From an optimization exercise on the open Yosys and OpenROAD flow, aimed at small area; shortcuts taken in it are not production practice.
Only simulation tests tie the RTL to the original design; equivalence was not proved.
Not every run is shown, and edits may drop behaviour that the tests do not exercise.

<file path="flow/config.mk">
export PLATFORM = sky130hd
export DESIGN_NAME = butterfly
export DESIGN_NICKNAME = butterfly
export VERILOG_FILES = /design/flow/design.v
export SDC_FILE = /design/flow/constraint.sdc
export NUM_CORES = 4
export LEC_CHECK = 0
export ABC_AREA = 1
export CAP_MARGIN = 20
export CORE_MARGIN = 2
export CORE_UTILIZATION = 40
export SLEW_MARGIN = 20
export SYNTH_HIERARCHICAL = 1
export SYNTH_MINIMUM_KEEP_SIZE = 0
</file>
<file path="flow/constraint.sdc">
create_clock -name core_clock -period 7.0 [get_ports {clk_data}]
set_input_delay 1.4000 -clock core_clock [delete_from_list [all_inputs] [get_ports {clk_data}]]
set_output_delay 1.4000 -clock core_clock [all_outputs]
set_load 0.01 [all_outputs]
</file>
<file path="flow/design.v">
`timescale 1ns / 1ps
module mult_butterfly (
    input CLK,
    input signed [15: 0] A,
    input signed [15: 0] B,
    output signed [31: 0] P
    );
    localparam STAGES = 8;
    reg signed [15: 0] a_r;
    reg signed [15: 0] b_r;
    reg signed [31: 0] p_r [0: STAGES - 2];
    integer i;
    always @(posedge CLK) begin
        a_r <= A;
        b_r <= B;
        p_r[0] <= a_r * b_r;
        for (i = 1; i <= STAGES - 2; i = i + 1) begin
            p_r[i] <= p_r[i-1];
        end
    end
    assign P = p_r[STAGES - 2];
endmodule
module butterfly #(
    parameter DATA_WIDTH = 16
)(
    input clk_data,
    input rst,
    input en,
    input signed [DATA_WIDTH - 1: 0] xp_real,
    input signed [DATA_WIDTH - 1: 0] xp_imag,
    input signed [DATA_WIDTH - 1: 0] xq_real,
    input signed [DATA_WIDTH - 1: 0] xq_imag,
    input signed [DATA_WIDTH - 1: 0] factor_real,
    input signed [DATA_WIDTH - 1: 0] factor_imag,
    output valid,
    output signed [DATA_WIDTH - 1: 0] yp_real,
    output signed [DATA_WIDTH - 1: 0] yp_imag,
    output signed [DATA_WIDTH - 1: 0] yq_real,
    output signed [DATA_WIDTH - 1: 0] yq_imag
    );
    wire fr_one0 = factor_real[0] ^ 1'b0;
    wire fr_two0 = (factor_real[1] & ~factor_real[0] & ~1'b0) | (~factor_real[1] & factor_real[0] & 1'b0);
    wire fr_neg0 = factor_real[1];
    wire pp1 = (fr_one0 & xq_real[0]) ^ fr_neg0;
    wire pp2 = ((fr_one0 & xq_real[1]) | (fr_two0 & xq_real[0])) ^ fr_neg0;
    wire pp3 = ((fr_one0 & xq_real[2]) | (fr_two0 & xq_real[1])) ^ fr_neg0;
    wire pp4 = ((fr_one0 & xq_real[3]) | (fr_two0 & xq_real[2])) ^ fr_neg0;
    wire pp5 = ((fr_one0 & xq_real[4]) | (fr_two0 & xq_real[3])) ^ fr_neg0;
    wire pp6 = ((fr_one0 & xq_real[5]) | (fr_two0 & xq_real[4])) ^ fr_neg0;
    wire pp7 = ((fr_one0 & xq_real[6]) | (fr_two0 & xq_real[5])) ^ fr_neg0;
    wire pp8 = ((fr_one0 & xq_real[7]) | (fr_two0 & xq_real[6])) ^ fr_neg0;
    wire pp9 = ((fr_one0 & xq_real[8]) | (fr_two0 & xq_real[7])) ^ fr_neg0;
    wire pp10 = ((fr_one0 & xq_real[9]) | (fr_two0 & xq_real[8])) ^ fr_neg0;
    wire pp11 = ((fr_one0 & xq_real[10]) | (fr_two0 & xq_real[9])) ^ fr_neg0;
    wire pp12 = ((fr_one0 & xq_real[11]) | (fr_two0 & xq_real[10])) ^ fr_neg0;
    wire pp13 = ((fr_one0 & xq_real[12]) | (fr_two0 & xq_real[11])) ^ fr_neg0;
    wire pp14 = ((fr_one0 & xq_real[13]) | (fr_two0 & xq_real[12])) ^ fr_neg0;
    wire pp15 = ((fr_one0 & xq_real[14]) | (fr_two0 & xq_real[13])) ^ fr_neg0;
    wire pp16 = ((fr_one0 & xq_real[15]) | (fr_two0 & xq_real[14])) ^ fr_neg0;
    wire pp17 = ((fr_one0 & xq_real[15]) | (fr_two0 & xq_real[15])) ^ fr_neg0;
    wire ppn18 = ~pp17;
    wire fr_one1 = factor_real[2] ^ factor_real[1];
    wire fr_two1 = (factor_real[3] & ~factor_real[2] & ~factor_real[1]) | (~factor_real[3] & factor_real[2] & factor_real[1]);
    wire fr_neg1 = factor_real[3];
    wire pp19 = (fr_one1 & xq_real[0]) ^ fr_neg1;
    wire pp20 = ((fr_one1 & xq_real[1]) | (fr_two1 & xq_real[0])) ^ fr_neg1;
    wire pp21 = ((fr_one1 & xq_real[2]) | (fr_two1 & xq_real[1])) ^ fr_neg1;
    wire pp22 = ((fr_one1 & xq_real[3]) | (fr_two1 & xq_real[2])) ^ fr_neg1;
    wire pp23 = ((fr_one1 & xq_real[4]) | (fr_two1 & xq_real[3])) ^ fr_neg1;
    wire pp24 = ((fr_one1 & xq_real[5]) | (fr_two1 & xq_real[4])) ^ fr_neg1;
    wire pp25 = ((fr_one1 & xq_real[6]) | (fr_two1 & xq_real[5])) ^ fr_neg1;
    wire pp26 = ((fr_one1 & xq_real[7]) | (fr_two1 & xq_real[6])) ^ fr_neg1;
    wire pp27 = ((fr_one1 & xq_real[8]) | (fr_two1 & xq_real[7])) ^ fr_neg1;
    wire pp28 = ((fr_one1 & xq_real[9]) | (fr_two1 & xq_real[8])) ^ fr_neg1;
    wire pp29 = ((fr_one1 & xq_real[10]) | (fr_two1 & xq_real[9])) ^ fr_neg1;
    wire pp30 = ((fr_one1 & xq_real[11]) | (fr_two1 & xq_real[10])) ^ fr_neg1;
    wire pp31 = ((fr_one1 & xq_real[12]) | (fr_two1 & xq_real[11])) ^ fr_neg1;
    wire pp32 = ((fr_one1 & xq_real[13]) | (fr_two1 & xq_real[12])) ^ fr_neg1;
    wire pp33 = ((fr_one1 & xq_real[14]) | (fr_two1 & xq_real[13])) ^ fr_neg1;
    wire pp34 = ((fr_one1 & xq_real[15]) | (fr_two1 & xq_real[14])) ^ fr_neg1;
    wire pp35 = ((fr_one1 & xq_real[15]) | (fr_two1 & xq_real[15])) ^ fr_neg1;
    wire ppn36 = ~pp35;
    wire fr_one2 = factor_real[4] ^ factor_real[3];
    wire fr_two2 = (factor_real[5] & ~factor_real[4] & ~factor_real[3]) | (~factor_real[5] & factor_real[4] & factor_real[3]);
    wire fr_neg2 = factor_real[5];
    wire pp37 = (fr_one2 & xq_real[0]) ^ fr_neg2;
    wire pp38 = ((fr_one2 & xq_real[1]) | (fr_two2 & xq_real[0])) ^ fr_neg2;
    wire pp39 = ((fr_one2 & xq_real[2]) | (fr_two2 & xq_real[1])) ^ fr_neg2;
    wire pp40 = ((fr_one2 & xq_real[3]) | (fr_two2 & xq_real[2])) ^ fr_neg2;
    wire pp41 = ((fr_one2 & xq_real[4]) | (fr_two2 & xq_real[3])) ^ fr_neg2;
    wire pp42 = ((fr_one2 & xq_real[5]) | (fr_two2 & xq_real[4])) ^ fr_neg2;
    wire pp43 = ((fr_one2 & xq_real[6]) | (fr_two2 & xq_real[5])) ^ fr_neg2;
    wire pp44 = ((fr_one2 & xq_real[7]) | (fr_two2 & xq_real[6])) ^ fr_neg2;
    wire pp45 = ((fr_one2 & xq_real[8]) | (fr_two2 & xq_real[7])) ^ fr_neg2;
    wire pp46 = ((fr_one2 & xq_real[9]) | (fr_two2 & xq_real[8])) ^ fr_neg2;
    wire pp47 = ((fr_one2 & xq_real[10]) | (fr_two2 & xq_real[9])) ^ fr_neg2;
    wire pp48 = ((fr_one2 & xq_real[11]) | (fr_two2 & xq_real[10])) ^ fr_neg2;
    wire pp49 = ((fr_one2 & xq_real[12]) | (fr_two2 & xq_real[11])) ^ fr_neg2;
    wire pp50 = ((fr_one2 & xq_real[13]) | (fr_two2 & xq_real[12])) ^ fr_neg2;
    wire pp51 = ((fr_one2 & xq_real[14]) | (fr_two2 & xq_real[13])) ^ fr_neg2;
    wire pp52 = ((fr_one2 & xq_real[15]) | (fr_two2 & xq_real[14])) ^ fr_neg2;
    wire pp53 = ((fr_one2 & xq_real[15]) | (fr_two2 & xq_real[15])) ^ fr_neg2;
    wire ppn54 = ~pp53;
    wire fr_one3 = factor_real[6] ^ factor_real[5];
    wire fr_two3 = (factor_real[7] & ~factor_real[6] & ~factor_real[5]) | (~factor_real[7] & factor_real[6] & factor_real[5]);
    wire fr_neg3 = factor_real[7];
    wire pp55 = (fr_one3 & xq_real[0]) ^ fr_neg3;
    wire pp56 = ((fr_one3 & xq_real[1]) | (fr_two3 & xq_real[0])) ^ fr_neg3;
    wire pp57 = ((fr_one3 & xq_real[2]) | (fr_two3 & xq_real[1])) ^ fr_neg3;
    wire pp58 = ((fr_one3 & xq_real[3]) | (fr_two3 & xq_real[2])) ^ fr_neg3;
    wire pp59 = ((fr_one3 & xq_real[4]) | (fr_two3 & xq_real[3])) ^ fr_neg3;
    wire pp60 = ((fr_one3 & xq_real[5]) | (fr_two3 & xq_real[4])) ^ fr_neg3;
    wire pp61 = ((fr_one3 & xq_real[6]) | (fr_two3 & xq_real[5])) ^ fr_neg3;
    wire pp62 = ((fr_one3 & xq_real[7]) | (fr_two3 & xq_real[6])) ^ fr_neg3;
    wire pp63 = ((fr_one3 & xq_real[8]) | (fr_two3 & xq_real[7])) ^ fr_neg3;
    wire pp64 = ((fr_one3 & xq_real[9]) | (fr_two3 & xq_real[8])) ^ fr_neg3;
    wire pp65 = ((fr_one3 & xq_real[10]) | (fr_two3 & xq_real[9])) ^ fr_neg3;
    wire pp66 = ((fr_one3 & xq_real[11]) | (fr_two3 & xq_real[10])) ^ fr_neg3;
    wire pp67 = ((fr_one3 & xq_real[12]) | (fr_two3 & xq_real[11])) ^ fr_neg3;
    wire pp68 = ((fr_one3 & xq_real[13]) | (fr_two3 & xq_real[12])) ^ fr_neg3;
    wire pp69 = ((fr_one3 & xq_real[14]) | (fr_two3 & xq_real[13])) ^ fr_neg3;
    wire pp70 = ((fr_one3 & xq_real[15]) | (fr_two3 & xq_real[14])) ^ fr_neg3;
    wire pp71 = ((fr_one3 & xq_real[15]) | (fr_two3 & xq_real[15])) ^ fr_neg3;
    wire ppn72 = ~pp71;
    wire fr_one4 = factor_real[8] ^ factor_real[7];
    wire fr_two4 = (factor_real[9] & ~factor_real[8] & ~factor_real[7]) | (~factor_real[9] & factor_real[8] & factor_real[7]);
    wire fr_neg4 = factor_real[9];
    wire pp73 = (fr_one4 & xq_real[0]) ^ fr_neg4;
    wire pp74 = ((fr_one4 & xq_real[1]) | (fr_two4 & xq_real[0])) ^ fr_neg4;
    wire pp75 = ((fr_one4 & xq_real[2]) | (fr_two4 & xq_real[1])) ^ fr_neg4;
    wire pp76 = ((fr_one4 & xq_real[3]) | (fr_two4 & xq_real[2])) ^ fr_neg4;
    wire pp77 = ((fr_one4 & xq_real[4]) | (fr_two4 & xq_real[3])) ^ fr_neg4;
    wire pp78 = ((fr_one4 & xq_real[5]) | (fr_two4 & xq_real[4])) ^ fr_neg4;
    wire pp79 = ((fr_one4 & xq_real[6]) | (fr_two4 & xq_real[5])) ^ fr_neg4;
    wire pp80 = ((fr_one4 & xq_real[7]) | (fr_two4 & xq_real[6])) ^ fr_neg4;
    wire pp81 = ((fr_one4 & xq_real[8]) | (fr_two4 & xq_real[7])) ^ fr_neg4;
    wire pp82 = ((fr_one4 & xq_real[9]) | (fr_two4 & xq_real[8])) ^ fr_neg4;
    wire pp83 = ((fr_one4 & xq_real[10]) | (fr_two4 & xq_real[9])) ^ fr_neg4;
    wire pp84 = ((fr_one4 & xq_real[11]) | (fr_two4 & xq_real[10])) ^ fr_neg4;
    wire pp85 = ((fr_one4 & xq_real[12]) | (fr_two4 & xq_real[11])) ^ fr_neg4;
    wire pp86 = ((fr_one4 & xq_real[13]) | (fr_two4 & xq_real[12])) ^ fr_neg4;
    wire pp87 = ((fr_one4 & xq_real[14]) | (fr_two4 & xq_real[13])) ^ fr_neg4;
    wire pp88 = ((fr_one4 & xq_real[15]) | (fr_two4 & xq_real[14])) ^ fr_neg4;
    wire pp89 = ((fr_one4 & xq_real[15]) | (fr_two4 & xq_real[15])) ^ fr_neg4;
    wire ppn90 = ~pp89;
    wire fr_one5 = factor_real[10] ^ factor_real[9];
    wire fr_two5 = (factor_real[11] & ~factor_real[10] & ~factor_real[9]) | (~factor_real[11] & factor_real[10] & factor_real[9]);
    wire fr_neg5 = factor_real[11];
    wire pp91 = (fr_one5 & xq_real[0]) ^ fr_neg5;
    wire pp92 = ((fr_one5 & xq_real[1]) | (fr_two5 & xq_real[0])) ^ fr_neg5;
    wire pp93 = ((fr_one5 & xq_real[2]) | (fr_two5 & xq_real[1])) ^ fr_neg5;
    wire pp94 = ((fr_one5 & xq_real[3]) | (fr_two5 & xq_real[2])) ^ fr_neg5;
    wire pp95 = ((fr_one5 & xq_real[4]) | (fr_two5 & xq_real[3])) ^ fr_neg5;
    wire pp96 = ((fr_one5 & xq_real[5]) | (fr_two5 & xq_real[4])) ^ fr_neg5;
    wire pp97 = ((fr_one5 & xq_real[6]) | (fr_two5 & xq_real[5])) ^ fr_neg5;
    wire pp98 = ((fr_one5 & xq_real[7]) | (fr_two5 & xq_real[6])) ^ fr_neg5;
    wire pp99 = ((fr_one5 & xq_real[8]) | (fr_two5 & xq_real[7])) ^ fr_neg5;
    wire pp100 = ((fr_one5 & xq_real[9]) | (fr_two5 & xq_real[8])) ^ fr_neg5;
    wire pp101 = ((fr_one5 & xq_real[10]) | (fr_two5 & xq_real[9])) ^ fr_neg5;
    wire pp102 = ((fr_one5 & xq_real[11]) | (fr_two5 & xq_real[10])) ^ fr_neg5;
    wire pp103 = ((fr_one5 & xq_real[12]) | (fr_two5 & xq_real[11])) ^ fr_neg5;
    wire pp104 = ((fr_one5 & xq_real[13]) | (fr_two5 & xq_real[12])) ^ fr_neg5;
    wire pp105 = ((fr_one5 & xq_real[14]) | (fr_two5 & xq_real[13])) ^ fr_neg5;
    wire pp106 = ((fr_one5 & xq_real[15]) | (fr_two5 & xq_real[14])) ^ fr_neg5;
    wire pp107 = ((fr_one5 & xq_real[15]) | (fr_two5 & xq_real[15])) ^ fr_neg5;
    wire ppn108 = ~pp107;
    wire fr_one6 = factor_real[12] ^ factor_real[11];
    wire fr_two6 = (factor_real[13] & ~factor_real[12] & ~factor_real[11]) | (~factor_real[13] & factor_real[12] & factor_real[11]);
    wire fr_neg6 = factor_real[13];
    wire pp109 = (fr_one6 & xq_real[0]) ^ fr_neg6;
    wire pp110 = ((fr_one6 & xq_real[1]) | (fr_two6 & xq_real[0])) ^ fr_neg6;
    wire pp111 = ((fr_one6 & xq_real[2]) | (fr_two6 & xq_real[1])) ^ fr_neg6;
    wire pp112 = ((fr_one6 & xq_real[3]) | (fr_two6 & xq_real[2])) ^ fr_neg6;
    wire pp113 = ((fr_one6 & xq_real[4]) | (fr_two6 & xq_real[3])) ^ fr_neg6;
    wire pp114 = ((fr_one6 & xq_real[5]) | (fr_two6 & xq_real[4])) ^ fr_neg6;
    wire pp115 = ((fr_one6 & xq_real[6]) | (fr_two6 & xq_real[5])) ^ fr_neg6;
    wire pp116 = ((fr_one6 & xq_real[7]) | (fr_two6 & xq_real[6])) ^ fr_neg6;
    wire pp117 = ((fr_one6 & xq_real[8]) | (fr_two6 & xq_real[7])) ^ fr_neg6;
    wire pp118 = ((fr_one6 & xq_real[9]) | (fr_two6 & xq_real[8])) ^ fr_neg6;
    wire pp119 = ((fr_one6 & xq_real[10]) | (fr_two6 & xq_real[9])) ^ fr_neg6;
    wire pp120 = ((fr_one6 & xq_real[11]) | (fr_two6 & xq_real[10])) ^ fr_neg6;
    wire pp121 = ((fr_one6 & xq_real[12]) | (fr_two6 & xq_real[11])) ^ fr_neg6;
    wire pp122 = ((fr_one6 & xq_real[13]) | (fr_two6 & xq_real[12])) ^ fr_neg6;
    wire pp123 = ((fr_one6 & xq_real[14]) | (fr_two6 & xq_real[13])) ^ fr_neg6;
    wire pp124 = ((fr_one6 & xq_real[15]) | (fr_two6 & xq_real[14])) ^ fr_neg6;
    wire pp125 = ((fr_one6 & xq_real[15]) | (fr_two6 & xq_real[15])) ^ fr_neg6;
    wire ppn126 = ~pp125;
    wire fr_one7 = factor_real[14] ^ factor_real[13];
    wire fr_two7 = (factor_real[15] & ~factor_real[14] & ~factor_real[13]) | (~factor_real[15] & factor_real[14] & factor_real[13]);
    wire fr_neg7 = factor_real[15];
    wire pp127 = (fr_one7 & xq_real[0]) ^ fr_neg7;
    wire pp128 = ((fr_one7 & xq_real[1]) | (fr_two7 & xq_real[0])) ^ fr_neg7;
    wire pp129 = ((fr_one7 & xq_real[2]) | (fr_two7 & xq_real[1])) ^ fr_neg7;
    wire pp130 = ((fr_one7 & xq_real[3]) | (fr_two7 & xq_real[2])) ^ fr_neg7;
    wire pp131 = ((fr_one7 & xq_real[4]) | (fr_two7 & xq_real[3])) ^ fr_neg7;
    wire pp132 = ((fr_one7 & xq_real[5]) | (fr_two7 & xq_real[4])) ^ fr_neg7;
    wire pp133 = ((fr_one7 & xq_real[6]) | (fr_two7 & xq_real[5])) ^ fr_neg7;
    wire pp134 = ((fr_one7 & xq_real[7]) | (fr_two7 & xq_real[6])) ^ fr_neg7;
    wire pp135 = ((fr_one7 & xq_real[8]) | (fr_two7 & xq_real[7])) ^ fr_neg7;
    wire pp136 = ((fr_one7 & xq_real[9]) | (fr_two7 & xq_real[8])) ^ fr_neg7;
    wire pp137 = ((fr_one7 & xq_real[10]) | (fr_two7 & xq_real[9])) ^ fr_neg7;
    wire pp138 = ((fr_one7 & xq_real[11]) | (fr_two7 & xq_real[10])) ^ fr_neg7;
    wire pp139 = ((fr_one7 & xq_real[12]) | (fr_two7 & xq_real[11])) ^ fr_neg7;
    wire pp140 = ((fr_one7 & xq_real[13]) | (fr_two7 & xq_real[12])) ^ fr_neg7;
    wire pp141 = ((fr_one7 & xq_real[14]) | (fr_two7 & xq_real[13])) ^ fr_neg7;
    wire pp142 = ((fr_one7 & xq_real[15]) | (fr_two7 & xq_real[14])) ^ fr_neg7;
    wire pp143 = ((fr_one7 & xq_real[15]) | (fr_two7 & xq_real[15])) ^ fr_neg7;
    wire ppn144 = ~pp143;
    wire fin_one0 = factor_imag[0] ^ 1'b0;
    wire fin_two0 = (factor_imag[1] & ~factor_imag[0] & ~1'b0) | (~factor_imag[1] & factor_imag[0] & 1'b0);
    wire fin_neg0 = ~factor_imag[1];
    wire pp145 = (fin_one0 & xq_imag[0]) ^ fin_neg0;
    wire pp146 = ((fin_one0 & xq_imag[1]) | (fin_two0 & xq_imag[0])) ^ fin_neg0;
    wire pp147 = ((fin_one0 & xq_imag[2]) | (fin_two0 & xq_imag[1])) ^ fin_neg0;
    wire pp148 = ((fin_one0 & xq_imag[3]) | (fin_two0 & xq_imag[2])) ^ fin_neg0;
    wire pp149 = ((fin_one0 & xq_imag[4]) | (fin_two0 & xq_imag[3])) ^ fin_neg0;
    wire pp150 = ((fin_one0 & xq_imag[5]) | (fin_two0 & xq_imag[4])) ^ fin_neg0;
    wire pp151 = ((fin_one0 & xq_imag[6]) | (fin_two0 & xq_imag[5])) ^ fin_neg0;
    wire pp152 = ((fin_one0 & xq_imag[7]) | (fin_two0 & xq_imag[6])) ^ fin_neg0;
    wire pp153 = ((fin_one0 & xq_imag[8]) | (fin_two0 & xq_imag[7])) ^ fin_neg0;
    wire pp154 = ((fin_one0 & xq_imag[9]) | (fin_two0 & xq_imag[8])) ^ fin_neg0;
    wire pp155 = ((fin_one0 & xq_imag[10]) | (fin_two0 & xq_imag[9])) ^ fin_neg0;
    wire pp156 = ((fin_one0 & xq_imag[11]) | (fin_two0 & xq_imag[10])) ^ fin_neg0;
    wire pp157 = ((fin_one0 & xq_imag[12]) | (fin_two0 & xq_imag[11])) ^ fin_neg0;
    wire pp158 = ((fin_one0 & xq_imag[13]) | (fin_two0 & xq_imag[12])) ^ fin_neg0;
    wire pp159 = ((fin_one0 & xq_imag[14]) | (fin_two0 & xq_imag[13])) ^ fin_neg0;
    wire pp160 = ((fin_one0 & xq_imag[15]) | (fin_two0 & xq_imag[14])) ^ fin_neg0;
    wire pp161 = ((fin_one0 & xq_imag[15]) | (fin_two0 & xq_imag[15])) ^ fin_neg0;
    wire ppn162 = ~pp161;
    wire fin_one1 = factor_imag[2] ^ factor_imag[1];
    wire fin_two1 = (factor_imag[3] & ~factor_imag[2] & ~factor_imag[1]) | (~factor_imag[3] & factor_imag[2] & factor_imag[1]);
    wire fin_neg1 = ~factor_imag[3];
    wire pp163 = (fin_one1 & xq_imag[0]) ^ fin_neg1;
    wire pp164 = ((fin_one1 & xq_imag[1]) | (fin_two1 & xq_imag[0])) ^ fin_neg1;
    wire pp165 = ((fin_one1 & xq_imag[2]) | (fin_two1 & xq_imag[1])) ^ fin_neg1;
    wire pp166 = ((fin_one1 & xq_imag[3]) | (fin_two1 & xq_imag[2])) ^ fin_neg1;
    wire pp167 = ((fin_one1 & xq_imag[4]) | (fin_two1 & xq_imag[3])) ^ fin_neg1;
    wire pp168 = ((fin_one1 & xq_imag[5]) | (fin_two1 & xq_imag[4])) ^ fin_neg1;
    wire pp169 = ((fin_one1 & xq_imag[6]) | (fin_two1 & xq_imag[5])) ^ fin_neg1;
    wire pp170 = ((fin_one1 & xq_imag[7]) | (fin_two1 & xq_imag[6])) ^ fin_neg1;
    wire pp171 = ((fin_one1 & xq_imag[8]) | (fin_two1 & xq_imag[7])) ^ fin_neg1;
    wire pp172 = ((fin_one1 & xq_imag[9]) | (fin_two1 & xq_imag[8])) ^ fin_neg1;
    wire pp173 = ((fin_one1 & xq_imag[10]) | (fin_two1 & xq_imag[9])) ^ fin_neg1;
    wire pp174 = ((fin_one1 & xq_imag[11]) | (fin_two1 & xq_imag[10])) ^ fin_neg1;
    wire pp175 = ((fin_one1 & xq_imag[12]) | (fin_two1 & xq_imag[11])) ^ fin_neg1;
    wire pp176 = ((fin_one1 & xq_imag[13]) | (fin_two1 & xq_imag[12])) ^ fin_neg1;
    wire pp177 = ((fin_one1 & xq_imag[14]) | (fin_two1 & xq_imag[13])) ^ fin_neg1;
    wire pp178 = ((fin_one1 & xq_imag[15]) | (fin_two1 & xq_imag[14])) ^ fin_neg1;
    wire pp179 = ((fin_one1 & xq_imag[15]) | (fin_two1 & xq_imag[15])) ^ fin_neg1;
    wire ppn180 = ~pp179;
    wire fin_one2 = factor_imag[4] ^ factor_imag[3];
    wire fin_two2 = (factor_imag[5] & ~factor_imag[4] & ~factor_imag[3]) | (~factor_imag[5] & factor_imag[4] & factor_imag[3]);
    wire fin_neg2 = ~factor_imag[5];
    wire pp181 = (fin_one2 & xq_imag[0]) ^ fin_neg2;
    wire pp182 = ((fin_one2 & xq_imag[1]) | (fin_two2 & xq_imag[0])) ^ fin_neg2;
    wire pp183 = ((fin_one2 & xq_imag[2]) | (fin_two2 & xq_imag[1])) ^ fin_neg2;
    wire pp184 = ((fin_one2 & xq_imag[3]) | (fin_two2 & xq_imag[2])) ^ fin_neg2;
    wire pp185 = ((fin_one2 & xq_imag[4]) | (fin_two2 & xq_imag[3])) ^ fin_neg2;
    wire pp186 = ((fin_one2 & xq_imag[5]) | (fin_two2 & xq_imag[4])) ^ fin_neg2;
    wire pp187 = ((fin_one2 & xq_imag[6]) | (fin_two2 & xq_imag[5])) ^ fin_neg2;
    wire pp188 = ((fin_one2 & xq_imag[7]) | (fin_two2 & xq_imag[6])) ^ fin_neg2;
    wire pp189 = ((fin_one2 & xq_imag[8]) | (fin_two2 & xq_imag[7])) ^ fin_neg2;
    wire pp190 = ((fin_one2 & xq_imag[9]) | (fin_two2 & xq_imag[8])) ^ fin_neg2;
    wire pp191 = ((fin_one2 & xq_imag[10]) | (fin_two2 & xq_imag[9])) ^ fin_neg2;
    wire pp192 = ((fin_one2 & xq_imag[11]) | (fin_two2 & xq_imag[10])) ^ fin_neg2;
    wire pp193 = ((fin_one2 & xq_imag[12]) | (fin_two2 & xq_imag[11])) ^ fin_neg2;
    wire pp194 = ((fin_one2 & xq_imag[13]) | (fin_two2 & xq_imag[12])) ^ fin_neg2;
    wire pp195 = ((fin_one2 & xq_imag[14]) | (fin_two2 & xq_imag[13])) ^ fin_neg2;
    wire pp196 = ((fin_one2 & xq_imag[15]) | (fin_two2 & xq_imag[14])) ^ fin_neg2;
    wire pp197 = ((fin_one2 & xq_imag[15]) | (fin_two2 & xq_imag[15])) ^ fin_neg2;
    wire ppn198 = ~pp197;
    wire fin_one3 = factor_imag[6] ^ factor_imag[5];
    wire fin_two3 = (factor_imag[7] & ~factor_imag[6] & ~factor_imag[5]) | (~factor_imag[7] & factor_imag[6] & factor_imag[5]);
    wire fin_neg3 = ~factor_imag[7];
    wire pp199 = (fin_one3 & xq_imag[0]) ^ fin_neg3;
    wire pp200 = ((fin_one3 & xq_imag[1]) | (fin_two3 & xq_imag[0])) ^ fin_neg3;
    wire pp201 = ((fin_one3 & xq_imag[2]) | (fin_two3 & xq_imag[1])) ^ fin_neg3;
    wire pp202 = ((fin_one3 & xq_imag[3]) | (fin_two3 & xq_imag[2])) ^ fin_neg3;
    wire pp203 = ((fin_one3 & xq_imag[4]) | (fin_two3 & xq_imag[3])) ^ fin_neg3;
    wire pp204 = ((fin_one3 & xq_imag[5]) | (fin_two3 & xq_imag[4])) ^ fin_neg3;
    wire pp205 = ((fin_one3 & xq_imag[6]) | (fin_two3 & xq_imag[5])) ^ fin_neg3;
    wire pp206 = ((fin_one3 & xq_imag[7]) | (fin_two3 & xq_imag[6])) ^ fin_neg3;
    wire pp207 = ((fin_one3 & xq_imag[8]) | (fin_two3 & xq_imag[7])) ^ fin_neg3;
    wire pp208 = ((fin_one3 & xq_imag[9]) | (fin_two3 & xq_imag[8])) ^ fin_neg3;
    wire pp209 = ((fin_one3 & xq_imag[10]) | (fin_two3 & xq_imag[9])) ^ fin_neg3;
    wire pp210 = ((fin_one3 & xq_imag[11]) | (fin_two3 & xq_imag[10])) ^ fin_neg3;
    wire pp211 = ((fin_one3 & xq_imag[12]) | (fin_two3 & xq_imag[11])) ^ fin_neg3;
    wire pp212 = ((fin_one3 & xq_imag[13]) | (fin_two3 & xq_imag[12])) ^ fin_neg3;
    wire pp213 = ((fin_one3 & xq_imag[14]) | (fin_two3 & xq_imag[13])) ^ fin_neg3;
    wire pp214 = ((fin_one3 & xq_imag[15]) | (fin_two3 & xq_imag[14])) ^ fin_neg3;
    wire pp215 = ((fin_one3 & xq_imag[15]) | (fin_two3 & xq_imag[15])) ^ fin_neg3;
    wire ppn216 = ~pp215;
    wire fin_one4 = factor_imag[8] ^ factor_imag[7];
    wire fin_two4 = (factor_imag[9] & ~factor_imag[8] & ~factor_imag[7]) | (~factor_imag[9] & factor_imag[8] & factor_imag[7]);
    wire fin_neg4 = ~factor_imag[9];
    wire pp217 = (fin_one4 & xq_imag[0]) ^ fin_neg4;
    wire pp218 = ((fin_one4 & xq_imag[1]) | (fin_two4 & xq_imag[0])) ^ fin_neg4;
    wire pp219 = ((fin_one4 & xq_imag[2]) | (fin_two4 & xq_imag[1])) ^ fin_neg4;
    wire pp220 = ((fin_one4 & xq_imag[3]) | (fin_two4 & xq_imag[2])) ^ fin_neg4;
    wire pp221 = ((fin_one4 & xq_imag[4]) | (fin_two4 & xq_imag[3])) ^ fin_neg4;
    wire pp222 = ((fin_one4 & xq_imag[5]) | (fin_two4 & xq_imag[4])) ^ fin_neg4;
    wire pp223 = ((fin_one4 & xq_imag[6]) | (fin_two4 & xq_imag[5])) ^ fin_neg4;
    wire pp224 = ((fin_one4 & xq_imag[7]) | (fin_two4 & xq_imag[6])) ^ fin_neg4;
    wire pp225 = ((fin_one4 & xq_imag[8]) | (fin_two4 & xq_imag[7])) ^ fin_neg4;
    wire pp226 = ((fin_one4 & xq_imag[9]) | (fin_two4 & xq_imag[8])) ^ fin_neg4;
    wire pp227 = ((fin_one4 & xq_imag[10]) | (fin_two4 & xq_imag[9])) ^ fin_neg4;
    wire pp228 = ((fin_one4 & xq_imag[11]) | (fin_two4 & xq_imag[10])) ^ fin_neg4;
    wire pp229 = ((fin_one4 & xq_imag[12]) | (fin_two4 & xq_imag[11])) ^ fin_neg4;
    wire pp230 = ((fin_one4 & xq_imag[13]) | (fin_two4 & xq_imag[12])) ^ fin_neg4;
    wire pp231 = ((fin_one4 & xq_imag[14]) | (fin_two4 & xq_imag[13])) ^ fin_neg4;
    wire pp232 = ((fin_one4 & xq_imag[15]) | (fin_two4 & xq_imag[14])) ^ fin_neg4;
    wire pp233 = ((fin_one4 & xq_imag[15]) | (fin_two4 & xq_imag[15])) ^ fin_neg4;
    wire ppn234 = ~pp233;
    wire fin_one5 = factor_imag[10] ^ factor_imag[9];
    wire fin_two5 = (factor_imag[11] & ~factor_imag[10] & ~factor_imag[9]) | (~factor_imag[11] & factor_imag[10] & factor_imag[9]);
    wire fin_neg5 = ~factor_imag[11];
    wire pp235 = (fin_one5 & xq_imag[0]) ^ fin_neg5;
    wire pp236 = ((fin_one5 & xq_imag[1]) | (fin_two5 & xq_imag[0])) ^ fin_neg5;
    wire pp237 = ((fin_one5 & xq_imag[2]) | (fin_two5 & xq_imag[1])) ^ fin_neg5;
    wire pp238 = ((fin_one5 & xq_imag[3]) | (fin_two5 & xq_imag[2])) ^ fin_neg5;
    wire pp239 = ((fin_one5 & xq_imag[4]) | (fin_two5 & xq_imag[3])) ^ fin_neg5;
    wire pp240 = ((fin_one5 & xq_imag[5]) | (fin_two5 & xq_imag[4])) ^ fin_neg5;
    wire pp241 = ((fin_one5 & xq_imag[6]) | (fin_two5 & xq_imag[5])) ^ fin_neg5;
    wire pp242 = ((fin_one5 & xq_imag[7]) | (fin_two5 & xq_imag[6])) ^ fin_neg5;
    wire pp243 = ((fin_one5 & xq_imag[8]) | (fin_two5 & xq_imag[7])) ^ fin_neg5;
    wire pp244 = ((fin_one5 & xq_imag[9]) | (fin_two5 & xq_imag[8])) ^ fin_neg5;
    wire pp245 = ((fin_one5 & xq_imag[10]) | (fin_two5 & xq_imag[9])) ^ fin_neg5;
    wire pp246 = ((fin_one5 & xq_imag[11]) | (fin_two5 & xq_imag[10])) ^ fin_neg5;
    wire pp247 = ((fin_one5 & xq_imag[12]) | (fin_two5 & xq_imag[11])) ^ fin_neg5;
    wire pp248 = ((fin_one5 & xq_imag[13]) | (fin_two5 & xq_imag[12])) ^ fin_neg5;
    wire pp249 = ((fin_one5 & xq_imag[14]) | (fin_two5 & xq_imag[13])) ^ fin_neg5;
    wire pp250 = ((fin_one5 & xq_imag[15]) | (fin_two5 & xq_imag[14])) ^ fin_neg5;
    wire pp251 = ((fin_one5 & xq_imag[15]) | (fin_two5 & xq_imag[15])) ^ fin_neg5;
    wire ppn252 = ~pp251;
    wire fin_one6 = factor_imag[12] ^ factor_imag[11];
    wire fin_two6 = (factor_imag[13] & ~factor_imag[12] & ~factor_imag[11]) | (~factor_imag[13] & factor_imag[12] & factor_imag[11]);
    wire fin_neg6 = ~factor_imag[13];
    wire pp253 = (fin_one6 & xq_imag[0]) ^ fin_neg6;
    wire pp254 = ((fin_one6 & xq_imag[1]) | (fin_two6 & xq_imag[0])) ^ fin_neg6;
    wire pp255 = ((fin_one6 & xq_imag[2]) | (fin_two6 & xq_imag[1])) ^ fin_neg6;
    wire pp256 = ((fin_one6 & xq_imag[3]) | (fin_two6 & xq_imag[2])) ^ fin_neg6;
    wire pp257 = ((fin_one6 & xq_imag[4]) | (fin_two6 & xq_imag[3])) ^ fin_neg6;
    wire pp258 = ((fin_one6 & xq_imag[5]) | (fin_two6 & xq_imag[4])) ^ fin_neg6;
    wire pp259 = ((fin_one6 & xq_imag[6]) | (fin_two6 & xq_imag[5])) ^ fin_neg6;
    wire pp260 = ((fin_one6 & xq_imag[7]) | (fin_two6 & xq_imag[6])) ^ fin_neg6;
    wire pp261 = ((fin_one6 & xq_imag[8]) | (fin_two6 & xq_imag[7])) ^ fin_neg6;
    wire pp262 = ((fin_one6 & xq_imag[9]) | (fin_two6 & xq_imag[8])) ^ fin_neg6;
    wire pp263 = ((fin_one6 & xq_imag[10]) | (fin_two6 & xq_imag[9])) ^ fin_neg6;
    wire pp264 = ((fin_one6 & xq_imag[11]) | (fin_two6 & xq_imag[10])) ^ fin_neg6;
    wire pp265 = ((fin_one6 & xq_imag[12]) | (fin_two6 & xq_imag[11])) ^ fin_neg6;
    wire pp266 = ((fin_one6 & xq_imag[13]) | (fin_two6 & xq_imag[12])) ^ fin_neg6;
    wire pp267 = ((fin_one6 & xq_imag[14]) | (fin_two6 & xq_imag[13])) ^ fin_neg6;
    wire pp268 = ((fin_one6 & xq_imag[15]) | (fin_two6 & xq_imag[14])) ^ fin_neg6;
    wire pp269 = ((fin_one6 & xq_imag[15]) | (fin_two6 & xq_imag[15])) ^ fin_neg6;
    wire ppn270 = ~pp269;
    wire fin_one7 = factor_imag[14] ^ factor_imag[13];
    wire fin_two7 = (factor_imag[15] & ~factor_imag[14] & ~factor_imag[13]) | (~factor_imag[15] & factor_imag[14] & factor_imag[13]);
    wire fin_neg7 = ~factor_imag[15];
    wire pp271 = (fin_one7 & xq_imag[0]) ^ fin_neg7;
    wire pp272 = ((fin_one7 & xq_imag[1]) | (fin_two7 & xq_imag[0])) ^ fin_neg7;
    wire pp273 = ((fin_one7 & xq_imag[2]) | (fin_two7 & xq_imag[1])) ^ fin_neg7;
    wire pp274 = ((fin_one7 & xq_imag[3]) | (fin_two7 & xq_imag[2])) ^ fin_neg7;
    wire pp275 = ((fin_one7 & xq_imag[4]) | (fin_two7 & xq_imag[3])) ^ fin_neg7;
    wire pp276 = ((fin_one7 & xq_imag[5]) | (fin_two7 & xq_imag[4])) ^ fin_neg7;
    wire pp277 = ((fin_one7 & xq_imag[6]) | (fin_two7 & xq_imag[5])) ^ fin_neg7;
    wire pp278 = ((fin_one7 & xq_imag[7]) | (fin_two7 & xq_imag[6])) ^ fin_neg7;
    wire pp279 = ((fin_one7 & xq_imag[8]) | (fin_two7 & xq_imag[7])) ^ fin_neg7;
    wire pp280 = ((fin_one7 & xq_imag[9]) | (fin_two7 & xq_imag[8])) ^ fin_neg7;
    wire pp281 = ((fin_one7 & xq_imag[10]) | (fin_two7 & xq_imag[9])) ^ fin_neg7;
    wire pp282 = ((fin_one7 & xq_imag[11]) | (fin_two7 & xq_imag[10])) ^ fin_neg7;
    wire pp283 = ((fin_one7 & xq_imag[12]) | (fin_two7 & xq_imag[11])) ^ fin_neg7;
    wire pp284 = ((fin_one7 & xq_imag[13]) | (fin_two7 & xq_imag[12])) ^ fin_neg7;
    wire pp285 = ((fin_one7 & xq_imag[14]) | (fin_two7 & xq_imag[13])) ^ fin_neg7;
    wire pp286 = ((fin_one7 & xq_imag[15]) | (fin_two7 & xq_imag[14])) ^ fin_neg7;
    wire pp287 = ((fin_one7 & xq_imag[15]) | (fin_two7 & xq_imag[15])) ^ fin_neg7;
    wire ppn288 = ~pp287;
    wire xs289 = ~xp_real[15];
    wire res290, rec291;
    bfly_fa u_res290 (.a(pp1), .b(fr_neg0), .c(pp145), .s(res290), .co(rec291));
    wire res292, rec293;
    bfly_ha u_res292 (.a(pp2), .b(pp146), .s(res292), .co(rec293));
    wire res294, rec295;
    bfly_fa u_res294 (.a(pp3), .b(pp19), .c(fr_neg1), .s(res294), .co(rec295));
    wire res296, rec297;
    bfly_fa u_res296 (.a(pp147), .b(pp163), .c(fin_neg1), .s(res296), .co(rec297));
    wire res298, rec299;
    bfly_ha u_res298 (.a(rec293), .b(res294), .s(res298), .co(rec299));
    wire res300, rec301;
    bfly_fa u_res300 (.a(pp4), .b(pp20), .c(pp148), .s(res300), .co(rec301));
    wire res302, rec303;
    bfly_fa u_res302 (.a(pp164), .b(rec295), .c(rec297), .s(res302), .co(rec303));
    wire res304, rec305;
    bfly_ha u_res304 (.a(res300), .b(rec299), .s(res304), .co(rec305));
    wire res306, rec307;
    bfly_fa u_res306 (.a(pp5), .b(pp21), .c(pp37), .s(res306), .co(rec307));
    wire res308, rec309;
    bfly_fa u_res308 (.a(fr_neg2), .b(pp149), .c(pp165), .s(res308), .co(rec309));
    wire res310, rec311;
    bfly_fa u_res310 (.a(pp181), .b(fin_neg2), .c(rec301), .s(res310), .co(rec311));
    wire res312, rec313;
    bfly_fa u_res312 (.a(res306), .b(res308), .c(rec303), .s(res312), .co(rec313));
    wire res314, rec315;
    bfly_ha u_res314 (.a(res310), .b(rec305), .s(res314), .co(rec315));
    wire res316, rec317;
    bfly_fa u_res316 (.a(pp6), .b(pp22), .c(pp38), .s(res316), .co(rec317));
    wire res318, rec319;
    bfly_fa u_res318 (.a(pp150), .b(pp166), .c(pp182), .s(res318), .co(rec319));
    wire res320, rec321;
    bfly_fa u_res320 (.a(rec307), .b(rec309), .c(res316), .s(res320), .co(rec321));
    wire res322, rec323;
    bfly_fa u_res322 (.a(res318), .b(rec311), .c(res320), .s(res322), .co(rec323));
    wire res324, rec325;
    bfly_ha u_res324 (.a(rec315), .b(rec313), .s(res324), .co(rec325));
    wire res326, rec327;
    bfly_fa u_res326 (.a(pp7), .b(pp23), .c(pp39), .s(res326), .co(rec327));
    wire res328, rec329;
    bfly_fa u_res328 (.a(pp55), .b(fr_neg3), .c(pp151), .s(res328), .co(rec329));
    wire res330, rec331;
    bfly_fa u_res330 (.a(pp167), .b(pp183), .c(pp199), .s(res330), .co(rec331));
    wire res332, rec333;
    bfly_fa u_res332 (.a(fin_neg3), .b(rec317), .c(rec319), .s(res332), .co(rec333));
    wire res334, rec335;
    bfly_fa u_res334 (.a(res326), .b(res328), .c(res330), .s(res334), .co(rec335));
    wire res336, rec337;
    bfly_fa u_res336 (.a(rec321), .b(res332), .c(res334), .s(res336), .co(rec337));
    wire res338, rec339;
    bfly_ha u_res338 (.a(rec323), .b(res336), .s(res338), .co(rec339));
    wire res340, rec341;
    bfly_fa u_res340 (.a(pp8), .b(pp24), .c(pp40), .s(res340), .co(rec341));
    wire res342, rec343;
    bfly_fa u_res342 (.a(pp56), .b(pp152), .c(pp168), .s(res342), .co(rec343));
    wire res344, rec345;
    bfly_fa u_res344 (.a(pp184), .b(pp200), .c(rec327), .s(res344), .co(rec345));
    wire res346, rec347;
    bfly_fa u_res346 (.a(rec329), .b(rec331), .c(res340), .s(res346), .co(rec347));
    wire res348, rec349;
    bfly_fa u_res348 (.a(res342), .b(rec333), .c(rec335), .s(res348), .co(rec349));
    wire res350, rec351;
    bfly_fa u_res350 (.a(res344), .b(res346), .c(rec337), .s(res350), .co(rec351));
    wire res352, rec353;
    bfly_ha u_res352 (.a(res348), .b(rec339), .s(res352), .co(rec353));
    wire res354, rec355;
    bfly_fa u_res354 (.a(pp9), .b(pp25), .c(pp41), .s(res354), .co(rec355));
    wire res356, rec357;
    bfly_fa u_res356 (.a(pp57), .b(pp73), .c(fr_neg4), .s(res356), .co(rec357));
    wire res358, rec359;
    bfly_fa u_res358 (.a(pp153), .b(pp169), .c(pp185), .s(res358), .co(rec359));
    wire res360, rec361;
    bfly_fa u_res360 (.a(pp201), .b(pp217), .c(fin_neg4), .s(res360), .co(rec361));
    wire res362, rec363;
    bfly_fa u_res362 (.a(rec341), .b(rec343), .c(res354), .s(res362), .co(rec363));
    wire res364, rec365;
    bfly_fa u_res364 (.a(res356), .b(res358), .c(res360), .s(res364), .co(rec365));
    wire res366, rec367;
    bfly_fa u_res366 (.a(rec345), .b(rec347), .c(res362), .s(res366), .co(rec367));
    wire res368, rec369;
    bfly_fa u_res368 (.a(res364), .b(rec349), .c(res366), .s(res368), .co(rec369));
    wire res370, rec371;
    bfly_ha u_res370 (.a(rec351), .b(rec353), .s(res370), .co(rec371));
    wire res372, rec373;
    bfly_fa u_res372 (.a(pp10), .b(pp26), .c(pp42), .s(res372), .co(rec373));
    wire res374, rec375;
    bfly_fa u_res374 (.a(pp58), .b(pp74), .c(pp154), .s(res374), .co(rec375));
    wire res376, rec377;
    bfly_fa u_res376 (.a(pp170), .b(pp186), .c(pp202), .s(res376), .co(rec377));
    wire res378, rec379;
    bfly_fa u_res378 (.a(pp218), .b(rec355), .c(rec357), .s(res378), .co(rec379));
    wire res380, rec381;
    bfly_fa u_res380 (.a(rec359), .b(rec361), .c(res372), .s(res380), .co(rec381));
    wire res382, rec383;
    bfly_fa u_res382 (.a(res374), .b(res376), .c(rec363), .s(res382), .co(rec383));
    wire res384, rec385;
    bfly_fa u_res384 (.a(rec365), .b(res378), .c(res380), .s(res384), .co(rec385));
    wire res386, rec387;
    bfly_fa u_res386 (.a(rec367), .b(res382), .c(res384), .s(res386), .co(rec387));
    wire res388, rec389;
    bfly_ha u_res388 (.a(rec369), .b(res386), .s(res388), .co(rec389));
    wire res390, rec391;
    bfly_fa u_res390 (.a(pp11), .b(pp27), .c(pp43), .s(res390), .co(rec391));
    wire res392, rec393;
    bfly_fa u_res392 (.a(pp59), .b(pp75), .c(pp91), .s(res392), .co(rec393));
    wire res394, rec395;
    bfly_fa u_res394 (.a(fr_neg5), .b(pp155), .c(pp171), .s(res394), .co(rec395));
    wire res396, rec397;
    bfly_fa u_res396 (.a(pp187), .b(pp203), .c(pp219), .s(res396), .co(rec397));
    wire res398, rec399;
    bfly_fa u_res398 (.a(pp235), .b(fin_neg5), .c(rec373), .s(res398), .co(rec399));
    wire res400, rec401;
    bfly_fa u_res400 (.a(rec375), .b(rec377), .c(res390), .s(res400), .co(rec401));
    wire res402, rec403;
    bfly_fa u_res402 (.a(res392), .b(res394), .c(res396), .s(res402), .co(rec403));
    wire res404, rec405;
    bfly_fa u_res404 (.a(rec379), .b(rec381), .c(res398), .s(res404), .co(rec405));
    wire res406, rec407;
    bfly_fa u_res406 (.a(res400), .b(res402), .c(rec383), .s(res406), .co(rec407));
    wire res408, rec409;
    bfly_fa u_res408 (.a(rec385), .b(res404), .c(res406), .s(res408), .co(rec409));
    wire res410, rec411;
    bfly_ha u_res410 (.a(rec387), .b(rec389), .s(res410), .co(rec411));
    wire res412, rec413;
    bfly_fa u_res412 (.a(pp12), .b(pp28), .c(pp44), .s(res412), .co(rec413));
    wire res414, rec415;
    bfly_fa u_res414 (.a(pp60), .b(pp76), .c(pp92), .s(res414), .co(rec415));
    wire res416, rec417;
    bfly_fa u_res416 (.a(pp156), .b(pp172), .c(pp188), .s(res416), .co(rec417));
    wire res418, rec419;
    bfly_fa u_res418 (.a(pp204), .b(pp220), .c(pp236), .s(res418), .co(rec419));
    wire res420, rec421;
    bfly_fa u_res420 (.a(rec391), .b(rec393), .c(rec395), .s(res420), .co(rec421));
    wire res422, rec423;
    bfly_fa u_res422 (.a(rec397), .b(res412), .c(res414), .s(res422), .co(rec423));
    wire res424, rec425;
    bfly_fa u_res424 (.a(res416), .b(res418), .c(rec399), .s(res424), .co(rec425));
    wire res426, rec427;
    bfly_fa u_res426 (.a(rec401), .b(rec403), .c(res420), .s(res426), .co(rec427));
    wire res428, rec429;
    bfly_fa u_res428 (.a(res422), .b(rec405), .c(res424), .s(res428), .co(rec429));
    wire res430, rec431;
    bfly_fa u_res430 (.a(res426), .b(rec407), .c(res428), .s(res430), .co(rec431));
    wire res432, rec433;
    bfly_ha u_res432 (.a(rec409), .b(res430), .s(res432), .co(rec433));
    wire res434, rec435;
    bfly_fa u_res434 (.a(pp13), .b(pp29), .c(pp45), .s(res434), .co(rec435));
    wire res436, rec437;
    bfly_fa u_res436 (.a(pp61), .b(pp77), .c(pp93), .s(res436), .co(rec437));
    wire res438, rec439;
    bfly_fa u_res438 (.a(pp109), .b(fr_neg6), .c(pp157), .s(res438), .co(rec439));
    wire res440, rec441;
    bfly_fa u_res440 (.a(pp173), .b(pp189), .c(pp205), .s(res440), .co(rec441));
    wire res442, rec443;
    bfly_fa u_res442 (.a(pp221), .b(pp237), .c(pp253), .s(res442), .co(rec443));
    wire res444, rec445;
    bfly_fa u_res444 (.a(fin_neg6), .b(rec413), .c(rec415), .s(res444), .co(rec445));
    wire res446, rec447;
    bfly_fa u_res446 (.a(rec417), .b(rec419), .c(res434), .s(res446), .co(rec447));
    wire res448, rec449;
    bfly_fa u_res448 (.a(res436), .b(res438), .c(res440), .s(res448), .co(rec449));
    wire res450, rec451;
    bfly_fa u_res450 (.a(res442), .b(rec421), .c(rec423), .s(res450), .co(rec451));
    wire res452, rec453;
    bfly_fa u_res452 (.a(res444), .b(res446), .c(res448), .s(res452), .co(rec453));
    wire res454, rec455;
    bfly_fa u_res454 (.a(rec425), .b(rec427), .c(res450), .s(res454), .co(rec455));
    wire res456, rec457;
    bfly_fa u_res456 (.a(res452), .b(rec429), .c(res454), .s(res456), .co(rec457));
    wire res458, rec459;
    bfly_ha u_res458 (.a(rec431), .b(res456), .s(res458), .co(rec459));
    wire res460, rec461;
    bfly_fa u_res460 (.a(pp14), .b(pp30), .c(pp46), .s(res460), .co(rec461));
    wire res462, rec463;
    bfly_fa u_res462 (.a(pp62), .b(pp78), .c(pp94), .s(res462), .co(rec463));
    wire res464, rec465;
    bfly_fa u_res464 (.a(pp110), .b(pp158), .c(pp174), .s(res464), .co(rec465));
    wire res466, rec467;
    bfly_fa u_res466 (.a(pp190), .b(pp206), .c(pp222), .s(res466), .co(rec467));
    wire res468, rec469;
    bfly_fa u_res468 (.a(pp238), .b(pp254), .c(xp_real[0]), .s(res468), .co(rec469));
    wire res470, rec471;
    bfly_fa u_res470 (.a(rec435), .b(rec437), .c(rec439), .s(res470), .co(rec471));
    wire res472, rec473;
    bfly_fa u_res472 (.a(rec441), .b(rec443), .c(res460), .s(res472), .co(rec473));
    wire res474, rec475;
    bfly_fa u_res474 (.a(res462), .b(res464), .c(res466), .s(res474), .co(rec475));
    wire res476, rec477;
    bfly_fa u_res476 (.a(res468), .b(rec445), .c(rec447), .s(res476), .co(rec477));
    wire res478, rec479;
    bfly_fa u_res478 (.a(rec449), .b(res470), .c(res472), .s(res478), .co(rec479));
    wire res480, rec481;
    bfly_fa u_res480 (.a(res474), .b(rec451), .c(rec453), .s(res480), .co(rec481));
    wire res482, rec483;
    bfly_fa u_res482 (.a(res476), .b(res478), .c(rec455), .s(res482), .co(rec483));
    wire res484, rec485;
    bfly_fa u_res484 (.a(res480), .b(rec457), .c(res482), .s(res484), .co(rec485));
    wire res486, rec487;
    bfly_fa u_res486 (.a(pp15), .b(pp31), .c(pp47), .s(res486), .co(rec487));
    wire res488, rec489;
    bfly_fa u_res488 (.a(pp63), .b(pp79), .c(pp95), .s(res488), .co(rec489));
    wire res490, rec491;
    bfly_fa u_res490 (.a(pp111), .b(pp127), .c(fr_neg7), .s(res490), .co(rec491));
    wire res492, rec493;
    bfly_fa u_res492 (.a(pp159), .b(pp175), .c(pp191), .s(res492), .co(rec493));
    wire res494, rec495;
    bfly_fa u_res494 (.a(pp207), .b(pp223), .c(pp239), .s(res494), .co(rec495));
    wire res496, rec497;
    bfly_fa u_res496 (.a(pp255), .b(pp271), .c(fin_neg7), .s(res496), .co(rec497));
    wire res498, rec499;
    bfly_fa u_res498 (.a(xp_real[1]), .b(rec461), .c(rec463), .s(res498), .co(rec499));
    wire res500, rec501;
    bfly_fa u_res500 (.a(rec465), .b(rec467), .c(rec469), .s(res500), .co(rec501));
    wire res502, rec503;
    bfly_fa u_res502 (.a(res486), .b(res488), .c(res490), .s(res502), .co(rec503));
    wire res504, rec505;
    bfly_fa u_res504 (.a(res492), .b(res494), .c(res496), .s(res504), .co(rec505));
    wire res506, rec507;
    bfly_fa u_res506 (.a(rec471), .b(rec473), .c(rec475), .s(res506), .co(rec507));
    wire res508, rec509;
    bfly_fa u_res508 (.a(res498), .b(res500), .c(res502), .s(res508), .co(rec509));
    wire res510, rec511;
    bfly_fa u_res510 (.a(res504), .b(rec477), .c(rec479), .s(res510), .co(rec511));
    wire res512, rec513;
    bfly_fa u_res512 (.a(res506), .b(res508), .c(rec481), .s(res512), .co(rec513));
    wire res514, rec515;
    bfly_fa u_res514 (.a(res510), .b(rec483), .c(res512), .s(res514), .co(rec515));
    wire res516, rec517;
    bfly_fa u_res516 (.a(pp16), .b(pp32), .c(pp48), .s(res516), .co(rec517));
    wire res518, rec519;
    bfly_fa u_res518 (.a(pp64), .b(pp80), .c(pp96), .s(res518), .co(rec519));
    wire res520, rec521;
    bfly_fa u_res520 (.a(pp112), .b(pp128), .c(pp160), .s(res520), .co(rec521));
    wire res522, rec523;
    bfly_fa u_res522 (.a(pp176), .b(pp192), .c(pp208), .s(res522), .co(rec523));
    wire res524, rec525;
    bfly_fa u_res524 (.a(pp224), .b(pp240), .c(pp256), .s(res524), .co(rec525));
    wire res526, rec527;
    bfly_fa u_res526 (.a(pp272), .b(xp_real[2]), .c(rec487), .s(res526), .co(rec527));
    wire res528, rec529;
    bfly_fa u_res528 (.a(rec489), .b(rec491), .c(rec493), .s(res528), .co(rec529));
    wire res530, rec531;
    bfly_fa u_res530 (.a(rec495), .b(rec497), .c(res516), .s(res530), .co(rec531));
    wire res532, rec533;
    bfly_fa u_res532 (.a(res518), .b(res520), .c(res522), .s(res532), .co(rec533));
    wire res534, rec535;
    bfly_fa u_res534 (.a(res524), .b(rec499), .c(rec501), .s(res534), .co(rec535));
    wire res536, rec537;
    bfly_fa u_res536 (.a(rec503), .b(rec505), .c(res526), .s(res536), .co(rec537));
    wire res538, rec539;
    bfly_fa u_res538 (.a(res528), .b(res530), .c(res532), .s(res538), .co(rec539));
    wire res540, rec541;
    bfly_fa u_res540 (.a(rec507), .b(res534), .c(rec509), .s(res540), .co(rec541));
    wire res542, rec543;
    bfly_fa u_res542 (.a(res536), .b(res538), .c(rec511), .s(res542), .co(rec543));
    wire res544, rec545;
    bfly_fa u_res544 (.a(res540), .b(rec513), .c(res542), .s(res544), .co(rec545));
    wire res546, rec547;
    bfly_fa u_res546 (.a(ppn18), .b(pp33), .c(pp49), .s(res546), .co(rec547));
    wire res548, rec549;
    bfly_fa u_res548 (.a(pp65), .b(pp81), .c(pp97), .s(res548), .co(rec549));
    wire res550, rec551;
    bfly_fa u_res550 (.a(pp113), .b(pp129), .c(ppn162), .s(res550), .co(rec551));
    wire res552, rec553;
    bfly_fa u_res552 (.a(pp177), .b(pp193), .c(pp209), .s(res552), .co(rec553));
    wire res554, rec555;
    bfly_fa u_res554 (.a(pp225), .b(pp241), .c(pp257), .s(res554), .co(rec555));
    wire res556, rec557;
    bfly_fa u_res556 (.a(pp273), .b(xp_real[3]), .c(rec517), .s(res556), .co(rec557));
    wire res558, rec559;
    bfly_fa u_res558 (.a(rec519), .b(rec521), .c(rec523), .s(res558), .co(rec559));
    wire res560, rec561;
    bfly_fa u_res560 (.a(rec525), .b(res546), .c(res548), .s(res560), .co(rec561));
    wire res562, rec563;
    bfly_fa u_res562 (.a(res550), .b(res552), .c(res554), .s(res562), .co(rec563));
    wire res564, rec565;
    bfly_fa u_res564 (.a(rec527), .b(rec529), .c(rec531), .s(res564), .co(rec565));
    wire res566, rec567;
    bfly_fa u_res566 (.a(rec533), .b(res556), .c(res558), .s(res566), .co(rec567));
    wire res568, rec569;
    bfly_fa u_res568 (.a(res560), .b(res562), .c(rec535), .s(res568), .co(rec569));
    wire res570, rec571;
    bfly_fa u_res570 (.a(rec537), .b(rec539), .c(res564), .s(res570), .co(rec571));
    wire res572, rec573;
    bfly_fa u_res572 (.a(res566), .b(res568), .c(rec541), .s(res572), .co(rec573));
    wire res574, rec575;
    bfly_fa u_res574 (.a(res570), .b(rec543), .c(res572), .s(res574), .co(rec575));
    wire res576 = ~(pp34 ^ pp50);
    wire rec577 = pp34 | pp50;
    wire res578, rec579;
    bfly_fa u_res578 (.a(pp66), .b(pp82), .c(pp98), .s(res578), .co(rec579));
    wire res580, rec581;
    bfly_fa u_res580 (.a(pp114), .b(pp130), .c(pp178), .s(res580), .co(rec581));
    wire res582, rec583;
    bfly_fa u_res582 (.a(pp194), .b(pp210), .c(pp226), .s(res582), .co(rec583));
    wire res584, rec585;
    bfly_fa u_res584 (.a(pp242), .b(pp258), .c(pp274), .s(res584), .co(rec585));
    wire res586, rec587;
    bfly_fa u_res586 (.a(xp_real[4]), .b(res576), .c(rec547), .s(res586), .co(rec587));
    wire res588, rec589;
    bfly_fa u_res588 (.a(rec549), .b(rec551), .c(rec553), .s(res588), .co(rec589));
    wire res590, rec591;
    bfly_fa u_res590 (.a(rec555), .b(res578), .c(res580), .s(res590), .co(rec591));
    wire res592, rec593;
    bfly_fa u_res592 (.a(res582), .b(res584), .c(rec557), .s(res592), .co(rec593));
    wire res594, rec595;
    bfly_fa u_res594 (.a(rec559), .b(rec561), .c(rec563), .s(res594), .co(rec595));
    wire res596, rec597;
    bfly_fa u_res596 (.a(res586), .b(res588), .c(res590), .s(res596), .co(rec597));
    wire res598, rec599;
    bfly_fa u_res598 (.a(rec565), .b(rec567), .c(res592), .s(res598), .co(rec599));
    wire res600, rec601;
    bfly_fa u_res600 (.a(res594), .b(res596), .c(rec569), .s(res600), .co(rec601));
    wire res602, rec603;
    bfly_fa u_res602 (.a(rec571), .b(res598), .c(res600), .s(res602), .co(rec603));
    wire res604, rec605;
    bfly_ha u_res604 (.a(rec573), .b(res602), .s(res604), .co(rec605));
    wire res606 = ~(ppn36 ^ pp51);
    wire rec607 = ppn36 | pp51;
    wire res608, rec609;
    bfly_fa u_res608 (.a(pp67), .b(pp83), .c(pp99), .s(res608), .co(rec609));
    wire res610, rec611;
    bfly_fa u_res610 (.a(pp115), .b(pp131), .c(ppn180), .s(res610), .co(rec611));
    wire res612, rec613;
    bfly_fa u_res612 (.a(pp195), .b(pp211), .c(pp227), .s(res612), .co(rec613));
    wire res614, rec615;
    bfly_fa u_res614 (.a(pp243), .b(pp259), .c(pp275), .s(res614), .co(rec615));
    wire res616, rec617;
    bfly_fa u_res616 (.a(xp_real[5]), .b(rec577), .c(res606), .s(res616), .co(rec617));
    wire res618, rec619;
    bfly_fa u_res618 (.a(rec579), .b(rec581), .c(rec583), .s(res618), .co(rec619));
    wire res620, rec621;
    bfly_fa u_res620 (.a(rec585), .b(res608), .c(res610), .s(res620), .co(rec621));
    wire res622, rec623;
    bfly_fa u_res622 (.a(res612), .b(res614), .c(res616), .s(res622), .co(rec623));
    wire res624, rec625;
    bfly_fa u_res624 (.a(rec587), .b(rec589), .c(rec591), .s(res624), .co(rec625));
    wire res626, rec627;
    bfly_fa u_res626 (.a(res618), .b(res620), .c(res622), .s(res626), .co(rec627));
    wire res628, rec629;
    bfly_fa u_res628 (.a(rec593), .b(rec595), .c(rec597), .s(res628), .co(rec629));
    wire res630, rec631;
    bfly_fa u_res630 (.a(res624), .b(res626), .c(rec599), .s(res630), .co(rec631));
    wire res632, rec633;
    bfly_fa u_res632 (.a(res628), .b(rec601), .c(res630), .s(res632), .co(rec633));
    wire res634, rec635;
    bfly_ha u_res634 (.a(rec603), .b(res632), .s(res634), .co(rec635));
    wire res636, rec637;
    bfly_fa u_res636 (.a(pp52), .b(pp68), .c(pp84), .s(res636), .co(rec637));
    wire res638, rec639;
    bfly_fa u_res638 (.a(pp100), .b(pp116), .c(pp132), .s(res638), .co(rec639));
    wire res640, rec641;
    bfly_fa u_res640 (.a(pp196), .b(pp212), .c(pp228), .s(res640), .co(rec641));
    wire res642, rec643;
    bfly_fa u_res642 (.a(pp244), .b(pp260), .c(pp276), .s(res642), .co(rec643));
    wire res644, rec645;
    bfly_fa u_res644 (.a(xp_real[6]), .b(rec607), .c(rec609), .s(res644), .co(rec645));
    wire res646, rec647;
    bfly_fa u_res646 (.a(rec611), .b(rec613), .c(rec615), .s(res646), .co(rec647));
    wire res648, rec649;
    bfly_fa u_res648 (.a(res636), .b(res638), .c(res640), .s(res648), .co(rec649));
    wire res650, rec651;
    bfly_fa u_res650 (.a(res642), .b(rec617), .c(rec619), .s(res650), .co(rec651));
    wire res652, rec653;
    bfly_fa u_res652 (.a(rec621), .b(res644), .c(res646), .s(res652), .co(rec653));
    wire res654, rec655;
    bfly_fa u_res654 (.a(res648), .b(rec623), .c(rec625), .s(res654), .co(rec655));
    wire res656, rec657;
    bfly_fa u_res656 (.a(res650), .b(res652), .c(rec627), .s(res656), .co(rec657));
    wire res658, rec659;
    bfly_fa u_res658 (.a(rec629), .b(res654), .c(res656), .s(res658), .co(rec659));
    wire res660, rec661;
    bfly_fa u_res660 (.a(rec631), .b(res658), .c(rec633), .s(res660), .co(rec661));
    wire res662 = ~(ppn54 ^ pp69);
    wire rec663 = ppn54 | pp69;
    wire res664, rec665;
    bfly_fa u_res664 (.a(pp85), .b(pp101), .c(pp117), .s(res664), .co(rec665));
    wire res666, rec667;
    bfly_fa u_res666 (.a(pp133), .b(ppn198), .c(pp213), .s(res666), .co(rec667));
    wire res668, rec669;
    bfly_fa u_res668 (.a(pp229), .b(pp245), .c(pp261), .s(res668), .co(rec669));
    wire res670, rec671;
    bfly_fa u_res670 (.a(pp277), .b(xp_real[7]), .c(res662), .s(res670), .co(rec671));
    wire res672, rec673;
    bfly_fa u_res672 (.a(rec637), .b(rec639), .c(rec641), .s(res672), .co(rec673));
    wire res674, rec675;
    bfly_fa u_res674 (.a(rec643), .b(res664), .c(res666), .s(res674), .co(rec675));
    wire res676, rec677;
    bfly_fa u_res676 (.a(res668), .b(res670), .c(rec645), .s(res676), .co(rec677));
    wire res678, rec679;
    bfly_fa u_res678 (.a(rec647), .b(rec649), .c(res672), .s(res678), .co(rec679));
    wire res680, rec681;
    bfly_fa u_res680 (.a(res674), .b(rec651), .c(rec653), .s(res680), .co(rec681));
    wire res682, rec683;
    bfly_fa u_res682 (.a(res676), .b(res678), .c(rec655), .s(res682), .co(rec683));
    wire res684, rec685;
    bfly_fa u_res684 (.a(res680), .b(rec657), .c(res682), .s(res684), .co(rec685));
    wire res686, rec687;
    bfly_ha u_res686 (.a(rec659), .b(res684), .s(res686), .co(rec687));
    wire res688, rec689;
    bfly_fa u_res688 (.a(pp70), .b(pp86), .c(pp102), .s(res688), .co(rec689));
    wire res690, rec691;
    bfly_fa u_res690 (.a(pp118), .b(pp134), .c(pp214), .s(res690), .co(rec691));
    wire res692, rec693;
    bfly_fa u_res692 (.a(pp230), .b(pp246), .c(pp262), .s(res692), .co(rec693));
    wire res694, rec695;
    bfly_fa u_res694 (.a(pp278), .b(xp_real[8]), .c(rec663), .s(res694), .co(rec695));
    wire res696, rec697;
    bfly_fa u_res696 (.a(rec665), .b(rec667), .c(rec669), .s(res696), .co(rec697));
    wire res698, rec699;
    bfly_fa u_res698 (.a(res688), .b(res690), .c(res692), .s(res698), .co(rec699));
    wire res700, rec701;
    bfly_fa u_res700 (.a(rec671), .b(res694), .c(rec673), .s(res700), .co(rec701));
    wire res702, rec703;
    bfly_fa u_res702 (.a(rec675), .b(res696), .c(res698), .s(res702), .co(rec703));
    wire res704, rec705;
    bfly_fa u_res704 (.a(rec677), .b(rec679), .c(res700), .s(res704), .co(rec705));
    wire res706, rec707;
    bfly_fa u_res706 (.a(res702), .b(rec681), .c(res704), .s(res706), .co(rec707));
    wire res708, rec709;
    bfly_fa u_res708 (.a(rec683), .b(res706), .c(rec685), .s(res708), .co(rec709));
    wire res710 = ~(ppn72 ^ pp87);
    wire rec711 = ppn72 | pp87;
    wire res712, rec713;
    bfly_fa u_res712 (.a(pp103), .b(pp119), .c(pp135), .s(res712), .co(rec713));
    wire res714, rec715;
    bfly_fa u_res714 (.a(ppn216), .b(pp231), .c(pp247), .s(res714), .co(rec715));
    wire res716, rec717;
    bfly_fa u_res716 (.a(pp263), .b(pp279), .c(xp_real[9]), .s(res716), .co(rec717));
    wire res718, rec719;
    bfly_fa u_res718 (.a(res710), .b(rec689), .c(rec691), .s(res718), .co(rec719));
    wire res720, rec721;
    bfly_fa u_res720 (.a(rec693), .b(res712), .c(res714), .s(res720), .co(rec721));
    wire res722, rec723;
    bfly_fa u_res722 (.a(res716), .b(rec695), .c(rec697), .s(res722), .co(rec723));
    wire res724, rec725;
    bfly_fa u_res724 (.a(rec699), .b(res718), .c(res720), .s(res724), .co(rec725));
    wire res726, rec727;
    bfly_fa u_res726 (.a(rec701), .b(res722), .c(rec703), .s(res726), .co(rec727));
    wire res728, rec729;
    bfly_fa u_res728 (.a(res724), .b(rec705), .c(res726), .s(res728), .co(rec729));
    wire res730, rec731;
    bfly_ha u_res730 (.a(rec707), .b(res728), .s(res730), .co(rec731));
    wire res732, rec733;
    bfly_fa u_res732 (.a(pp88), .b(pp104), .c(pp120), .s(res732), .co(rec733));
    wire res734, rec735;
    bfly_fa u_res734 (.a(pp136), .b(pp232), .c(pp248), .s(res734), .co(rec735));
    wire res736, rec737;
    bfly_fa u_res736 (.a(pp264), .b(pp280), .c(xp_real[10]), .s(res736), .co(rec737));
    wire res738, rec739;
    bfly_fa u_res738 (.a(rec711), .b(rec713), .c(rec715), .s(res738), .co(rec739));
    wire res740, rec741;
    bfly_fa u_res740 (.a(rec717), .b(res732), .c(res734), .s(res740), .co(rec741));
    wire res742, rec743;
    bfly_fa u_res742 (.a(res736), .b(rec719), .c(rec721), .s(res742), .co(rec743));
    wire res744, rec745;
    bfly_fa u_res744 (.a(res738), .b(res740), .c(rec723), .s(res744), .co(rec745));
    wire res746, rec747;
    bfly_fa u_res746 (.a(rec725), .b(res742), .c(res744), .s(res746), .co(rec747));
    wire res748, rec749;
    bfly_fa u_res748 (.a(rec727), .b(res746), .c(rec729), .s(res748), .co(rec749));
    wire res750 = ~(ppn90 ^ pp105);
    wire rec751 = ppn90 | pp105;
    wire res752, rec753;
    bfly_fa u_res752 (.a(pp121), .b(pp137), .c(ppn234), .s(res752), .co(rec753));
    wire res754, rec755;
    bfly_fa u_res754 (.a(pp249), .b(pp265), .c(pp281), .s(res754), .co(rec755));
    wire res756, rec757;
    bfly_fa u_res756 (.a(xp_real[11]), .b(res750), .c(rec733), .s(res756), .co(rec757));
    wire res758, rec759;
    bfly_fa u_res758 (.a(rec735), .b(rec737), .c(res752), .s(res758), .co(rec759));
    wire res760, rec761;
    bfly_fa u_res760 (.a(res754), .b(rec739), .c(rec741), .s(res760), .co(rec761));
    wire res762, rec763;
    bfly_fa u_res762 (.a(res756), .b(res758), .c(rec743), .s(res762), .co(rec763));
    wire res764, rec765;
    bfly_fa u_res764 (.a(res760), .b(rec745), .c(res762), .s(res764), .co(rec765));
    wire res766, rec767;
    bfly_ha u_res766 (.a(rec747), .b(res764), .s(res766), .co(rec767));
    wire res768, rec769;
    bfly_fa u_res768 (.a(pp106), .b(pp122), .c(pp138), .s(res768), .co(rec769));
    wire res770, rec771;
    bfly_fa u_res770 (.a(pp250), .b(pp266), .c(pp282), .s(res770), .co(rec771));
    wire res772, rec773;
    bfly_fa u_res772 (.a(xp_real[12]), .b(rec751), .c(rec753), .s(res772), .co(rec773));
    wire res774, rec775;
    bfly_fa u_res774 (.a(rec755), .b(res768), .c(res770), .s(res774), .co(rec775));
    wire res776, rec777;
    bfly_fa u_res776 (.a(rec757), .b(rec759), .c(res772), .s(res776), .co(rec777));
    wire res778, rec779;
    bfly_fa u_res778 (.a(res774), .b(rec761), .c(res776), .s(res778), .co(rec779));
    wire res780, rec781;
    bfly_fa u_res780 (.a(rec763), .b(res778), .c(rec765), .s(res780), .co(rec781));
    wire res782 = ~(ppn108 ^ pp123);
    wire rec783 = ppn108 | pp123;
    wire res784, rec785;
    bfly_fa u_res784 (.a(pp139), .b(ppn252), .c(pp267), .s(res784), .co(rec785));
    wire res786, rec787;
    bfly_fa u_res786 (.a(pp283), .b(xp_real[13]), .c(res782), .s(res786), .co(rec787));
    wire res788, rec789;
    bfly_fa u_res788 (.a(rec769), .b(rec771), .c(res784), .s(res788), .co(rec789));
    wire res790, rec791;
    bfly_fa u_res790 (.a(res786), .b(rec773), .c(rec775), .s(res790), .co(rec791));
    wire res792, rec793;
    bfly_fa u_res792 (.a(res788), .b(rec777), .c(res790), .s(res792), .co(rec793));
    wire res794, rec795;
    bfly_ha u_res794 (.a(rec779), .b(res792), .s(res794), .co(rec795));
    wire res796, rec797;
    bfly_fa u_res796 (.a(pp124), .b(pp140), .c(pp268), .s(res796), .co(rec797));
    wire res798, rec799;
    bfly_fa u_res798 (.a(pp284), .b(xp_real[14]), .c(rec783), .s(res798), .co(rec799));
    wire res800, rec801;
    bfly_fa u_res800 (.a(rec785), .b(res796), .c(rec787), .s(res800), .co(rec801));
    wire res802, rec803;
    bfly_fa u_res802 (.a(res798), .b(rec789), .c(res800), .s(res802), .co(rec803));
    wire res804, rec805;
    bfly_fa u_res804 (.a(rec791), .b(res802), .c(rec793), .s(res804), .co(rec805));
    wire res806, rec807;
    bfly_fa u_res806 (.a(ppn126), .b(pp141), .c(ppn270), .s(res806), .co(rec807));
    wire res808, rec809;
    bfly_fa u_res808 (.a(pp285), .b(xs289), .c(rec797), .s(res808), .co(rec809));
    wire res810, rec811;
    bfly_fa u_res810 (.a(res806), .b(rec799), .c(res808), .s(res810), .co(rec811));
    wire res812, rec813;
    bfly_fa u_res812 (.a(rec801), .b(res810), .c(rec803), .s(res812), .co(rec813));
    wire res814, rec815;
    bfly_fa u_res814 (.a(pp142), .b(pp286), .c(rec807), .s(res814), .co(rec815));
    wire res816, rec817;
    bfly_fa u_res816 (.a(rec809), .b(res814), .c(rec811), .s(res816), .co(rec817));
    wire res818 = ~(ppn144 ^ ppn288);
    wire rec819 = ppn144 | ppn288;
    wire res820, rec821;
    bfly_ha u_res820 (.a(res818), .b(rec815), .s(res820), .co(rec821));
    wire [20:0] re_a = {1'b1, 1'b1, rec819, res820, res816, res812, rec795, res794, rec767, res766, rec731, res730, rec687, res686, rec635, rec605, rec575, rec545, rec515, rec485, rec459};
    wire [20:0] re_b = {1'b0, 1'b0, rec821, rec817, rec813, rec805, res804, rec781, res780, rec749, res748, rec709, res708, rec661, res660, res634, res604, res574, res544, res514, res484};
    wire [12:0] re_la = {rec433, rec411, res408, rec371, res368, res350, rec325, res322, res314, res302, res296, res292, fin_neg0};
    wire [12:0] re_lb = {res458, res432, res410, res388, res370, res352, res338, res324, res312, res304, res298, rec291, res290};
    wire [12:0] re_lx = re_la ^ re_lb;
    wire [12:0] re_lo = re_la | re_lb;
    wire [12:0] re_lg = re_la & re_lb;
    wire re_z = (re_lx == {re_lo[11:0], 1'b0});
    wire re_G822 = re_lg[1] | (re_lo[1] & re_lg[0]);
    wire re_P823 = re_lo[1] & re_lo[0];
    wire re_G824 = re_lg[3] | (re_lo[3] & re_lg[2]);
    wire re_P825 = re_lo[3] & re_lo[2];
    wire re_G826 = re_lg[5] | (re_lo[5] & re_lg[4]);
    wire re_P827 = re_lo[5] & re_lo[4];
    wire re_G828 = re_lg[7] | (re_lo[7] & re_lg[6]);
    wire re_P829 = re_lo[7] & re_lo[6];
    wire re_G830 = re_lg[9] | (re_lo[9] & re_lg[8]);
    wire re_P831 = re_lo[9] & re_lo[8];
    wire re_G832 = re_lg[11] | (re_lo[11] & re_lg[10]);
    wire re_P833 = re_lo[11] & re_lo[10];
    wire re_G834 = re_G824 | (re_P825 & re_G822);
    wire re_P835 = re_P825 & re_P823;
    wire re_G836 = re_G828 | (re_P829 & re_G826);
    wire re_P837 = re_P829 & re_P827;
    wire re_G838 = re_G832 | (re_P833 & re_G830);
    wire re_P839 = re_P833 & re_P831;
    wire re_G840 = re_G836 | (re_P837 & re_G834);
    wire re_P841 = re_P837 & re_P835;
    wire re_G842 = re_lg[12] | (re_lo[12] & re_G838);
    wire re_P843 = re_lo[12] & re_P839;
    wire re_G844 = re_G842 | (re_P843 & re_G840);
    wire re_P845 = re_P843 & re_P841;
    wire re_c13 = re_G844;
    wire fi_one0 = factor_imag[0] ^ 1'b0;
    wire fi_two0 = (factor_imag[1] & ~factor_imag[0] & ~1'b0) | (~factor_imag[1] & factor_imag[0] & 1'b0);
    wire fi_neg0 = factor_imag[1];
    wire pp846 = (fi_one0 & xq_real[0]) ^ fi_neg0;
    wire pp847 = ((fi_one0 & xq_real[1]) | (fi_two0 & xq_real[0])) ^ fi_neg0;
    wire pp848 = ((fi_one0 & xq_real[2]) | (fi_two0 & xq_real[1])) ^ fi_neg0;
    wire pp849 = ((fi_one0 & xq_real[3]) | (fi_two0 & xq_real[2])) ^ fi_neg0;
    wire pp850 = ((fi_one0 & xq_real[4]) | (fi_two0 & xq_real[3])) ^ fi_neg0;
    wire pp851 = ((fi_one0 & xq_real[5]) | (fi_two0 & xq_real[4])) ^ fi_neg0;
    wire pp852 = ((fi_one0 & xq_real[6]) | (fi_two0 & xq_real[5])) ^ fi_neg0;
    wire pp853 = ((fi_one0 & xq_real[7]) | (fi_two0 & xq_real[6])) ^ fi_neg0;
    wire pp854 = ((fi_one0 & xq_real[8]) | (fi_two0 & xq_real[7])) ^ fi_neg0;
    wire pp855 = ((fi_one0 & xq_real[9]) | (fi_two0 & xq_real[8])) ^ fi_neg0;
    wire pp856 = ((fi_one0 & xq_real[10]) | (fi_two0 & xq_real[9])) ^ fi_neg0;
    wire pp857 = ((fi_one0 & xq_real[11]) | (fi_two0 & xq_real[10])) ^ fi_neg0;
    wire pp858 = ((fi_one0 & xq_real[12]) | (fi_two0 & xq_real[11])) ^ fi_neg0;
    wire pp859 = ((fi_one0 & xq_real[13]) | (fi_two0 & xq_real[12])) ^ fi_neg0;
    wire pp860 = ((fi_one0 & xq_real[14]) | (fi_two0 & xq_real[13])) ^ fi_neg0;
    wire pp861 = ((fi_one0 & xq_real[15]) | (fi_two0 & xq_real[14])) ^ fi_neg0;
    wire pp862 = ((fi_one0 & xq_real[15]) | (fi_two0 & xq_real[15])) ^ fi_neg0;
    wire ppn863 = ~pp862;
    wire fi_one1 = factor_imag[2] ^ factor_imag[1];
    wire fi_two1 = (factor_imag[3] & ~factor_imag[2] & ~factor_imag[1]) | (~factor_imag[3] & factor_imag[2] & factor_imag[1]);
    wire fi_neg1 = factor_imag[3];
    wire pp864 = (fi_one1 & xq_real[0]) ^ fi_neg1;
    wire pp865 = ((fi_one1 & xq_real[1]) | (fi_two1 & xq_real[0])) ^ fi_neg1;
    wire pp866 = ((fi_one1 & xq_real[2]) | (fi_two1 & xq_real[1])) ^ fi_neg1;
    wire pp867 = ((fi_one1 & xq_real[3]) | (fi_two1 & xq_real[2])) ^ fi_neg1;
    wire pp868 = ((fi_one1 & xq_real[4]) | (fi_two1 & xq_real[3])) ^ fi_neg1;
    wire pp869 = ((fi_one1 & xq_real[5]) | (fi_two1 & xq_real[4])) ^ fi_neg1;
    wire pp870 = ((fi_one1 & xq_real[6]) | (fi_two1 & xq_real[5])) ^ fi_neg1;
    wire pp871 = ((fi_one1 & xq_real[7]) | (fi_two1 & xq_real[6])) ^ fi_neg1;
    wire pp872 = ((fi_one1 & xq_real[8]) | (fi_two1 & xq_real[7])) ^ fi_neg1;
    wire pp873 = ((fi_one1 & xq_real[9]) | (fi_two1 & xq_real[8])) ^ fi_neg1;
    wire pp874 = ((fi_one1 & xq_real[10]) | (fi_two1 & xq_real[9])) ^ fi_neg1;
    wire pp875 = ((fi_one1 & xq_real[11]) | (fi_two1 & xq_real[10])) ^ fi_neg1;
    wire pp876 = ((fi_one1 & xq_real[12]) | (fi_two1 & xq_real[11])) ^ fi_neg1;
    wire pp877 = ((fi_one1 & xq_real[13]) | (fi_two1 & xq_real[12])) ^ fi_neg1;
    wire pp878 = ((fi_one1 & xq_real[14]) | (fi_two1 & xq_real[13])) ^ fi_neg1;
    wire pp879 = ((fi_one1 & xq_real[15]) | (fi_two1 & xq_real[14])) ^ fi_neg1;
    wire pp880 = ((fi_one1 & xq_real[15]) | (fi_two1 & xq_real[15])) ^ fi_neg1;
    wire ppn881 = ~pp880;
    wire fi_one2 = factor_imag[4] ^ factor_imag[3];
    wire fi_two2 = (factor_imag[5] & ~factor_imag[4] & ~factor_imag[3]) | (~factor_imag[5] & factor_imag[4] & factor_imag[3]);
    wire fi_neg2 = factor_imag[5];
    wire pp882 = (fi_one2 & xq_real[0]) ^ fi_neg2;
    wire pp883 = ((fi_one2 & xq_real[1]) | (fi_two2 & xq_real[0])) ^ fi_neg2;
    wire pp884 = ((fi_one2 & xq_real[2]) | (fi_two2 & xq_real[1])) ^ fi_neg2;
    wire pp885 = ((fi_one2 & xq_real[3]) | (fi_two2 & xq_real[2])) ^ fi_neg2;
    wire pp886 = ((fi_one2 & xq_real[4]) | (fi_two2 & xq_real[3])) ^ fi_neg2;
    wire pp887 = ((fi_one2 & xq_real[5]) | (fi_two2 & xq_real[4])) ^ fi_neg2;
    wire pp888 = ((fi_one2 & xq_real[6]) | (fi_two2 & xq_real[5])) ^ fi_neg2;
    wire pp889 = ((fi_one2 & xq_real[7]) | (fi_two2 & xq_real[6])) ^ fi_neg2;
    wire pp890 = ((fi_one2 & xq_real[8]) | (fi_two2 & xq_real[7])) ^ fi_neg2;
    wire pp891 = ((fi_one2 & xq_real[9]) | (fi_two2 & xq_real[8])) ^ fi_neg2;
    wire pp892 = ((fi_one2 & xq_real[10]) | (fi_two2 & xq_real[9])) ^ fi_neg2;
    wire pp893 = ((fi_one2 & xq_real[11]) | (fi_two2 & xq_real[10])) ^ fi_neg2;
    wire pp894 = ((fi_one2 & xq_real[12]) | (fi_two2 & xq_real[11])) ^ fi_neg2;
    wire pp895 = ((fi_one2 & xq_real[13]) | (fi_two2 & xq_real[12])) ^ fi_neg2;
    wire pp896 = ((fi_one2 & xq_real[14]) | (fi_two2 & xq_real[13])) ^ fi_neg2;
    wire pp897 = ((fi_one2 & xq_real[15]) | (fi_two2 & xq_real[14])) ^ fi_neg2;
    wire pp898 = ((fi_one2 & xq_real[15]) | (fi_two2 & xq_real[15])) ^ fi_neg2;
    wire ppn899 = ~pp898;
    wire fi_one3 = factor_imag[6] ^ factor_imag[5];
    wire fi_two3 = (factor_imag[7] & ~factor_imag[6] & ~factor_imag[5]) | (~factor_imag[7] & factor_imag[6] & factor_imag[5]);
    wire fi_neg3 = factor_imag[7];
    wire pp900 = (fi_one3 & xq_real[0]) ^ fi_neg3;
    wire pp901 = ((fi_one3 & xq_real[1]) | (fi_two3 & xq_real[0])) ^ fi_neg3;
    wire pp902 = ((fi_one3 & xq_real[2]) | (fi_two3 & xq_real[1])) ^ fi_neg3;
    wire pp903 = ((fi_one3 & xq_real[3]) | (fi_two3 & xq_real[2])) ^ fi_neg3;
    wire pp904 = ((fi_one3 & xq_real[4]) | (fi_two3 & xq_real[3])) ^ fi_neg3;
    wire pp905 = ((fi_one3 & xq_real[5]) | (fi_two3 & xq_real[4])) ^ fi_neg3;
    wire pp906 = ((fi_one3 & xq_real[6]) | (fi_two3 & xq_real[5])) ^ fi_neg3;
    wire pp907 = ((fi_one3 & xq_real[7]) | (fi_two3 & xq_real[6])) ^ fi_neg3;
    wire pp908 = ((fi_one3 & xq_real[8]) | (fi_two3 & xq_real[7])) ^ fi_neg3;
    wire pp909 = ((fi_one3 & xq_real[9]) | (fi_two3 & xq_real[8])) ^ fi_neg3;
    wire pp910 = ((fi_one3 & xq_real[10]) | (fi_two3 & xq_real[9])) ^ fi_neg3;
    wire pp911 = ((fi_one3 & xq_real[11]) | (fi_two3 & xq_real[10])) ^ fi_neg3;
    wire pp912 = ((fi_one3 & xq_real[12]) | (fi_two3 & xq_real[11])) ^ fi_neg3;
    wire pp913 = ((fi_one3 & xq_real[13]) | (fi_two3 & xq_real[12])) ^ fi_neg3;
    wire pp914 = ((fi_one3 & xq_real[14]) | (fi_two3 & xq_real[13])) ^ fi_neg3;
    wire pp915 = ((fi_one3 & xq_real[15]) | (fi_two3 & xq_real[14])) ^ fi_neg3;
    wire pp916 = ((fi_one3 & xq_real[15]) | (fi_two3 & xq_real[15])) ^ fi_neg3;
    wire ppn917 = ~pp916;
    wire fi_one4 = factor_imag[8] ^ factor_imag[7];
    wire fi_two4 = (factor_imag[9] & ~factor_imag[8] & ~factor_imag[7]) | (~factor_imag[9] & factor_imag[8] & factor_imag[7]);
    wire fi_neg4 = factor_imag[9];
    wire pp918 = (fi_one4 & xq_real[0]) ^ fi_neg4;
    wire pp919 = ((fi_one4 & xq_real[1]) | (fi_two4 & xq_real[0])) ^ fi_neg4;
    wire pp920 = ((fi_one4 & xq_real[2]) | (fi_two4 & xq_real[1])) ^ fi_neg4;
    wire pp921 = ((fi_one4 & xq_real[3]) | (fi_two4 & xq_real[2])) ^ fi_neg4;
    wire pp922 = ((fi_one4 & xq_real[4]) | (fi_two4 & xq_real[3])) ^ fi_neg4;
    wire pp923 = ((fi_one4 & xq_real[5]) | (fi_two4 & xq_real[4])) ^ fi_neg4;
    wire pp924 = ((fi_one4 & xq_real[6]) | (fi_two4 & xq_real[5])) ^ fi_neg4;
    wire pp925 = ((fi_one4 & xq_real[7]) | (fi_two4 & xq_real[6])) ^ fi_neg4;
    wire pp926 = ((fi_one4 & xq_real[8]) | (fi_two4 & xq_real[7])) ^ fi_neg4;
    wire pp927 = ((fi_one4 & xq_real[9]) | (fi_two4 & xq_real[8])) ^ fi_neg4;
    wire pp928 = ((fi_one4 & xq_real[10]) | (fi_two4 & xq_real[9])) ^ fi_neg4;
    wire pp929 = ((fi_one4 & xq_real[11]) | (fi_two4 & xq_real[10])) ^ fi_neg4;
    wire pp930 = ((fi_one4 & xq_real[12]) | (fi_two4 & xq_real[11])) ^ fi_neg4;
    wire pp931 = ((fi_one4 & xq_real[13]) | (fi_two4 & xq_real[12])) ^ fi_neg4;
    wire pp932 = ((fi_one4 & xq_real[14]) | (fi_two4 & xq_real[13])) ^ fi_neg4;
    wire pp933 = ((fi_one4 & xq_real[15]) | (fi_two4 & xq_real[14])) ^ fi_neg4;
    wire pp934 = ((fi_one4 & xq_real[15]) | (fi_two4 & xq_real[15])) ^ fi_neg4;
    wire ppn935 = ~pp934;
    wire fi_one5 = factor_imag[10] ^ factor_imag[9];
    wire fi_two5 = (factor_imag[11] & ~factor_imag[10] & ~factor_imag[9]) | (~factor_imag[11] & factor_imag[10] & factor_imag[9]);
    wire fi_neg5 = factor_imag[11];
    wire pp936 = (fi_one5 & xq_real[0]) ^ fi_neg5;
    wire pp937 = ((fi_one5 & xq_real[1]) | (fi_two5 & xq_real[0])) ^ fi_neg5;
    wire pp938 = ((fi_one5 & xq_real[2]) | (fi_two5 & xq_real[1])) ^ fi_neg5;
    wire pp939 = ((fi_one5 & xq_real[3]) | (fi_two5 & xq_real[2])) ^ fi_neg5;
    wire pp940 = ((fi_one5 & xq_real[4]) | (fi_two5 & xq_real[3])) ^ fi_neg5;
    wire pp941 = ((fi_one5 & xq_real[5]) | (fi_two5 & xq_real[4])) ^ fi_neg5;
    wire pp942 = ((fi_one5 & xq_real[6]) | (fi_two5 & xq_real[5])) ^ fi_neg5;
    wire pp943 = ((fi_one5 & xq_real[7]) | (fi_two5 & xq_real[6])) ^ fi_neg5;
    wire pp944 = ((fi_one5 & xq_real[8]) | (fi_two5 & xq_real[7])) ^ fi_neg5;
    wire pp945 = ((fi_one5 & xq_real[9]) | (fi_two5 & xq_real[8])) ^ fi_neg5;
    wire pp946 = ((fi_one5 & xq_real[10]) | (fi_two5 & xq_real[9])) ^ fi_neg5;
    wire pp947 = ((fi_one5 & xq_real[11]) | (fi_two5 & xq_real[10])) ^ fi_neg5;
    wire pp948 = ((fi_one5 & xq_real[12]) | (fi_two5 & xq_real[11])) ^ fi_neg5;
    wire pp949 = ((fi_one5 & xq_real[13]) | (fi_two5 & xq_real[12])) ^ fi_neg5;
    wire pp950 = ((fi_one5 & xq_real[14]) | (fi_two5 & xq_real[13])) ^ fi_neg5;
    wire pp951 = ((fi_one5 & xq_real[15]) | (fi_two5 & xq_real[14])) ^ fi_neg5;
    wire pp952 = ((fi_one5 & xq_real[15]) | (fi_two5 & xq_real[15])) ^ fi_neg5;
    wire ppn953 = ~pp952;
    wire fi_one6 = factor_imag[12] ^ factor_imag[11];
    wire fi_two6 = (factor_imag[13] & ~factor_imag[12] & ~factor_imag[11]) | (~factor_imag[13] & factor_imag[12] & factor_imag[11]);
    wire fi_neg6 = factor_imag[13];
    wire pp954 = (fi_one6 & xq_real[0]) ^ fi_neg6;
    wire pp955 = ((fi_one6 & xq_real[1]) | (fi_two6 & xq_real[0])) ^ fi_neg6;
    wire pp956 = ((fi_one6 & xq_real[2]) | (fi_two6 & xq_real[1])) ^ fi_neg6;
    wire pp957 = ((fi_one6 & xq_real[3]) | (fi_two6 & xq_real[2])) ^ fi_neg6;
    wire pp958 = ((fi_one6 & xq_real[4]) | (fi_two6 & xq_real[3])) ^ fi_neg6;
    wire pp959 = ((fi_one6 & xq_real[5]) | (fi_two6 & xq_real[4])) ^ fi_neg6;
    wire pp960 = ((fi_one6 & xq_real[6]) | (fi_two6 & xq_real[5])) ^ fi_neg6;
    wire pp961 = ((fi_one6 & xq_real[7]) | (fi_two6 & xq_real[6])) ^ fi_neg6;
    wire pp962 = ((fi_one6 & xq_real[8]) | (fi_two6 & xq_real[7])) ^ fi_neg6;
    wire pp963 = ((fi_one6 & xq_real[9]) | (fi_two6 & xq_real[8])) ^ fi_neg6;
    wire pp964 = ((fi_one6 & xq_real[10]) | (fi_two6 & xq_real[9])) ^ fi_neg6;
    wire pp965 = ((fi_one6 & xq_real[11]) | (fi_two6 & xq_real[10])) ^ fi_neg6;
    wire pp966 = ((fi_one6 & xq_real[12]) | (fi_two6 & xq_real[11])) ^ fi_neg6;
    wire pp967 = ((fi_one6 & xq_real[13]) | (fi_two6 & xq_real[12])) ^ fi_neg6;
    wire pp968 = ((fi_one6 & xq_real[14]) | (fi_two6 & xq_real[13])) ^ fi_neg6;
    wire pp969 = ((fi_one6 & xq_real[15]) | (fi_two6 & xq_real[14])) ^ fi_neg6;
    wire pp970 = ((fi_one6 & xq_real[15]) | (fi_two6 & xq_real[15])) ^ fi_neg6;
    wire ppn971 = ~pp970;
    wire fi_one7 = factor_imag[14] ^ factor_imag[13];
    wire fi_two7 = (factor_imag[15] & ~factor_imag[14] & ~factor_imag[13]) | (~factor_imag[15] & factor_imag[14] & factor_imag[13]);
    wire fi_neg7 = factor_imag[15];
    wire pp972 = (fi_one7 & xq_real[0]) ^ fi_neg7;
    wire pp973 = ((fi_one7 & xq_real[1]) | (fi_two7 & xq_real[0])) ^ fi_neg7;
    wire pp974 = ((fi_one7 & xq_real[2]) | (fi_two7 & xq_real[1])) ^ fi_neg7;
    wire pp975 = ((fi_one7 & xq_real[3]) | (fi_two7 & xq_real[2])) ^ fi_neg7;
    wire pp976 = ((fi_one7 & xq_real[4]) | (fi_two7 & xq_real[3])) ^ fi_neg7;
    wire pp977 = ((fi_one7 & xq_real[5]) | (fi_two7 & xq_real[4])) ^ fi_neg7;
    wire pp978 = ((fi_one7 & xq_real[6]) | (fi_two7 & xq_real[5])) ^ fi_neg7;
    wire pp979 = ((fi_one7 & xq_real[7]) | (fi_two7 & xq_real[6])) ^ fi_neg7;
    wire pp980 = ((fi_one7 & xq_real[8]) | (fi_two7 & xq_real[7])) ^ fi_neg7;
    wire pp981 = ((fi_one7 & xq_real[9]) | (fi_two7 & xq_real[8])) ^ fi_neg7;
    wire pp982 = ((fi_one7 & xq_real[10]) | (fi_two7 & xq_real[9])) ^ fi_neg7;
    wire pp983 = ((fi_one7 & xq_real[11]) | (fi_two7 & xq_real[10])) ^ fi_neg7;
    wire pp984 = ((fi_one7 & xq_real[12]) | (fi_two7 & xq_real[11])) ^ fi_neg7;
    wire pp985 = ((fi_one7 & xq_real[13]) | (fi_two7 & xq_real[12])) ^ fi_neg7;
    wire pp986 = ((fi_one7 & xq_real[14]) | (fi_two7 & xq_real[13])) ^ fi_neg7;
    wire pp987 = ((fi_one7 & xq_real[15]) | (fi_two7 & xq_real[14])) ^ fi_neg7;
    wire pp988 = ((fi_one7 & xq_real[15]) | (fi_two7 & xq_real[15])) ^ fi_neg7;
    wire ppn989 = ~pp988;
    wire pp990 = (fr_one0 & xq_imag[0]) ^ fr_neg0;
    wire pp991 = ((fr_one0 & xq_imag[1]) | (fr_two0 & xq_imag[0])) ^ fr_neg0;
    wire pp992 = ((fr_one0 & xq_imag[2]) | (fr_two0 & xq_imag[1])) ^ fr_neg0;
    wire pp993 = ((fr_one0 & xq_imag[3]) | (fr_two0 & xq_imag[2])) ^ fr_neg0;
    wire pp994 = ((fr_one0 & xq_imag[4]) | (fr_two0 & xq_imag[3])) ^ fr_neg0;
    wire pp995 = ((fr_one0 & xq_imag[5]) | (fr_two0 & xq_imag[4])) ^ fr_neg0;
    wire pp996 = ((fr_one0 & xq_imag[6]) | (fr_two0 & xq_imag[5])) ^ fr_neg0;
    wire pp997 = ((fr_one0 & xq_imag[7]) | (fr_two0 & xq_imag[6])) ^ fr_neg0;
    wire pp998 = ((fr_one0 & xq_imag[8]) | (fr_two0 & xq_imag[7])) ^ fr_neg0;
    wire pp999 = ((fr_one0 & xq_imag[9]) | (fr_two0 & xq_imag[8])) ^ fr_neg0;
    wire pp1000 = ((fr_one0 & xq_imag[10]) | (fr_two0 & xq_imag[9])) ^ fr_neg0;
    wire pp1001 = ((fr_one0 & xq_imag[11]) | (fr_two0 & xq_imag[10])) ^ fr_neg0;
    wire pp1002 = ((fr_one0 & xq_imag[12]) | (fr_two0 & xq_imag[11])) ^ fr_neg0;
    wire pp1003 = ((fr_one0 & xq_imag[13]) | (fr_two0 & xq_imag[12])) ^ fr_neg0;
    wire pp1004 = ((fr_one0 & xq_imag[14]) | (fr_two0 & xq_imag[13])) ^ fr_neg0;
    wire pp1005 = ((fr_one0 & xq_imag[15]) | (fr_two0 & xq_imag[14])) ^ fr_neg0;
    wire pp1006 = ((fr_one0 & xq_imag[15]) | (fr_two0 & xq_imag[15])) ^ fr_neg0;
    wire ppn1007 = ~pp1006;
    wire pp1008 = (fr_one1 & xq_imag[0]) ^ fr_neg1;
    wire pp1009 = ((fr_one1 & xq_imag[1]) | (fr_two1 & xq_imag[0])) ^ fr_neg1;
    wire pp1010 = ((fr_one1 & xq_imag[2]) | (fr_two1 & xq_imag[1])) ^ fr_neg1;
    wire pp1011 = ((fr_one1 & xq_imag[3]) | (fr_two1 & xq_imag[2])) ^ fr_neg1;
    wire pp1012 = ((fr_one1 & xq_imag[4]) | (fr_two1 & xq_imag[3])) ^ fr_neg1;
    wire pp1013 = ((fr_one1 & xq_imag[5]) | (fr_two1 & xq_imag[4])) ^ fr_neg1;
    wire pp1014 = ((fr_one1 & xq_imag[6]) | (fr_two1 & xq_imag[5])) ^ fr_neg1;
    wire pp1015 = ((fr_one1 & xq_imag[7]) | (fr_two1 & xq_imag[6])) ^ fr_neg1;
    wire pp1016 = ((fr_one1 & xq_imag[8]) | (fr_two1 & xq_imag[7])) ^ fr_neg1;
    wire pp1017 = ((fr_one1 & xq_imag[9]) | (fr_two1 & xq_imag[8])) ^ fr_neg1;
    wire pp1018 = ((fr_one1 & xq_imag[10]) | (fr_two1 & xq_imag[9])) ^ fr_neg1;
    wire pp1019 = ((fr_one1 & xq_imag[11]) | (fr_two1 & xq_imag[10])) ^ fr_neg1;
    wire pp1020 = ((fr_one1 & xq_imag[12]) | (fr_two1 & xq_imag[11])) ^ fr_neg1;
    wire pp1021 = ((fr_one1 & xq_imag[13]) | (fr_two1 & xq_imag[12])) ^ fr_neg1;
    wire pp1022 = ((fr_one1 & xq_imag[14]) | (fr_two1 & xq_imag[13])) ^ fr_neg1;
    wire pp1023 = ((fr_one1 & xq_imag[15]) | (fr_two1 & xq_imag[14])) ^ fr_neg1;
    wire pp1024 = ((fr_one1 & xq_imag[15]) | (fr_two1 & xq_imag[15])) ^ fr_neg1;
    wire ppn1025 = ~pp1024;
    wire pp1026 = (fr_one2 & xq_imag[0]) ^ fr_neg2;
    wire pp1027 = ((fr_one2 & xq_imag[1]) | (fr_two2 & xq_imag[0])) ^ fr_neg2;
    wire pp1028 = ((fr_one2 & xq_imag[2]) | (fr_two2 & xq_imag[1])) ^ fr_neg2;
    wire pp1029 = ((fr_one2 & xq_imag[3]) | (fr_two2 & xq_imag[2])) ^ fr_neg2;
    wire pp1030 = ((fr_one2 & xq_imag[4]) | (fr_two2 & xq_imag[3])) ^ fr_neg2;
    wire pp1031 = ((fr_one2 & xq_imag[5]) | (fr_two2 & xq_imag[4])) ^ fr_neg2;
    wire pp1032 = ((fr_one2 & xq_imag[6]) | (fr_two2 & xq_imag[5])) ^ fr_neg2;
    wire pp1033 = ((fr_one2 & xq_imag[7]) | (fr_two2 & xq_imag[6])) ^ fr_neg2;
    wire pp1034 = ((fr_one2 & xq_imag[8]) | (fr_two2 & xq_imag[7])) ^ fr_neg2;
    wire pp1035 = ((fr_one2 & xq_imag[9]) | (fr_two2 & xq_imag[8])) ^ fr_neg2;
    wire pp1036 = ((fr_one2 & xq_imag[10]) | (fr_two2 & xq_imag[9])) ^ fr_neg2;
    wire pp1037 = ((fr_one2 & xq_imag[11]) | (fr_two2 & xq_imag[10])) ^ fr_neg2;
    wire pp1038 = ((fr_one2 & xq_imag[12]) | (fr_two2 & xq_imag[11])) ^ fr_neg2;
    wire pp1039 = ((fr_one2 & xq_imag[13]) | (fr_two2 & xq_imag[12])) ^ fr_neg2;
    wire pp1040 = ((fr_one2 & xq_imag[14]) | (fr_two2 & xq_imag[13])) ^ fr_neg2;
    wire pp1041 = ((fr_one2 & xq_imag[15]) | (fr_two2 & xq_imag[14])) ^ fr_neg2;
    wire pp1042 = ((fr_one2 & xq_imag[15]) | (fr_two2 & xq_imag[15])) ^ fr_neg2;
    wire ppn1043 = ~pp1042;
    wire pp1044 = (fr_one3 & xq_imag[0]) ^ fr_neg3;
    wire pp1045 = ((fr_one3 & xq_imag[1]) | (fr_two3 & xq_imag[0])) ^ fr_neg3;
    wire pp1046 = ((fr_one3 & xq_imag[2]) | (fr_two3 & xq_imag[1])) ^ fr_neg3;
    wire pp1047 = ((fr_one3 & xq_imag[3]) | (fr_two3 & xq_imag[2])) ^ fr_neg3;
    wire pp1048 = ((fr_one3 & xq_imag[4]) | (fr_two3 & xq_imag[3])) ^ fr_neg3;
    wire pp1049 = ((fr_one3 & xq_imag[5]) | (fr_two3 & xq_imag[4])) ^ fr_neg3;
    wire pp1050 = ((fr_one3 & xq_imag[6]) | (fr_two3 & xq_imag[5])) ^ fr_neg3;
    wire pp1051 = ((fr_one3 & xq_imag[7]) | (fr_two3 & xq_imag[6])) ^ fr_neg3;
    wire pp1052 = ((fr_one3 & xq_imag[8]) | (fr_two3 & xq_imag[7])) ^ fr_neg3;
    wire pp1053 = ((fr_one3 & xq_imag[9]) | (fr_two3 & xq_imag[8])) ^ fr_neg3;
    wire pp1054 = ((fr_one3 & xq_imag[10]) | (fr_two3 & xq_imag[9])) ^ fr_neg3;
    wire pp1055 = ((fr_one3 & xq_imag[11]) | (fr_two3 & xq_imag[10])) ^ fr_neg3;
    wire pp1056 = ((fr_one3 & xq_imag[12]) | (fr_two3 & xq_imag[11])) ^ fr_neg3;
    wire pp1057 = ((fr_one3 & xq_imag[13]) | (fr_two3 & xq_imag[12])) ^ fr_neg3;
    wire pp1058 = ((fr_one3 & xq_imag[14]) | (fr_two3 & xq_imag[13])) ^ fr_neg3;
    wire pp1059 = ((fr_one3 & xq_imag[15]) | (fr_two3 & xq_imag[14])) ^ fr_neg3;
    wire pp1060 = ((fr_one3 & xq_imag[15]) | (fr_two3 & xq_imag[15])) ^ fr_neg3;
    wire ppn1061 = ~pp1060;
    wire pp1062 = (fr_one4 & xq_imag[0]) ^ fr_neg4;
    wire pp1063 = ((fr_one4 & xq_imag[1]) | (fr_two4 & xq_imag[0])) ^ fr_neg4;
    wire pp1064 = ((fr_one4 & xq_imag[2]) | (fr_two4 & xq_imag[1])) ^ fr_neg4;
    wire pp1065 = ((fr_one4 & xq_imag[3]) | (fr_two4 & xq_imag[2])) ^ fr_neg4;
    wire pp1066 = ((fr_one4 & xq_imag[4]) | (fr_two4 & xq_imag[3])) ^ fr_neg4;
    wire pp1067 = ((fr_one4 & xq_imag[5]) | (fr_two4 & xq_imag[4])) ^ fr_neg4;
    wire pp1068 = ((fr_one4 & xq_imag[6]) | (fr_two4 & xq_imag[5])) ^ fr_neg4;
    wire pp1069 = ((fr_one4 & xq_imag[7]) | (fr_two4 & xq_imag[6])) ^ fr_neg4;
    wire pp1070 = ((fr_one4 & xq_imag[8]) | (fr_two4 & xq_imag[7])) ^ fr_neg4;
    wire pp1071 = ((fr_one4 & xq_imag[9]) | (fr_two4 & xq_imag[8])) ^ fr_neg4;
    wire pp1072 = ((fr_one4 & xq_imag[10]) | (fr_two4 & xq_imag[9])) ^ fr_neg4;
    wire pp1073 = ((fr_one4 & xq_imag[11]) | (fr_two4 & xq_imag[10])) ^ fr_neg4;
    wire pp1074 = ((fr_one4 & xq_imag[12]) | (fr_two4 & xq_imag[11])) ^ fr_neg4;
    wire pp1075 = ((fr_one4 & xq_imag[13]) | (fr_two4 & xq_imag[12])) ^ fr_neg4;
    wire pp1076 = ((fr_one4 & xq_imag[14]) | (fr_two4 & xq_imag[13])) ^ fr_neg4;
    wire pp1077 = ((fr_one4 & xq_imag[15]) | (fr_two4 & xq_imag[14])) ^ fr_neg4;
    wire pp1078 = ((fr_one4 & xq_imag[15]) | (fr_two4 & xq_imag[15])) ^ fr_neg4;
    wire ppn1079 = ~pp1078;
    wire pp1080 = (fr_one5 & xq_imag[0]) ^ fr_neg5;
    wire pp1081 = ((fr_one5 & xq_imag[1]) | (fr_two5 & xq_imag[0])) ^ fr_neg5;
    wire pp1082 = ((fr_one5 & xq_imag[2]) | (fr_two5 & xq_imag[1])) ^ fr_neg5;
    wire pp1083 = ((fr_one5 & xq_imag[3]) | (fr_two5 & xq_imag[2])) ^ fr_neg5;
    wire pp1084 = ((fr_one5 & xq_imag[4]) | (fr_two5 & xq_imag[3])) ^ fr_neg5;
    wire pp1085 = ((fr_one5 & xq_imag[5]) | (fr_two5 & xq_imag[4])) ^ fr_neg5;
    wire pp1086 = ((fr_one5 & xq_imag[6]) | (fr_two5 & xq_imag[5])) ^ fr_neg5;
    wire pp1087 = ((fr_one5 & xq_imag[7]) | (fr_two5 & xq_imag[6])) ^ fr_neg5;
    wire pp1088 = ((fr_one5 & xq_imag[8]) | (fr_two5 & xq_imag[7])) ^ fr_neg5;
    wire pp1089 = ((fr_one5 & xq_imag[9]) | (fr_two5 & xq_imag[8])) ^ fr_neg5;
    wire pp1090 = ((fr_one5 & xq_imag[10]) | (fr_two5 & xq_imag[9])) ^ fr_neg5;
    wire pp1091 = ((fr_one5 & xq_imag[11]) | (fr_two5 & xq_imag[10])) ^ fr_neg5;
    wire pp1092 = ((fr_one5 & xq_imag[12]) | (fr_two5 & xq_imag[11])) ^ fr_neg5;
    wire pp1093 = ((fr_one5 & xq_imag[13]) | (fr_two5 & xq_imag[12])) ^ fr_neg5;
    wire pp1094 = ((fr_one5 & xq_imag[14]) | (fr_two5 & xq_imag[13])) ^ fr_neg5;
    wire pp1095 = ((fr_one5 & xq_imag[15]) | (fr_two5 & xq_imag[14])) ^ fr_neg5;
    wire pp1096 = ((fr_one5 & xq_imag[15]) | (fr_two5 & xq_imag[15])) ^ fr_neg5;
    wire ppn1097 = ~pp1096;
    wire pp1098 = (fr_one6 & xq_imag[0]) ^ fr_neg6;
    wire pp1099 = ((fr_one6 & xq_imag[1]) | (fr_two6 & xq_imag[0])) ^ fr_neg6;
    wire pp1100 = ((fr_one6 & xq_imag[2]) | (fr_two6 & xq_imag[1])) ^ fr_neg6;
    wire pp1101 = ((fr_one6 & xq_imag[3]) | (fr_two6 & xq_imag[2])) ^ fr_neg6;
    wire pp1102 = ((fr_one6 & xq_imag[4]) | (fr_two6 & xq_imag[3])) ^ fr_neg6;
    wire pp1103 = ((fr_one6 & xq_imag[5]) | (fr_two6 & xq_imag[4])) ^ fr_neg6;
    wire pp1104 = ((fr_one6 & xq_imag[6]) | (fr_two6 & xq_imag[5])) ^ fr_neg6;
    wire pp1105 = ((fr_one6 & xq_imag[7]) | (fr_two6 & xq_imag[6])) ^ fr_neg6;
    wire pp1106 = ((fr_one6 & xq_imag[8]) | (fr_two6 & xq_imag[7])) ^ fr_neg6;
    wire pp1107 = ((fr_one6 & xq_imag[9]) | (fr_two6 & xq_imag[8])) ^ fr_neg6;
    wire pp1108 = ((fr_one6 & xq_imag[10]) | (fr_two6 & xq_imag[9])) ^ fr_neg6;
    wire pp1109 = ((fr_one6 & xq_imag[11]) | (fr_two6 & xq_imag[10])) ^ fr_neg6;
    wire pp1110 = ((fr_one6 & xq_imag[12]) | (fr_two6 & xq_imag[11])) ^ fr_neg6;
    wire pp1111 = ((fr_one6 & xq_imag[13]) | (fr_two6 & xq_imag[12])) ^ fr_neg6;
    wire pp1112 = ((fr_one6 & xq_imag[14]) | (fr_two6 & xq_imag[13])) ^ fr_neg6;
    wire pp1113 = ((fr_one6 & xq_imag[15]) | (fr_two6 & xq_imag[14])) ^ fr_neg6;
    wire pp1114 = ((fr_one6 & xq_imag[15]) | (fr_two6 & xq_imag[15])) ^ fr_neg6;
    wire ppn1115 = ~pp1114;
    wire pp1116 = (fr_one7 & xq_imag[0]) ^ fr_neg7;
    wire pp1117 = ((fr_one7 & xq_imag[1]) | (fr_two7 & xq_imag[0])) ^ fr_neg7;
    wire pp1118 = ((fr_one7 & xq_imag[2]) | (fr_two7 & xq_imag[1])) ^ fr_neg7;
    wire pp1119 = ((fr_one7 & xq_imag[3]) | (fr_two7 & xq_imag[2])) ^ fr_neg7;
    wire pp1120 = ((fr_one7 & xq_imag[4]) | (fr_two7 & xq_imag[3])) ^ fr_neg7;
    wire pp1121 = ((fr_one7 & xq_imag[5]) | (fr_two7 & xq_imag[4])) ^ fr_neg7;
    wire pp1122 = ((fr_one7 & xq_imag[6]) | (fr_two7 & xq_imag[5])) ^ fr_neg7;
    wire pp1123 = ((fr_one7 & xq_imag[7]) | (fr_two7 & xq_imag[6])) ^ fr_neg7;
    wire pp1124 = ((fr_one7 & xq_imag[8]) | (fr_two7 & xq_imag[7])) ^ fr_neg7;
    wire pp1125 = ((fr_one7 & xq_imag[9]) | (fr_two7 & xq_imag[8])) ^ fr_neg7;
    wire pp1126 = ((fr_one7 & xq_imag[10]) | (fr_two7 & xq_imag[9])) ^ fr_neg7;
    wire pp1127 = ((fr_one7 & xq_imag[11]) | (fr_two7 & xq_imag[10])) ^ fr_neg7;
    wire pp1128 = ((fr_one7 & xq_imag[12]) | (fr_two7 & xq_imag[11])) ^ fr_neg7;
    wire pp1129 = ((fr_one7 & xq_imag[13]) | (fr_two7 & xq_imag[12])) ^ fr_neg7;
    wire pp1130 = ((fr_one7 & xq_imag[14]) | (fr_two7 & xq_imag[13])) ^ fr_neg7;
    wire pp1131 = ((fr_one7 & xq_imag[15]) | (fr_two7 & xq_imag[14])) ^ fr_neg7;
    wire pp1132 = ((fr_one7 & xq_imag[15]) | (fr_two7 & xq_imag[15])) ^ fr_neg7;
    wire ppn1133 = ~pp1132;
    wire xs1134 = ~xp_imag[15];
    wire ims1135, imc1136;
    bfly_fa u_ims1135 (.a(pp846), .b(fi_neg0), .c(pp990), .s(ims1135), .co(imc1136));
    wire ims1137, imc1138;
    bfly_ha u_ims1137 (.a(pp847), .b(pp991), .s(ims1137), .co(imc1138));
    wire ims1139, imc1140;
    bfly_fa u_ims1139 (.a(pp848), .b(pp864), .c(fi_neg1), .s(ims1139), .co(imc1140));
    wire ims1141, imc1142;
    bfly_fa u_ims1141 (.a(pp992), .b(pp1008), .c(fr_neg1), .s(ims1141), .co(imc1142));
    wire ims1143, imc1144;
    bfly_ha u_ims1143 (.a(imc1138), .b(ims1139), .s(ims1143), .co(imc1144));
    wire ims1145, imc1146;
    bfly_fa u_ims1145 (.a(pp849), .b(pp865), .c(pp993), .s(ims1145), .co(imc1146));
    wire ims1147, imc1148;
    bfly_fa u_ims1147 (.a(pp1009), .b(imc1140), .c(imc1142), .s(ims1147), .co(imc1148));
    wire ims1149, imc1150;
    bfly_ha u_ims1149 (.a(ims1145), .b(imc1144), .s(ims1149), .co(imc1150));
    wire ims1151, imc1152;
    bfly_fa u_ims1151 (.a(pp850), .b(pp866), .c(pp882), .s(ims1151), .co(imc1152));
    wire ims1153, imc1154;
    bfly_fa u_ims1153 (.a(fi_neg2), .b(pp994), .c(pp1010), .s(ims1153), .co(imc1154));
    wire ims1155, imc1156;
    bfly_fa u_ims1155 (.a(pp1026), .b(fr_neg2), .c(imc1146), .s(ims1155), .co(imc1156));
    wire ims1157, imc1158;
    bfly_fa u_ims1157 (.a(ims1151), .b(ims1153), .c(imc1148), .s(ims1157), .co(imc1158));
    wire ims1159, imc1160;
    bfly_ha u_ims1159 (.a(ims1155), .b(imc1150), .s(ims1159), .co(imc1160));
    wire ims1161, imc1162;
    bfly_fa u_ims1161 (.a(pp851), .b(pp867), .c(pp883), .s(ims1161), .co(imc1162));
    wire ims1163, imc1164;
    bfly_fa u_ims1163 (.a(pp995), .b(pp1011), .c(pp1027), .s(ims1163), .co(imc1164));
    wire ims1165, imc1166;
    bfly_fa u_ims1165 (.a(imc1152), .b(imc1154), .c(ims1161), .s(ims1165), .co(imc1166));
    wire ims1167, imc1168;
    bfly_fa u_ims1167 (.a(ims1163), .b(imc1156), .c(ims1165), .s(ims1167), .co(imc1168));
    wire ims1169, imc1170;
    bfly_ha u_ims1169 (.a(imc1160), .b(imc1158), .s(ims1169), .co(imc1170));
    wire ims1171, imc1172;
    bfly_fa u_ims1171 (.a(pp852), .b(pp868), .c(pp884), .s(ims1171), .co(imc1172));
    wire ims1173, imc1174;
    bfly_fa u_ims1173 (.a(pp900), .b(fi_neg3), .c(pp996), .s(ims1173), .co(imc1174));
    wire ims1175, imc1176;
    bfly_fa u_ims1175 (.a(pp1012), .b(pp1028), .c(pp1044), .s(ims1175), .co(imc1176));
    wire ims1177, imc1178;
    bfly_fa u_ims1177 (.a(fr_neg3), .b(imc1162), .c(imc1164), .s(ims1177), .co(imc1178));
    wire ims1179, imc1180;
    bfly_fa u_ims1179 (.a(ims1171), .b(ims1173), .c(ims1175), .s(ims1179), .co(imc1180));
    wire ims1181, imc1182;
    bfly_fa u_ims1181 (.a(imc1166), .b(ims1177), .c(ims1179), .s(ims1181), .co(imc1182));
    wire ims1183, imc1184;
    bfly_ha u_ims1183 (.a(imc1168), .b(ims1181), .s(ims1183), .co(imc1184));
    wire ims1185, imc1186;
    bfly_fa u_ims1185 (.a(pp853), .b(pp869), .c(pp885), .s(ims1185), .co(imc1186));
    wire ims1187, imc1188;
    bfly_fa u_ims1187 (.a(pp901), .b(pp997), .c(pp1013), .s(ims1187), .co(imc1188));
    wire ims1189, imc1190;
    bfly_fa u_ims1189 (.a(pp1029), .b(pp1045), .c(imc1172), .s(ims1189), .co(imc1190));
    wire ims1191, imc1192;
    bfly_fa u_ims1191 (.a(imc1174), .b(imc1176), .c(ims1185), .s(ims1191), .co(imc1192));
    wire ims1193, imc1194;
    bfly_fa u_ims1193 (.a(ims1187), .b(imc1178), .c(imc1180), .s(ims1193), .co(imc1194));
    wire ims1195, imc1196;
    bfly_fa u_ims1195 (.a(ims1189), .b(ims1191), .c(imc1182), .s(ims1195), .co(imc1196));
    wire ims1197, imc1198;
    bfly_ha u_ims1197 (.a(ims1193), .b(imc1184), .s(ims1197), .co(imc1198));
    wire ims1199, imc1200;
    bfly_fa u_ims1199 (.a(pp854), .b(pp870), .c(pp886), .s(ims1199), .co(imc1200));
    wire ims1201, imc1202;
    bfly_fa u_ims1201 (.a(pp902), .b(pp918), .c(fi_neg4), .s(ims1201), .co(imc1202));
    wire ims1203, imc1204;
    bfly_fa u_ims1203 (.a(pp998), .b(pp1014), .c(pp1030), .s(ims1203), .co(imc1204));
    wire ims1205, imc1206;
    bfly_fa u_ims1205 (.a(pp1046), .b(pp1062), .c(fr_neg4), .s(ims1205), .co(imc1206));
    wire ims1207, imc1208;
    bfly_fa u_ims1207 (.a(imc1186), .b(imc1188), .c(ims1199), .s(ims1207), .co(imc1208));
    wire ims1209, imc1210;
    bfly_fa u_ims1209 (.a(ims1201), .b(ims1203), .c(ims1205), .s(ims1209), .co(imc1210));
    wire ims1211, imc1212;
    bfly_fa u_ims1211 (.a(imc1190), .b(imc1192), .c(ims1207), .s(ims1211), .co(imc1212));
    wire ims1213, imc1214;
    bfly_fa u_ims1213 (.a(ims1209), .b(imc1194), .c(ims1211), .s(ims1213), .co(imc1214));
    wire ims1215, imc1216;
    bfly_ha u_ims1215 (.a(imc1196), .b(imc1198), .s(ims1215), .co(imc1216));
    wire ims1217, imc1218;
    bfly_fa u_ims1217 (.a(pp855), .b(pp871), .c(pp887), .s(ims1217), .co(imc1218));
    wire ims1219, imc1220;
    bfly_fa u_ims1219 (.a(pp903), .b(pp919), .c(pp999), .s(ims1219), .co(imc1220));
    wire ims1221, imc1222;
    bfly_fa u_ims1221 (.a(pp1015), .b(pp1031), .c(pp1047), .s(ims1221), .co(imc1222));
    wire ims1223, imc1224;
    bfly_fa u_ims1223 (.a(pp1063), .b(imc1200), .c(imc1202), .s(ims1223), .co(imc1224));
    wire ims1225, imc1226;
    bfly_fa u_ims1225 (.a(imc1204), .b(imc1206), .c(ims1217), .s(ims1225), .co(imc1226));
    wire ims1227, imc1228;
    bfly_fa u_ims1227 (.a(ims1219), .b(ims1221), .c(imc1208), .s(ims1227), .co(imc1228));
    wire ims1229, imc1230;
    bfly_fa u_ims1229 (.a(imc1210), .b(ims1223), .c(ims1225), .s(ims1229), .co(imc1230));
    wire ims1231, imc1232;
    bfly_fa u_ims1231 (.a(imc1212), .b(ims1227), .c(ims1229), .s(ims1231), .co(imc1232));
    wire ims1233, imc1234;
    bfly_ha u_ims1233 (.a(imc1214), .b(ims1231), .s(ims1233), .co(imc1234));
    wire ims1235, imc1236;
    bfly_fa u_ims1235 (.a(pp856), .b(pp872), .c(pp888), .s(ims1235), .co(imc1236));
    wire ims1237, imc1238;
    bfly_fa u_ims1237 (.a(pp904), .b(pp920), .c(pp936), .s(ims1237), .co(imc1238));
    wire ims1239, imc1240;
    bfly_fa u_ims1239 (.a(fi_neg5), .b(pp1000), .c(pp1016), .s(ims1239), .co(imc1240));
    wire ims1241, imc1242;
    bfly_fa u_ims1241 (.a(pp1032), .b(pp1048), .c(pp1064), .s(ims1241), .co(imc1242));
    wire ims1243, imc1244;
    bfly_fa u_ims1243 (.a(pp1080), .b(fr_neg5), .c(imc1218), .s(ims1243), .co(imc1244));
    wire ims1245, imc1246;
    bfly_fa u_ims1245 (.a(imc1220), .b(imc1222), .c(ims1235), .s(ims1245), .co(imc1246));
    wire ims1247, imc1248;
    bfly_fa u_ims1247 (.a(ims1237), .b(ims1239), .c(ims1241), .s(ims1247), .co(imc1248));
    wire ims1249, imc1250;
    bfly_fa u_ims1249 (.a(imc1224), .b(imc1226), .c(ims1243), .s(ims1249), .co(imc1250));
    wire ims1251, imc1252;
    bfly_fa u_ims1251 (.a(ims1245), .b(ims1247), .c(imc1228), .s(ims1251), .co(imc1252));
    wire ims1253, imc1254;
    bfly_fa u_ims1253 (.a(imc1230), .b(ims1249), .c(ims1251), .s(ims1253), .co(imc1254));
    wire ims1255, imc1256;
    bfly_ha u_ims1255 (.a(imc1232), .b(imc1234), .s(ims1255), .co(imc1256));
    wire ims1257, imc1258;
    bfly_fa u_ims1257 (.a(pp857), .b(pp873), .c(pp889), .s(ims1257), .co(imc1258));
    wire ims1259, imc1260;
    bfly_fa u_ims1259 (.a(pp905), .b(pp921), .c(pp937), .s(ims1259), .co(imc1260));
    wire ims1261, imc1262;
    bfly_fa u_ims1261 (.a(pp1001), .b(pp1017), .c(pp1033), .s(ims1261), .co(imc1262));
    wire ims1263, imc1264;
    bfly_fa u_ims1263 (.a(pp1049), .b(pp1065), .c(pp1081), .s(ims1263), .co(imc1264));
    wire ims1265, imc1266;
    bfly_fa u_ims1265 (.a(imc1236), .b(imc1238), .c(imc1240), .s(ims1265), .co(imc1266));
    wire ims1267, imc1268;
    bfly_fa u_ims1267 (.a(imc1242), .b(ims1257), .c(ims1259), .s(ims1267), .co(imc1268));
    wire ims1269, imc1270;
    bfly_fa u_ims1269 (.a(ims1261), .b(ims1263), .c(imc1244), .s(ims1269), .co(imc1270));
    wire ims1271, imc1272;
    bfly_fa u_ims1271 (.a(imc1246), .b(imc1248), .c(ims1265), .s(ims1271), .co(imc1272));
    wire ims1273, imc1274;
    bfly_fa u_ims1273 (.a(ims1267), .b(imc1250), .c(ims1269), .s(ims1273), .co(imc1274));
    wire ims1275, imc1276;
    bfly_fa u_ims1275 (.a(ims1271), .b(imc1252), .c(ims1273), .s(ims1275), .co(imc1276));
    wire ims1277, imc1278;
    bfly_ha u_ims1277 (.a(imc1254), .b(ims1275), .s(ims1277), .co(imc1278));
    wire ims1279, imc1280;
    bfly_fa u_ims1279 (.a(pp858), .b(pp874), .c(pp890), .s(ims1279), .co(imc1280));
    wire ims1281, imc1282;
    bfly_fa u_ims1281 (.a(pp906), .b(pp922), .c(pp938), .s(ims1281), .co(imc1282));
    wire ims1283, imc1284;
    bfly_fa u_ims1283 (.a(pp954), .b(fi_neg6), .c(pp1002), .s(ims1283), .co(imc1284));
    wire ims1285, imc1286;
    bfly_fa u_ims1285 (.a(pp1018), .b(pp1034), .c(pp1050), .s(ims1285), .co(imc1286));
    wire ims1287, imc1288;
    bfly_fa u_ims1287 (.a(pp1066), .b(pp1082), .c(pp1098), .s(ims1287), .co(imc1288));
    wire ims1289, imc1290;
    bfly_fa u_ims1289 (.a(fr_neg6), .b(imc1258), .c(imc1260), .s(ims1289), .co(imc1290));
    wire ims1291, imc1292;
    bfly_fa u_ims1291 (.a(imc1262), .b(imc1264), .c(ims1279), .s(ims1291), .co(imc1292));
    wire ims1293, imc1294;
    bfly_fa u_ims1293 (.a(ims1281), .b(ims1283), .c(ims1285), .s(ims1293), .co(imc1294));
    wire ims1295, imc1296;
    bfly_fa u_ims1295 (.a(ims1287), .b(imc1266), .c(imc1268), .s(ims1295), .co(imc1296));
    wire ims1297, imc1298;
    bfly_fa u_ims1297 (.a(ims1289), .b(ims1291), .c(ims1293), .s(ims1297), .co(imc1298));
    wire ims1299, imc1300;
    bfly_fa u_ims1299 (.a(imc1270), .b(imc1272), .c(ims1295), .s(ims1299), .co(imc1300));
    wire ims1301, imc1302;
    bfly_fa u_ims1301 (.a(ims1297), .b(imc1274), .c(ims1299), .s(ims1301), .co(imc1302));
    wire ims1303, imc1304;
    bfly_ha u_ims1303 (.a(imc1276), .b(ims1301), .s(ims1303), .co(imc1304));
    wire ims1305, imc1306;
    bfly_fa u_ims1305 (.a(pp859), .b(pp875), .c(pp891), .s(ims1305), .co(imc1306));
    wire ims1307, imc1308;
    bfly_fa u_ims1307 (.a(pp907), .b(pp923), .c(pp939), .s(ims1307), .co(imc1308));
    wire ims1309, imc1310;
    bfly_fa u_ims1309 (.a(pp955), .b(pp1003), .c(pp1019), .s(ims1309), .co(imc1310));
    wire ims1311, imc1312;
    bfly_fa u_ims1311 (.a(pp1035), .b(pp1051), .c(pp1067), .s(ims1311), .co(imc1312));
    wire ims1313, imc1314;
    bfly_fa u_ims1313 (.a(pp1083), .b(pp1099), .c(xp_imag[0]), .s(ims1313), .co(imc1314));
    wire ims1315, imc1316;
    bfly_fa u_ims1315 (.a(imc1280), .b(imc1282), .c(imc1284), .s(ims1315), .co(imc1316));
    wire ims1317, imc1318;
    bfly_fa u_ims1317 (.a(imc1286), .b(imc1288), .c(ims1305), .s(ims1317), .co(imc1318));
    wire ims1319, imc1320;
    bfly_fa u_ims1319 (.a(ims1307), .b(ims1309), .c(ims1311), .s(ims1319), .co(imc1320));
    wire ims1321, imc1322;
    bfly_fa u_ims1321 (.a(ims1313), .b(imc1290), .c(imc1292), .s(ims1321), .co(imc1322));
    wire ims1323, imc1324;
    bfly_fa u_ims1323 (.a(imc1294), .b(ims1315), .c(ims1317), .s(ims1323), .co(imc1324));
    wire ims1325, imc1326;
    bfly_fa u_ims1325 (.a(ims1319), .b(imc1296), .c(imc1298), .s(ims1325), .co(imc1326));
    wire ims1327, imc1328;
    bfly_fa u_ims1327 (.a(ims1321), .b(ims1323), .c(imc1300), .s(ims1327), .co(imc1328));
    wire ims1329, imc1330;
    bfly_fa u_ims1329 (.a(ims1325), .b(imc1302), .c(ims1327), .s(ims1329), .co(imc1330));
    wire ims1331, imc1332;
    bfly_fa u_ims1331 (.a(pp860), .b(pp876), .c(pp892), .s(ims1331), .co(imc1332));
    wire ims1333, imc1334;
    bfly_fa u_ims1333 (.a(pp908), .b(pp924), .c(pp940), .s(ims1333), .co(imc1334));
    wire ims1335, imc1336;
    bfly_fa u_ims1335 (.a(pp956), .b(pp972), .c(fi_neg7), .s(ims1335), .co(imc1336));
    wire ims1337, imc1338;
    bfly_fa u_ims1337 (.a(pp1004), .b(pp1020), .c(pp1036), .s(ims1337), .co(imc1338));
    wire ims1339, imc1340;
    bfly_fa u_ims1339 (.a(pp1052), .b(pp1068), .c(pp1084), .s(ims1339), .co(imc1340));
    wire ims1341, imc1342;
    bfly_fa u_ims1341 (.a(pp1100), .b(pp1116), .c(fr_neg7), .s(ims1341), .co(imc1342));
    wire ims1343, imc1344;
    bfly_fa u_ims1343 (.a(xp_imag[1]), .b(imc1306), .c(imc1308), .s(ims1343), .co(imc1344));
    wire ims1345, imc1346;
    bfly_fa u_ims1345 (.a(imc1310), .b(imc1312), .c(imc1314), .s(ims1345), .co(imc1346));
    wire ims1347, imc1348;
    bfly_fa u_ims1347 (.a(ims1331), .b(ims1333), .c(ims1335), .s(ims1347), .co(imc1348));
    wire ims1349, imc1350;
    bfly_fa u_ims1349 (.a(ims1337), .b(ims1339), .c(ims1341), .s(ims1349), .co(imc1350));
    wire ims1351, imc1352;
    bfly_fa u_ims1351 (.a(imc1316), .b(imc1318), .c(imc1320), .s(ims1351), .co(imc1352));
    wire ims1353, imc1354;
    bfly_fa u_ims1353 (.a(ims1343), .b(ims1345), .c(ims1347), .s(ims1353), .co(imc1354));
    wire ims1355, imc1356;
    bfly_fa u_ims1355 (.a(ims1349), .b(imc1322), .c(imc1324), .s(ims1355), .co(imc1356));
    wire ims1357, imc1358;
    bfly_fa u_ims1357 (.a(ims1351), .b(ims1353), .c(imc1326), .s(ims1357), .co(imc1358));
    wire ims1359, imc1360;
    bfly_fa u_ims1359 (.a(ims1355), .b(imc1328), .c(ims1357), .s(ims1359), .co(imc1360));
    wire ims1361, imc1362;
    bfly_fa u_ims1361 (.a(pp861), .b(pp877), .c(pp893), .s(ims1361), .co(imc1362));
    wire ims1363, imc1364;
    bfly_fa u_ims1363 (.a(pp909), .b(pp925), .c(pp941), .s(ims1363), .co(imc1364));
    wire ims1365, imc1366;
    bfly_fa u_ims1365 (.a(pp957), .b(pp973), .c(pp1005), .s(ims1365), .co(imc1366));
    wire ims1367, imc1368;
    bfly_fa u_ims1367 (.a(pp1021), .b(pp1037), .c(pp1053), .s(ims1367), .co(imc1368));
    wire ims1369, imc1370;
    bfly_fa u_ims1369 (.a(pp1069), .b(pp1085), .c(pp1101), .s(ims1369), .co(imc1370));
    wire ims1371, imc1372;
    bfly_fa u_ims1371 (.a(pp1117), .b(xp_imag[2]), .c(imc1332), .s(ims1371), .co(imc1372));
    wire ims1373, imc1374;
    bfly_fa u_ims1373 (.a(imc1334), .b(imc1336), .c(imc1338), .s(ims1373), .co(imc1374));
    wire ims1375, imc1376;
    bfly_fa u_ims1375 (.a(imc1340), .b(imc1342), .c(ims1361), .s(ims1375), .co(imc1376));
    wire ims1377, imc1378;
    bfly_fa u_ims1377 (.a(ims1363), .b(ims1365), .c(ims1367), .s(ims1377), .co(imc1378));
    wire ims1379, imc1380;
    bfly_fa u_ims1379 (.a(ims1369), .b(imc1344), .c(imc1346), .s(ims1379), .co(imc1380));
    wire ims1381, imc1382;
    bfly_fa u_ims1381 (.a(imc1348), .b(imc1350), .c(ims1371), .s(ims1381), .co(imc1382));
    wire ims1383, imc1384;
    bfly_fa u_ims1383 (.a(ims1373), .b(ims1375), .c(ims1377), .s(ims1383), .co(imc1384));
    wire ims1385, imc1386;
    bfly_fa u_ims1385 (.a(imc1352), .b(ims1379), .c(imc1354), .s(ims1385), .co(imc1386));
    wire ims1387, imc1388;
    bfly_fa u_ims1387 (.a(ims1381), .b(ims1383), .c(imc1356), .s(ims1387), .co(imc1388));
    wire ims1389, imc1390;
    bfly_fa u_ims1389 (.a(ims1385), .b(imc1358), .c(ims1387), .s(ims1389), .co(imc1390));
    wire ims1391, imc1392;
    bfly_fa u_ims1391 (.a(ppn863), .b(pp878), .c(pp894), .s(ims1391), .co(imc1392));
    wire ims1393, imc1394;
    bfly_fa u_ims1393 (.a(pp910), .b(pp926), .c(pp942), .s(ims1393), .co(imc1394));
    wire ims1395, imc1396;
    bfly_fa u_ims1395 (.a(pp958), .b(pp974), .c(ppn1007), .s(ims1395), .co(imc1396));
    wire ims1397, imc1398;
    bfly_fa u_ims1397 (.a(pp1022), .b(pp1038), .c(pp1054), .s(ims1397), .co(imc1398));
    wire ims1399, imc1400;
    bfly_fa u_ims1399 (.a(pp1070), .b(pp1086), .c(pp1102), .s(ims1399), .co(imc1400));
    wire ims1401, imc1402;
    bfly_fa u_ims1401 (.a(pp1118), .b(xp_imag[3]), .c(imc1362), .s(ims1401), .co(imc1402));
    wire ims1403, imc1404;
    bfly_fa u_ims1403 (.a(imc1364), .b(imc1366), .c(imc1368), .s(ims1403), .co(imc1404));
    wire ims1405, imc1406;
    bfly_fa u_ims1405 (.a(imc1370), .b(ims1391), .c(ims1393), .s(ims1405), .co(imc1406));
    wire ims1407, imc1408;
    bfly_fa u_ims1407 (.a(ims1395), .b(ims1397), .c(ims1399), .s(ims1407), .co(imc1408));
    wire ims1409, imc1410;
    bfly_fa u_ims1409 (.a(imc1372), .b(imc1374), .c(imc1376), .s(ims1409), .co(imc1410));
    wire ims1411, imc1412;
    bfly_fa u_ims1411 (.a(imc1378), .b(ims1401), .c(ims1403), .s(ims1411), .co(imc1412));
    wire ims1413, imc1414;
    bfly_fa u_ims1413 (.a(ims1405), .b(ims1407), .c(imc1380), .s(ims1413), .co(imc1414));
    wire ims1415, imc1416;
    bfly_fa u_ims1415 (.a(imc1382), .b(imc1384), .c(ims1409), .s(ims1415), .co(imc1416));
    wire ims1417, imc1418;
    bfly_fa u_ims1417 (.a(ims1411), .b(ims1413), .c(imc1386), .s(ims1417), .co(imc1418));
    wire ims1419, imc1420;
    bfly_fa u_ims1419 (.a(ims1415), .b(imc1388), .c(ims1417), .s(ims1419), .co(imc1420));
    wire ims1421 = ~(pp879 ^ pp895);
    wire imc1422 = pp879 | pp895;
    wire ims1423, imc1424;
    bfly_fa u_ims1423 (.a(pp911), .b(pp927), .c(pp943), .s(ims1423), .co(imc1424));
    wire ims1425, imc1426;
    bfly_fa u_ims1425 (.a(pp959), .b(pp975), .c(pp1023), .s(ims1425), .co(imc1426));
    wire ims1427, imc1428;
    bfly_fa u_ims1427 (.a(pp1039), .b(pp1055), .c(pp1071), .s(ims1427), .co(imc1428));
    wire ims1429, imc1430;
    bfly_fa u_ims1429 (.a(pp1087), .b(pp1103), .c(pp1119), .s(ims1429), .co(imc1430));
    wire ims1431, imc1432;
    bfly_fa u_ims1431 (.a(xp_imag[4]), .b(ims1421), .c(imc1392), .s(ims1431), .co(imc1432));
    wire ims1433, imc1434;
    bfly_fa u_ims1433 (.a(imc1394), .b(imc1396), .c(imc1398), .s(ims1433), .co(imc1434));
    wire ims1435, imc1436;
    bfly_fa u_ims1435 (.a(imc1400), .b(ims1423), .c(ims1425), .s(ims1435), .co(imc1436));
    wire ims1437, imc1438;
    bfly_fa u_ims1437 (.a(ims1427), .b(ims1429), .c(imc1402), .s(ims1437), .co(imc1438));
    wire ims1439, imc1440;
    bfly_fa u_ims1439 (.a(imc1404), .b(imc1406), .c(imc1408), .s(ims1439), .co(imc1440));
    wire ims1441, imc1442;
    bfly_fa u_ims1441 (.a(ims1431), .b(ims1433), .c(ims1435), .s(ims1441), .co(imc1442));
    wire ims1443, imc1444;
    bfly_fa u_ims1443 (.a(imc1410), .b(imc1412), .c(ims1437), .s(ims1443), .co(imc1444));
    wire ims1445, imc1446;
    bfly_fa u_ims1445 (.a(ims1439), .b(ims1441), .c(imc1414), .s(ims1445), .co(imc1446));
    wire ims1447, imc1448;
    bfly_fa u_ims1447 (.a(imc1416), .b(ims1443), .c(ims1445), .s(ims1447), .co(imc1448));
    wire ims1449, imc1450;
    bfly_ha u_ims1449 (.a(imc1418), .b(ims1447), .s(ims1449), .co(imc1450));
    wire ims1451 = ~(ppn881 ^ pp896);
    wire imc1452 = ppn881 | pp896;
    wire ims1453, imc1454;
    bfly_fa u_ims1453 (.a(pp912), .b(pp928), .c(pp944), .s(ims1453), .co(imc1454));
    wire ims1455, imc1456;
    bfly_fa u_ims1455 (.a(pp960), .b(pp976), .c(ppn1025), .s(ims1455), .co(imc1456));
    wire ims1457, imc1458;
    bfly_fa u_ims1457 (.a(pp1040), .b(pp1056), .c(pp1072), .s(ims1457), .co(imc1458));
    wire ims1459, imc1460;
    bfly_fa u_ims1459 (.a(pp1088), .b(pp1104), .c(pp1120), .s(ims1459), .co(imc1460));
    wire ims1461, imc1462;
    bfly_fa u_ims1461 (.a(xp_imag[5]), .b(imc1422), .c(ims1451), .s(ims1461), .co(imc1462));
    wire ims1463, imc1464;
    bfly_fa u_ims1463 (.a(imc1424), .b(imc1426), .c(imc1428), .s(ims1463), .co(imc1464));
    wire ims1465, imc1466;
    bfly_fa u_ims1465 (.a(imc1430), .b(ims1453), .c(ims1455), .s(ims1465), .co(imc1466));
    wire ims1467, imc1468;
    bfly_fa u_ims1467 (.a(ims1457), .b(ims1459), .c(ims1461), .s(ims1467), .co(imc1468));
    wire ims1469, imc1470;
    bfly_fa u_ims1469 (.a(imc1432), .b(imc1434), .c(imc1436), .s(ims1469), .co(imc1470));
    wire ims1471, imc1472;
    bfly_fa u_ims1471 (.a(ims1463), .b(ims1465), .c(ims1467), .s(ims1471), .co(imc1472));
    wire ims1473, imc1474;
    bfly_fa u_ims1473 (.a(imc1438), .b(imc1440), .c(imc1442), .s(ims1473), .co(imc1474));
    wire ims1475, imc1476;
    bfly_fa u_ims1475 (.a(ims1469), .b(ims1471), .c(imc1444), .s(ims1475), .co(imc1476));
    wire ims1477, imc1478;
    bfly_fa u_ims1477 (.a(ims1473), .b(imc1446), .c(ims1475), .s(ims1477), .co(imc1478));
    wire ims1479, imc1480;
    bfly_ha u_ims1479 (.a(imc1448), .b(ims1477), .s(ims1479), .co(imc1480));
    wire ims1481, imc1482;
    bfly_fa u_ims1481 (.a(pp897), .b(pp913), .c(pp929), .s(ims1481), .co(imc1482));
    wire ims1483, imc1484;
    bfly_fa u_ims1483 (.a(pp945), .b(pp961), .c(pp977), .s(ims1483), .co(imc1484));
    wire ims1485, imc1486;
    bfly_fa u_ims1485 (.a(pp1041), .b(pp1057), .c(pp1073), .s(ims1485), .co(imc1486));
    wire ims1487, imc1488;
    bfly_fa u_ims1487 (.a(pp1089), .b(pp1105), .c(pp1121), .s(ims1487), .co(imc1488));
    wire ims1489, imc1490;
    bfly_fa u_ims1489 (.a(xp_imag[6]), .b(imc1452), .c(imc1454), .s(ims1489), .co(imc1490));
    wire ims1491, imc1492;
    bfly_fa u_ims1491 (.a(imc1456), .b(imc1458), .c(imc1460), .s(ims1491), .co(imc1492));
    wire ims1493, imc1494;
    bfly_fa u_ims1493 (.a(ims1481), .b(ims1483), .c(ims1485), .s(ims1493), .co(imc1494));
    wire ims1495, imc1496;
    bfly_fa u_ims1495 (.a(ims1487), .b(imc1462), .c(imc1464), .s(ims1495), .co(imc1496));
    wire ims1497, imc1498;
    bfly_fa u_ims1497 (.a(imc1466), .b(ims1489), .c(ims1491), .s(ims1497), .co(imc1498));
    wire ims1499, imc1500;
    bfly_fa u_ims1499 (.a(ims1493), .b(imc1468), .c(imc1470), .s(ims1499), .co(imc1500));
    wire ims1501, imc1502;
    bfly_fa u_ims1501 (.a(ims1495), .b(ims1497), .c(imc1472), .s(ims1501), .co(imc1502));
    wire ims1503, imc1504;
    bfly_fa u_ims1503 (.a(imc1474), .b(ims1499), .c(ims1501), .s(ims1503), .co(imc1504));
    wire ims1505, imc1506;
    bfly_fa u_ims1505 (.a(imc1476), .b(ims1503), .c(imc1478), .s(ims1505), .co(imc1506));
    wire ims1507 = ~(ppn899 ^ pp914);
    wire imc1508 = ppn899 | pp914;
    wire ims1509, imc1510;
    bfly_fa u_ims1509 (.a(pp930), .b(pp946), .c(pp962), .s(ims1509), .co(imc1510));
    wire ims1511, imc1512;
    bfly_fa u_ims1511 (.a(pp978), .b(ppn1043), .c(pp1058), .s(ims1511), .co(imc1512));
    wire ims1513, imc1514;
    bfly_fa u_ims1513 (.a(pp1074), .b(pp1090), .c(pp1106), .s(ims1513), .co(imc1514));
    wire ims1515, imc1516;
    bfly_fa u_ims1515 (.a(pp1122), .b(xp_imag[7]), .c(ims1507), .s(ims1515), .co(imc1516));
    wire ims1517, imc1518;
    bfly_fa u_ims1517 (.a(imc1482), .b(imc1484), .c(imc1486), .s(ims1517), .co(imc1518));
    wire ims1519, imc1520;
    bfly_fa u_ims1519 (.a(imc1488), .b(ims1509), .c(ims1511), .s(ims1519), .co(imc1520));
    wire ims1521, imc1522;
    bfly_fa u_ims1521 (.a(ims1513), .b(ims1515), .c(imc1490), .s(ims1521), .co(imc1522));
    wire ims1523, imc1524;
    bfly_fa u_ims1523 (.a(imc1492), .b(imc1494), .c(ims1517), .s(ims1523), .co(imc1524));
    wire ims1525, imc1526;
    bfly_fa u_ims1525 (.a(ims1519), .b(imc1496), .c(imc1498), .s(ims1525), .co(imc1526));
    wire ims1527, imc1528;
    bfly_fa u_ims1527 (.a(ims1521), .b(ims1523), .c(imc1500), .s(ims1527), .co(imc1528));
    wire ims1529, imc1530;
    bfly_fa u_ims1529 (.a(ims1525), .b(imc1502), .c(ims1527), .s(ims1529), .co(imc1530));
    wire ims1531, imc1532;
    bfly_ha u_ims1531 (.a(imc1504), .b(ims1529), .s(ims1531), .co(imc1532));
    wire ims1533, imc1534;
    bfly_fa u_ims1533 (.a(pp915), .b(pp931), .c(pp947), .s(ims1533), .co(imc1534));
    wire ims1535, imc1536;
    bfly_fa u_ims1535 (.a(pp963), .b(pp979), .c(pp1059), .s(ims1535), .co(imc1536));
    wire ims1537, imc1538;
    bfly_fa u_ims1537 (.a(pp1075), .b(pp1091), .c(pp1107), .s(ims1537), .co(imc1538));
    wire ims1539, imc1540;
    bfly_fa u_ims1539 (.a(pp1123), .b(xp_imag[8]), .c(imc1508), .s(ims1539), .co(imc1540));
    wire ims1541, imc1542;
    bfly_fa u_ims1541 (.a(imc1510), .b(imc1512), .c(imc1514), .s(ims1541), .co(imc1542));
    wire ims1543, imc1544;
    bfly_fa u_ims1543 (.a(ims1533), .b(ims1535), .c(ims1537), .s(ims1543), .co(imc1544));
    wire ims1545, imc1546;
    bfly_fa u_ims1545 (.a(imc1516), .b(ims1539), .c(imc1518), .s(ims1545), .co(imc1546));
    wire ims1547, imc1548;
    bfly_fa u_ims1547 (.a(imc1520), .b(ims1541), .c(ims1543), .s(ims1547), .co(imc1548));
    wire ims1549, imc1550;
    bfly_fa u_ims1549 (.a(imc1522), .b(imc1524), .c(ims1545), .s(ims1549), .co(imc1550));
    wire ims1551, imc1552;
    bfly_fa u_ims1551 (.a(ims1547), .b(imc1526), .c(ims1549), .s(ims1551), .co(imc1552));
    wire ims1553, imc1554;
    bfly_fa u_ims1553 (.a(imc1528), .b(ims1551), .c(imc1530), .s(ims1553), .co(imc1554));
    wire ims1555 = ~(ppn917 ^ pp932);
    wire imc1556 = ppn917 | pp932;
    wire ims1557, imc1558;
    bfly_fa u_ims1557 (.a(pp948), .b(pp964), .c(pp980), .s(ims1557), .co(imc1558));
    wire ims1559, imc1560;
    bfly_fa u_ims1559 (.a(ppn1061), .b(pp1076), .c(pp1092), .s(ims1559), .co(imc1560));
    wire ims1561, imc1562;
    bfly_fa u_ims1561 (.a(pp1108), .b(pp1124), .c(xp_imag[9]), .s(ims1561), .co(imc1562));
    wire ims1563, imc1564;
    bfly_fa u_ims1563 (.a(ims1555), .b(imc1534), .c(imc1536), .s(ims1563), .co(imc1564));
    wire ims1565, imc1566;
    bfly_fa u_ims1565 (.a(imc1538), .b(ims1557), .c(ims1559), .s(ims1565), .co(imc1566));
    wire ims1567, imc1568;
    bfly_fa u_ims1567 (.a(ims1561), .b(imc1540), .c(imc1542), .s(ims1567), .co(imc1568));
    wire ims1569, imc1570;
    bfly_fa u_ims1569 (.a(imc1544), .b(ims1563), .c(ims1565), .s(ims1569), .co(imc1570));
    wire ims1571, imc1572;
    bfly_fa u_ims1571 (.a(imc1546), .b(ims1567), .c(imc1548), .s(ims1571), .co(imc1572));
    wire ims1573, imc1574;
    bfly_fa u_ims1573 (.a(ims1569), .b(imc1550), .c(ims1571), .s(ims1573), .co(imc1574));
    wire ims1575, imc1576;
    bfly_ha u_ims1575 (.a(imc1552), .b(ims1573), .s(ims1575), .co(imc1576));
    wire ims1577, imc1578;
    bfly_fa u_ims1577 (.a(pp933), .b(pp949), .c(pp965), .s(ims1577), .co(imc1578));
    wire ims1579, imc1580;
    bfly_fa u_ims1579 (.a(pp981), .b(pp1077), .c(pp1093), .s(ims1579), .co(imc1580));
    wire ims1581, imc1582;
    bfly_fa u_ims1581 (.a(pp1109), .b(pp1125), .c(xp_imag[10]), .s(ims1581), .co(imc1582));
    wire ims1583, imc1584;
    bfly_fa u_ims1583 (.a(imc1556), .b(imc1558), .c(imc1560), .s(ims1583), .co(imc1584));
    wire ims1585, imc1586;
    bfly_fa u_ims1585 (.a(imc1562), .b(ims1577), .c(ims1579), .s(ims1585), .co(imc1586));
    wire ims1587, imc1588;
    bfly_fa u_ims1587 (.a(ims1581), .b(imc1564), .c(imc1566), .s(ims1587), .co(imc1588));
    wire ims1589, imc1590;
    bfly_fa u_ims1589 (.a(ims1583), .b(ims1585), .c(imc1568), .s(ims1589), .co(imc1590));
    wire ims1591, imc1592;
    bfly_fa u_ims1591 (.a(imc1570), .b(ims1587), .c(ims1589), .s(ims1591), .co(imc1592));
    wire ims1593, imc1594;
    bfly_fa u_ims1593 (.a(imc1572), .b(ims1591), .c(imc1574), .s(ims1593), .co(imc1594));
    wire ims1595 = ~(ppn935 ^ pp950);
    wire imc1596 = ppn935 | pp950;
    wire ims1597, imc1598;
    bfly_fa u_ims1597 (.a(pp966), .b(pp982), .c(ppn1079), .s(ims1597), .co(imc1598));
    wire ims1599, imc1600;
    bfly_fa u_ims1599 (.a(pp1094), .b(pp1110), .c(pp1126), .s(ims1599), .co(imc1600));
    wire ims1601, imc1602;
    bfly_fa u_ims1601 (.a(xp_imag[11]), .b(ims1595), .c(imc1578), .s(ims1601), .co(imc1602));
    wire ims1603, imc1604;
    bfly_fa u_ims1603 (.a(imc1580), .b(imc1582), .c(ims1597), .s(ims1603), .co(imc1604));
    wire ims1605, imc1606;
    bfly_fa u_ims1605 (.a(ims1599), .b(imc1584), .c(imc1586), .s(ims1605), .co(imc1606));
    wire ims1607, imc1608;
    bfly_fa u_ims1607 (.a(ims1601), .b(ims1603), .c(imc1588), .s(ims1607), .co(imc1608));
    wire ims1609, imc1610;
    bfly_fa u_ims1609 (.a(ims1605), .b(imc1590), .c(ims1607), .s(ims1609), .co(imc1610));
    wire ims1611, imc1612;
    bfly_ha u_ims1611 (.a(imc1592), .b(ims1609), .s(ims1611), .co(imc1612));
    wire ims1613, imc1614;
    bfly_fa u_ims1613 (.a(pp951), .b(pp967), .c(pp983), .s(ims1613), .co(imc1614));
    wire ims1615, imc1616;
    bfly_fa u_ims1615 (.a(pp1095), .b(pp1111), .c(pp1127), .s(ims1615), .co(imc1616));
    wire ims1617, imc1618;
    bfly_fa u_ims1617 (.a(xp_imag[12]), .b(imc1596), .c(imc1598), .s(ims1617), .co(imc1618));
    wire ims1619, imc1620;
    bfly_fa u_ims1619 (.a(imc1600), .b(ims1613), .c(ims1615), .s(ims1619), .co(imc1620));
    wire ims1621, imc1622;
    bfly_fa u_ims1621 (.a(imc1602), .b(imc1604), .c(ims1617), .s(ims1621), .co(imc1622));
    wire ims1623, imc1624;
    bfly_fa u_ims1623 (.a(ims1619), .b(imc1606), .c(ims1621), .s(ims1623), .co(imc1624));
    wire ims1625, imc1626;
    bfly_fa u_ims1625 (.a(imc1608), .b(ims1623), .c(imc1610), .s(ims1625), .co(imc1626));
    wire ims1627 = ~(ppn953 ^ pp968);
    wire imc1628 = ppn953 | pp968;
    wire ims1629, imc1630;
    bfly_fa u_ims1629 (.a(pp984), .b(ppn1097), .c(pp1112), .s(ims1629), .co(imc1630));
    wire ims1631, imc1632;
    bfly_fa u_ims1631 (.a(pp1128), .b(xp_imag[13]), .c(ims1627), .s(ims1631), .co(imc1632));
    wire ims1633, imc1634;
    bfly_fa u_ims1633 (.a(imc1614), .b(imc1616), .c(ims1629), .s(ims1633), .co(imc1634));
    wire ims1635, imc1636;
    bfly_fa u_ims1635 (.a(ims1631), .b(imc1618), .c(imc1620), .s(ims1635), .co(imc1636));
    wire ims1637, imc1638;
    bfly_fa u_ims1637 (.a(ims1633), .b(imc1622), .c(ims1635), .s(ims1637), .co(imc1638));
    wire ims1639, imc1640;
    bfly_ha u_ims1639 (.a(imc1624), .b(ims1637), .s(ims1639), .co(imc1640));
    wire ims1641, imc1642;
    bfly_fa u_ims1641 (.a(pp969), .b(pp985), .c(pp1113), .s(ims1641), .co(imc1642));
    wire ims1643, imc1644;
    bfly_fa u_ims1643 (.a(pp1129), .b(xp_imag[14]), .c(imc1628), .s(ims1643), .co(imc1644));
    wire ims1645, imc1646;
    bfly_fa u_ims1645 (.a(imc1630), .b(ims1641), .c(imc1632), .s(ims1645), .co(imc1646));
    wire ims1647, imc1648;
    bfly_fa u_ims1647 (.a(ims1643), .b(imc1634), .c(ims1645), .s(ims1647), .co(imc1648));
    wire ims1649, imc1650;
    bfly_fa u_ims1649 (.a(imc1636), .b(ims1647), .c(imc1638), .s(ims1649), .co(imc1650));
    wire ims1651, imc1652;
    bfly_fa u_ims1651 (.a(ppn971), .b(pp986), .c(ppn1115), .s(ims1651), .co(imc1652));
    wire ims1653, imc1654;
    bfly_fa u_ims1653 (.a(pp1130), .b(xs1134), .c(imc1642), .s(ims1653), .co(imc1654));
    wire ims1655, imc1656;
    bfly_fa u_ims1655 (.a(ims1651), .b(imc1644), .c(ims1653), .s(ims1655), .co(imc1656));
    wire ims1657, imc1658;
    bfly_fa u_ims1657 (.a(imc1646), .b(ims1655), .c(imc1648), .s(ims1657), .co(imc1658));
    wire ims1659, imc1660;
    bfly_fa u_ims1659 (.a(pp987), .b(pp1131), .c(imc1652), .s(ims1659), .co(imc1660));
    wire ims1661, imc1662;
    bfly_fa u_ims1661 (.a(imc1654), .b(ims1659), .c(imc1656), .s(ims1661), .co(imc1662));
    wire ims1663 = ~(ppn989 ^ ppn1133);
    wire imc1664 = ppn989 | ppn1133;
    wire ims1665, imc1666;
    bfly_ha u_ims1665 (.a(ims1663), .b(imc1660), .s(ims1665), .co(imc1666));
    wire [20:0] im_a = {1'b1, 1'b1, imc1664, ims1665, ims1661, ims1657, imc1640, ims1639, imc1612, ims1611, imc1576, ims1575, imc1532, ims1531, imc1480, imc1450, imc1420, imc1390, imc1360, imc1330, imc1304};
    wire [20:0] im_b = {1'b0, 1'b0, imc1666, imc1662, imc1658, imc1650, ims1649, imc1626, ims1625, imc1594, ims1593, imc1554, ims1553, imc1506, ims1505, ims1479, ims1449, ims1419, ims1389, ims1359, ims1329};
    wire [12:0] im_la = {imc1278, imc1256, ims1253, imc1216, ims1213, ims1195, imc1170, ims1167, ims1159, ims1147, ims1141, ims1137, fr_neg0};
    wire [12:0] im_lb = {ims1303, ims1277, ims1255, ims1233, ims1215, ims1197, ims1183, ims1169, ims1157, ims1149, ims1143, imc1136, ims1135};
    wire [12:0] im_lx = im_la ^ im_lb;
    wire [12:0] im_lo = im_la | im_lb;
    wire [12:0] im_lg = im_la & im_lb;
    wire im_z = (im_lx == {im_lo[11:0], 1'b0});
    wire im_G1667 = im_lg[1] | (im_lo[1] & im_lg[0]);
    wire im_P1668 = im_lo[1] & im_lo[0];
    wire im_G1669 = im_lg[3] | (im_lo[3] & im_lg[2]);
    wire im_P1670 = im_lo[3] & im_lo[2];
    wire im_G1671 = im_lg[5] | (im_lo[5] & im_lg[4]);
    wire im_P1672 = im_lo[5] & im_lo[4];
    wire im_G1673 = im_lg[7] | (im_lo[7] & im_lg[6]);
    wire im_P1674 = im_lo[7] & im_lo[6];
    wire im_G1675 = im_lg[9] | (im_lo[9] & im_lg[8]);
    wire im_P1676 = im_lo[9] & im_lo[8];
    wire im_G1677 = im_lg[11] | (im_lo[11] & im_lg[10]);
    wire im_P1678 = im_lo[11] & im_lo[10];
    wire im_G1679 = im_G1669 | (im_P1670 & im_G1667);
    wire im_P1680 = im_P1670 & im_P1668;
    wire im_G1681 = im_G1673 | (im_P1674 & im_G1671);
    wire im_P1682 = im_P1674 & im_P1672;
    wire im_G1683 = im_G1677 | (im_P1678 & im_G1675);
    wire im_P1684 = im_P1678 & im_P1676;
    wire im_G1685 = im_G1681 | (im_P1682 & im_G1679);
    wire im_P1686 = im_P1682 & im_P1680;
    wire im_G1687 = im_lg[12] | (im_lo[12] & im_G1683);
    wire im_P1688 = im_lo[12] & im_P1684;
    wire im_G1689 = im_G1687 | (im_P1688 & im_G1685);
    wire im_P1690 = im_P1688 & im_P1686;
    wire im_c13 = im_G1689;
    reg v1, v2;
    always @(posedge clk_data) begin
        v1 <= en & ~rst;
        v2 <= v1 & ~rst;
    end
    assign valid = v2;
    reg [20:0] re_ar, re_br; reg re_cr, re_zr; reg [15:0] re_xp;
    always @(posedge clk_data) begin
        re_ar <= re_a; re_br <= re_b; re_cr <= re_c13; re_zr <= re_z; re_xp <= xp_real;
    end
    wire [21:0] re_hs = {re_ar, 1'b1} + {re_br, re_cr};
    wire [20:0] re_h = re_hs[21:1];
    wire [21:0] re_qs = {{4{re_xp[15]}}, re_xp, 1'b0, 1'b1} + {~re_h, re_zr};
    wire [20:0] re_q = re_qs[21:1];
    reg [20:0] im_ar, im_br; reg im_cr, im_zr; reg [15:0] im_xp;
    always @(posedge clk_data) begin
        im_ar <= im_a; im_br <= im_b; im_cr <= im_c13; im_zr <= im_z; im_xp <= xp_imag;
    end
    wire [21:0] im_hs = {im_ar, 1'b1} + {im_br, im_cr};
    wire [20:0] im_h = im_hs[21:1];
    wire [21:0] im_qs = {{4{im_xp[15]}}, im_xp, 1'b0, 1'b1} + {~im_h, im_zr};
    wire [20:0] im_q = im_qs[21:1];
    assign yp_real = {re_h[20], re_h[14:0]};
    assign yp_imag = {im_h[20], im_h[14:0]};
    assign yq_real = {re_q[20], re_q[14:0]};
    assign yq_imag = {im_q[20], im_q[14:0]};
endmodule
module bfly_fa (input a, input b, input c, output s, output co);
    assign s = a ^ b ^ c;
    assign co = (a & b) | (a & c) | (b & c);
endmodule
module bfly_ha (input a, input b, output s, output co);
    assign s = a ^ b;
    assign co = a & b;
endmodule
</file>
<file path="flow/run.sh">
#!/bin/bash
# synth_recipe.tcl (not shown) runs the flow's synth.tcl, then flattens the netlist and writes it again
# the make line also repeats each setting of config.mk as NAME=value (left out here)
make -C /OpenROAD-flow-scripts/flow DESIGN_CONFIG=/design/flow/config.mk WORK_HOME=/design/flow/orfs CLKGATE_MAP_FILE= SYNTH_SCRIPT=/design/flow/synth_recipe.tcl finish
</file>
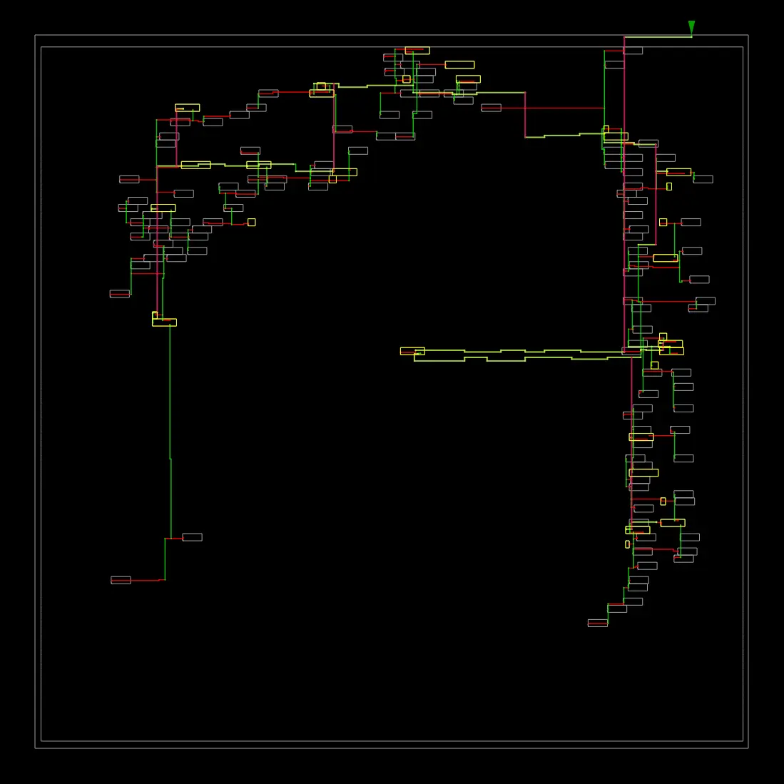
(run_1/clock_nets.png)
Clock Skews: 0.0000510 ns
clk sinks: 114
count of flip-flops and latches: 114

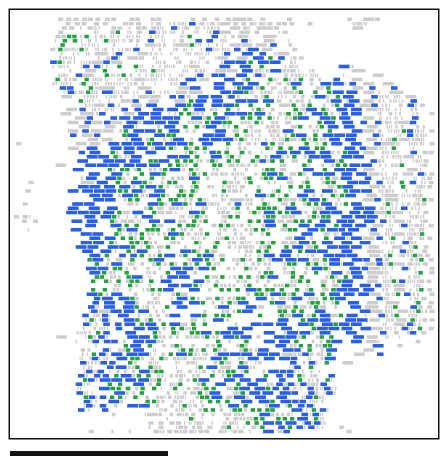
(run_1/gates.png)
The bar under the picture is 100 um long.
[blue] fa/ha/maj cells | cells: 664 | where: spread over the die
[green] xor and xnor cells | cells: 573

==> summary.log, run 1 <==
[run_status] run status finished clean
[worst_setup_path] CP delay by family, top adder cells
[global_route] GR Util met3 0.0544
[clock_tree] CTS tree built
[drt] vias after detailed routing 24,400
[global_route] GR Layer Usage met1 0.360
[drt] Iter 0 DRT Violations 2,439
[placed_design] number of placed instances with taps included 4,189
[timing] number of max-slew violations in the final report 0
[placed_design] dpl hpwl 83,700 um
[synth] top cells by area, synth sky130_fd_sc_hd__fa_1 (34%), sky130_fd_sc_hd__xor2_1 (17%), sky130_fd_sc_hd__o22ai_1 (9.4%), sky130_fd_sc_hd__dfxtp_1 (8.0%), sky130_fd_sc_hd__ha_1 (8.0%)
[cells_and_area] sequential cell area in the final layout 2280 um2
[floorplanning] Total Die Area 73,500 um2
[floorplanning] Vert. Die Dim 271 um
[worst_setup_path] CP Buf/Inv Count 3
[worst_setup_path] launching point of the worst reg2reg path v1$_DFF_P_
[global_route] layer with the highest usage met2
[clock_tree] total number of H-tree levels 4
[clock_tree] maximum number of buffers from clock root to sink 2
[placed_design] IO Port Bufs 163
[timing] share of the clock period used by the worst path after layout 0.898
[timing] Setup violations, final 0
[drt] post-route DRC violation count 0
[worst_setup_path] CP Class input pin to flip-flop
[synth] FFs w/ async S/R, synth 0
[cells_and_area] fraction of layout cells with a size suffix above 1 0.105
[synth] number of enable flip-flop cells after synthesis 0
[global_route] number of global-route vias before repair 25,100
[synth] simple logic cell fraction of the synthesized area 0.0869
[drt] via/cell ratio 5.79
[cells_and_area] cell class with the largest area share multi-input combinational cells
[cells_and_area] design area 32,100 um2
[synth] Post-Synthesis Cells 3,162
[global_route] initial antenna violation count 2
[cells_and_area] area occupied by multi-input gates 24,000 um2
[synth] most frequent cells after synthesis sky130_fd_sc_hd__xor2_1 (551), sky130_fd_sc_hd__fa_1 (482), sky130_fd_sc_hd__o22ai_1 (428), sky130_fd_sc_hd__nand2_1 (331), sky130_fd_sc_hd__inv_1 (273)
[drt] number of optimization iterations in the first detailed-route pass 8
[cells_and_area] Final Non-Filler Cells 4,221
[global_route] GR Overflow Total 0
[global_route] met2 capacity usage during global routing 0.458
[synth] library cell occupying the most area in the post-synthesis netlist sky130_fd_sc_hd__fa_1
[cells_and_area] portion of the layout cell area used by non-clock buffers 0.0914
[synth] number of storage elements in the synthesis netlist 114
[synth] dominant register cell in the synthesized netlist sky130_fd_sc_hd__dfxtp_1
[floorplanning] Placement Rows 97
[worst_setup_path] required time at the worst-slack endpoint 7.43 ns
[cells_and_area] growth of design area from synthesis to finish 12.5%
[drt] DR WL/cell 24.6 um
[synth] Synth Net Count 3,925
[global_route] global-route total usage across every layer 0.285
[synth] Post-Synthesis Cell Area 28,500 um2
[drt] routed wire length 104,000 um
[timing] total count of hold-check failures in the final report 0
[timing] setup repair after global routing missed its margin false
[synth] most instantiated library cell after synthesis sky130_fd_sc_hd__xor2_1
[clock_tree] clock buffer count from CTS 17
[timing] minimum hold slack 0.400 ns
[cells_and_area] most common cell after layout, fill and taps aside sky130_fd_sc_hd__xor2_1
[synth] count of yosys warnings during synthesis 7
[synth] Avg Cell Area, Syn 9.03 um2
[cells_and_area] fraction of standard cell area in multi-input logic 0.747
[synth] Post-Synth Adder-Cell Area 0.418
[synth] number of distinct standard cells referenced by the synthesized netlist 38
[cells_and_area] multi-input combinational gate total 2,495
[clock_tree] insertion delay to the later sink of the worst-skew pair 0.47 ns
[worst_setup_path] Critical Path Slowest Stage Cell sky130_fd_sc_hd__fa_1
[worst_setup_path] data arrival time of the critical path 6.71 ns
[synth] top cell type's share of synthesized area 0.338
[cells_and_area] number of clock buffer instances in the layout 18
[timing] worst relative slew slack 0.325
[clock_tree] CTS root buffer sky130_fd_sc_hd__clkbuf_16
[cells_and_area] fraction of area in registers 0.0711
[cells_and_area] number of diodes 0
[worst_hold_path] startpoint of the most critical hold path v1$_DFF_P_
[synth] share of the synthesized area in compound gates (AO/OA/AOI/OAI) 0.157
[worst_hold_path] class of the worst hold path flip-flop to flip-flop
[worst_setup_path] worst reg-to-reg path cell count 2
[clock_tree] post-CTS repair timing setup buffer count 0
[synth] share of the synthesized netlist area taken by xor and xnor gates 0.176
[worst_setup_path] type of destination of the critical path flip-flop
[timing] setup ws final 0.714 ns
[cells_and_area] fill cell instance count of the final layout 6,896
[floorplanning] placeable core area 70,400 um2
[drt] routed length on met2 47,700 um
[worst_setup_path] worst setup slack for register-to-register paths 6.54 ns
[clock_tree] number of gates given a new drive strength after cts 0
[drt] highest routing layer actually used met5
[floorplanning] count of boundary I/O pins 164
[worst_setup_path] max incr delay on CP 0.58 ns
[floorplanning] initial cell density of the core 0.405
[timing] minimum clock period after layout 6.29 ns
[worst_setup_path] number of cells on the critical path 18
[floorplanning] die extent in x 271 um
[placed_design] Placed Instance Area 31,500 um2
[placed_design] Setup Slack @ Placement 0.292 ns
[timing] total negative slack 0 ns
[synth] combinational family with the most area after synthesis adder cells
[synth] fraction of the yosys area taken by sequential cells 0.0800
[worst_setup_path] worst-path cell chain clkdlybuf4s50_1 > nor2_1 > nor2_2 > inv_2 > o22ai_1 > xor2_1 > fa_1 > fa_1 > fa_1 > fa_1 > fa_1 > ha_1 > inv_1 > ha_1 > xnor2_1 > nor3_1 > nand4_1 > nor2_1
[cells_and_area] non-clock inverter count 305
[cells_and_area] top library cells by usage in the layout, fill and taps aside sky130_fd_sc_hd__xor2_1 (551), sky130_fd_sc_hd__fa_1 (482), sky130_fd_sc_hd__o22ai_1 (428)
[worst_hold_path] cell depth of the worst min-delay path 2
[global_route] pin count of the biggest net entering global routing 33
[cells_and_area] Buffers excl. clock 335
[flow_run] Maximum Capacitance Violations 0
[cells_and_area] fraction of area in clock buffers and inverters 0.0185
[worst_setup_path] worst-path fanout max 21
[floorplanning] total number of tap cells 940
[timing] highest clock rate 159 MHz
[cells_and_area] Final Util 0.456
[clock_tree] CTS Hold Buffers Added 0
[drt] remaining number of nets flagged by the antenna check after routing 0
[clock_tree] clock transition time at the flip-flop clock pins of the worst setup and hold paths 0.07 ns
[timing] actual transition at the worst max-transition pin 1.01 ns
[global_route] wire length of the first global-routing pass 158,000 um
[synth] mux contribution to synthesized area 0
[worst_hold_path] Min-Delay Endpoint v2$_DFF_P_
[worst_setup_path] cell type with the highest occurrence count on the critical path sky130_fd_sc_hd__fa_1
[worst_setup_path] crit path launch factor_real[4]
[drt] sum of met3 wire segment lengths after detailed routing 8410 um
[drt] Metal-1 WL 41,100 um
[cells_and_area] final-stage net count 4,031
[worst_setup_path] capture point of the worst path re_zr$_DFF_P_
[worst_setup_path] endpoint of the worst register-to-register path v2$_DFF_P_
[worst_setup_path] startpoint kind of the worst setup timing path input pin
[placed_design] RD Place Congestion 0.965
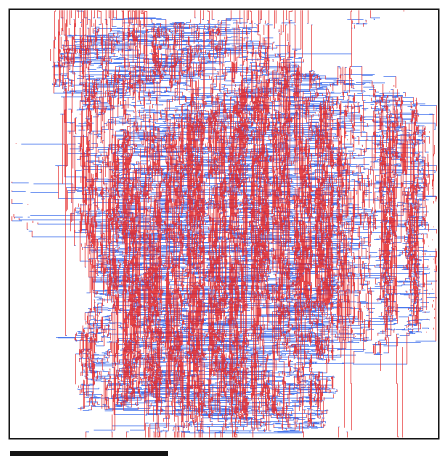
(run_1/layers.png)
The bar under the picture is 100 um long. Two of the layers only.
[red] M2 | wire length: 47.7 mm
[blue] M1 | wire length: 41.1 mm

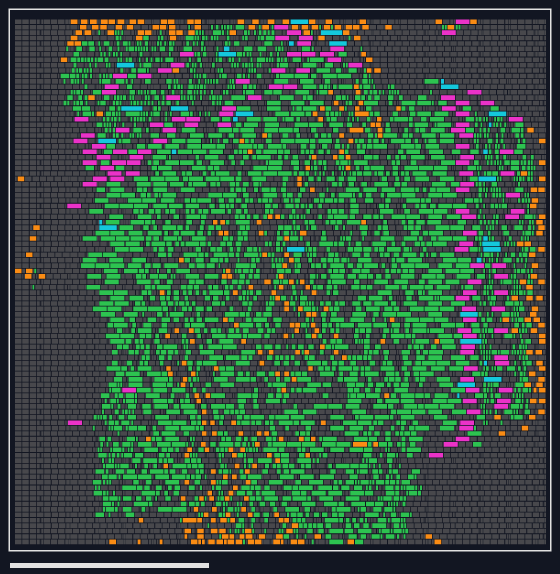
(run_1/class_map.png)
The bar under the picture is 100 um long. Fill, decap, tap and diode cells in grey.
[green] remaining logic cells | cells: 2,800 | share of their area: 81%
[cyan] clock drivers and dummy loads | cells: 32 | share of their area: 1.9%
[orange] remaining buffers and delay cells | cells: 335 | share of their area: 9.5%
[magenta] sequential cells | cells: 114 | share of their area: 7.4%

--- run 2 (diff from run 1) ---
--- a/flow/config.mk
+++ b/flow/config.mk
@@ -6,9 +6,9 @@
 export NUM_CORES = 4
 export LEC_CHECK = 0
 export ABC_AREA = 1
-export CAP_MARGIN = 20
+export CAP_MARGIN = 0
 export CORE_MARGIN = 2
 export CORE_UTILIZATION = 40
-export SLEW_MARGIN = 20
+export SLEW_MARGIN = 0
 export SYNTH_HIERARCHICAL = 1
 export SYNTH_MINIMUM_KEEP_SIZE = 0
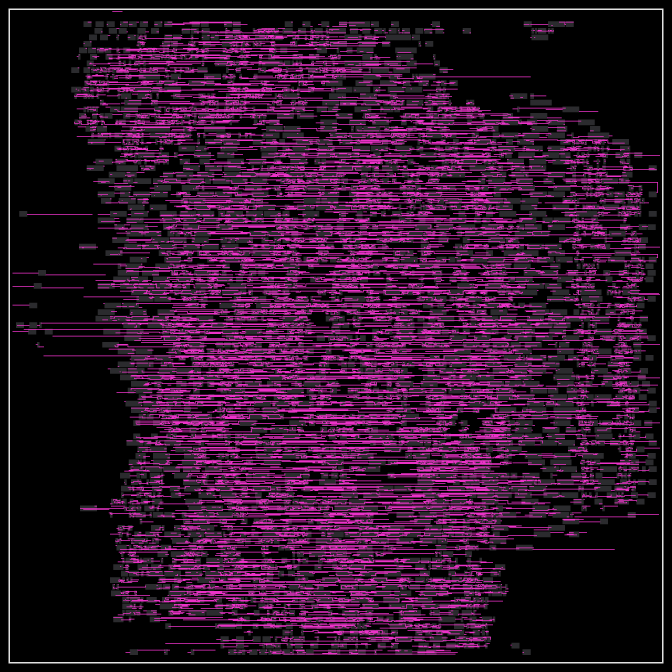
(run_2/m1.png)
Cells faint in the background.
wire length on this layer: 41.1 mm
longest straight run: 103 um

==> summary.log, run 2 <==
[cells_and_area] Final Non-Filler Cells 4,221 [unchanged]
[timing] share of the clock period used by the worst path after layout 0.898 [unchanged]
[worst_setup_path] max incr delay on CP 0.58 ns [about the same]
[clock_tree] total number of H-tree levels 4 [unchanged]
[floorplanning] Placement Rows 97 [unchanged]
[synth] fraction of the yosys area taken by sequential cells 0.0800 [unchanged]
[cells_and_area] fill cell instance count of the final layout 6,896 [unchanged]
[drt] DR WL/cell 24.6 um [unchanged]
[clock_tree] post-CTS repair timing setup buffer count 0 [unchanged]
[worst_hold_path] class of the worst hold path flip-flop to flip-flop [unchanged]
[floorplanning] Total Die Area 73,500 um2 [unchanged]
[drt] routed wire length 104,000 um [unchanged]
[worst_hold_path] Min-Delay Endpoint v2$_DFF_P_ [unchanged]
[drt] number of optimization iterations in the first detailed-route pass 8 [unchanged]
[timing] setup repair after global routing missed its margin false [unchanged]
[clock_tree] clock buffer count from CTS 17 [unchanged]
[placed_design] IO Port Bufs 163 [unchanged]
[global_route] GR Util met3 0.0544 [unchanged]
[worst_setup_path] capture point of the worst path re_zr$_DFF_P_ [unchanged]
[timing] worst relative slew slack 0.325 [unchanged]
[synth] Post-Synthesis Cells 3,162 [unchanged]
[cells_and_area] number of diodes 0 [unchanged]
[worst_setup_path] cell type with the highest occurrence count on the critical path sky130_fd_sc_hd__fa_1 [unchanged]
[cells_and_area] multi-input combinational gate total 2,495 [unchanged]
[placed_design] Placed Instance Area 31,500 um2 [unchanged]
[drt] sum of met3 wire segment lengths after detailed routing 8410 um [unchanged]
[worst_setup_path] worst-path fanout max 21 [unchanged]
[synth] number of storage elements in the synthesis netlist 114 [unchanged]
[floorplanning] Vert. Die Dim 271 um [unchanged]
[cells_and_area] number of clock buffer instances in the layout 18 [unchanged]
[cells_and_area] fraction of area in registers 0.0711 [unchanged]
[timing] highest clock rate 159 MHz [unchanged]
[worst_setup_path] type of destination of the critical path flip-flop [unchanged]
[synth] FFs w/ async S/R, synth 0 [unchanged]
[worst_setup_path] Critical Path Slowest Stage Cell sky130_fd_sc_hd__fa_1 [unchanged]
[floorplanning] initial cell density of the core 0.405 [unchanged]
[synth] number of enable flip-flop cells after synthesis 0 [unchanged]
[worst_setup_path] worst setup slack for register-to-register paths 6.54 ns [about the same]
[timing] Setup violations, final 0 [unchanged]
[worst_setup_path] launching point of the worst reg2reg path v1$_DFF_P_ [unchanged]
[worst_setup_path] worst reg-to-reg path cell count 2 [unchanged]
[run_status] run status finished clean [unchanged]
[global_route] number of global-route vias before repair 25,100 [unchanged]
[global_route] global-route total usage across every layer 0.285 [unchanged]
[worst_setup_path] required time at the worst-slack endpoint 7.43 ns [about the same]
[synth] share of the synthesized area in compound gates (AO/OA/AOI/OAI) 0.157 [unchanged]
[synth] Post-Synthesis Cell Area 28,500 um2 [unchanged]
[synth] top cells by area, synth sky130_fd_sc_hd__fa_1 (34%), sky130_fd_sc_hd__xor2_1 (17%), sky130_fd_sc_hd__o22ai_1 (9.4%), sky130_fd_sc_hd__dfxtp_1 (8.0%), sky130_fd_sc_hd__ha_1 (8.0%) [unchanged]
[cells_and_area] most common cell after layout, fill and taps aside sky130_fd_sc_hd__xor2_1 [unchanged]
[clock_tree] CTS root buffer sky130_fd_sc_hd__clkbuf_16 [unchanged]
[timing] setup ws final 0.714 ns [unchanged]
[placed_design] dpl hpwl 83,700 um [unchanged]
[timing] total negative slack 0 ns [unchanged]
[worst_setup_path] CP Buf/Inv Count 3 [unchanged]
[cells_and_area] non-clock inverter count 305 [unchanged]
[worst_setup_path] data arrival time of the critical path 6.71 ns [about the same]
[drt] Metal-1 WL 41,100 um [unchanged]
[cells_and_area] Final Util 0.456 [unchanged]
[drt] remaining number of nets flagged by the antenna check after routing 0 [unchanged]
--- run 3 (diff from run 2) ---
--- a/flow/config.mk
+++ b/flow/config.mk
@@ -9,6 +9,8 @@
 export CAP_MARGIN = 0
 export CORE_MARGIN = 2
 export CORE_UTILIZATION = 40
+export CTS_BUF_LIST = sky130_fd_sc_hd__clkbuf_8
+export CTS_CLUSTER_SIZE = 30
 export SLEW_MARGIN = 0
 export SYNTH_HIERARCHICAL = 1
 export SYNTH_MINIMUM_KEEP_SIZE = 0
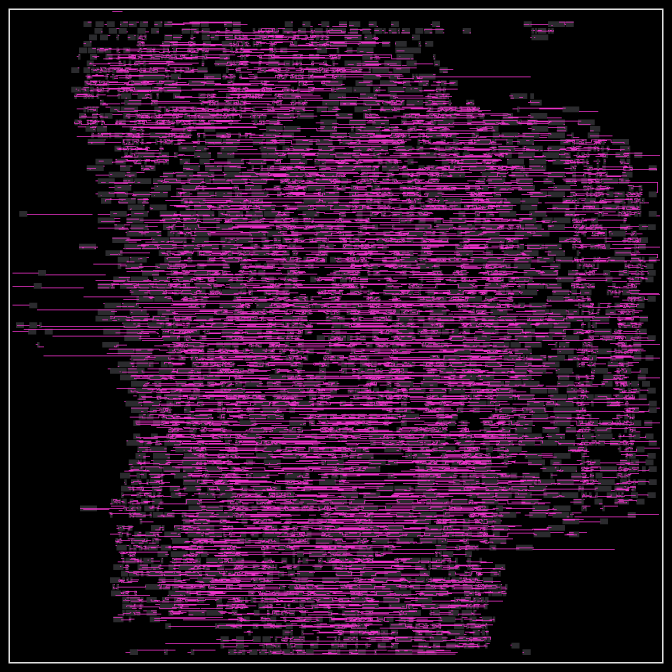
(run_3/m1.png)
Cells faint in the background.
main direction: horizontal
longest straight run: 83.5 um
nets with wire on the layer: 3,686
wire length on this layer: 41.4 mm
share of all routed wire: 40%
vias after detailed routing: 24,400
GR Layer Usage met1: 0.361

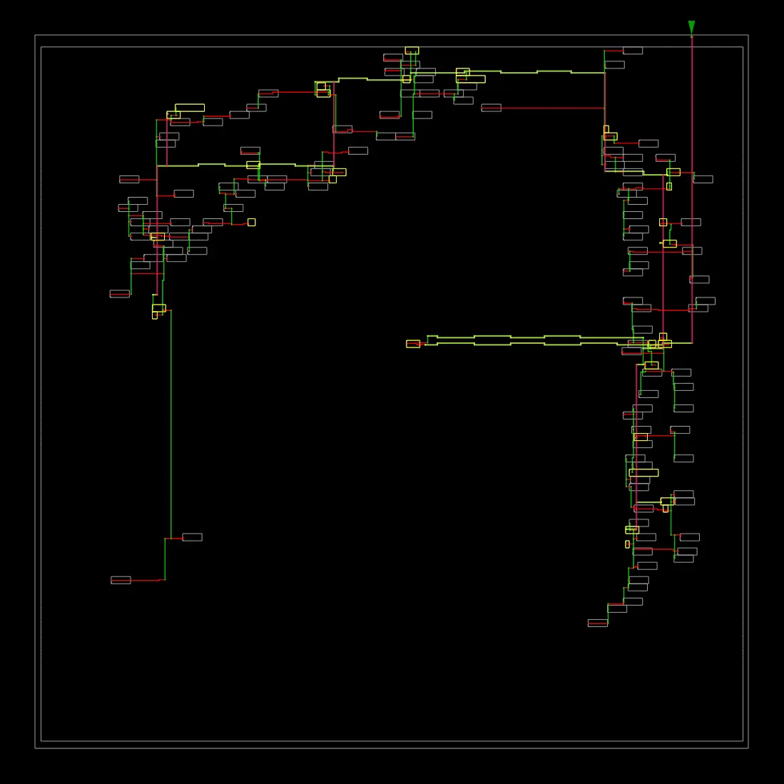
(run_3/clock_nets.png)
insertion delay to the later sink of the worst-skew pair: 0.53 ns
number of clock buffer instances in the layout: 17

==> summary.log, run 3 <==
[timing] setup ws final 0.771 ns [was 0.714 ns]
[worst_hold_path] Min-Delay Endpoint v2$_DFF_P_ [unchanged]
[worst_setup_path] type of destination of the critical path flip-flop [unchanged]
[worst_setup_path] endpoint of the worst register-to-register path v2$_DFF_P_ [unchanged]
[cells_and_area] portion of the layout cell area used by non-clock buffers 0.0919 [was 0.0914]
[drt] DR WL/cell 24.6 um [about the same]
[synth] number of storage elements in the synthesis netlist 114 [unchanged]
[clock_tree] CTS tree built [unchanged]
[synth] FFs w/ async S/R, synth 0 [unchanged]
[synth] count of yosys warnings during synthesis 7 [unchanged]
[cells_and_area] fill cell instance count of the final layout 6,924 [was 6,896]
[drt] routed length on met2 47,600 um [was 47,700 um]
[cells_and_area] growth of design area from synthesis to finish 11.8% [was 12.5%]
[cells_and_area] fraction of layout cells with a size suffix above 1 0.105 [unchanged]
[cells_and_area] top library cells by usage in the layout, fill and taps aside sky130_fd_sc_hd__xor2_1 (551), sky130_fd_sc_hd__fa_1 (482), sky130_fd_sc_hd__o22ai_1 (428) [unchanged]
[timing] worst relative slew slack 0.329 [was 0.325]
[drt] remaining number of nets flagged by the antenna check after routing 0 [unchanged]
[synth] simple logic cell fraction of the synthesized area 0.0869 [unchanged]
[timing] total count of hold-check failures in the final report 0 [unchanged]
[placed_design] number of placed instances with taps included 4,189 [unchanged]
[worst_setup_path] max incr delay on CP 0.58 ns [about the same]
[run_status] run status finished clean [unchanged]
[synth] mux contribution to synthesized area 0 [unchanged]
[clock_tree] total number of H-tree levels 4 [unchanged]
[flow_run] Maximum Capacitance Violations 0 [unchanged]
[clock_tree] CTS root buffer sky130_fd_sc_hd__clkbuf_8 [was sky130_fd_sc_hd__clkbuf_16]
[worst_setup_path] startpoint kind of the worst setup timing path input pin [unchanged]
[cells_and_area] sequential cell area in the final layout 2280 um2 [unchanged]
[cells_and_area] non-clock inverter count 305 [unchanged]
[drt] via/cell ratio 5.79 [about the same]
[cells_and_area] final-stage net count 4,031 [unchanged]
[global_route] GR Overflow Total 0 [unchanged]
[timing] highest clock rate 161 MHz [was 159 MHz]
[timing] setup repair after global routing missed its margin false [unchanged]
[timing] actual transition at the worst max-transition pin 1.01 ns [about the same]
[global_route] GR Util met3 0.0518 [was 0.0544]
[clock_tree] clock transition time at the flip-flop clock pins of the worst setup and hold paths 0.10 ns [was 0.07 ns]
[drt] post-route DRC violation count 0 [unchanged]
[drt] number of optimization iterations in the first detailed-route pass 6 [was 8]
[synth] top cells by area, synth sky130_fd_sc_hd__fa_1 (34%), sky130_fd_sc_hd__xor2_1 (17%), sky130_fd_sc_hd__o22ai_1 (9.4%), sky130_fd_sc_hd__dfxtp_1 (8.0%), sky130_fd_sc_hd__ha_1 (8.0%) [unchanged]
[cells_and_area] fraction of standard cell area in multi-input logic 0.751 [was 0.747]
[worst_setup_path] worst-path fanout max 21 [unchanged]
[floorplanning] total number of tap cells 940 [unchanged]
[timing] total negative slack 0 ns [unchanged]
[worst_setup_path] number of cells on the critical path 18 [unchanged]
[synth] Avg Cell Area, Syn 9.03 um2 [unchanged]
[worst_setup_path] data arrival time of the critical path 6.72 ns [was 6.71 ns]
[worst_setup_path] CP Class input pin to flip-flop [unchanged]
[clock_tree] clk sinks 114 [unchanged]
[synth] combinational family with the most area after synthesis adder cells [unchanged]
[timing] minimum clock period after layout 6.23 ns [was 6.29 ns]
[synth] Post-Synthesis Cell Area 28,500 um2 [unchanged]
[global_route] pin count of the biggest net entering global routing 33 [unchanged]
[global_route] layer with the highest usage met2 [unchanged]
[synth] library cell occupying the most area in the post-synthesis netlist sky130_fd_sc_hd__fa_1 [unchanged]
[cells_and_area] fraction of area in clock buffers and inverters 0.0126 [was 0.0185]
[placed_design] Placed Instance Area 31,500 um2 [unchanged]
[worst_setup_path] CP delay by family, top adder cells [unchanged]
[cells_and_area] most common cell after layout, fill and taps aside sky130_fd_sc_hd__xor2_1 [unchanged]
[floorplanning] initial cell density of the core 0.405 [unchanged]
[worst_hold_path] class of the worst hold path flip-flop to flip-flop [unchanged]
[worst_setup_path] worst-path cell chain clkdlybuf4s50_1 > nor2_1 > nor2_2 > inv_2 > o22ai_1 > xor2_1 > fa_1 > fa_1 > fa_1 > fa_1 > fa_1 > ha_1 > inv_1 > ha_1 > xnor2_1 > nor3_1 > nand4_1 > nor2_1 [unchanged]
[global_route] wire length of the first global-routing pass 158,000 um [about the same]
[synth] most instantiated library cell after synthesis sky130_fd_sc_hd__xor2_1 [unchanged]
[clock_tree] post-CTS repair timing setup buffer count 0 [unchanged]
[synth] number of distinct standard cells referenced by the synthesized netlist 38 [unchanged]
[placed_design] RD Place Congestion 0.965 [unchanged]
[synth] number of enable flip-flop cells after synthesis 0 [unchanged]
[global_route] global-route total usage across every layer 0.285 [about the same]
[timing] Clock Skews 0.0000510 ns [about the same]
[clock_tree] CTS Hold Buffers Added 0 [unchanged]
[floorplanning] Vert. Die Dim 271 um [unchanged]
[worst_hold_path] cell depth of the worst min-delay path 2 [unchanged]
[synth] Synth Net Count 3,925 [unchanged]
[timing] number of max-slew violations in the final report 0 [unchanged]
[placed_design] IO Port Bufs 163 [unchanged]
[cells_and_area] area occupied by multi-input gates 24,000 um2 [unchanged]
[synth] Post-Synthesis Cells 3,162 [unchanged]
[worst_setup_path] cell type with the highest occurrence count on the critical path sky130_fd_sc_hd__fa_1 [unchanged]
[cells_and_area] count of flip-flops and latches 114 [unchanged]
[synth] fraction of the yosys area taken by sequential cells 0.0800 [unchanged]
[drt] routed wire length 104,000 um [about the same]
[worst_setup_path] crit path launch factor_real[4] [unchanged]
[synth] top cell type's share of synthesized area 0.338 [unchanged]
[timing] Setup violations, final 0 [unchanged]
[cells_and_area] Final Non-Filler Cells 4,222 [was 4,221]
[timing] share of the clock period used by the worst path after layout 0.890 [was 0.898]
[synth] share of the synthesized netlist area taken by xor and xnor gates 0.176 [unchanged]
[drt] Metal-1 WL 41,400 um [was 41,100 um]
[drt] Iter 0 DRT Violations 2,319 [was 2,439]
[drt] sum of met3 wire segment lengths after detailed routing 8290 um [was 8410 um]
[worst_setup_path] worst setup slack for register-to-register paths 6.54 ns [about the same]
[synth] share of the synthesized area in compound gates (AO/OA/AOI/OAI) 0.157 [unchanged]
[placed_design] dpl hpwl 83,700 um [unchanged]
[worst_setup_path] capture point of the worst path re_zr$_DFF_P_ [unchanged]
[global_route] number of global-route vias before repair 25,100 [unchanged]
[clock_tree] maximum number of buffers from clock root to sink 2 [unchanged]
[clock_tree] clock buffer count from CTS 17 [unchanged]
[worst_setup_path] CP Buf/Inv Count 3 [unchanged]
[synth] most frequent cells after synthesis sky130_fd_sc_hd__xor2_1 (551), sky130_fd_sc_hd__fa_1 (482), sky130_fd_sc_hd__o22ai_1 (428), sky130_fd_sc_hd__nand2_1 (331), sky130_fd_sc_hd__inv_1 (273) [unchanged]
[worst_hold_path] startpoint of the most critical hold path v1$_DFF_P_ [unchanged]
[timing] minimum hold slack 0.403 ns [was 0.400 ns]
[cells_and_area] multi-input combinational gate total 2,495 [unchanged]
[synth] dominant register cell in the synthesized netlist sky130_fd_sc_hd__dfxtp_1 [unchanged]
[worst_setup_path] worst reg-to-reg path cell count 2 [unchanged]
[worst_setup_path] Critical Path Slowest Stage Cell sky130_fd_sc_hd__fa_1 [unchanged]
[global_route] initial antenna violation count 3 [was 2]
[floorplanning] Total Die Area 73,500 um2 [unchanged]
[cells_and_area] fraction of area in registers 0.0715 [was 0.0711]
[cells_and_area] cell class with the largest area share multi-input combinational cells [unchanged]
[floorplanning] die extent in x 271 um [unchanged]
[worst_setup_path] required time at the worst-slack endpoint 7.49 ns [was 7.43 ns]
[floorplanning] count of boundary I/O pins 164 [unchanged]
[drt] highest routing layer actually used met5 [unchanged]
[synth] Post-Synth Adder-Cell Area 0.418 [unchanged]
[placed_design] Setup Slack @ Placement 0.292 ns [unchanged]
[cells_and_area] Buffers excl. clock 335 [unchanged]
[clock_tree] number of gates given a new drive strength after cts 0 [unchanged]
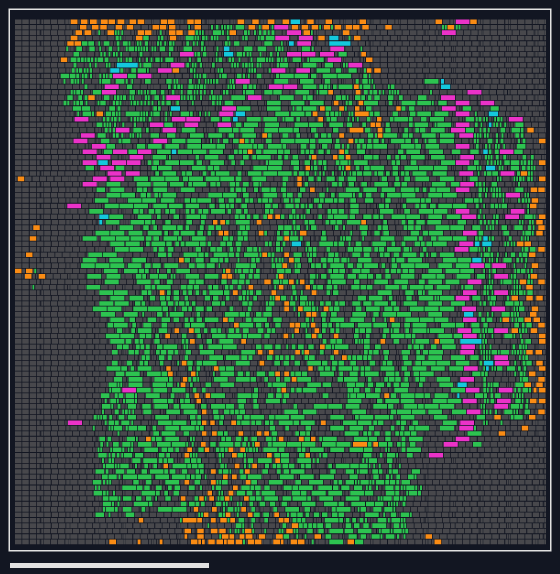
(run_3/class_map.png)
The bar under the picture is 100 um long. Fill, decap, tap and diode cells in grey.
[cyan] clock drivers and dummy loads | cells: 32 | share of their area: 1.3%
[magenta] sequential cells | cells: 114 | share of their area: 7.4%
[orange] remaining buffers and delay cells | cells: 335 | share of their area: 9.5%
[green] remaining logic cells | cells: 2,800 | share of their area: 82%
placeable core area: 70,400 um2
Placement Rows: 97
design area: 31,900 um2
Final Util: 0.453

## Run 4: large edit since run 3, in outline
flow/design.v: 1855 -> 2419 lines; modules unchanged: 3
  butterfly: edited, 1825 -> 2389 lines
--- a/flow/config.mk
+++ b/flow/config.mk
@@ -7,10 +7,10 @@
 export LEC_CHECK = 0
 export ABC_AREA = 1
-export CAP_MARGIN = 0
+export CAP_MARGIN = 20
 export CORE_MARGIN = 2
 export CORE_UTILIZATION = 40
 export CTS_BUF_LIST = sky130_fd_sc_hd__clkbuf_8
 export CTS_CLUSTER_SIZE = 30
-export SLEW_MARGIN = 0
+export SLEW_MARGIN = 20
 export SYNTH_HIERARCHICAL = 1
 export SYNTH_MINIMUM_KEEP_SIZE = 0
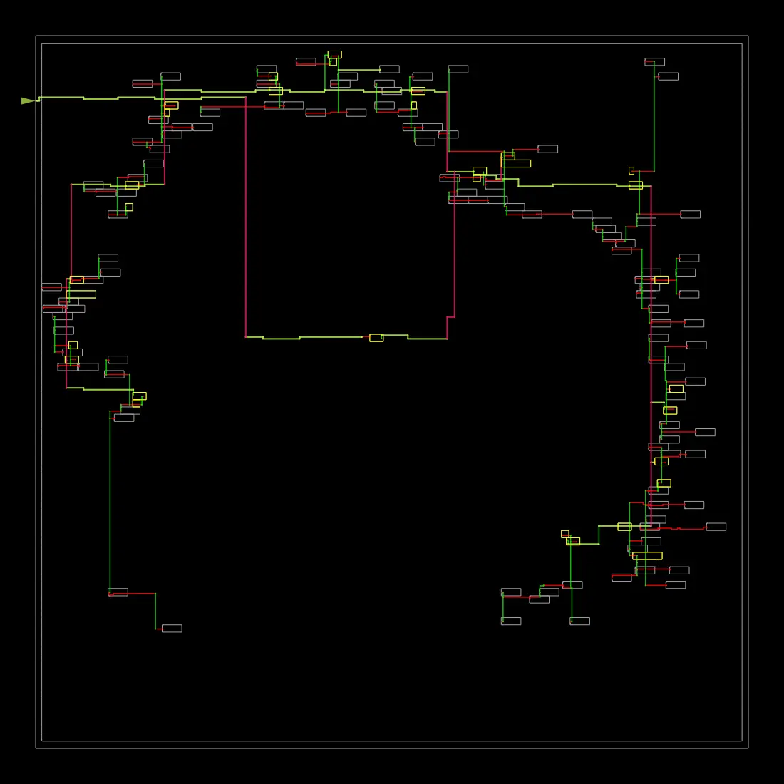
(run_4/clock_nets.png)
number of clock buffer instances in the layout: 19
Clock Skews: 0.0000313 ns
clock buffer count from CTS: 17

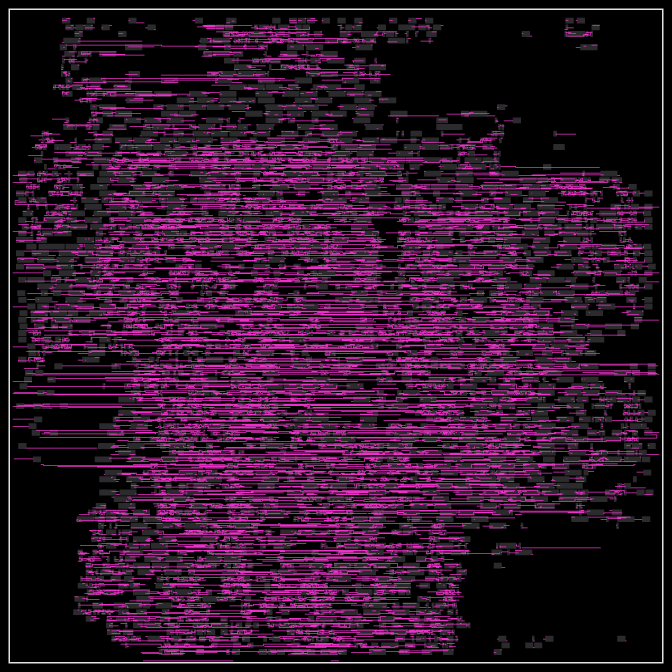
(run_4/m1.png)
Cells faint in the background.
main direction: horizontal
nets with wire on the layer: 3,456
wire length on this layer: 39.9 mm
longest straight run: 92.0 um
GR Layer Usage met1: 0.373
routed wire length: 99,700 um

==> summary.log, run 4 <==
[worst_setup_path] cell type with the highest occurrence count on the critical path sky130_fd_sc_hd__fa_1 [unchanged]
[worst_setup_path] CP Class input pin to flip-flop [unchanged]
[placed_design] Placed Instance Area 30,000 um2 [was 31,500 um2]
[timing] Setup violations, final 0 [unchanged]
[worst_setup_path] worst reg-to-reg path cell count 2 [unchanged]
[global_route] wire length of the first global-routing pass 150,000 um [was 158,000 um]
[synth] Synth Net Count 3,792 [was 3,925]
[synth] top cell type's share of synthesized area 0.362 [was 0.338]
[worst_setup_path] number of cells on the critical path 17 [was 18]
[drt] highest routing layer actually used met5 [unchanged]
[worst_setup_path] startpoint kind of the worst setup timing path input pin [unchanged]
[worst_hold_path] Min-Delay Endpoint v2$_DFF_P_ [unchanged]
[cells_and_area] non-clock inverter count 289 [was 305]
[timing] minimum hold slack 0.409 ns [was 0.403 ns]
[synth] simple logic cell fraction of the synthesized area 0.0698 [was 0.0869]
[cells_and_area] count of flip-flops and latches 114 [unchanged]
[timing] highest clock rate 160 MHz [was 161 MHz]
[drt] post-route DRC violation count 0 [unchanged]
[synth] top cells by area, synth sky130_fd_sc_hd__fa_1 (36%), sky130_fd_sc_hd__xor2_1 (16%), sky130_fd_sc_hd__o22ai_1 (10%), sky130_fd_sc_hd__dfxtp_1 (8.3%), sky130_fd_sc_hd__ha_1 (7.9%) [was sky130_fd_sc_hd__fa_1 (34%), sky130_fd_sc_hd__xor2_1 (17%), sky130_fd_sc_hd__o22ai_1 (9.4%), sky130_fd_sc_hd__dfxtp_1 (8.0%), sky130_fd_sc_hd__ha_1 (8.0%)]
[cells_and_area] Final Util 0.444 [was 0.453]
[worst_setup_path] CP delay by family, top adder cells [unchanged]
[placed_design] IO Port Bufs 163 [unchanged]
[clock_tree] post-CTS repair timing setup buffer count 0 [unchanged]
[synth] dominant register cell in the synthesized netlist sky130_fd_sc_hd__dfxtp_1 [unchanged]
[drt] sum of met3 wire segment lengths after detailed routing 10,300 um [was 8290 um]
[timing] actual transition at the worst max-transition pin 1.02 ns [was 1.01 ns]
[worst_setup_path] launching point of the worst reg2reg path v1$_DFF_P_ [unchanged]
[timing] total count of hold-check failures in the final report 0 [unchanged]
[run_status] run status finished clean [unchanged]
[cells_and_area] fraction of layout cells with a size suffix above 1 0.0841 [was 0.105]
[worst_setup_path] worst-path cell chain clkdlybuf4s50_1 > inv_1 > o21ai_2 > o22ai_1 > xor2_1 > fa_1 > fa_1 > fa_1 > fa_1 > fa_1 > ha_1 > inv_1 > ha_1 > o21ai_0 > a221oi_1 > nand3_1 > nor2_1 [was clkdlybuf4s50_1 > nor2_1 > nor2_2 > inv_2 > o22ai_1 > xor2_1 > fa_1 > fa_1 > fa_1 > fa_1 > fa_1 > ha_1 > inv_1 > ha_1 > xnor2_1 > nor3_1 > nand4_1 > nor2_1]
[worst_setup_path] Critical Path Slowest Stage Cell sky130_fd_sc_hd__clkdlybuf4s50_1 [was sky130_fd_sc_hd__fa_1]
[drt] number of optimization iterations in the first detailed-route pass 6 [unchanged]
[cells_and_area] final-stage net count 3,817 [was 4,031]
[clock_tree] insertion delay to the later sink of the worst-skew pair 0.53 ns [about the same]
[synth] share of the synthesized area in compound gates (AO/OA/AOI/OAI) 0.139 [was 0.157]
[cells_and_area] sequential cell area in the final layout 2280 um2 [unchanged]
[synth] combinational family with the most area after synthesis adder cells [unchanged]
[worst_hold_path] class of the worst hold path flip-flop to flip-flop [unchanged]
[worst_setup_path] capture point of the worst path re_zr$_DFF_P_ [unchanged]
[clock_tree] number of gates given a new drive strength after cts 0 [unchanged]
[drt] Iter 0 DRT Violations 2,343 [was 2,319]
[synth] number of distinct standard cells referenced by the synthesized netlist 42 [was 38]
[cells_and_area] portion of the layout cell area used by non-clock buffers 0.0956 [was 0.0919]
[global_route] GR Util met3 0.0765 [was 0.0518]
[synth] share of the synthesized netlist area taken by xor and xnor gates 0.166 [was 0.176]
[timing] share of the clock period used by the worst path after layout 0.893 [was 0.890]
[synth] most frequent cells after synthesis sky130_fd_sc_hd__xor2_1 (516), sky130_fd_sc_hd__fa_1 (500), sky130_fd_sc_hd__o22ai_1 (447), sky130_fd_sc_hd__inv_1 (280), sky130_fd_sc_hd__nand2_1 (268) [was sky130_fd_sc_hd__xor2_1 (551), sky130_fd_sc_hd__fa_1 (482), sky130_fd_sc_hd__o22ai_1 (428), sky130_fd_sc_hd__nand2_1 (331), sky130_fd_sc_hd__inv_1 (273)]
[timing] number of max-slew violations in the final report 0 [unchanged]
[timing] setup repair after global routing missed its margin false [unchanged]
[floorplanning] total number of tap cells 882 [was 940]
[floorplanning] Placement Rows 96 [was 97]
[cells_and_area] top library cells by usage in the layout, fill and taps aside sky130_fd_sc_hd__xor2_1 (516), sky130_fd_sc_hd__fa_1 (500), sky130_fd_sc_hd__o22ai_1 (447) [was sky130_fd_sc_hd__xor2_1 (551), sky130_fd_sc_hd__fa_1 (482), sky130_fd_sc_hd__o22ai_1 (428)]
[timing] minimum clock period after layout 6.25 ns [was 6.23 ns]
[floorplanning] die extent in x 267 um [was 271 um]
[timing] setup ws final 0.746 ns [was 0.771 ns]
[placed_design] Setup Slack @ Placement 0.254 ns [was 0.292 ns]
[worst_setup_path] CP Buf/Inv Count 3 [unchanged]
[cells_and_area] Buffers excl. clock 330 [was 335]
[clock_tree] CTS root buffer sky130_fd_sc_hd__clkbuf_8 [unchanged]
[worst_hold_path] startpoint of the most critical hold path v1$_DFF_P_ [unchanged]
[global_route] number of global-route vias before repair 23,500 [was 25,100]
[clock_tree] clk sinks 114 [unchanged]
[synth] Avg Cell Area, Syn 9.15 um2 [was 9.03 um2]
[drt] routed length on met2 43,100 um [was 47,600 um]
[synth] number of enable flip-flop cells after synthesis 0 [unchanged]
[clock_tree] CTS Hold Buffers Added 0 [unchanged]
[cells_and_area] Final Non-Filler Cells 3,942 [was 4,222]
[cells_and_area] fraction of standard cell area in multi-input logic 0.743 [was 0.751]
[synth] fraction of the yosys area taken by sequential cells 0.0826 [was 0.0800]
[floorplanning] Total Die Area 71,200 um2 [was 73,500 um2]
[floorplanning] placeable core area 68,500 um2 [was 70,400 um2]
[clock_tree] clock transition time at the flip-flop clock pins of the worst setup and hold paths 0.08 ns [was 0.10 ns]
[worst_setup_path] crit path launch factor_imag[7] [was factor_real[4]]
[synth] library cell occupying the most area in the post-synthesis netlist sky130_fd_sc_hd__fa_1 [unchanged]
[worst_setup_path] worst setup slack for register-to-register paths 6.53 ns [was 6.54 ns]
[global_route] GR Overflow Total 0 [unchanged]
[floorplanning] initial cell density of the core 0.404 [was 0.405]
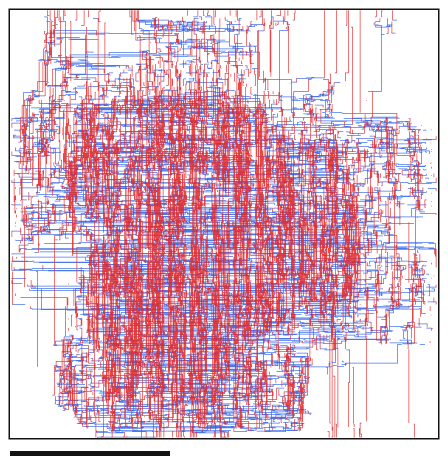
(run_4/layers.png)
The bar under the picture is 100 um long. Two of the layers only.
[blue] M1 | wire length: 39.9 mm
[red] M2 | wire length: 43.1 mm
global-route total usage across every layer: 0.287
vias after detailed routing: 22,700

--- run 5 (diff from run 4) ---
==> flow/flow/run.sh (new file) <==
#!/bin/bash
# Standard layout, with the port buffers that buffer_ports inserts taken
# from the platform's smallest plain buffer, and timing-driven global
# placement using its resizing only virtually (to weight nets); the
# resizer's own repair steps after placement and after CTS size the design.
set -euo pipefail
export BUFFER_PORTS_ARGS="-buffer_cell sky130_fd_sc_hd__buf_1"
export GPL_KEEP_OVERFLOW=0.3
bash standard.sh > standard_flow.log 2>&1
==> flow/standard.sh (new file) <==
#!/bin/bash
# synth_recipe.tcl (not shown) runs the flow's synth.tcl, then flattens the netlist and writes it again
# the make line also repeats each setting of config.mk as NAME=value (left out here)
make -C /OpenROAD-flow-scripts/flow DESIGN_CONFIG=/design/flow/config.mk WORK_HOME=/design/flow/orfs CLKGATE_MAP_FILE= SYNTH_SCRIPT=/design/flow/synth_recipe.tcl "${@:-finish}"
removed: flow/run.sh
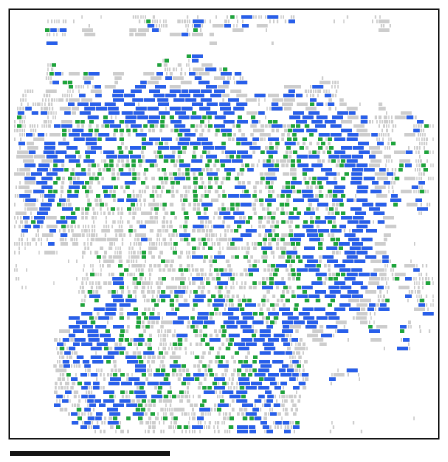
(run_5/gates.png)
The bar under the picture is 100 um long.
[blue] fa/ha/maj cells | cells: 674 | where: spread over the die
[green] xor and xnor cells | cells: 524
Final Non-Filler Cells: 4,033
fraction of standard cell area in multi-input logic: 0.748
most common cell after layout, fill and taps aside: sky130_fd_sc_hd__xor2_1

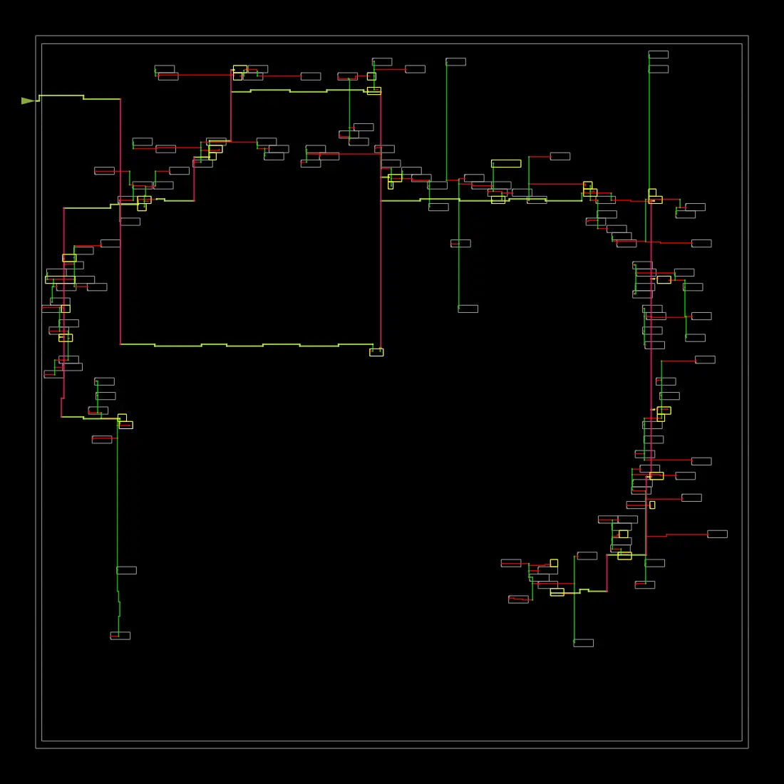
(run_5/clock_nets.png)
insertion delay to the later sink of the worst-skew pair: 0.52 ns
Clock Skews: 0.0000225 ns

==> summary.log, run 5 <==
[run_status] run status finished clean [unchanged]
[worst_setup_path] endpoint of the worst register-to-register path v2$_DFF_P_ [unchanged]
[cells_and_area] cell class with the largest area share multi-input combinational cells [unchanged]
[worst_setup_path] number of cells on the critical path 18 [was 17]
[global_route] number of global-route vias before repair 23,400 [was 23,500]
[global_route] initial antenna violation count 3 [was 5]
[synth] number of enable flip-flop cells after synthesis 0 [unchanged]
[global_route] wire length of the first global-routing pass 147,000 um [was 150,000 um]
[worst_setup_path] Critical Path Slowest Stage Cell sky130_fd_sc_hd__fa_1 [was sky130_fd_sc_hd__clkdlybuf4s50_1]
[cells_and_area] Final Util 0.442 [was 0.444]
[drt] routed length on met2 42,000 um [was 43,100 um]
[clock_tree] post-CTS repair timing setup buffer count 0 [unchanged]
[cells_and_area] sequential cell area in the final layout 2280 um2 [unchanged]
[placed_design] IO Port Bufs 163 [unchanged]
[floorplanning] die extent in x 267 um [unchanged]
[cells_and_area] multi-input combinational gate total 2,292 [unchanged]
[cells_and_area] fill cell instance count of the final layout 6,672 [was 6,786]
[timing] worst relative slew slack 0.246 [was 0.311]
[synth] share of the synthesized area in compound gates (AO/OA/AOI/OAI) 0.139 [unchanged]
[flow_run] Maximum Capacitance Violations 0 [unchanged]
[drt] Metal-1 WL 38,300 um [was 39,900 um]
[worst_hold_path] Min-Delay Endpoint v2$_DFF_P_ [unchanged]
[cells_and_area] non-clock inverter count 289 [unchanged]
[drt] remaining number of nets flagged by the antenna check after routing 0 [unchanged]
[placed_design] dpl hpwl 78,700 um [was 78,900 um]
[timing] setup ws final 1.11 ns [was 0.746 ns]
[synth] Synth Net Count 3,792 [unchanged]
[drt] Iter 0 DRT Violations 2,495 [was 2,343]
[synth] most frequent cells after synthesis sky130_fd_sc_hd__xor2_1 (516), sky130_fd_sc_hd__fa_1 (500), sky130_fd_sc_hd__o22ai_1 (447), sky130_fd_sc_hd__inv_1 (280), sky130_fd_sc_hd__nand2_1 (268) [unchanged]
[cells_and_area] portion of the layout cell area used by non-clock buffers 0.0910 [was 0.0956]
[floorplanning] Total Die Area 71,200 um2 [unchanged]
[placed_design] Setup Slack @ Placement 0.646 ns [was 0.254 ns]
[cells_and_area] design area 30,300 um2 [was 30,400 um2]
[synth] top cells by area, synth sky130_fd_sc_hd__fa_1 (36%), sky130_fd_sc_hd__xor2_1 (16%), sky130_fd_sc_hd__o22ai_1 (10%), sky130_fd_sc_hd__dfxtp_1 (8.3%), sky130_fd_sc_hd__ha_1 (7.9%) [unchanged]
[worst_setup_path] capture point of the worst path im_zr$_DFF_P_ [was re_zr$_DFF_P_]
[cells_and_area] fraction of layout cells with a size suffix above 1 0.112 [was 0.0841]
[worst_setup_path] max incr delay on CP 0.57 ns [was 0.65 ns]
[worst_setup_path] worst-path cell chain clkbuf_2 > buf_4 > inv_1 > o21ai_2 > buf_12 > o22ai_1 > xor2_1 > fa_1 > fa_1 > fa_1 > fa_1 > fa_1 > ha_1 > inv_1 > ha_1 > xor2_1 > nand3_1 > nor4_1 [was clkdlybuf4s50_1 > inv_1 > o21ai_2 > o22ai_1 > xor2_1 > fa_1 > fa_1 > fa_1 > fa_1 > fa_1 > ha_1 > inv_1 > ha_1 > o21ai_0 > a221oi_1 > nand3_1 > nor2_1]
[synth] Post-Synthesis Cell Area 27,600 um2 [unchanged]
[timing] highest clock rate 170 MHz [was 160 MHz]
[cells_and_area] area occupied by multi-input gates 22,700 um2 [was 22,600 um2]
[timing] Setup violations, final 0 [unchanged]
[cells_and_area] number of diodes 2 [was 3]
[synth] number of storage elements in the synthesis netlist 114 [unchanged]
[cells_and_area] growth of design area from synthesis to finish 9.60% [was 10.0%]
[worst_setup_path] CP Class input pin to flip-flop [unchanged]
[clock_tree] clk sinks 114 [unchanged]
[clock_tree] CTS Hold Buffers Added 0 [unchanged]
[global_route] layer with the highest usage met2 [unchanged]
[worst_setup_path] required time at the worst-slack endpoint 7.44 ns [was 7.47 ns]
[synth] mux contribution to synthesized area 0 [unchanged]
[timing] total count of hold-check failures in the final report 0 [unchanged]
[placed_design] RD Place Congestion 1.04 [was 1.02]
[synth] share of the synthesized netlist area taken by xor and xnor gates 0.166 [unchanged]
[global_route] pin count of the biggest net entering global routing 34 [was 50]
[global_route] met2 capacity usage during global routing 0.416 [was 0.433]
[cells_and_area] top library cells by usage in the layout, fill and taps aside sky130_fd_sc_hd__xor2_1 (516), sky130_fd_sc_hd__fa_1 (500), sky130_fd_sc_hd__o22ai_1 (447) [unchanged]
[floorplanning] Placement Rows 96 [unchanged]
[timing] minimum hold slack 0.409 ns [about the same]
[drt] sum of met3 wire segment lengths after detailed routing 11,500 um [was 10,300 um]
[floorplanning] total number of tap cells 882 [unchanged]
[global_route] GR Layer Usage met1 0.362 [was 0.373]
[worst_setup_path] data arrival time of the critical path 6.32 ns [was 6.73 ns]
[worst_setup_path] startpoint kind of the worst setup timing path input pin [unchanged]
[synth] most instantiated library cell after synthesis sky130_fd_sc_hd__xor2_1 [unchanged]
[synth] top cell type's share of synthesized area 0.362 [unchanged]
[synth] Post-Synthesis Cells 3,019 [unchanged]
[clock_tree] CTS tree built [unchanged]
[global_route] GR Util met3 0.0824 [was 0.0765]
[clock_tree] total number of H-tree levels 4 [unchanged]
[clock_tree] clock transition time at the flip-flop clock pins of the worst setup and hold paths 0.08 ns [about the same]
[synth] Post-Synth Adder-Cell Area 0.441 [unchanged]
[timing] total negative slack 0 ns [unchanged]
[worst_setup_path] launching point of the worst reg2reg path v1$_DFF_P_ [unchanged]
[clock_tree] CTS root buffer sky130_fd_sc_hd__clkbuf_8 [unchanged]
[worst_hold_path] startpoint of the most critical hold path v1$_DFF_P_ [unchanged]
[timing] setup repair after global routing missed its margin false [unchanged]
[worst_setup_path] CP Buf/Inv Count 5 [was 3]
[clock_tree] number of gates given a new drive strength after cts 0 [unchanged]
[worst_setup_path] type of destination of the critical path flip-flop [unchanged]
[worst_setup_path] worst setup slack for register-to-register paths 6.53 ns [about the same]
[cells_and_area] Buffers excl. clock 422 [was 330]
[synth] library cell occupying the most area in the post-synthesis netlist sky130_fd_sc_hd__fa_1 [unchanged]
[synth] combinational family with the most area after synthesis adder cells [unchanged]
[timing] share of the clock period used by the worst path after layout 0.841 [was 0.893]
[synth] FFs w/ async S/R, synth 0 [unchanged]
[cells_and_area] final-stage net count 3,909 [was 3,817]
[cells_and_area] count of flip-flops and latches 114 [unchanged]
[global_route] GR Overflow Total 0 [unchanged]
[cells_and_area] fraction of area in clock buffers and inverters 0.0131 [was 0.0139]
[timing] actual transition at the worst max-transition pin 1.12 ns [was 1.02 ns]
[clock_tree] maximum number of buffers from clock root to sink 2 [unchanged]
[worst_hold_path] cell depth of the worst min-delay path 2 [unchanged]
[placed_design] Placed Instance Area 29,900 um2 [was 30,000 um2]
[synth] dominant register cell in the synthesized netlist sky130_fd_sc_hd__dfxtp_1 [unchanged]
[worst_setup_path] worst-path fanout max 18 [was 13]
[synth] number of distinct standard cells referenced by the synthesized netlist 42 [unchanged]
[floorplanning] Vert. Die Dim 267 um [unchanged]
[drt] post-route DRC violation count 0 [unchanged]
[cells_and_area] number of clock buffer instances in the layout 17 [was 19]
[timing] number of max-slew violations in the final report 0 [unchanged]
[worst_setup_path] crit path launch factor_real[7] [was factor_imag[7]]
[synth] Avg Cell Area, Syn 9.15 um2 [unchanged]
[drt] number of optimization iterations in the first detailed-route pass 6 [unchanged]
[floorplanning] initial cell density of the core 0.404 [unchanged]
[clock_tree] clock buffer count from CTS 17 [unchanged]
[worst_setup_path] cell type with the highest occurrence count on the critical path sky130_fd_sc_hd__fa_1 [unchanged]
[placed_design] number of placed instances with taps included 3,999 [was 3,907]
[worst_setup_path] worst reg-to-reg path cell count 2 [unchanged]
[synth] fraction of the yosys area taken by sequential cells 0.0826 [unchanged]
[timing] minimum clock period after layout 5.89 ns [was 6.25 ns]
[drt] via/cell ratio 5.77 [about the same]
[cells_and_area] fraction of area in registers 0.0753 [was 0.0751]
[synth] simple logic cell fraction of the synthesized area 0.0698 [unchanged]
[worst_hold_path] class of the worst hold path flip-flop to flip-flop [unchanged]
[worst_setup_path] CP delay by family, top adder cells [unchanged]
[floorplanning] count of boundary I/O pins 164 [unchanged]
[floorplanning] placeable core area 68,500 um2 [unchanged]
[drt] highest routing layer actually used met5 [unchanged]
[synth] count of yosys warnings during synthesis 7 [unchanged]
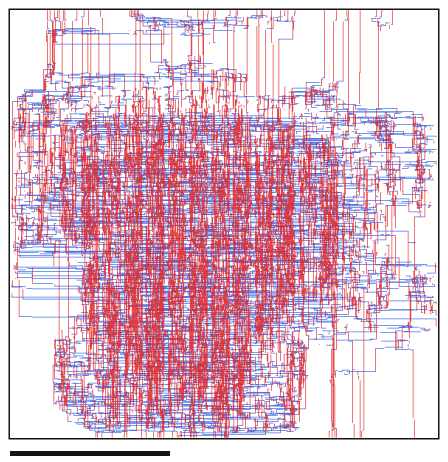
(run_5/layers.png)
The bar under the picture is 100 um long. Two of the layers only.
[blue] M1 | wire length: 38.3 mm
[red] M2 | wire length: 42.0 mm
vias after detailed routing: 23,300
DR WL/cell: 24.5 um
routed wire length: 98,800 um
global-route total usage across every layer: 0.282

--- run 6 (diff from run 5) ---
--- a/flow/flow/run.sh
+++ b/flow/flow/run.sh
@@ -5,5 +5,5 @@
 # resizer's own repair steps after placement and after CTS size the design.
 set -euo pipefail
 export BUFFER_PORTS_ARGS="-buffer_cell sky130_fd_sc_hd__buf_1"
-export GPL_KEEP_OVERFLOW=0.3
+export GPL_KEEP_OVERFLOW=0
 bash standard.sh > standard_flow.log 2>&1
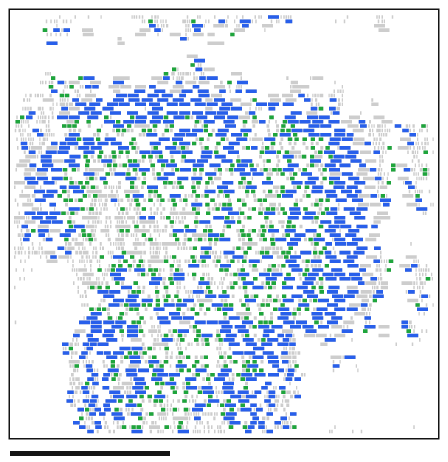
(run_6/gates.png)
The bar under the picture is 100 um long.
[green] xor and xnor cells | cells: 524
[blue] fa/ha/maj cells | cells: 674 | where: spread over the die

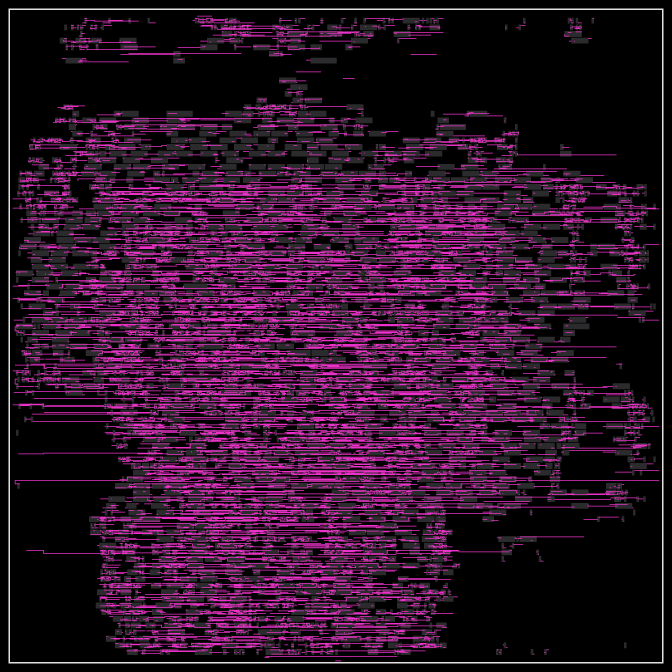
(run_6/m1.png)
Cells faint in the background.
main direction: horizontal
longest straight run: 73.2 um
share of all routed wire: 39%
wire length on this layer: 36.6 mm

==> summary.log, run 6 <==
[global_route] met2 capacity usage during global routing 0.399 [was 0.416]
[clock_tree] CTS Hold Buffers Added 0 [unchanged]
[drt] remaining number of nets flagged by the antenna check after routing 0 [unchanged]
[synth] top cell type's share of synthesized area 0.362 [unchanged]
[clock_tree] total number of H-tree levels 4 [unchanged]
[clock_tree] maximum number of buffers from clock root to sink 2 [unchanged]
[timing] total count of hold-check failures in the final report 0 [unchanged]
[synth] share of the synthesized netlist area taken by xor and xnor gates 0.166 [unchanged]
[synth] combinational family with the most area after synthesis adder cells [unchanged]
[cells_and_area] number of clock buffer instances in the layout 19 [was 17]
[global_route] global-route total usage across every layer 0.268 [was 0.282]
[synth] most instantiated library cell after synthesis sky130_fd_sc_hd__xor2_1 [unchanged]
[clock_tree] number of gates given a new drive strength after cts 0 [unchanged]
[global_route] number of global-route vias before repair 22,500 [was 23,400]
[synth] Post-Synth Adder-Cell Area 0.441 [unchanged]
[worst_hold_path] startpoint of the most critical hold path v1$_DFF_P_ [unchanged]
[worst_hold_path] class of the worst hold path flip-flop to flip-flop [unchanged]
[floorplanning] initial cell density of the core 0.404 [unchanged]
[timing] share of the clock period used by the worst path after layout 0.977 [was 0.841]
[drt] number of optimization iterations in the first detailed-route pass 7 [was 6]
[clock_tree] CTS tree built [unchanged]
[timing] minimum clock period after layout 6.84 ns [was 5.89 ns]
[global_route] initial antenna violation count 7 [was 3]
[worst_setup_path] data arrival time of the critical path 7.32 ns [was 6.32 ns]
[synth] Post-Synthesis Cells 3,019 [unchanged]
[drt] Metal-1 WL 36,600 um [was 38,300 um]
[placed_design] RD Place Congestion 0.969 [was 1.04]
[placed_design] IO Port Bufs 163 [unchanged]
[global_route] layer with the highest usage met2 [unchanged]
[synth] number of storage elements in the synthesis netlist 114 [unchanged]
[clock_tree] clock buffer count from CTS 17 [unchanged]
[drt] highest routing layer actually used met5 [unchanged]
[clock_tree] insertion delay to the later sink of the worst-skew pair 0.54 ns [was 0.52 ns]
[worst_setup_path] max incr delay on CP 1.18 ns [was 0.57 ns]
[placed_design] Placed Instance Area 28,500 um2 [was 29,900 um2]
[placed_design] number of placed instances with taps included 3,769 [was 3,999]
[worst_setup_path] worst setup slack for register-to-register paths 6.52 ns [was 6.53 ns]
[timing] Clock Skews 0.0000145 ns [was 0.0000225 ns]
[synth] share of the synthesized area in compound gates (AO/OA/AOI/OAI) 0.139 [unchanged]
[cells_and_area] fraction of standard cell area in multi-input logic 0.783 [was 0.748]
[synth] Avg Cell Area, Syn 9.15 um2 [unchanged]
[placed_design] dpl hpwl 69,500 um [was 78,700 um]
[synth] dominant register cell in the synthesized netlist sky130_fd_sc_hd__dfxtp_1 [unchanged]
[cells_and_area] cell class with the largest area share multi-input combinational cells [unchanged]
[synth] number of enable flip-flop cells after synthesis 0 [unchanged]
[timing] actual transition at the worst max-transition pin 1.22 ns [was 1.12 ns]
[drt] routed length on met2 40,200 um [was 42,000 um]
[clock_tree] clock transition time at the flip-flop clock pins of the worst setup and hold paths 0.08 ns [about the same]
[floorplanning] Vert. Die Dim 267 um [unchanged]
[timing] number of max-slew violations in the final report 0 [unchanged]
[worst_setup_path] endpoint of the worst register-to-register path v2$_DFF_P_ [unchanged]
[cells_and_area] fraction of layout cells with a size suffix above 1 0.0589 [was 0.112]
[cells_and_area] most common cell after layout, fill and taps aside sky130_fd_sc_hd__xor2_1 [unchanged]
[worst_setup_path] CP delay by family, top adder cells [unchanged]
[global_route] GR Util met3 0.0782 [was 0.0824]
[cells_and_area] area occupied by multi-input gates 22,700 um2 [about the same]
[floorplanning] count of boundary I/O pins 164 [unchanged]
[worst_setup_path] required time at the worst-slack endpoint 7.48 ns [was 7.44 ns]
[drt] post-route DRC violation count 0 [unchanged]
[timing] Setup violations, final 0 [unchanged]
[worst_hold_path] cell depth of the worst min-delay path 2 [unchanged]
[clock_tree] clk sinks 114 [unchanged]
[worst_setup_path] cell type with the highest occurrence count on the critical path sky130_fd_sc_hd__fa_1 [unchanged]
[floorplanning] die extent in x 267 um [unchanged]
[timing] setup ws final 0.159 ns [was 1.11 ns]
[worst_setup_path] worst-path fanout max 23 [was 18]
[global_route] pin count of the biggest net entering global routing 40 [was 34]
[drt] DR WL/cell 24.6 um [was 24.5 um]
[cells_and_area] sequential cell area in the final layout 2280 um2 [unchanged]
[worst_setup_path] CP Class input pin to flip-flop [unchanged]
[drt] vias after detailed routing 22,300 [was 23,300]
[worst_setup_path] capture point of the worst path re_zr$_DFF_P_ [was im_zr$_DFF_P_]
[cells_and_area] Final Non-Filler Cells 3,809 [was 4,033]
[cells_and_area] top library cells by usage in the layout, fill and taps aside sky130_fd_sc_hd__xor2_1 (516), sky130_fd_sc_hd__fa_1 (500), sky130_fd_sc_hd__o22ai_1 (447) [unchanged]
[worst_hold_path] Min-Delay Endpoint v2$_DFF_P_ [unchanged]
[timing] highest clock rate 146 MHz [was 170 MHz]
[cells_and_area] number of diodes 8 [was 2]
[drt] via/cell ratio 5.84 [was 5.77]
[timing] worst relative slew slack 0.181 [was 0.246]
[worst_setup_path] CP Buf/Inv Count 3 [was 5]
[worst_setup_path] crit path launch xq_real[0] [was factor_real[7]]
[worst_setup_path] worst-path cell chain buf_1 > clkinv_1 > o22ai_1 > xor2_1 > fa_1 > fa_1 > fa_1 > fa_1 > fa_1 > ha_1 > inv_1 > ha_1 > o21ai_0 > a221oi_1 > nand3_1 > nor2_1 [was clkbuf_2 > buf_4 > inv_1 > o21ai_2 > buf_12 > o22ai_1 > xor2_1 > fa_1 > fa_1 > fa_1 > fa_1 > fa_1 > ha_1 > inv_1 > ha_1 > xor2_1 > nand3_1 > nor4_1]
[worst_setup_path] startpoint kind of the worst setup timing path input pin [unchanged]
[timing] setup repair after global routing missed its margin false [unchanged]
[synth] mux contribution to synthesized area 0 [unchanged]
[floorplanning] total number of tap cells 882 [unchanged]
[worst_setup_path] type of destination of the critical path flip-flop [unchanged]
[global_route] GR Overflow Total 0 [unchanged]
[timing] total negative slack 0 ns [unchanged]
[synth] number of distinct standard cells referenced by the synthesized netlist 42 [unchanged]
[clock_tree] post-CTS repair timing setup buffer count 0 [unchanged]
[synth] Synth Net Count 3,792 [unchanged]
[cells_and_area] fill cell instance count of the final layout 6,788 [was 6,672]
[synth] library cell occupying the most area in the post-synthesis netlist sky130_fd_sc_hd__fa_1 [unchanged]
[worst_setup_path] worst reg-to-reg path cell count 2 [unchanged]
[drt] sum of met3 wire segment lengths after detailed routing 10,800 um [was 11,500 um]
[worst_setup_path] launching point of the worst reg2reg path v1$_DFF_P_ [unchanged]
[synth] most frequent cells after synthesis sky130_fd_sc_hd__xor2_1 (516), sky130_fd_sc_hd__fa_1 (500), sky130_fd_sc_hd__o22ai_1 (447), sky130_fd_sc_hd__inv_1 (280), sky130_fd_sc_hd__nand2_1 (268) [unchanged]
[cells_and_area] non-clock inverter count 289 [unchanged]
[drt] routed wire length 93,700 um [was 98,800 um]
[cells_and_area] fraction of area in clock buffers and inverters 0.0154 [was 0.0131]
[synth] count of yosys warnings during synthesis 7 [unchanged]
[flow_run] Maximum Capacitance Violations 0 [unchanged]
[run_status] run status finished clean [unchanged]
[timing] minimum hold slack 0.411 ns [was 0.409 ns]
[placed_design] Setup Slack @ Placement -0.263 ns [was 0.646 ns]
[cells_and_area] count of flip-flops and latches 114 [unchanged]
[clock_tree] CTS root buffer sky130_fd_sc_hd__clkbuf_8 [unchanged]
[worst_setup_path] Critical Path Slowest Stage Cell sky130_fd_sc_hd__clkinv_1 [was sky130_fd_sc_hd__fa_1]
[cells_and_area] multi-input combinational gate total 2,292 [unchanged]
[synth] FFs w/ async S/R, synth 0 [unchanged]
[synth] top cells by area, synth sky130_fd_sc_hd__fa_1 (36%), sky130_fd_sc_hd__xor2_1 (16%), sky130_fd_sc_hd__o22ai_1 (10%), sky130_fd_sc_hd__dfxtp_1 (8.3%), sky130_fd_sc_hd__ha_1 (7.9%) [unchanged]
[cells_and_area] Buffers excl. clock 192 [was 422]
[synth] fraction of the yosys area taken by sequential cells 0.0826 [unchanged]
[synth] simple logic cell fraction of the synthesized area 0.0698 [unchanged]
[cells_and_area] final-stage net count 3,679 [was 3,909]
[worst_setup_path] number of cells on the critical path 16 [was 18]
[synth] Post-Synthesis Cell Area 27,600 um2 [unchanged]
[drt] Iter 0 DRT Violations 2,509 [was 2,495]
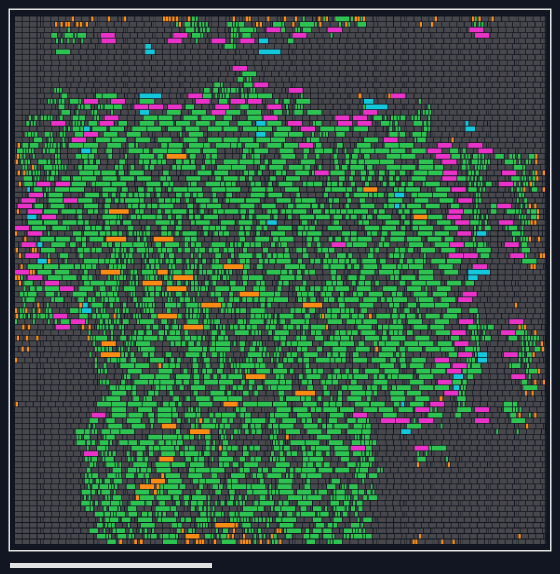
(run_6/class_map.png)
The bar under the picture is 100 um long. Fill, decap, tap and diode cells in grey.
[cyan] clock drivers and dummy loads | cells: 32 | share of their area: 1.6%
[magenta] sequential cells | cells: 114 | share of their area: 8.2%
[green] remaining logic cells | cells: 2,581 | share of their area: 85%
[orange] remaining buffers and delay cells | cells: 192 | share of their area: 4.9%
design area: 29,000 um2
fraction of area in registers: 0.0787
Placement Rows: 96
Final Util: 0.424
placeable core area: 68,500 um2

--- run 7 (diff from run 6) ---
--- a/flow/config.mk
+++ b/flow/config.mk
@@ -6,11 +6,11 @@
 export NUM_CORES = 4
 export LEC_CHECK = 0
 export ABC_AREA = 1
-export CAP_MARGIN = 20
+export CAP_MARGIN = 0
 export CORE_MARGIN = 2
 export CORE_UTILIZATION = 40
 export CTS_BUF_LIST = sky130_fd_sc_hd__clkbuf_8
 export CTS_CLUSTER_SIZE = 30
-export SLEW_MARGIN = 20
+export SLEW_MARGIN = 0
 export SYNTH_HIERARCHICAL = 1
 export SYNTH_MINIMUM_KEEP_SIZE = 0
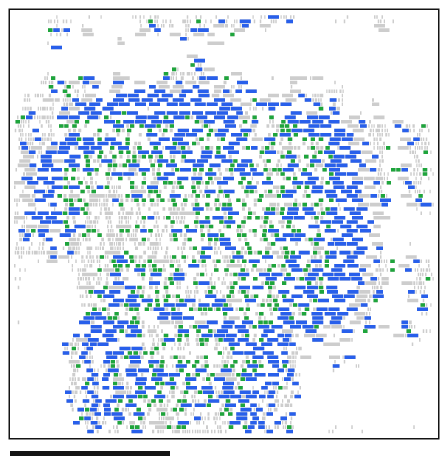
(run_7/gates.png)
The bar under the picture is 100 um long.
[blue] fa/ha/maj cells | cells: 674 | where: spread over the die
[green] xor and xnor cells | cells: 524

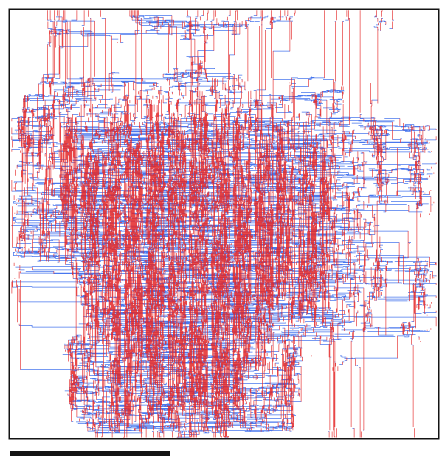
(run_7/layers.png)
The bar under the picture is 100 um long. Two of the layers only.
[blue] M1 | wire length: 36.7 mm
[red] M2 | wire length: 40.7 mm

==> summary.log, run 7 <==
[run_status] run status finished with violations [was finished clean]
[run_status] reasons for failing layout checks capacitance limit, slew limit
[floorplanning] die extent in x 267 um [unchanged]
[global_route] met2 capacity usage during global routing 0.400 [was 0.399]
[worst_setup_path] CP delay by family, top adder cells [unchanged]
[clock_tree] post-CTS repair timing setup buffer count 2 [was 0]
[cells_and_area] sequential cell area in the final layout 2280 um2 [unchanged]
[drt] post-route DRC violation count 0 [unchanged]
[worst_setup_path] type of destination of the critical path flip-flop [unchanged]
[timing] setup ws final 0.152 ns [was 0.159 ns]
[cells_and_area] portion of the layout cell area used by non-clock buffers 0.0488 [was 0.0467]
[floorplanning] initial cell density of the core 0.404 [unchanged]
[drt] DR WL/cell 24.9 um [was 24.6 um]
[synth] dominant register cell in the synthesized netlist sky130_fd_sc_hd__dfxtp_1 [unchanged]
[worst_setup_path] worst-path cell chain buf_2 > nor2_1 > nor2_1 > clkinvlp_4 > o22ai_1 > xor2_1 > fa_1 > fa_1 > fa_1 > fa_1 > fa_1 > fa_1 > fa_1 [was buf_1 > clkinv_1 > o22ai_1 > xor2_1 > fa_1 > fa_1 > fa_1 > fa_1 > fa_1 > ha_1 > inv_1 > ha_1 > o21ai_0 > a221oi_1 > nand3_1 > nor2_1]
[clock_tree] number of gates given a new drive strength after cts 8 [was 0]
[synth] top cell type's share of synthesized area 0.362 [unchanged]
[cells_and_area] design area 29,100 um2 [was 29,000 um2]
[worst_setup_path] worst reg-to-reg path cell count 2 [unchanged]
[clock_tree] clock buffer count from CTS 17 [unchanged]
[drt] sum of met3 wire segment lengths after detailed routing 11,200 um [was 10,800 um]
[cells_and_area] Final Util 0.426 [was 0.424]
[global_route] GR Layer Usage met1 0.350 [was 0.346]
[cells_and_area] Buffers excl. clock 204 [was 192]
[floorplanning] placeable core area 68,500 um2 [unchanged]
[synth] mux contribution to synthesized area 0 [unchanged]
[cells_and_area] area occupied by multi-input gates 22,700 um2 [about the same]
[synth] count of yosys warnings during synthesis 7 [unchanged]
[placed_design] Setup Slack @ Placement -1.13 ns [was -0.263 ns]
[timing] total count of hold-check failures in the final report 0 [unchanged]
[clock_tree] CTS root buffer sky130_fd_sc_hd__clkbuf_8 [unchanged]
[worst_setup_path] crit path launch factor_imag[1] [was xq_real[0]]
[placed_design] RD Place Congestion 0.969 [unchanged]
[worst_hold_path] startpoint of the most critical hold path v1$_DFF_P_ [unchanged]
[drt] highest routing layer actually used met5 [unchanged]
[synth] Post-Synthesis Cells 3,019 [unchanged]
[worst_setup_path] cell type with the highest occurrence count on the critical path sky130_fd_sc_hd__fa_1 [unchanged]
[timing] Setup violations, final 0 [unchanged]
[placed_design] number of placed instances with taps included 3,764 [was 3,769]
[floorplanning] total number of tap cells 882 [unchanged]
[synth] number of storage elements in the synthesis netlist 114 [unchanged]
[synth] number of enable flip-flop cells after synthesis 0 [unchanged]
[global_route] wire length of the first global-routing pass 142,000 um [was 141,000 um]
[timing] number of max-slew violations in the final report 64 [was 0]
[synth] fraction of the yosys area taken by sequential cells 0.0826 [unchanged]
[cells_and_area] fill cell instance count of the final layout 6,804 [was 6,788]
[cells_and_area] fraction of area in clock buffers and inverters 0.0161 [was 0.0154]
[synth] combinational family with the most area after synthesis adder cells [unchanged]
[worst_hold_path] class of the worst hold path flip-flop to flip-flop [unchanged]
[floorplanning] count of boundary I/O pins 164 [unchanged]
[worst_setup_path] launching point of the worst reg2reg path v1$_DFF_P_ [unchanged]
[timing] highest clock rate 146 MHz [about the same]
[timing] minimum hold slack 0.409 ns [was 0.411 ns]
[worst_setup_path] startpoint kind of the worst setup timing path input pin [unchanged]
[flow_run] Maximum Capacitance Violations 4 [was 0]
[cells_and_area] fraction of standard cell area in multi-input logic 0.779 [was 0.783]
[synth] Post-Synthesis Cell Area 27,600 um2 [unchanged]
[cells_and_area] count of flip-flops and latches 114 [unchanged]
[global_route] layer with the highest usage met2 [unchanged]
[worst_setup_path] Critical Path Slowest Stage Cell sky130_fd_sc_hd__clkinvlp_4 [was sky130_fd_sc_hd__clkinv_1]
[drt] via/cell ratio 5.86 [was 5.84]
[synth] Synth Net Count 3,792 [unchanged]
[cells_and_area] final-stage net count 3,699 [was 3,679]
[timing] share of the clock period used by the worst path after layout 0.978 [was 0.977]
[synth] share of the synthesized area in compound gates (AO/OA/AOI/OAI) 0.139 [unchanged]
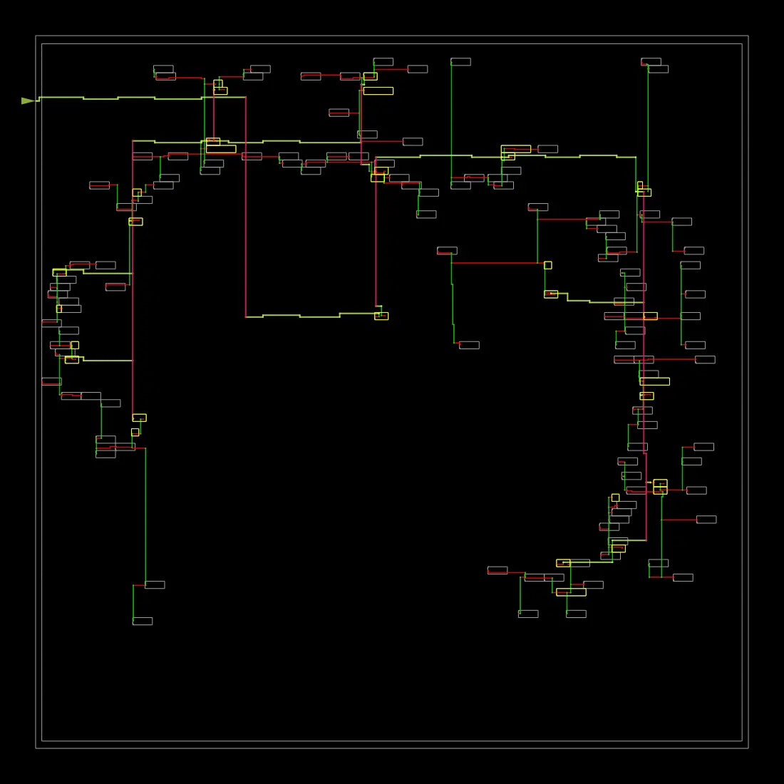
(run_7/clock_nets.png)
insertion delay to the later sink of the worst-skew pair: 0.53 ns
Clock Skews: 0.0000177 ns

## Run 8: large edit since run 7, in outline
flow/design.v: 2419 -> 1791 lines; modules unchanged: 3
  butterfly: edited, 2389 -> 1761 lines
==> flow/run.sh (new file) <==
#!/bin/bash
# synth_recipe.tcl (not shown) runs the flow's synth.tcl, then flattens the netlist and writes it again
# the make line also repeats each setting of config.mk as NAME=value (left out here)
make -C /OpenROAD-flow-scripts/flow DESIGN_CONFIG=/design/flow/config.mk WORK_HOME=/design/flow/orfs CLKGATE_MAP_FILE= SYNTH_SCRIPT=/design/flow/synth_recipe.tcl finish
--- a/flow/config.mk
+++ b/flow/config.mk
@@ -7,10 +7,8 @@
 export LEC_CHECK = 0
 export ABC_AREA = 1
-export CAP_MARGIN = 0
+export CAP_MARGIN = 20
 export CORE_MARGIN = 2
 export CORE_UTILIZATION = 40
-export CTS_BUF_LIST = sky130_fd_sc_hd__clkbuf_8
-export CTS_CLUSTER_SIZE = 30
-export SLEW_MARGIN = 0
+export SLEW_MARGIN = 20
 export SYNTH_HIERARCHICAL = 1
 export SYNTH_MINIMUM_KEEP_SIZE = 0
removed: flow/flow/run.sh
removed: flow/standard.sh
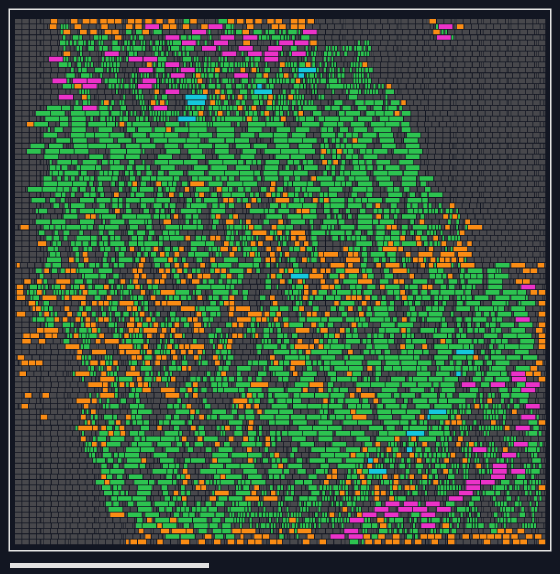
(run_8/class_map.png)
The bar under the picture is 100 um long. Fill, decap, tap and diode cells in grey.
[magenta] sequential cells | cells: 78 | share of their area: 4.5%
[cyan] clock drivers and dummy loads | cells: 16 | share of their area: 0.86%
[orange] remaining buffers and delay cells | cells: 712 | share of their area: 19%
[green] remaining logic cells | cells: 3,011 | share of their area: 76%
Placement Rows: 97
Final Util: 0.512
placeable core area: 70,300 um2

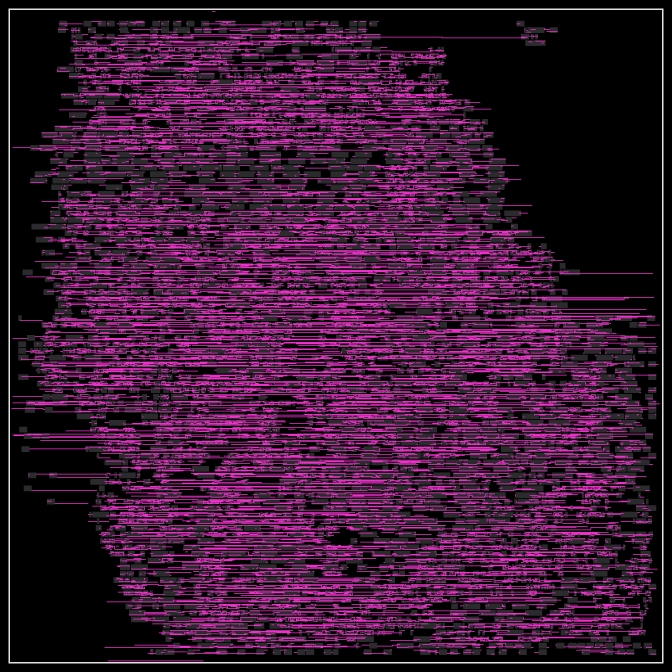
(run_8/m1.png)
Cells faint in the background.
share of all routed wire: 43%
longest straight run: 114 um
main direction: horizontal
nets with wire on the layer: 4,214
wire length on this layer: 49.6 mm
routed wire length: 116,000 um
GR Layer Usage met1: 0.440
vias after detailed routing: 27,300

==> summary.log, run 8 <==
[clock_tree] number of gates given a new drive strength after cts 8 [unchanged]
[cells_and_area] fraction of layout cells with a size suffix above 1 0.227 [was 0.0551]
[synth] mux contribution to synthesized area 0 [unchanged]
[clock_tree] insertion delay to the later sink of the worst-skew pair 0.38 ns [was 0.53 ns]
[synth] top cell type's share of synthesized area 0.339 [was 0.362]
[global_route] wire length of the first global-routing pass 171,000 um [was 142,000 um]
[synth] Avg Cell Area, Syn 8.45 um2 [was 9.15 um2]
[clock_tree] maximum number of buffers from clock root to sink 2 [unchanged]
[timing] total count of hold-check failures in the final report 0 [unchanged]
[synth] dominant register cell in the synthesized netlist sky130_fd_sc_hd__dfxtp_1 [unchanged]
[drt] routed length on met2 49,300 um [was 40,700 um]
[cells_and_area] Final Non-Filler Cells 4,760 [was 3,825]
[clock_tree] CTS root buffer sky130_fd_sc_hd__clkbuf_16 [was sky130_fd_sc_hd__clkbuf_8]
[synth] count of yosys warnings during synthesis 7 [unchanged]
[cells_and_area] number of clock buffer instances in the layout 10 [was 19]
[global_route] GR Overflow Total 0 [unchanged]
[synth] combinational family with the most area after synthesis adder cells [unchanged]
[floorplanning] die extent in x 271 um [was 267 um]
[global_route] initial antenna violation count 4 [was 7]
[drt] via/cell ratio 5.73 [was 5.86]
[worst_setup_path] endpoint of the worst register-to-register path v2$_DFF_P_ [unchanged]
[worst_hold_path] class of the worst hold path flip-flop to flip-flop [unchanged]
[floorplanning] Total Die Area 73,300 um2 [was 71,200 um2]
[synth] number of storage elements in the synthesis netlist 78 [was 114]
[worst_hold_path] startpoint of the most critical hold path v1$_DFF_P_ [unchanged]
[worst_setup_path] cell type with the highest occurrence count on the critical path sky130_fd_sc_hd__fa_1 [unchanged]
[cells_and_area] cell class with the largest area share multi-input combinational cells [unchanged]
[placed_design] number of placed instances with taps included 4,727 [was 3,764]
[cells_and_area] fill cell instance count of the final layout 6,623 [was 6,804]
[cells_and_area] design area 36,000 um2 [was 29,100 um2]
[cells_and_area] final-stage net count 4,549 [was 3,699]
[clock_tree] clock buffer count from CTS 9 [was 17]
[floorplanning] count of boundary I/O pins 164 [unchanged]
[worst_setup_path] worst-path fanout max 8 [was 24]
[run_status] run status finished clean [was finished with violations]
[cells_and_area] top library cells by usage in the layout, fill and taps aside sky130_fd_sc_hd__xor2_1 (515), sky130_fd_sc_hd__buf_4 (471), sky130_fd_sc_hd__fa_1 (447) [was sky130_fd_sc_hd__xor2_1 (516), sky130_fd_sc_hd__fa_1 (500), sky130_fd_sc_hd__o22ai_1 (447)]
[global_route] pin count of the biggest net entering global routing 35 [was 40]
[timing] minimum clock period after layout 6.88 ns [was 6.85 ns]
[cells_and_area] growth of design area from synthesis to finish 26.4% [was 5.45%]
[cells_and_area] sequential cell area in the final layout 1560 um2 [was 2280 um2]
[synth] FFs w/ async S/R, synth 0 [unchanged]
[synth] fraction of the yosys area taken by sequential cells 0.0548 [was 0.0826]
[global_route] number of global-route vias before repair 26,800 [was 22,400]
[drt] remaining number of nets flagged by the antenna check after routing 0 [unchanged]
[worst_setup_path] CP Class input pin to flip-flop [unchanged]
[cells_and_area] count of flip-flops and latches 78 [was 114]
[placed_design] IO Port Bufs 163 [unchanged]
[synth] number of distinct standard cells referenced by the synthesized netlist 41 [was 42]
[placed_design] RD Place Congestion 1.04 [was 0.969]
[drt] Iter 0 DRT Violations 3,142 [was 2,649]
[placed_design] Placed Instance Area 34,700 um2 [was 28,300 um2]
[cells_and_area] fraction of standard cell area in multi-input logic 0.703 [was 0.779]
[worst_setup_path] max incr delay on CP 0.52 ns [was 0.65 ns]
[cells_and_area] Buffers excl. clock 712 [was 204]
[timing] actual transition at the worst max-transition pin 1.05 ns [was 1.57 ns]
[worst_setup_path] startpoint kind of the worst setup timing path input pin [unchanged]
[timing] setup ws final 0.124 ns [was 0.152 ns]
[worst_setup_path] required time at the worst-slack endpoint 7.29 ns [was 7.41 ns]
[drt] highest routing layer actually used met5 [unchanged]
[synth] simple logic cell fraction of the synthesized area 0.119 [was 0.0698]
[worst_setup_path] data arrival time of the critical path 7.16 ns [was 7.26 ns]
[placed_design] Setup Slack @ Placement -0.530 ns [was -1.13 ns]
[cells_and_area] fraction of area in registers 0.0434 [was 0.0783]
[global_route] met2 capacity usage during global routing 0.457 [was 0.400]
[worst_setup_path] worst reg-to-reg path cell count 2 [unchanged]
[synth] Post-Synthesis Cell Area 28,500 um2 [was 27,600 um2]
[floorplanning] total number of tap cells 940 [was 882]
[timing] total negative slack 0 ns [unchanged]
[worst_setup_path] type of destination of the critical path flip-flop [unchanged]
[cells_and_area] number of diodes 3 [was 4]
[synth] share of the synthesized area in compound gates (AO/OA/AOI/OAI) 0.171 [was 0.139]
[cells_and_area] fraction of area in clock buffers and inverters 0.00831 [was 0.0161]
[synth] top cells by area, synth sky130_fd_sc_hd__fa_1 (34%), sky130_fd_sc_hd__xor2_1 (16%), sky130_fd_sc_hd__o22ai_1 (8.9%), sky130_fd_sc_hd__ha_1 (6.9%), sky130_fd_sc_hd__nand2_1 (6.0%) [was sky130_fd_sc_hd__fa_1 (36%), sky130_fd_sc_hd__xor2_1 (16%), sky130_fd_sc_hd__o22ai_1 (10%), sky130_fd_sc_hd__dfxtp_1 (8.3%), sky130_fd_sc_hd__ha_1 (7.9%)]
[global_route] layer with the highest usage met2 [unchanged]
[worst_hold_path] cell depth of the worst min-delay path 2 [unchanged]
[clock_tree] post-CTS repair timing setup buffer count 0 [was 2]
[synth] library cell occupying the most area in the post-synthesis netlist sky130_fd_sc_hd__fa_1 [unchanged]
[drt] post-route DRC violation count 0 [unchanged]
[flow_run] Maximum Capacitance Violations 0 [was 4]
[clock_tree] clk sinks 78 [was 114]
[placed_design] dpl hpwl 98,000 um [was 69,000 um]
[worst_setup_path] CP delay by family, top adder cells [unchanged]
[timing] worst relative slew slack 0.301 [was -0.0496]
[drt] sum of met3 wire segment lengths after detailed routing 12,000 um [was 11,200 um]
[clock_tree] CTS Hold Buffers Added 0 [unchanged]
[clock_tree] total number of H-tree levels 3 [was 4]
[timing] number of max-slew violations in the final report 0 [was 64]
[clock_tree] clock transition time at the flip-flop clock pins of the worst setup and hold paths 0.08 ns [about the same]
[worst_setup_path] CP Buf/Inv Count 8 [was 2]
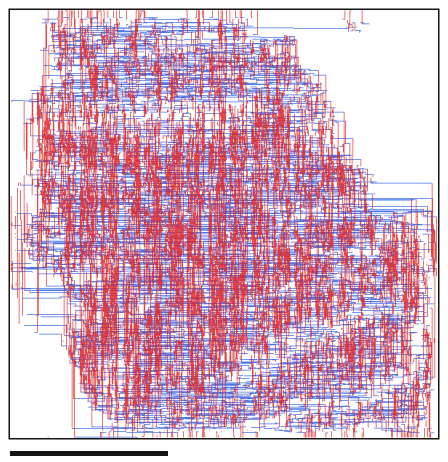
(run_8/layers.png)
The bar under the picture is 100 um long. Two of the layers only.
[red] M2 | wire length: 49.3 mm
[blue] M1 | wire length: 49.6 mm
global-route total usage across every layer: 0.312
DR WL/cell: 24.5 um


==> layout pictures side by side <==
Selected gate families.
The bar under the picture is 100 um long.
shot_01.png
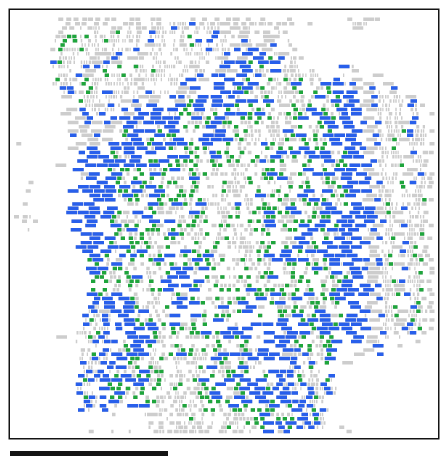
shot_02.png
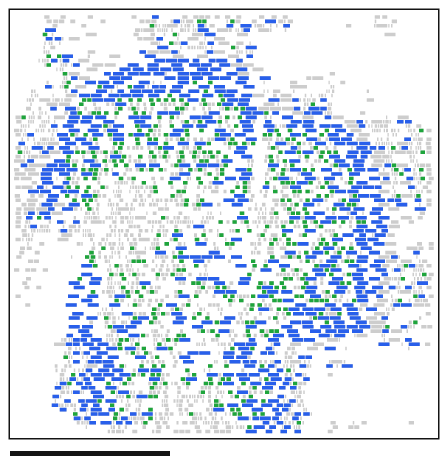
shot_03.png
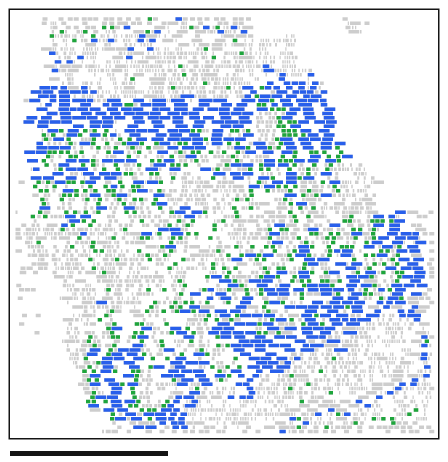
- shot_02.png = run 4
- shot_01.png = run 3
- shot_03.png = run 8

Key to shot_02.png:
[green] xor and xnor cells | cells: 524
[blue] fa/ha/maj cells | cells: 674 | where: spread over the die

[re-timing with driven ports]
In the flow no input, the clock included, has a driving cell. The finished layouts below were timed again as built, in two steps. Step 1: set_driving_cell puts a clkbuf_16 on clk_data and a buf_2 on each other input, an assumption about the parent block. Step 2, shift: input delay + t, output delay - t, t = (earliest + latest rising clock arrival at the registers) / 2. This alone moves slack from input paths to output paths. Three values: ideal ports, drivers, drivers and shift; two values: the first two.
run	t, ns	slack for setup (ns)	pins driven straight from the clock port
run 1	0.534	0.714 / 0.709 / 0.176	1
run 2	0.534	0.714 / 0.709 / 0.176	1
run 3	0.592	0.771 / 0.724 / 0.132	1
run 4	0.579	0.746 / 0.734 / 0.155	1
run 5	0.580	1.112 / 1.133 / 0.553	1
run 6	0.595	0.159 / 0.146 / -0.448	1
run 7	0.591	0.152 / 0.126 / -0.465	1
run 8	0.446	0.124 / 0.166 / -0.280	1
For run 3, which loses most, drivers alone change the setup slack by -0.047 ns; drivers and shift together by -0.639 ns.
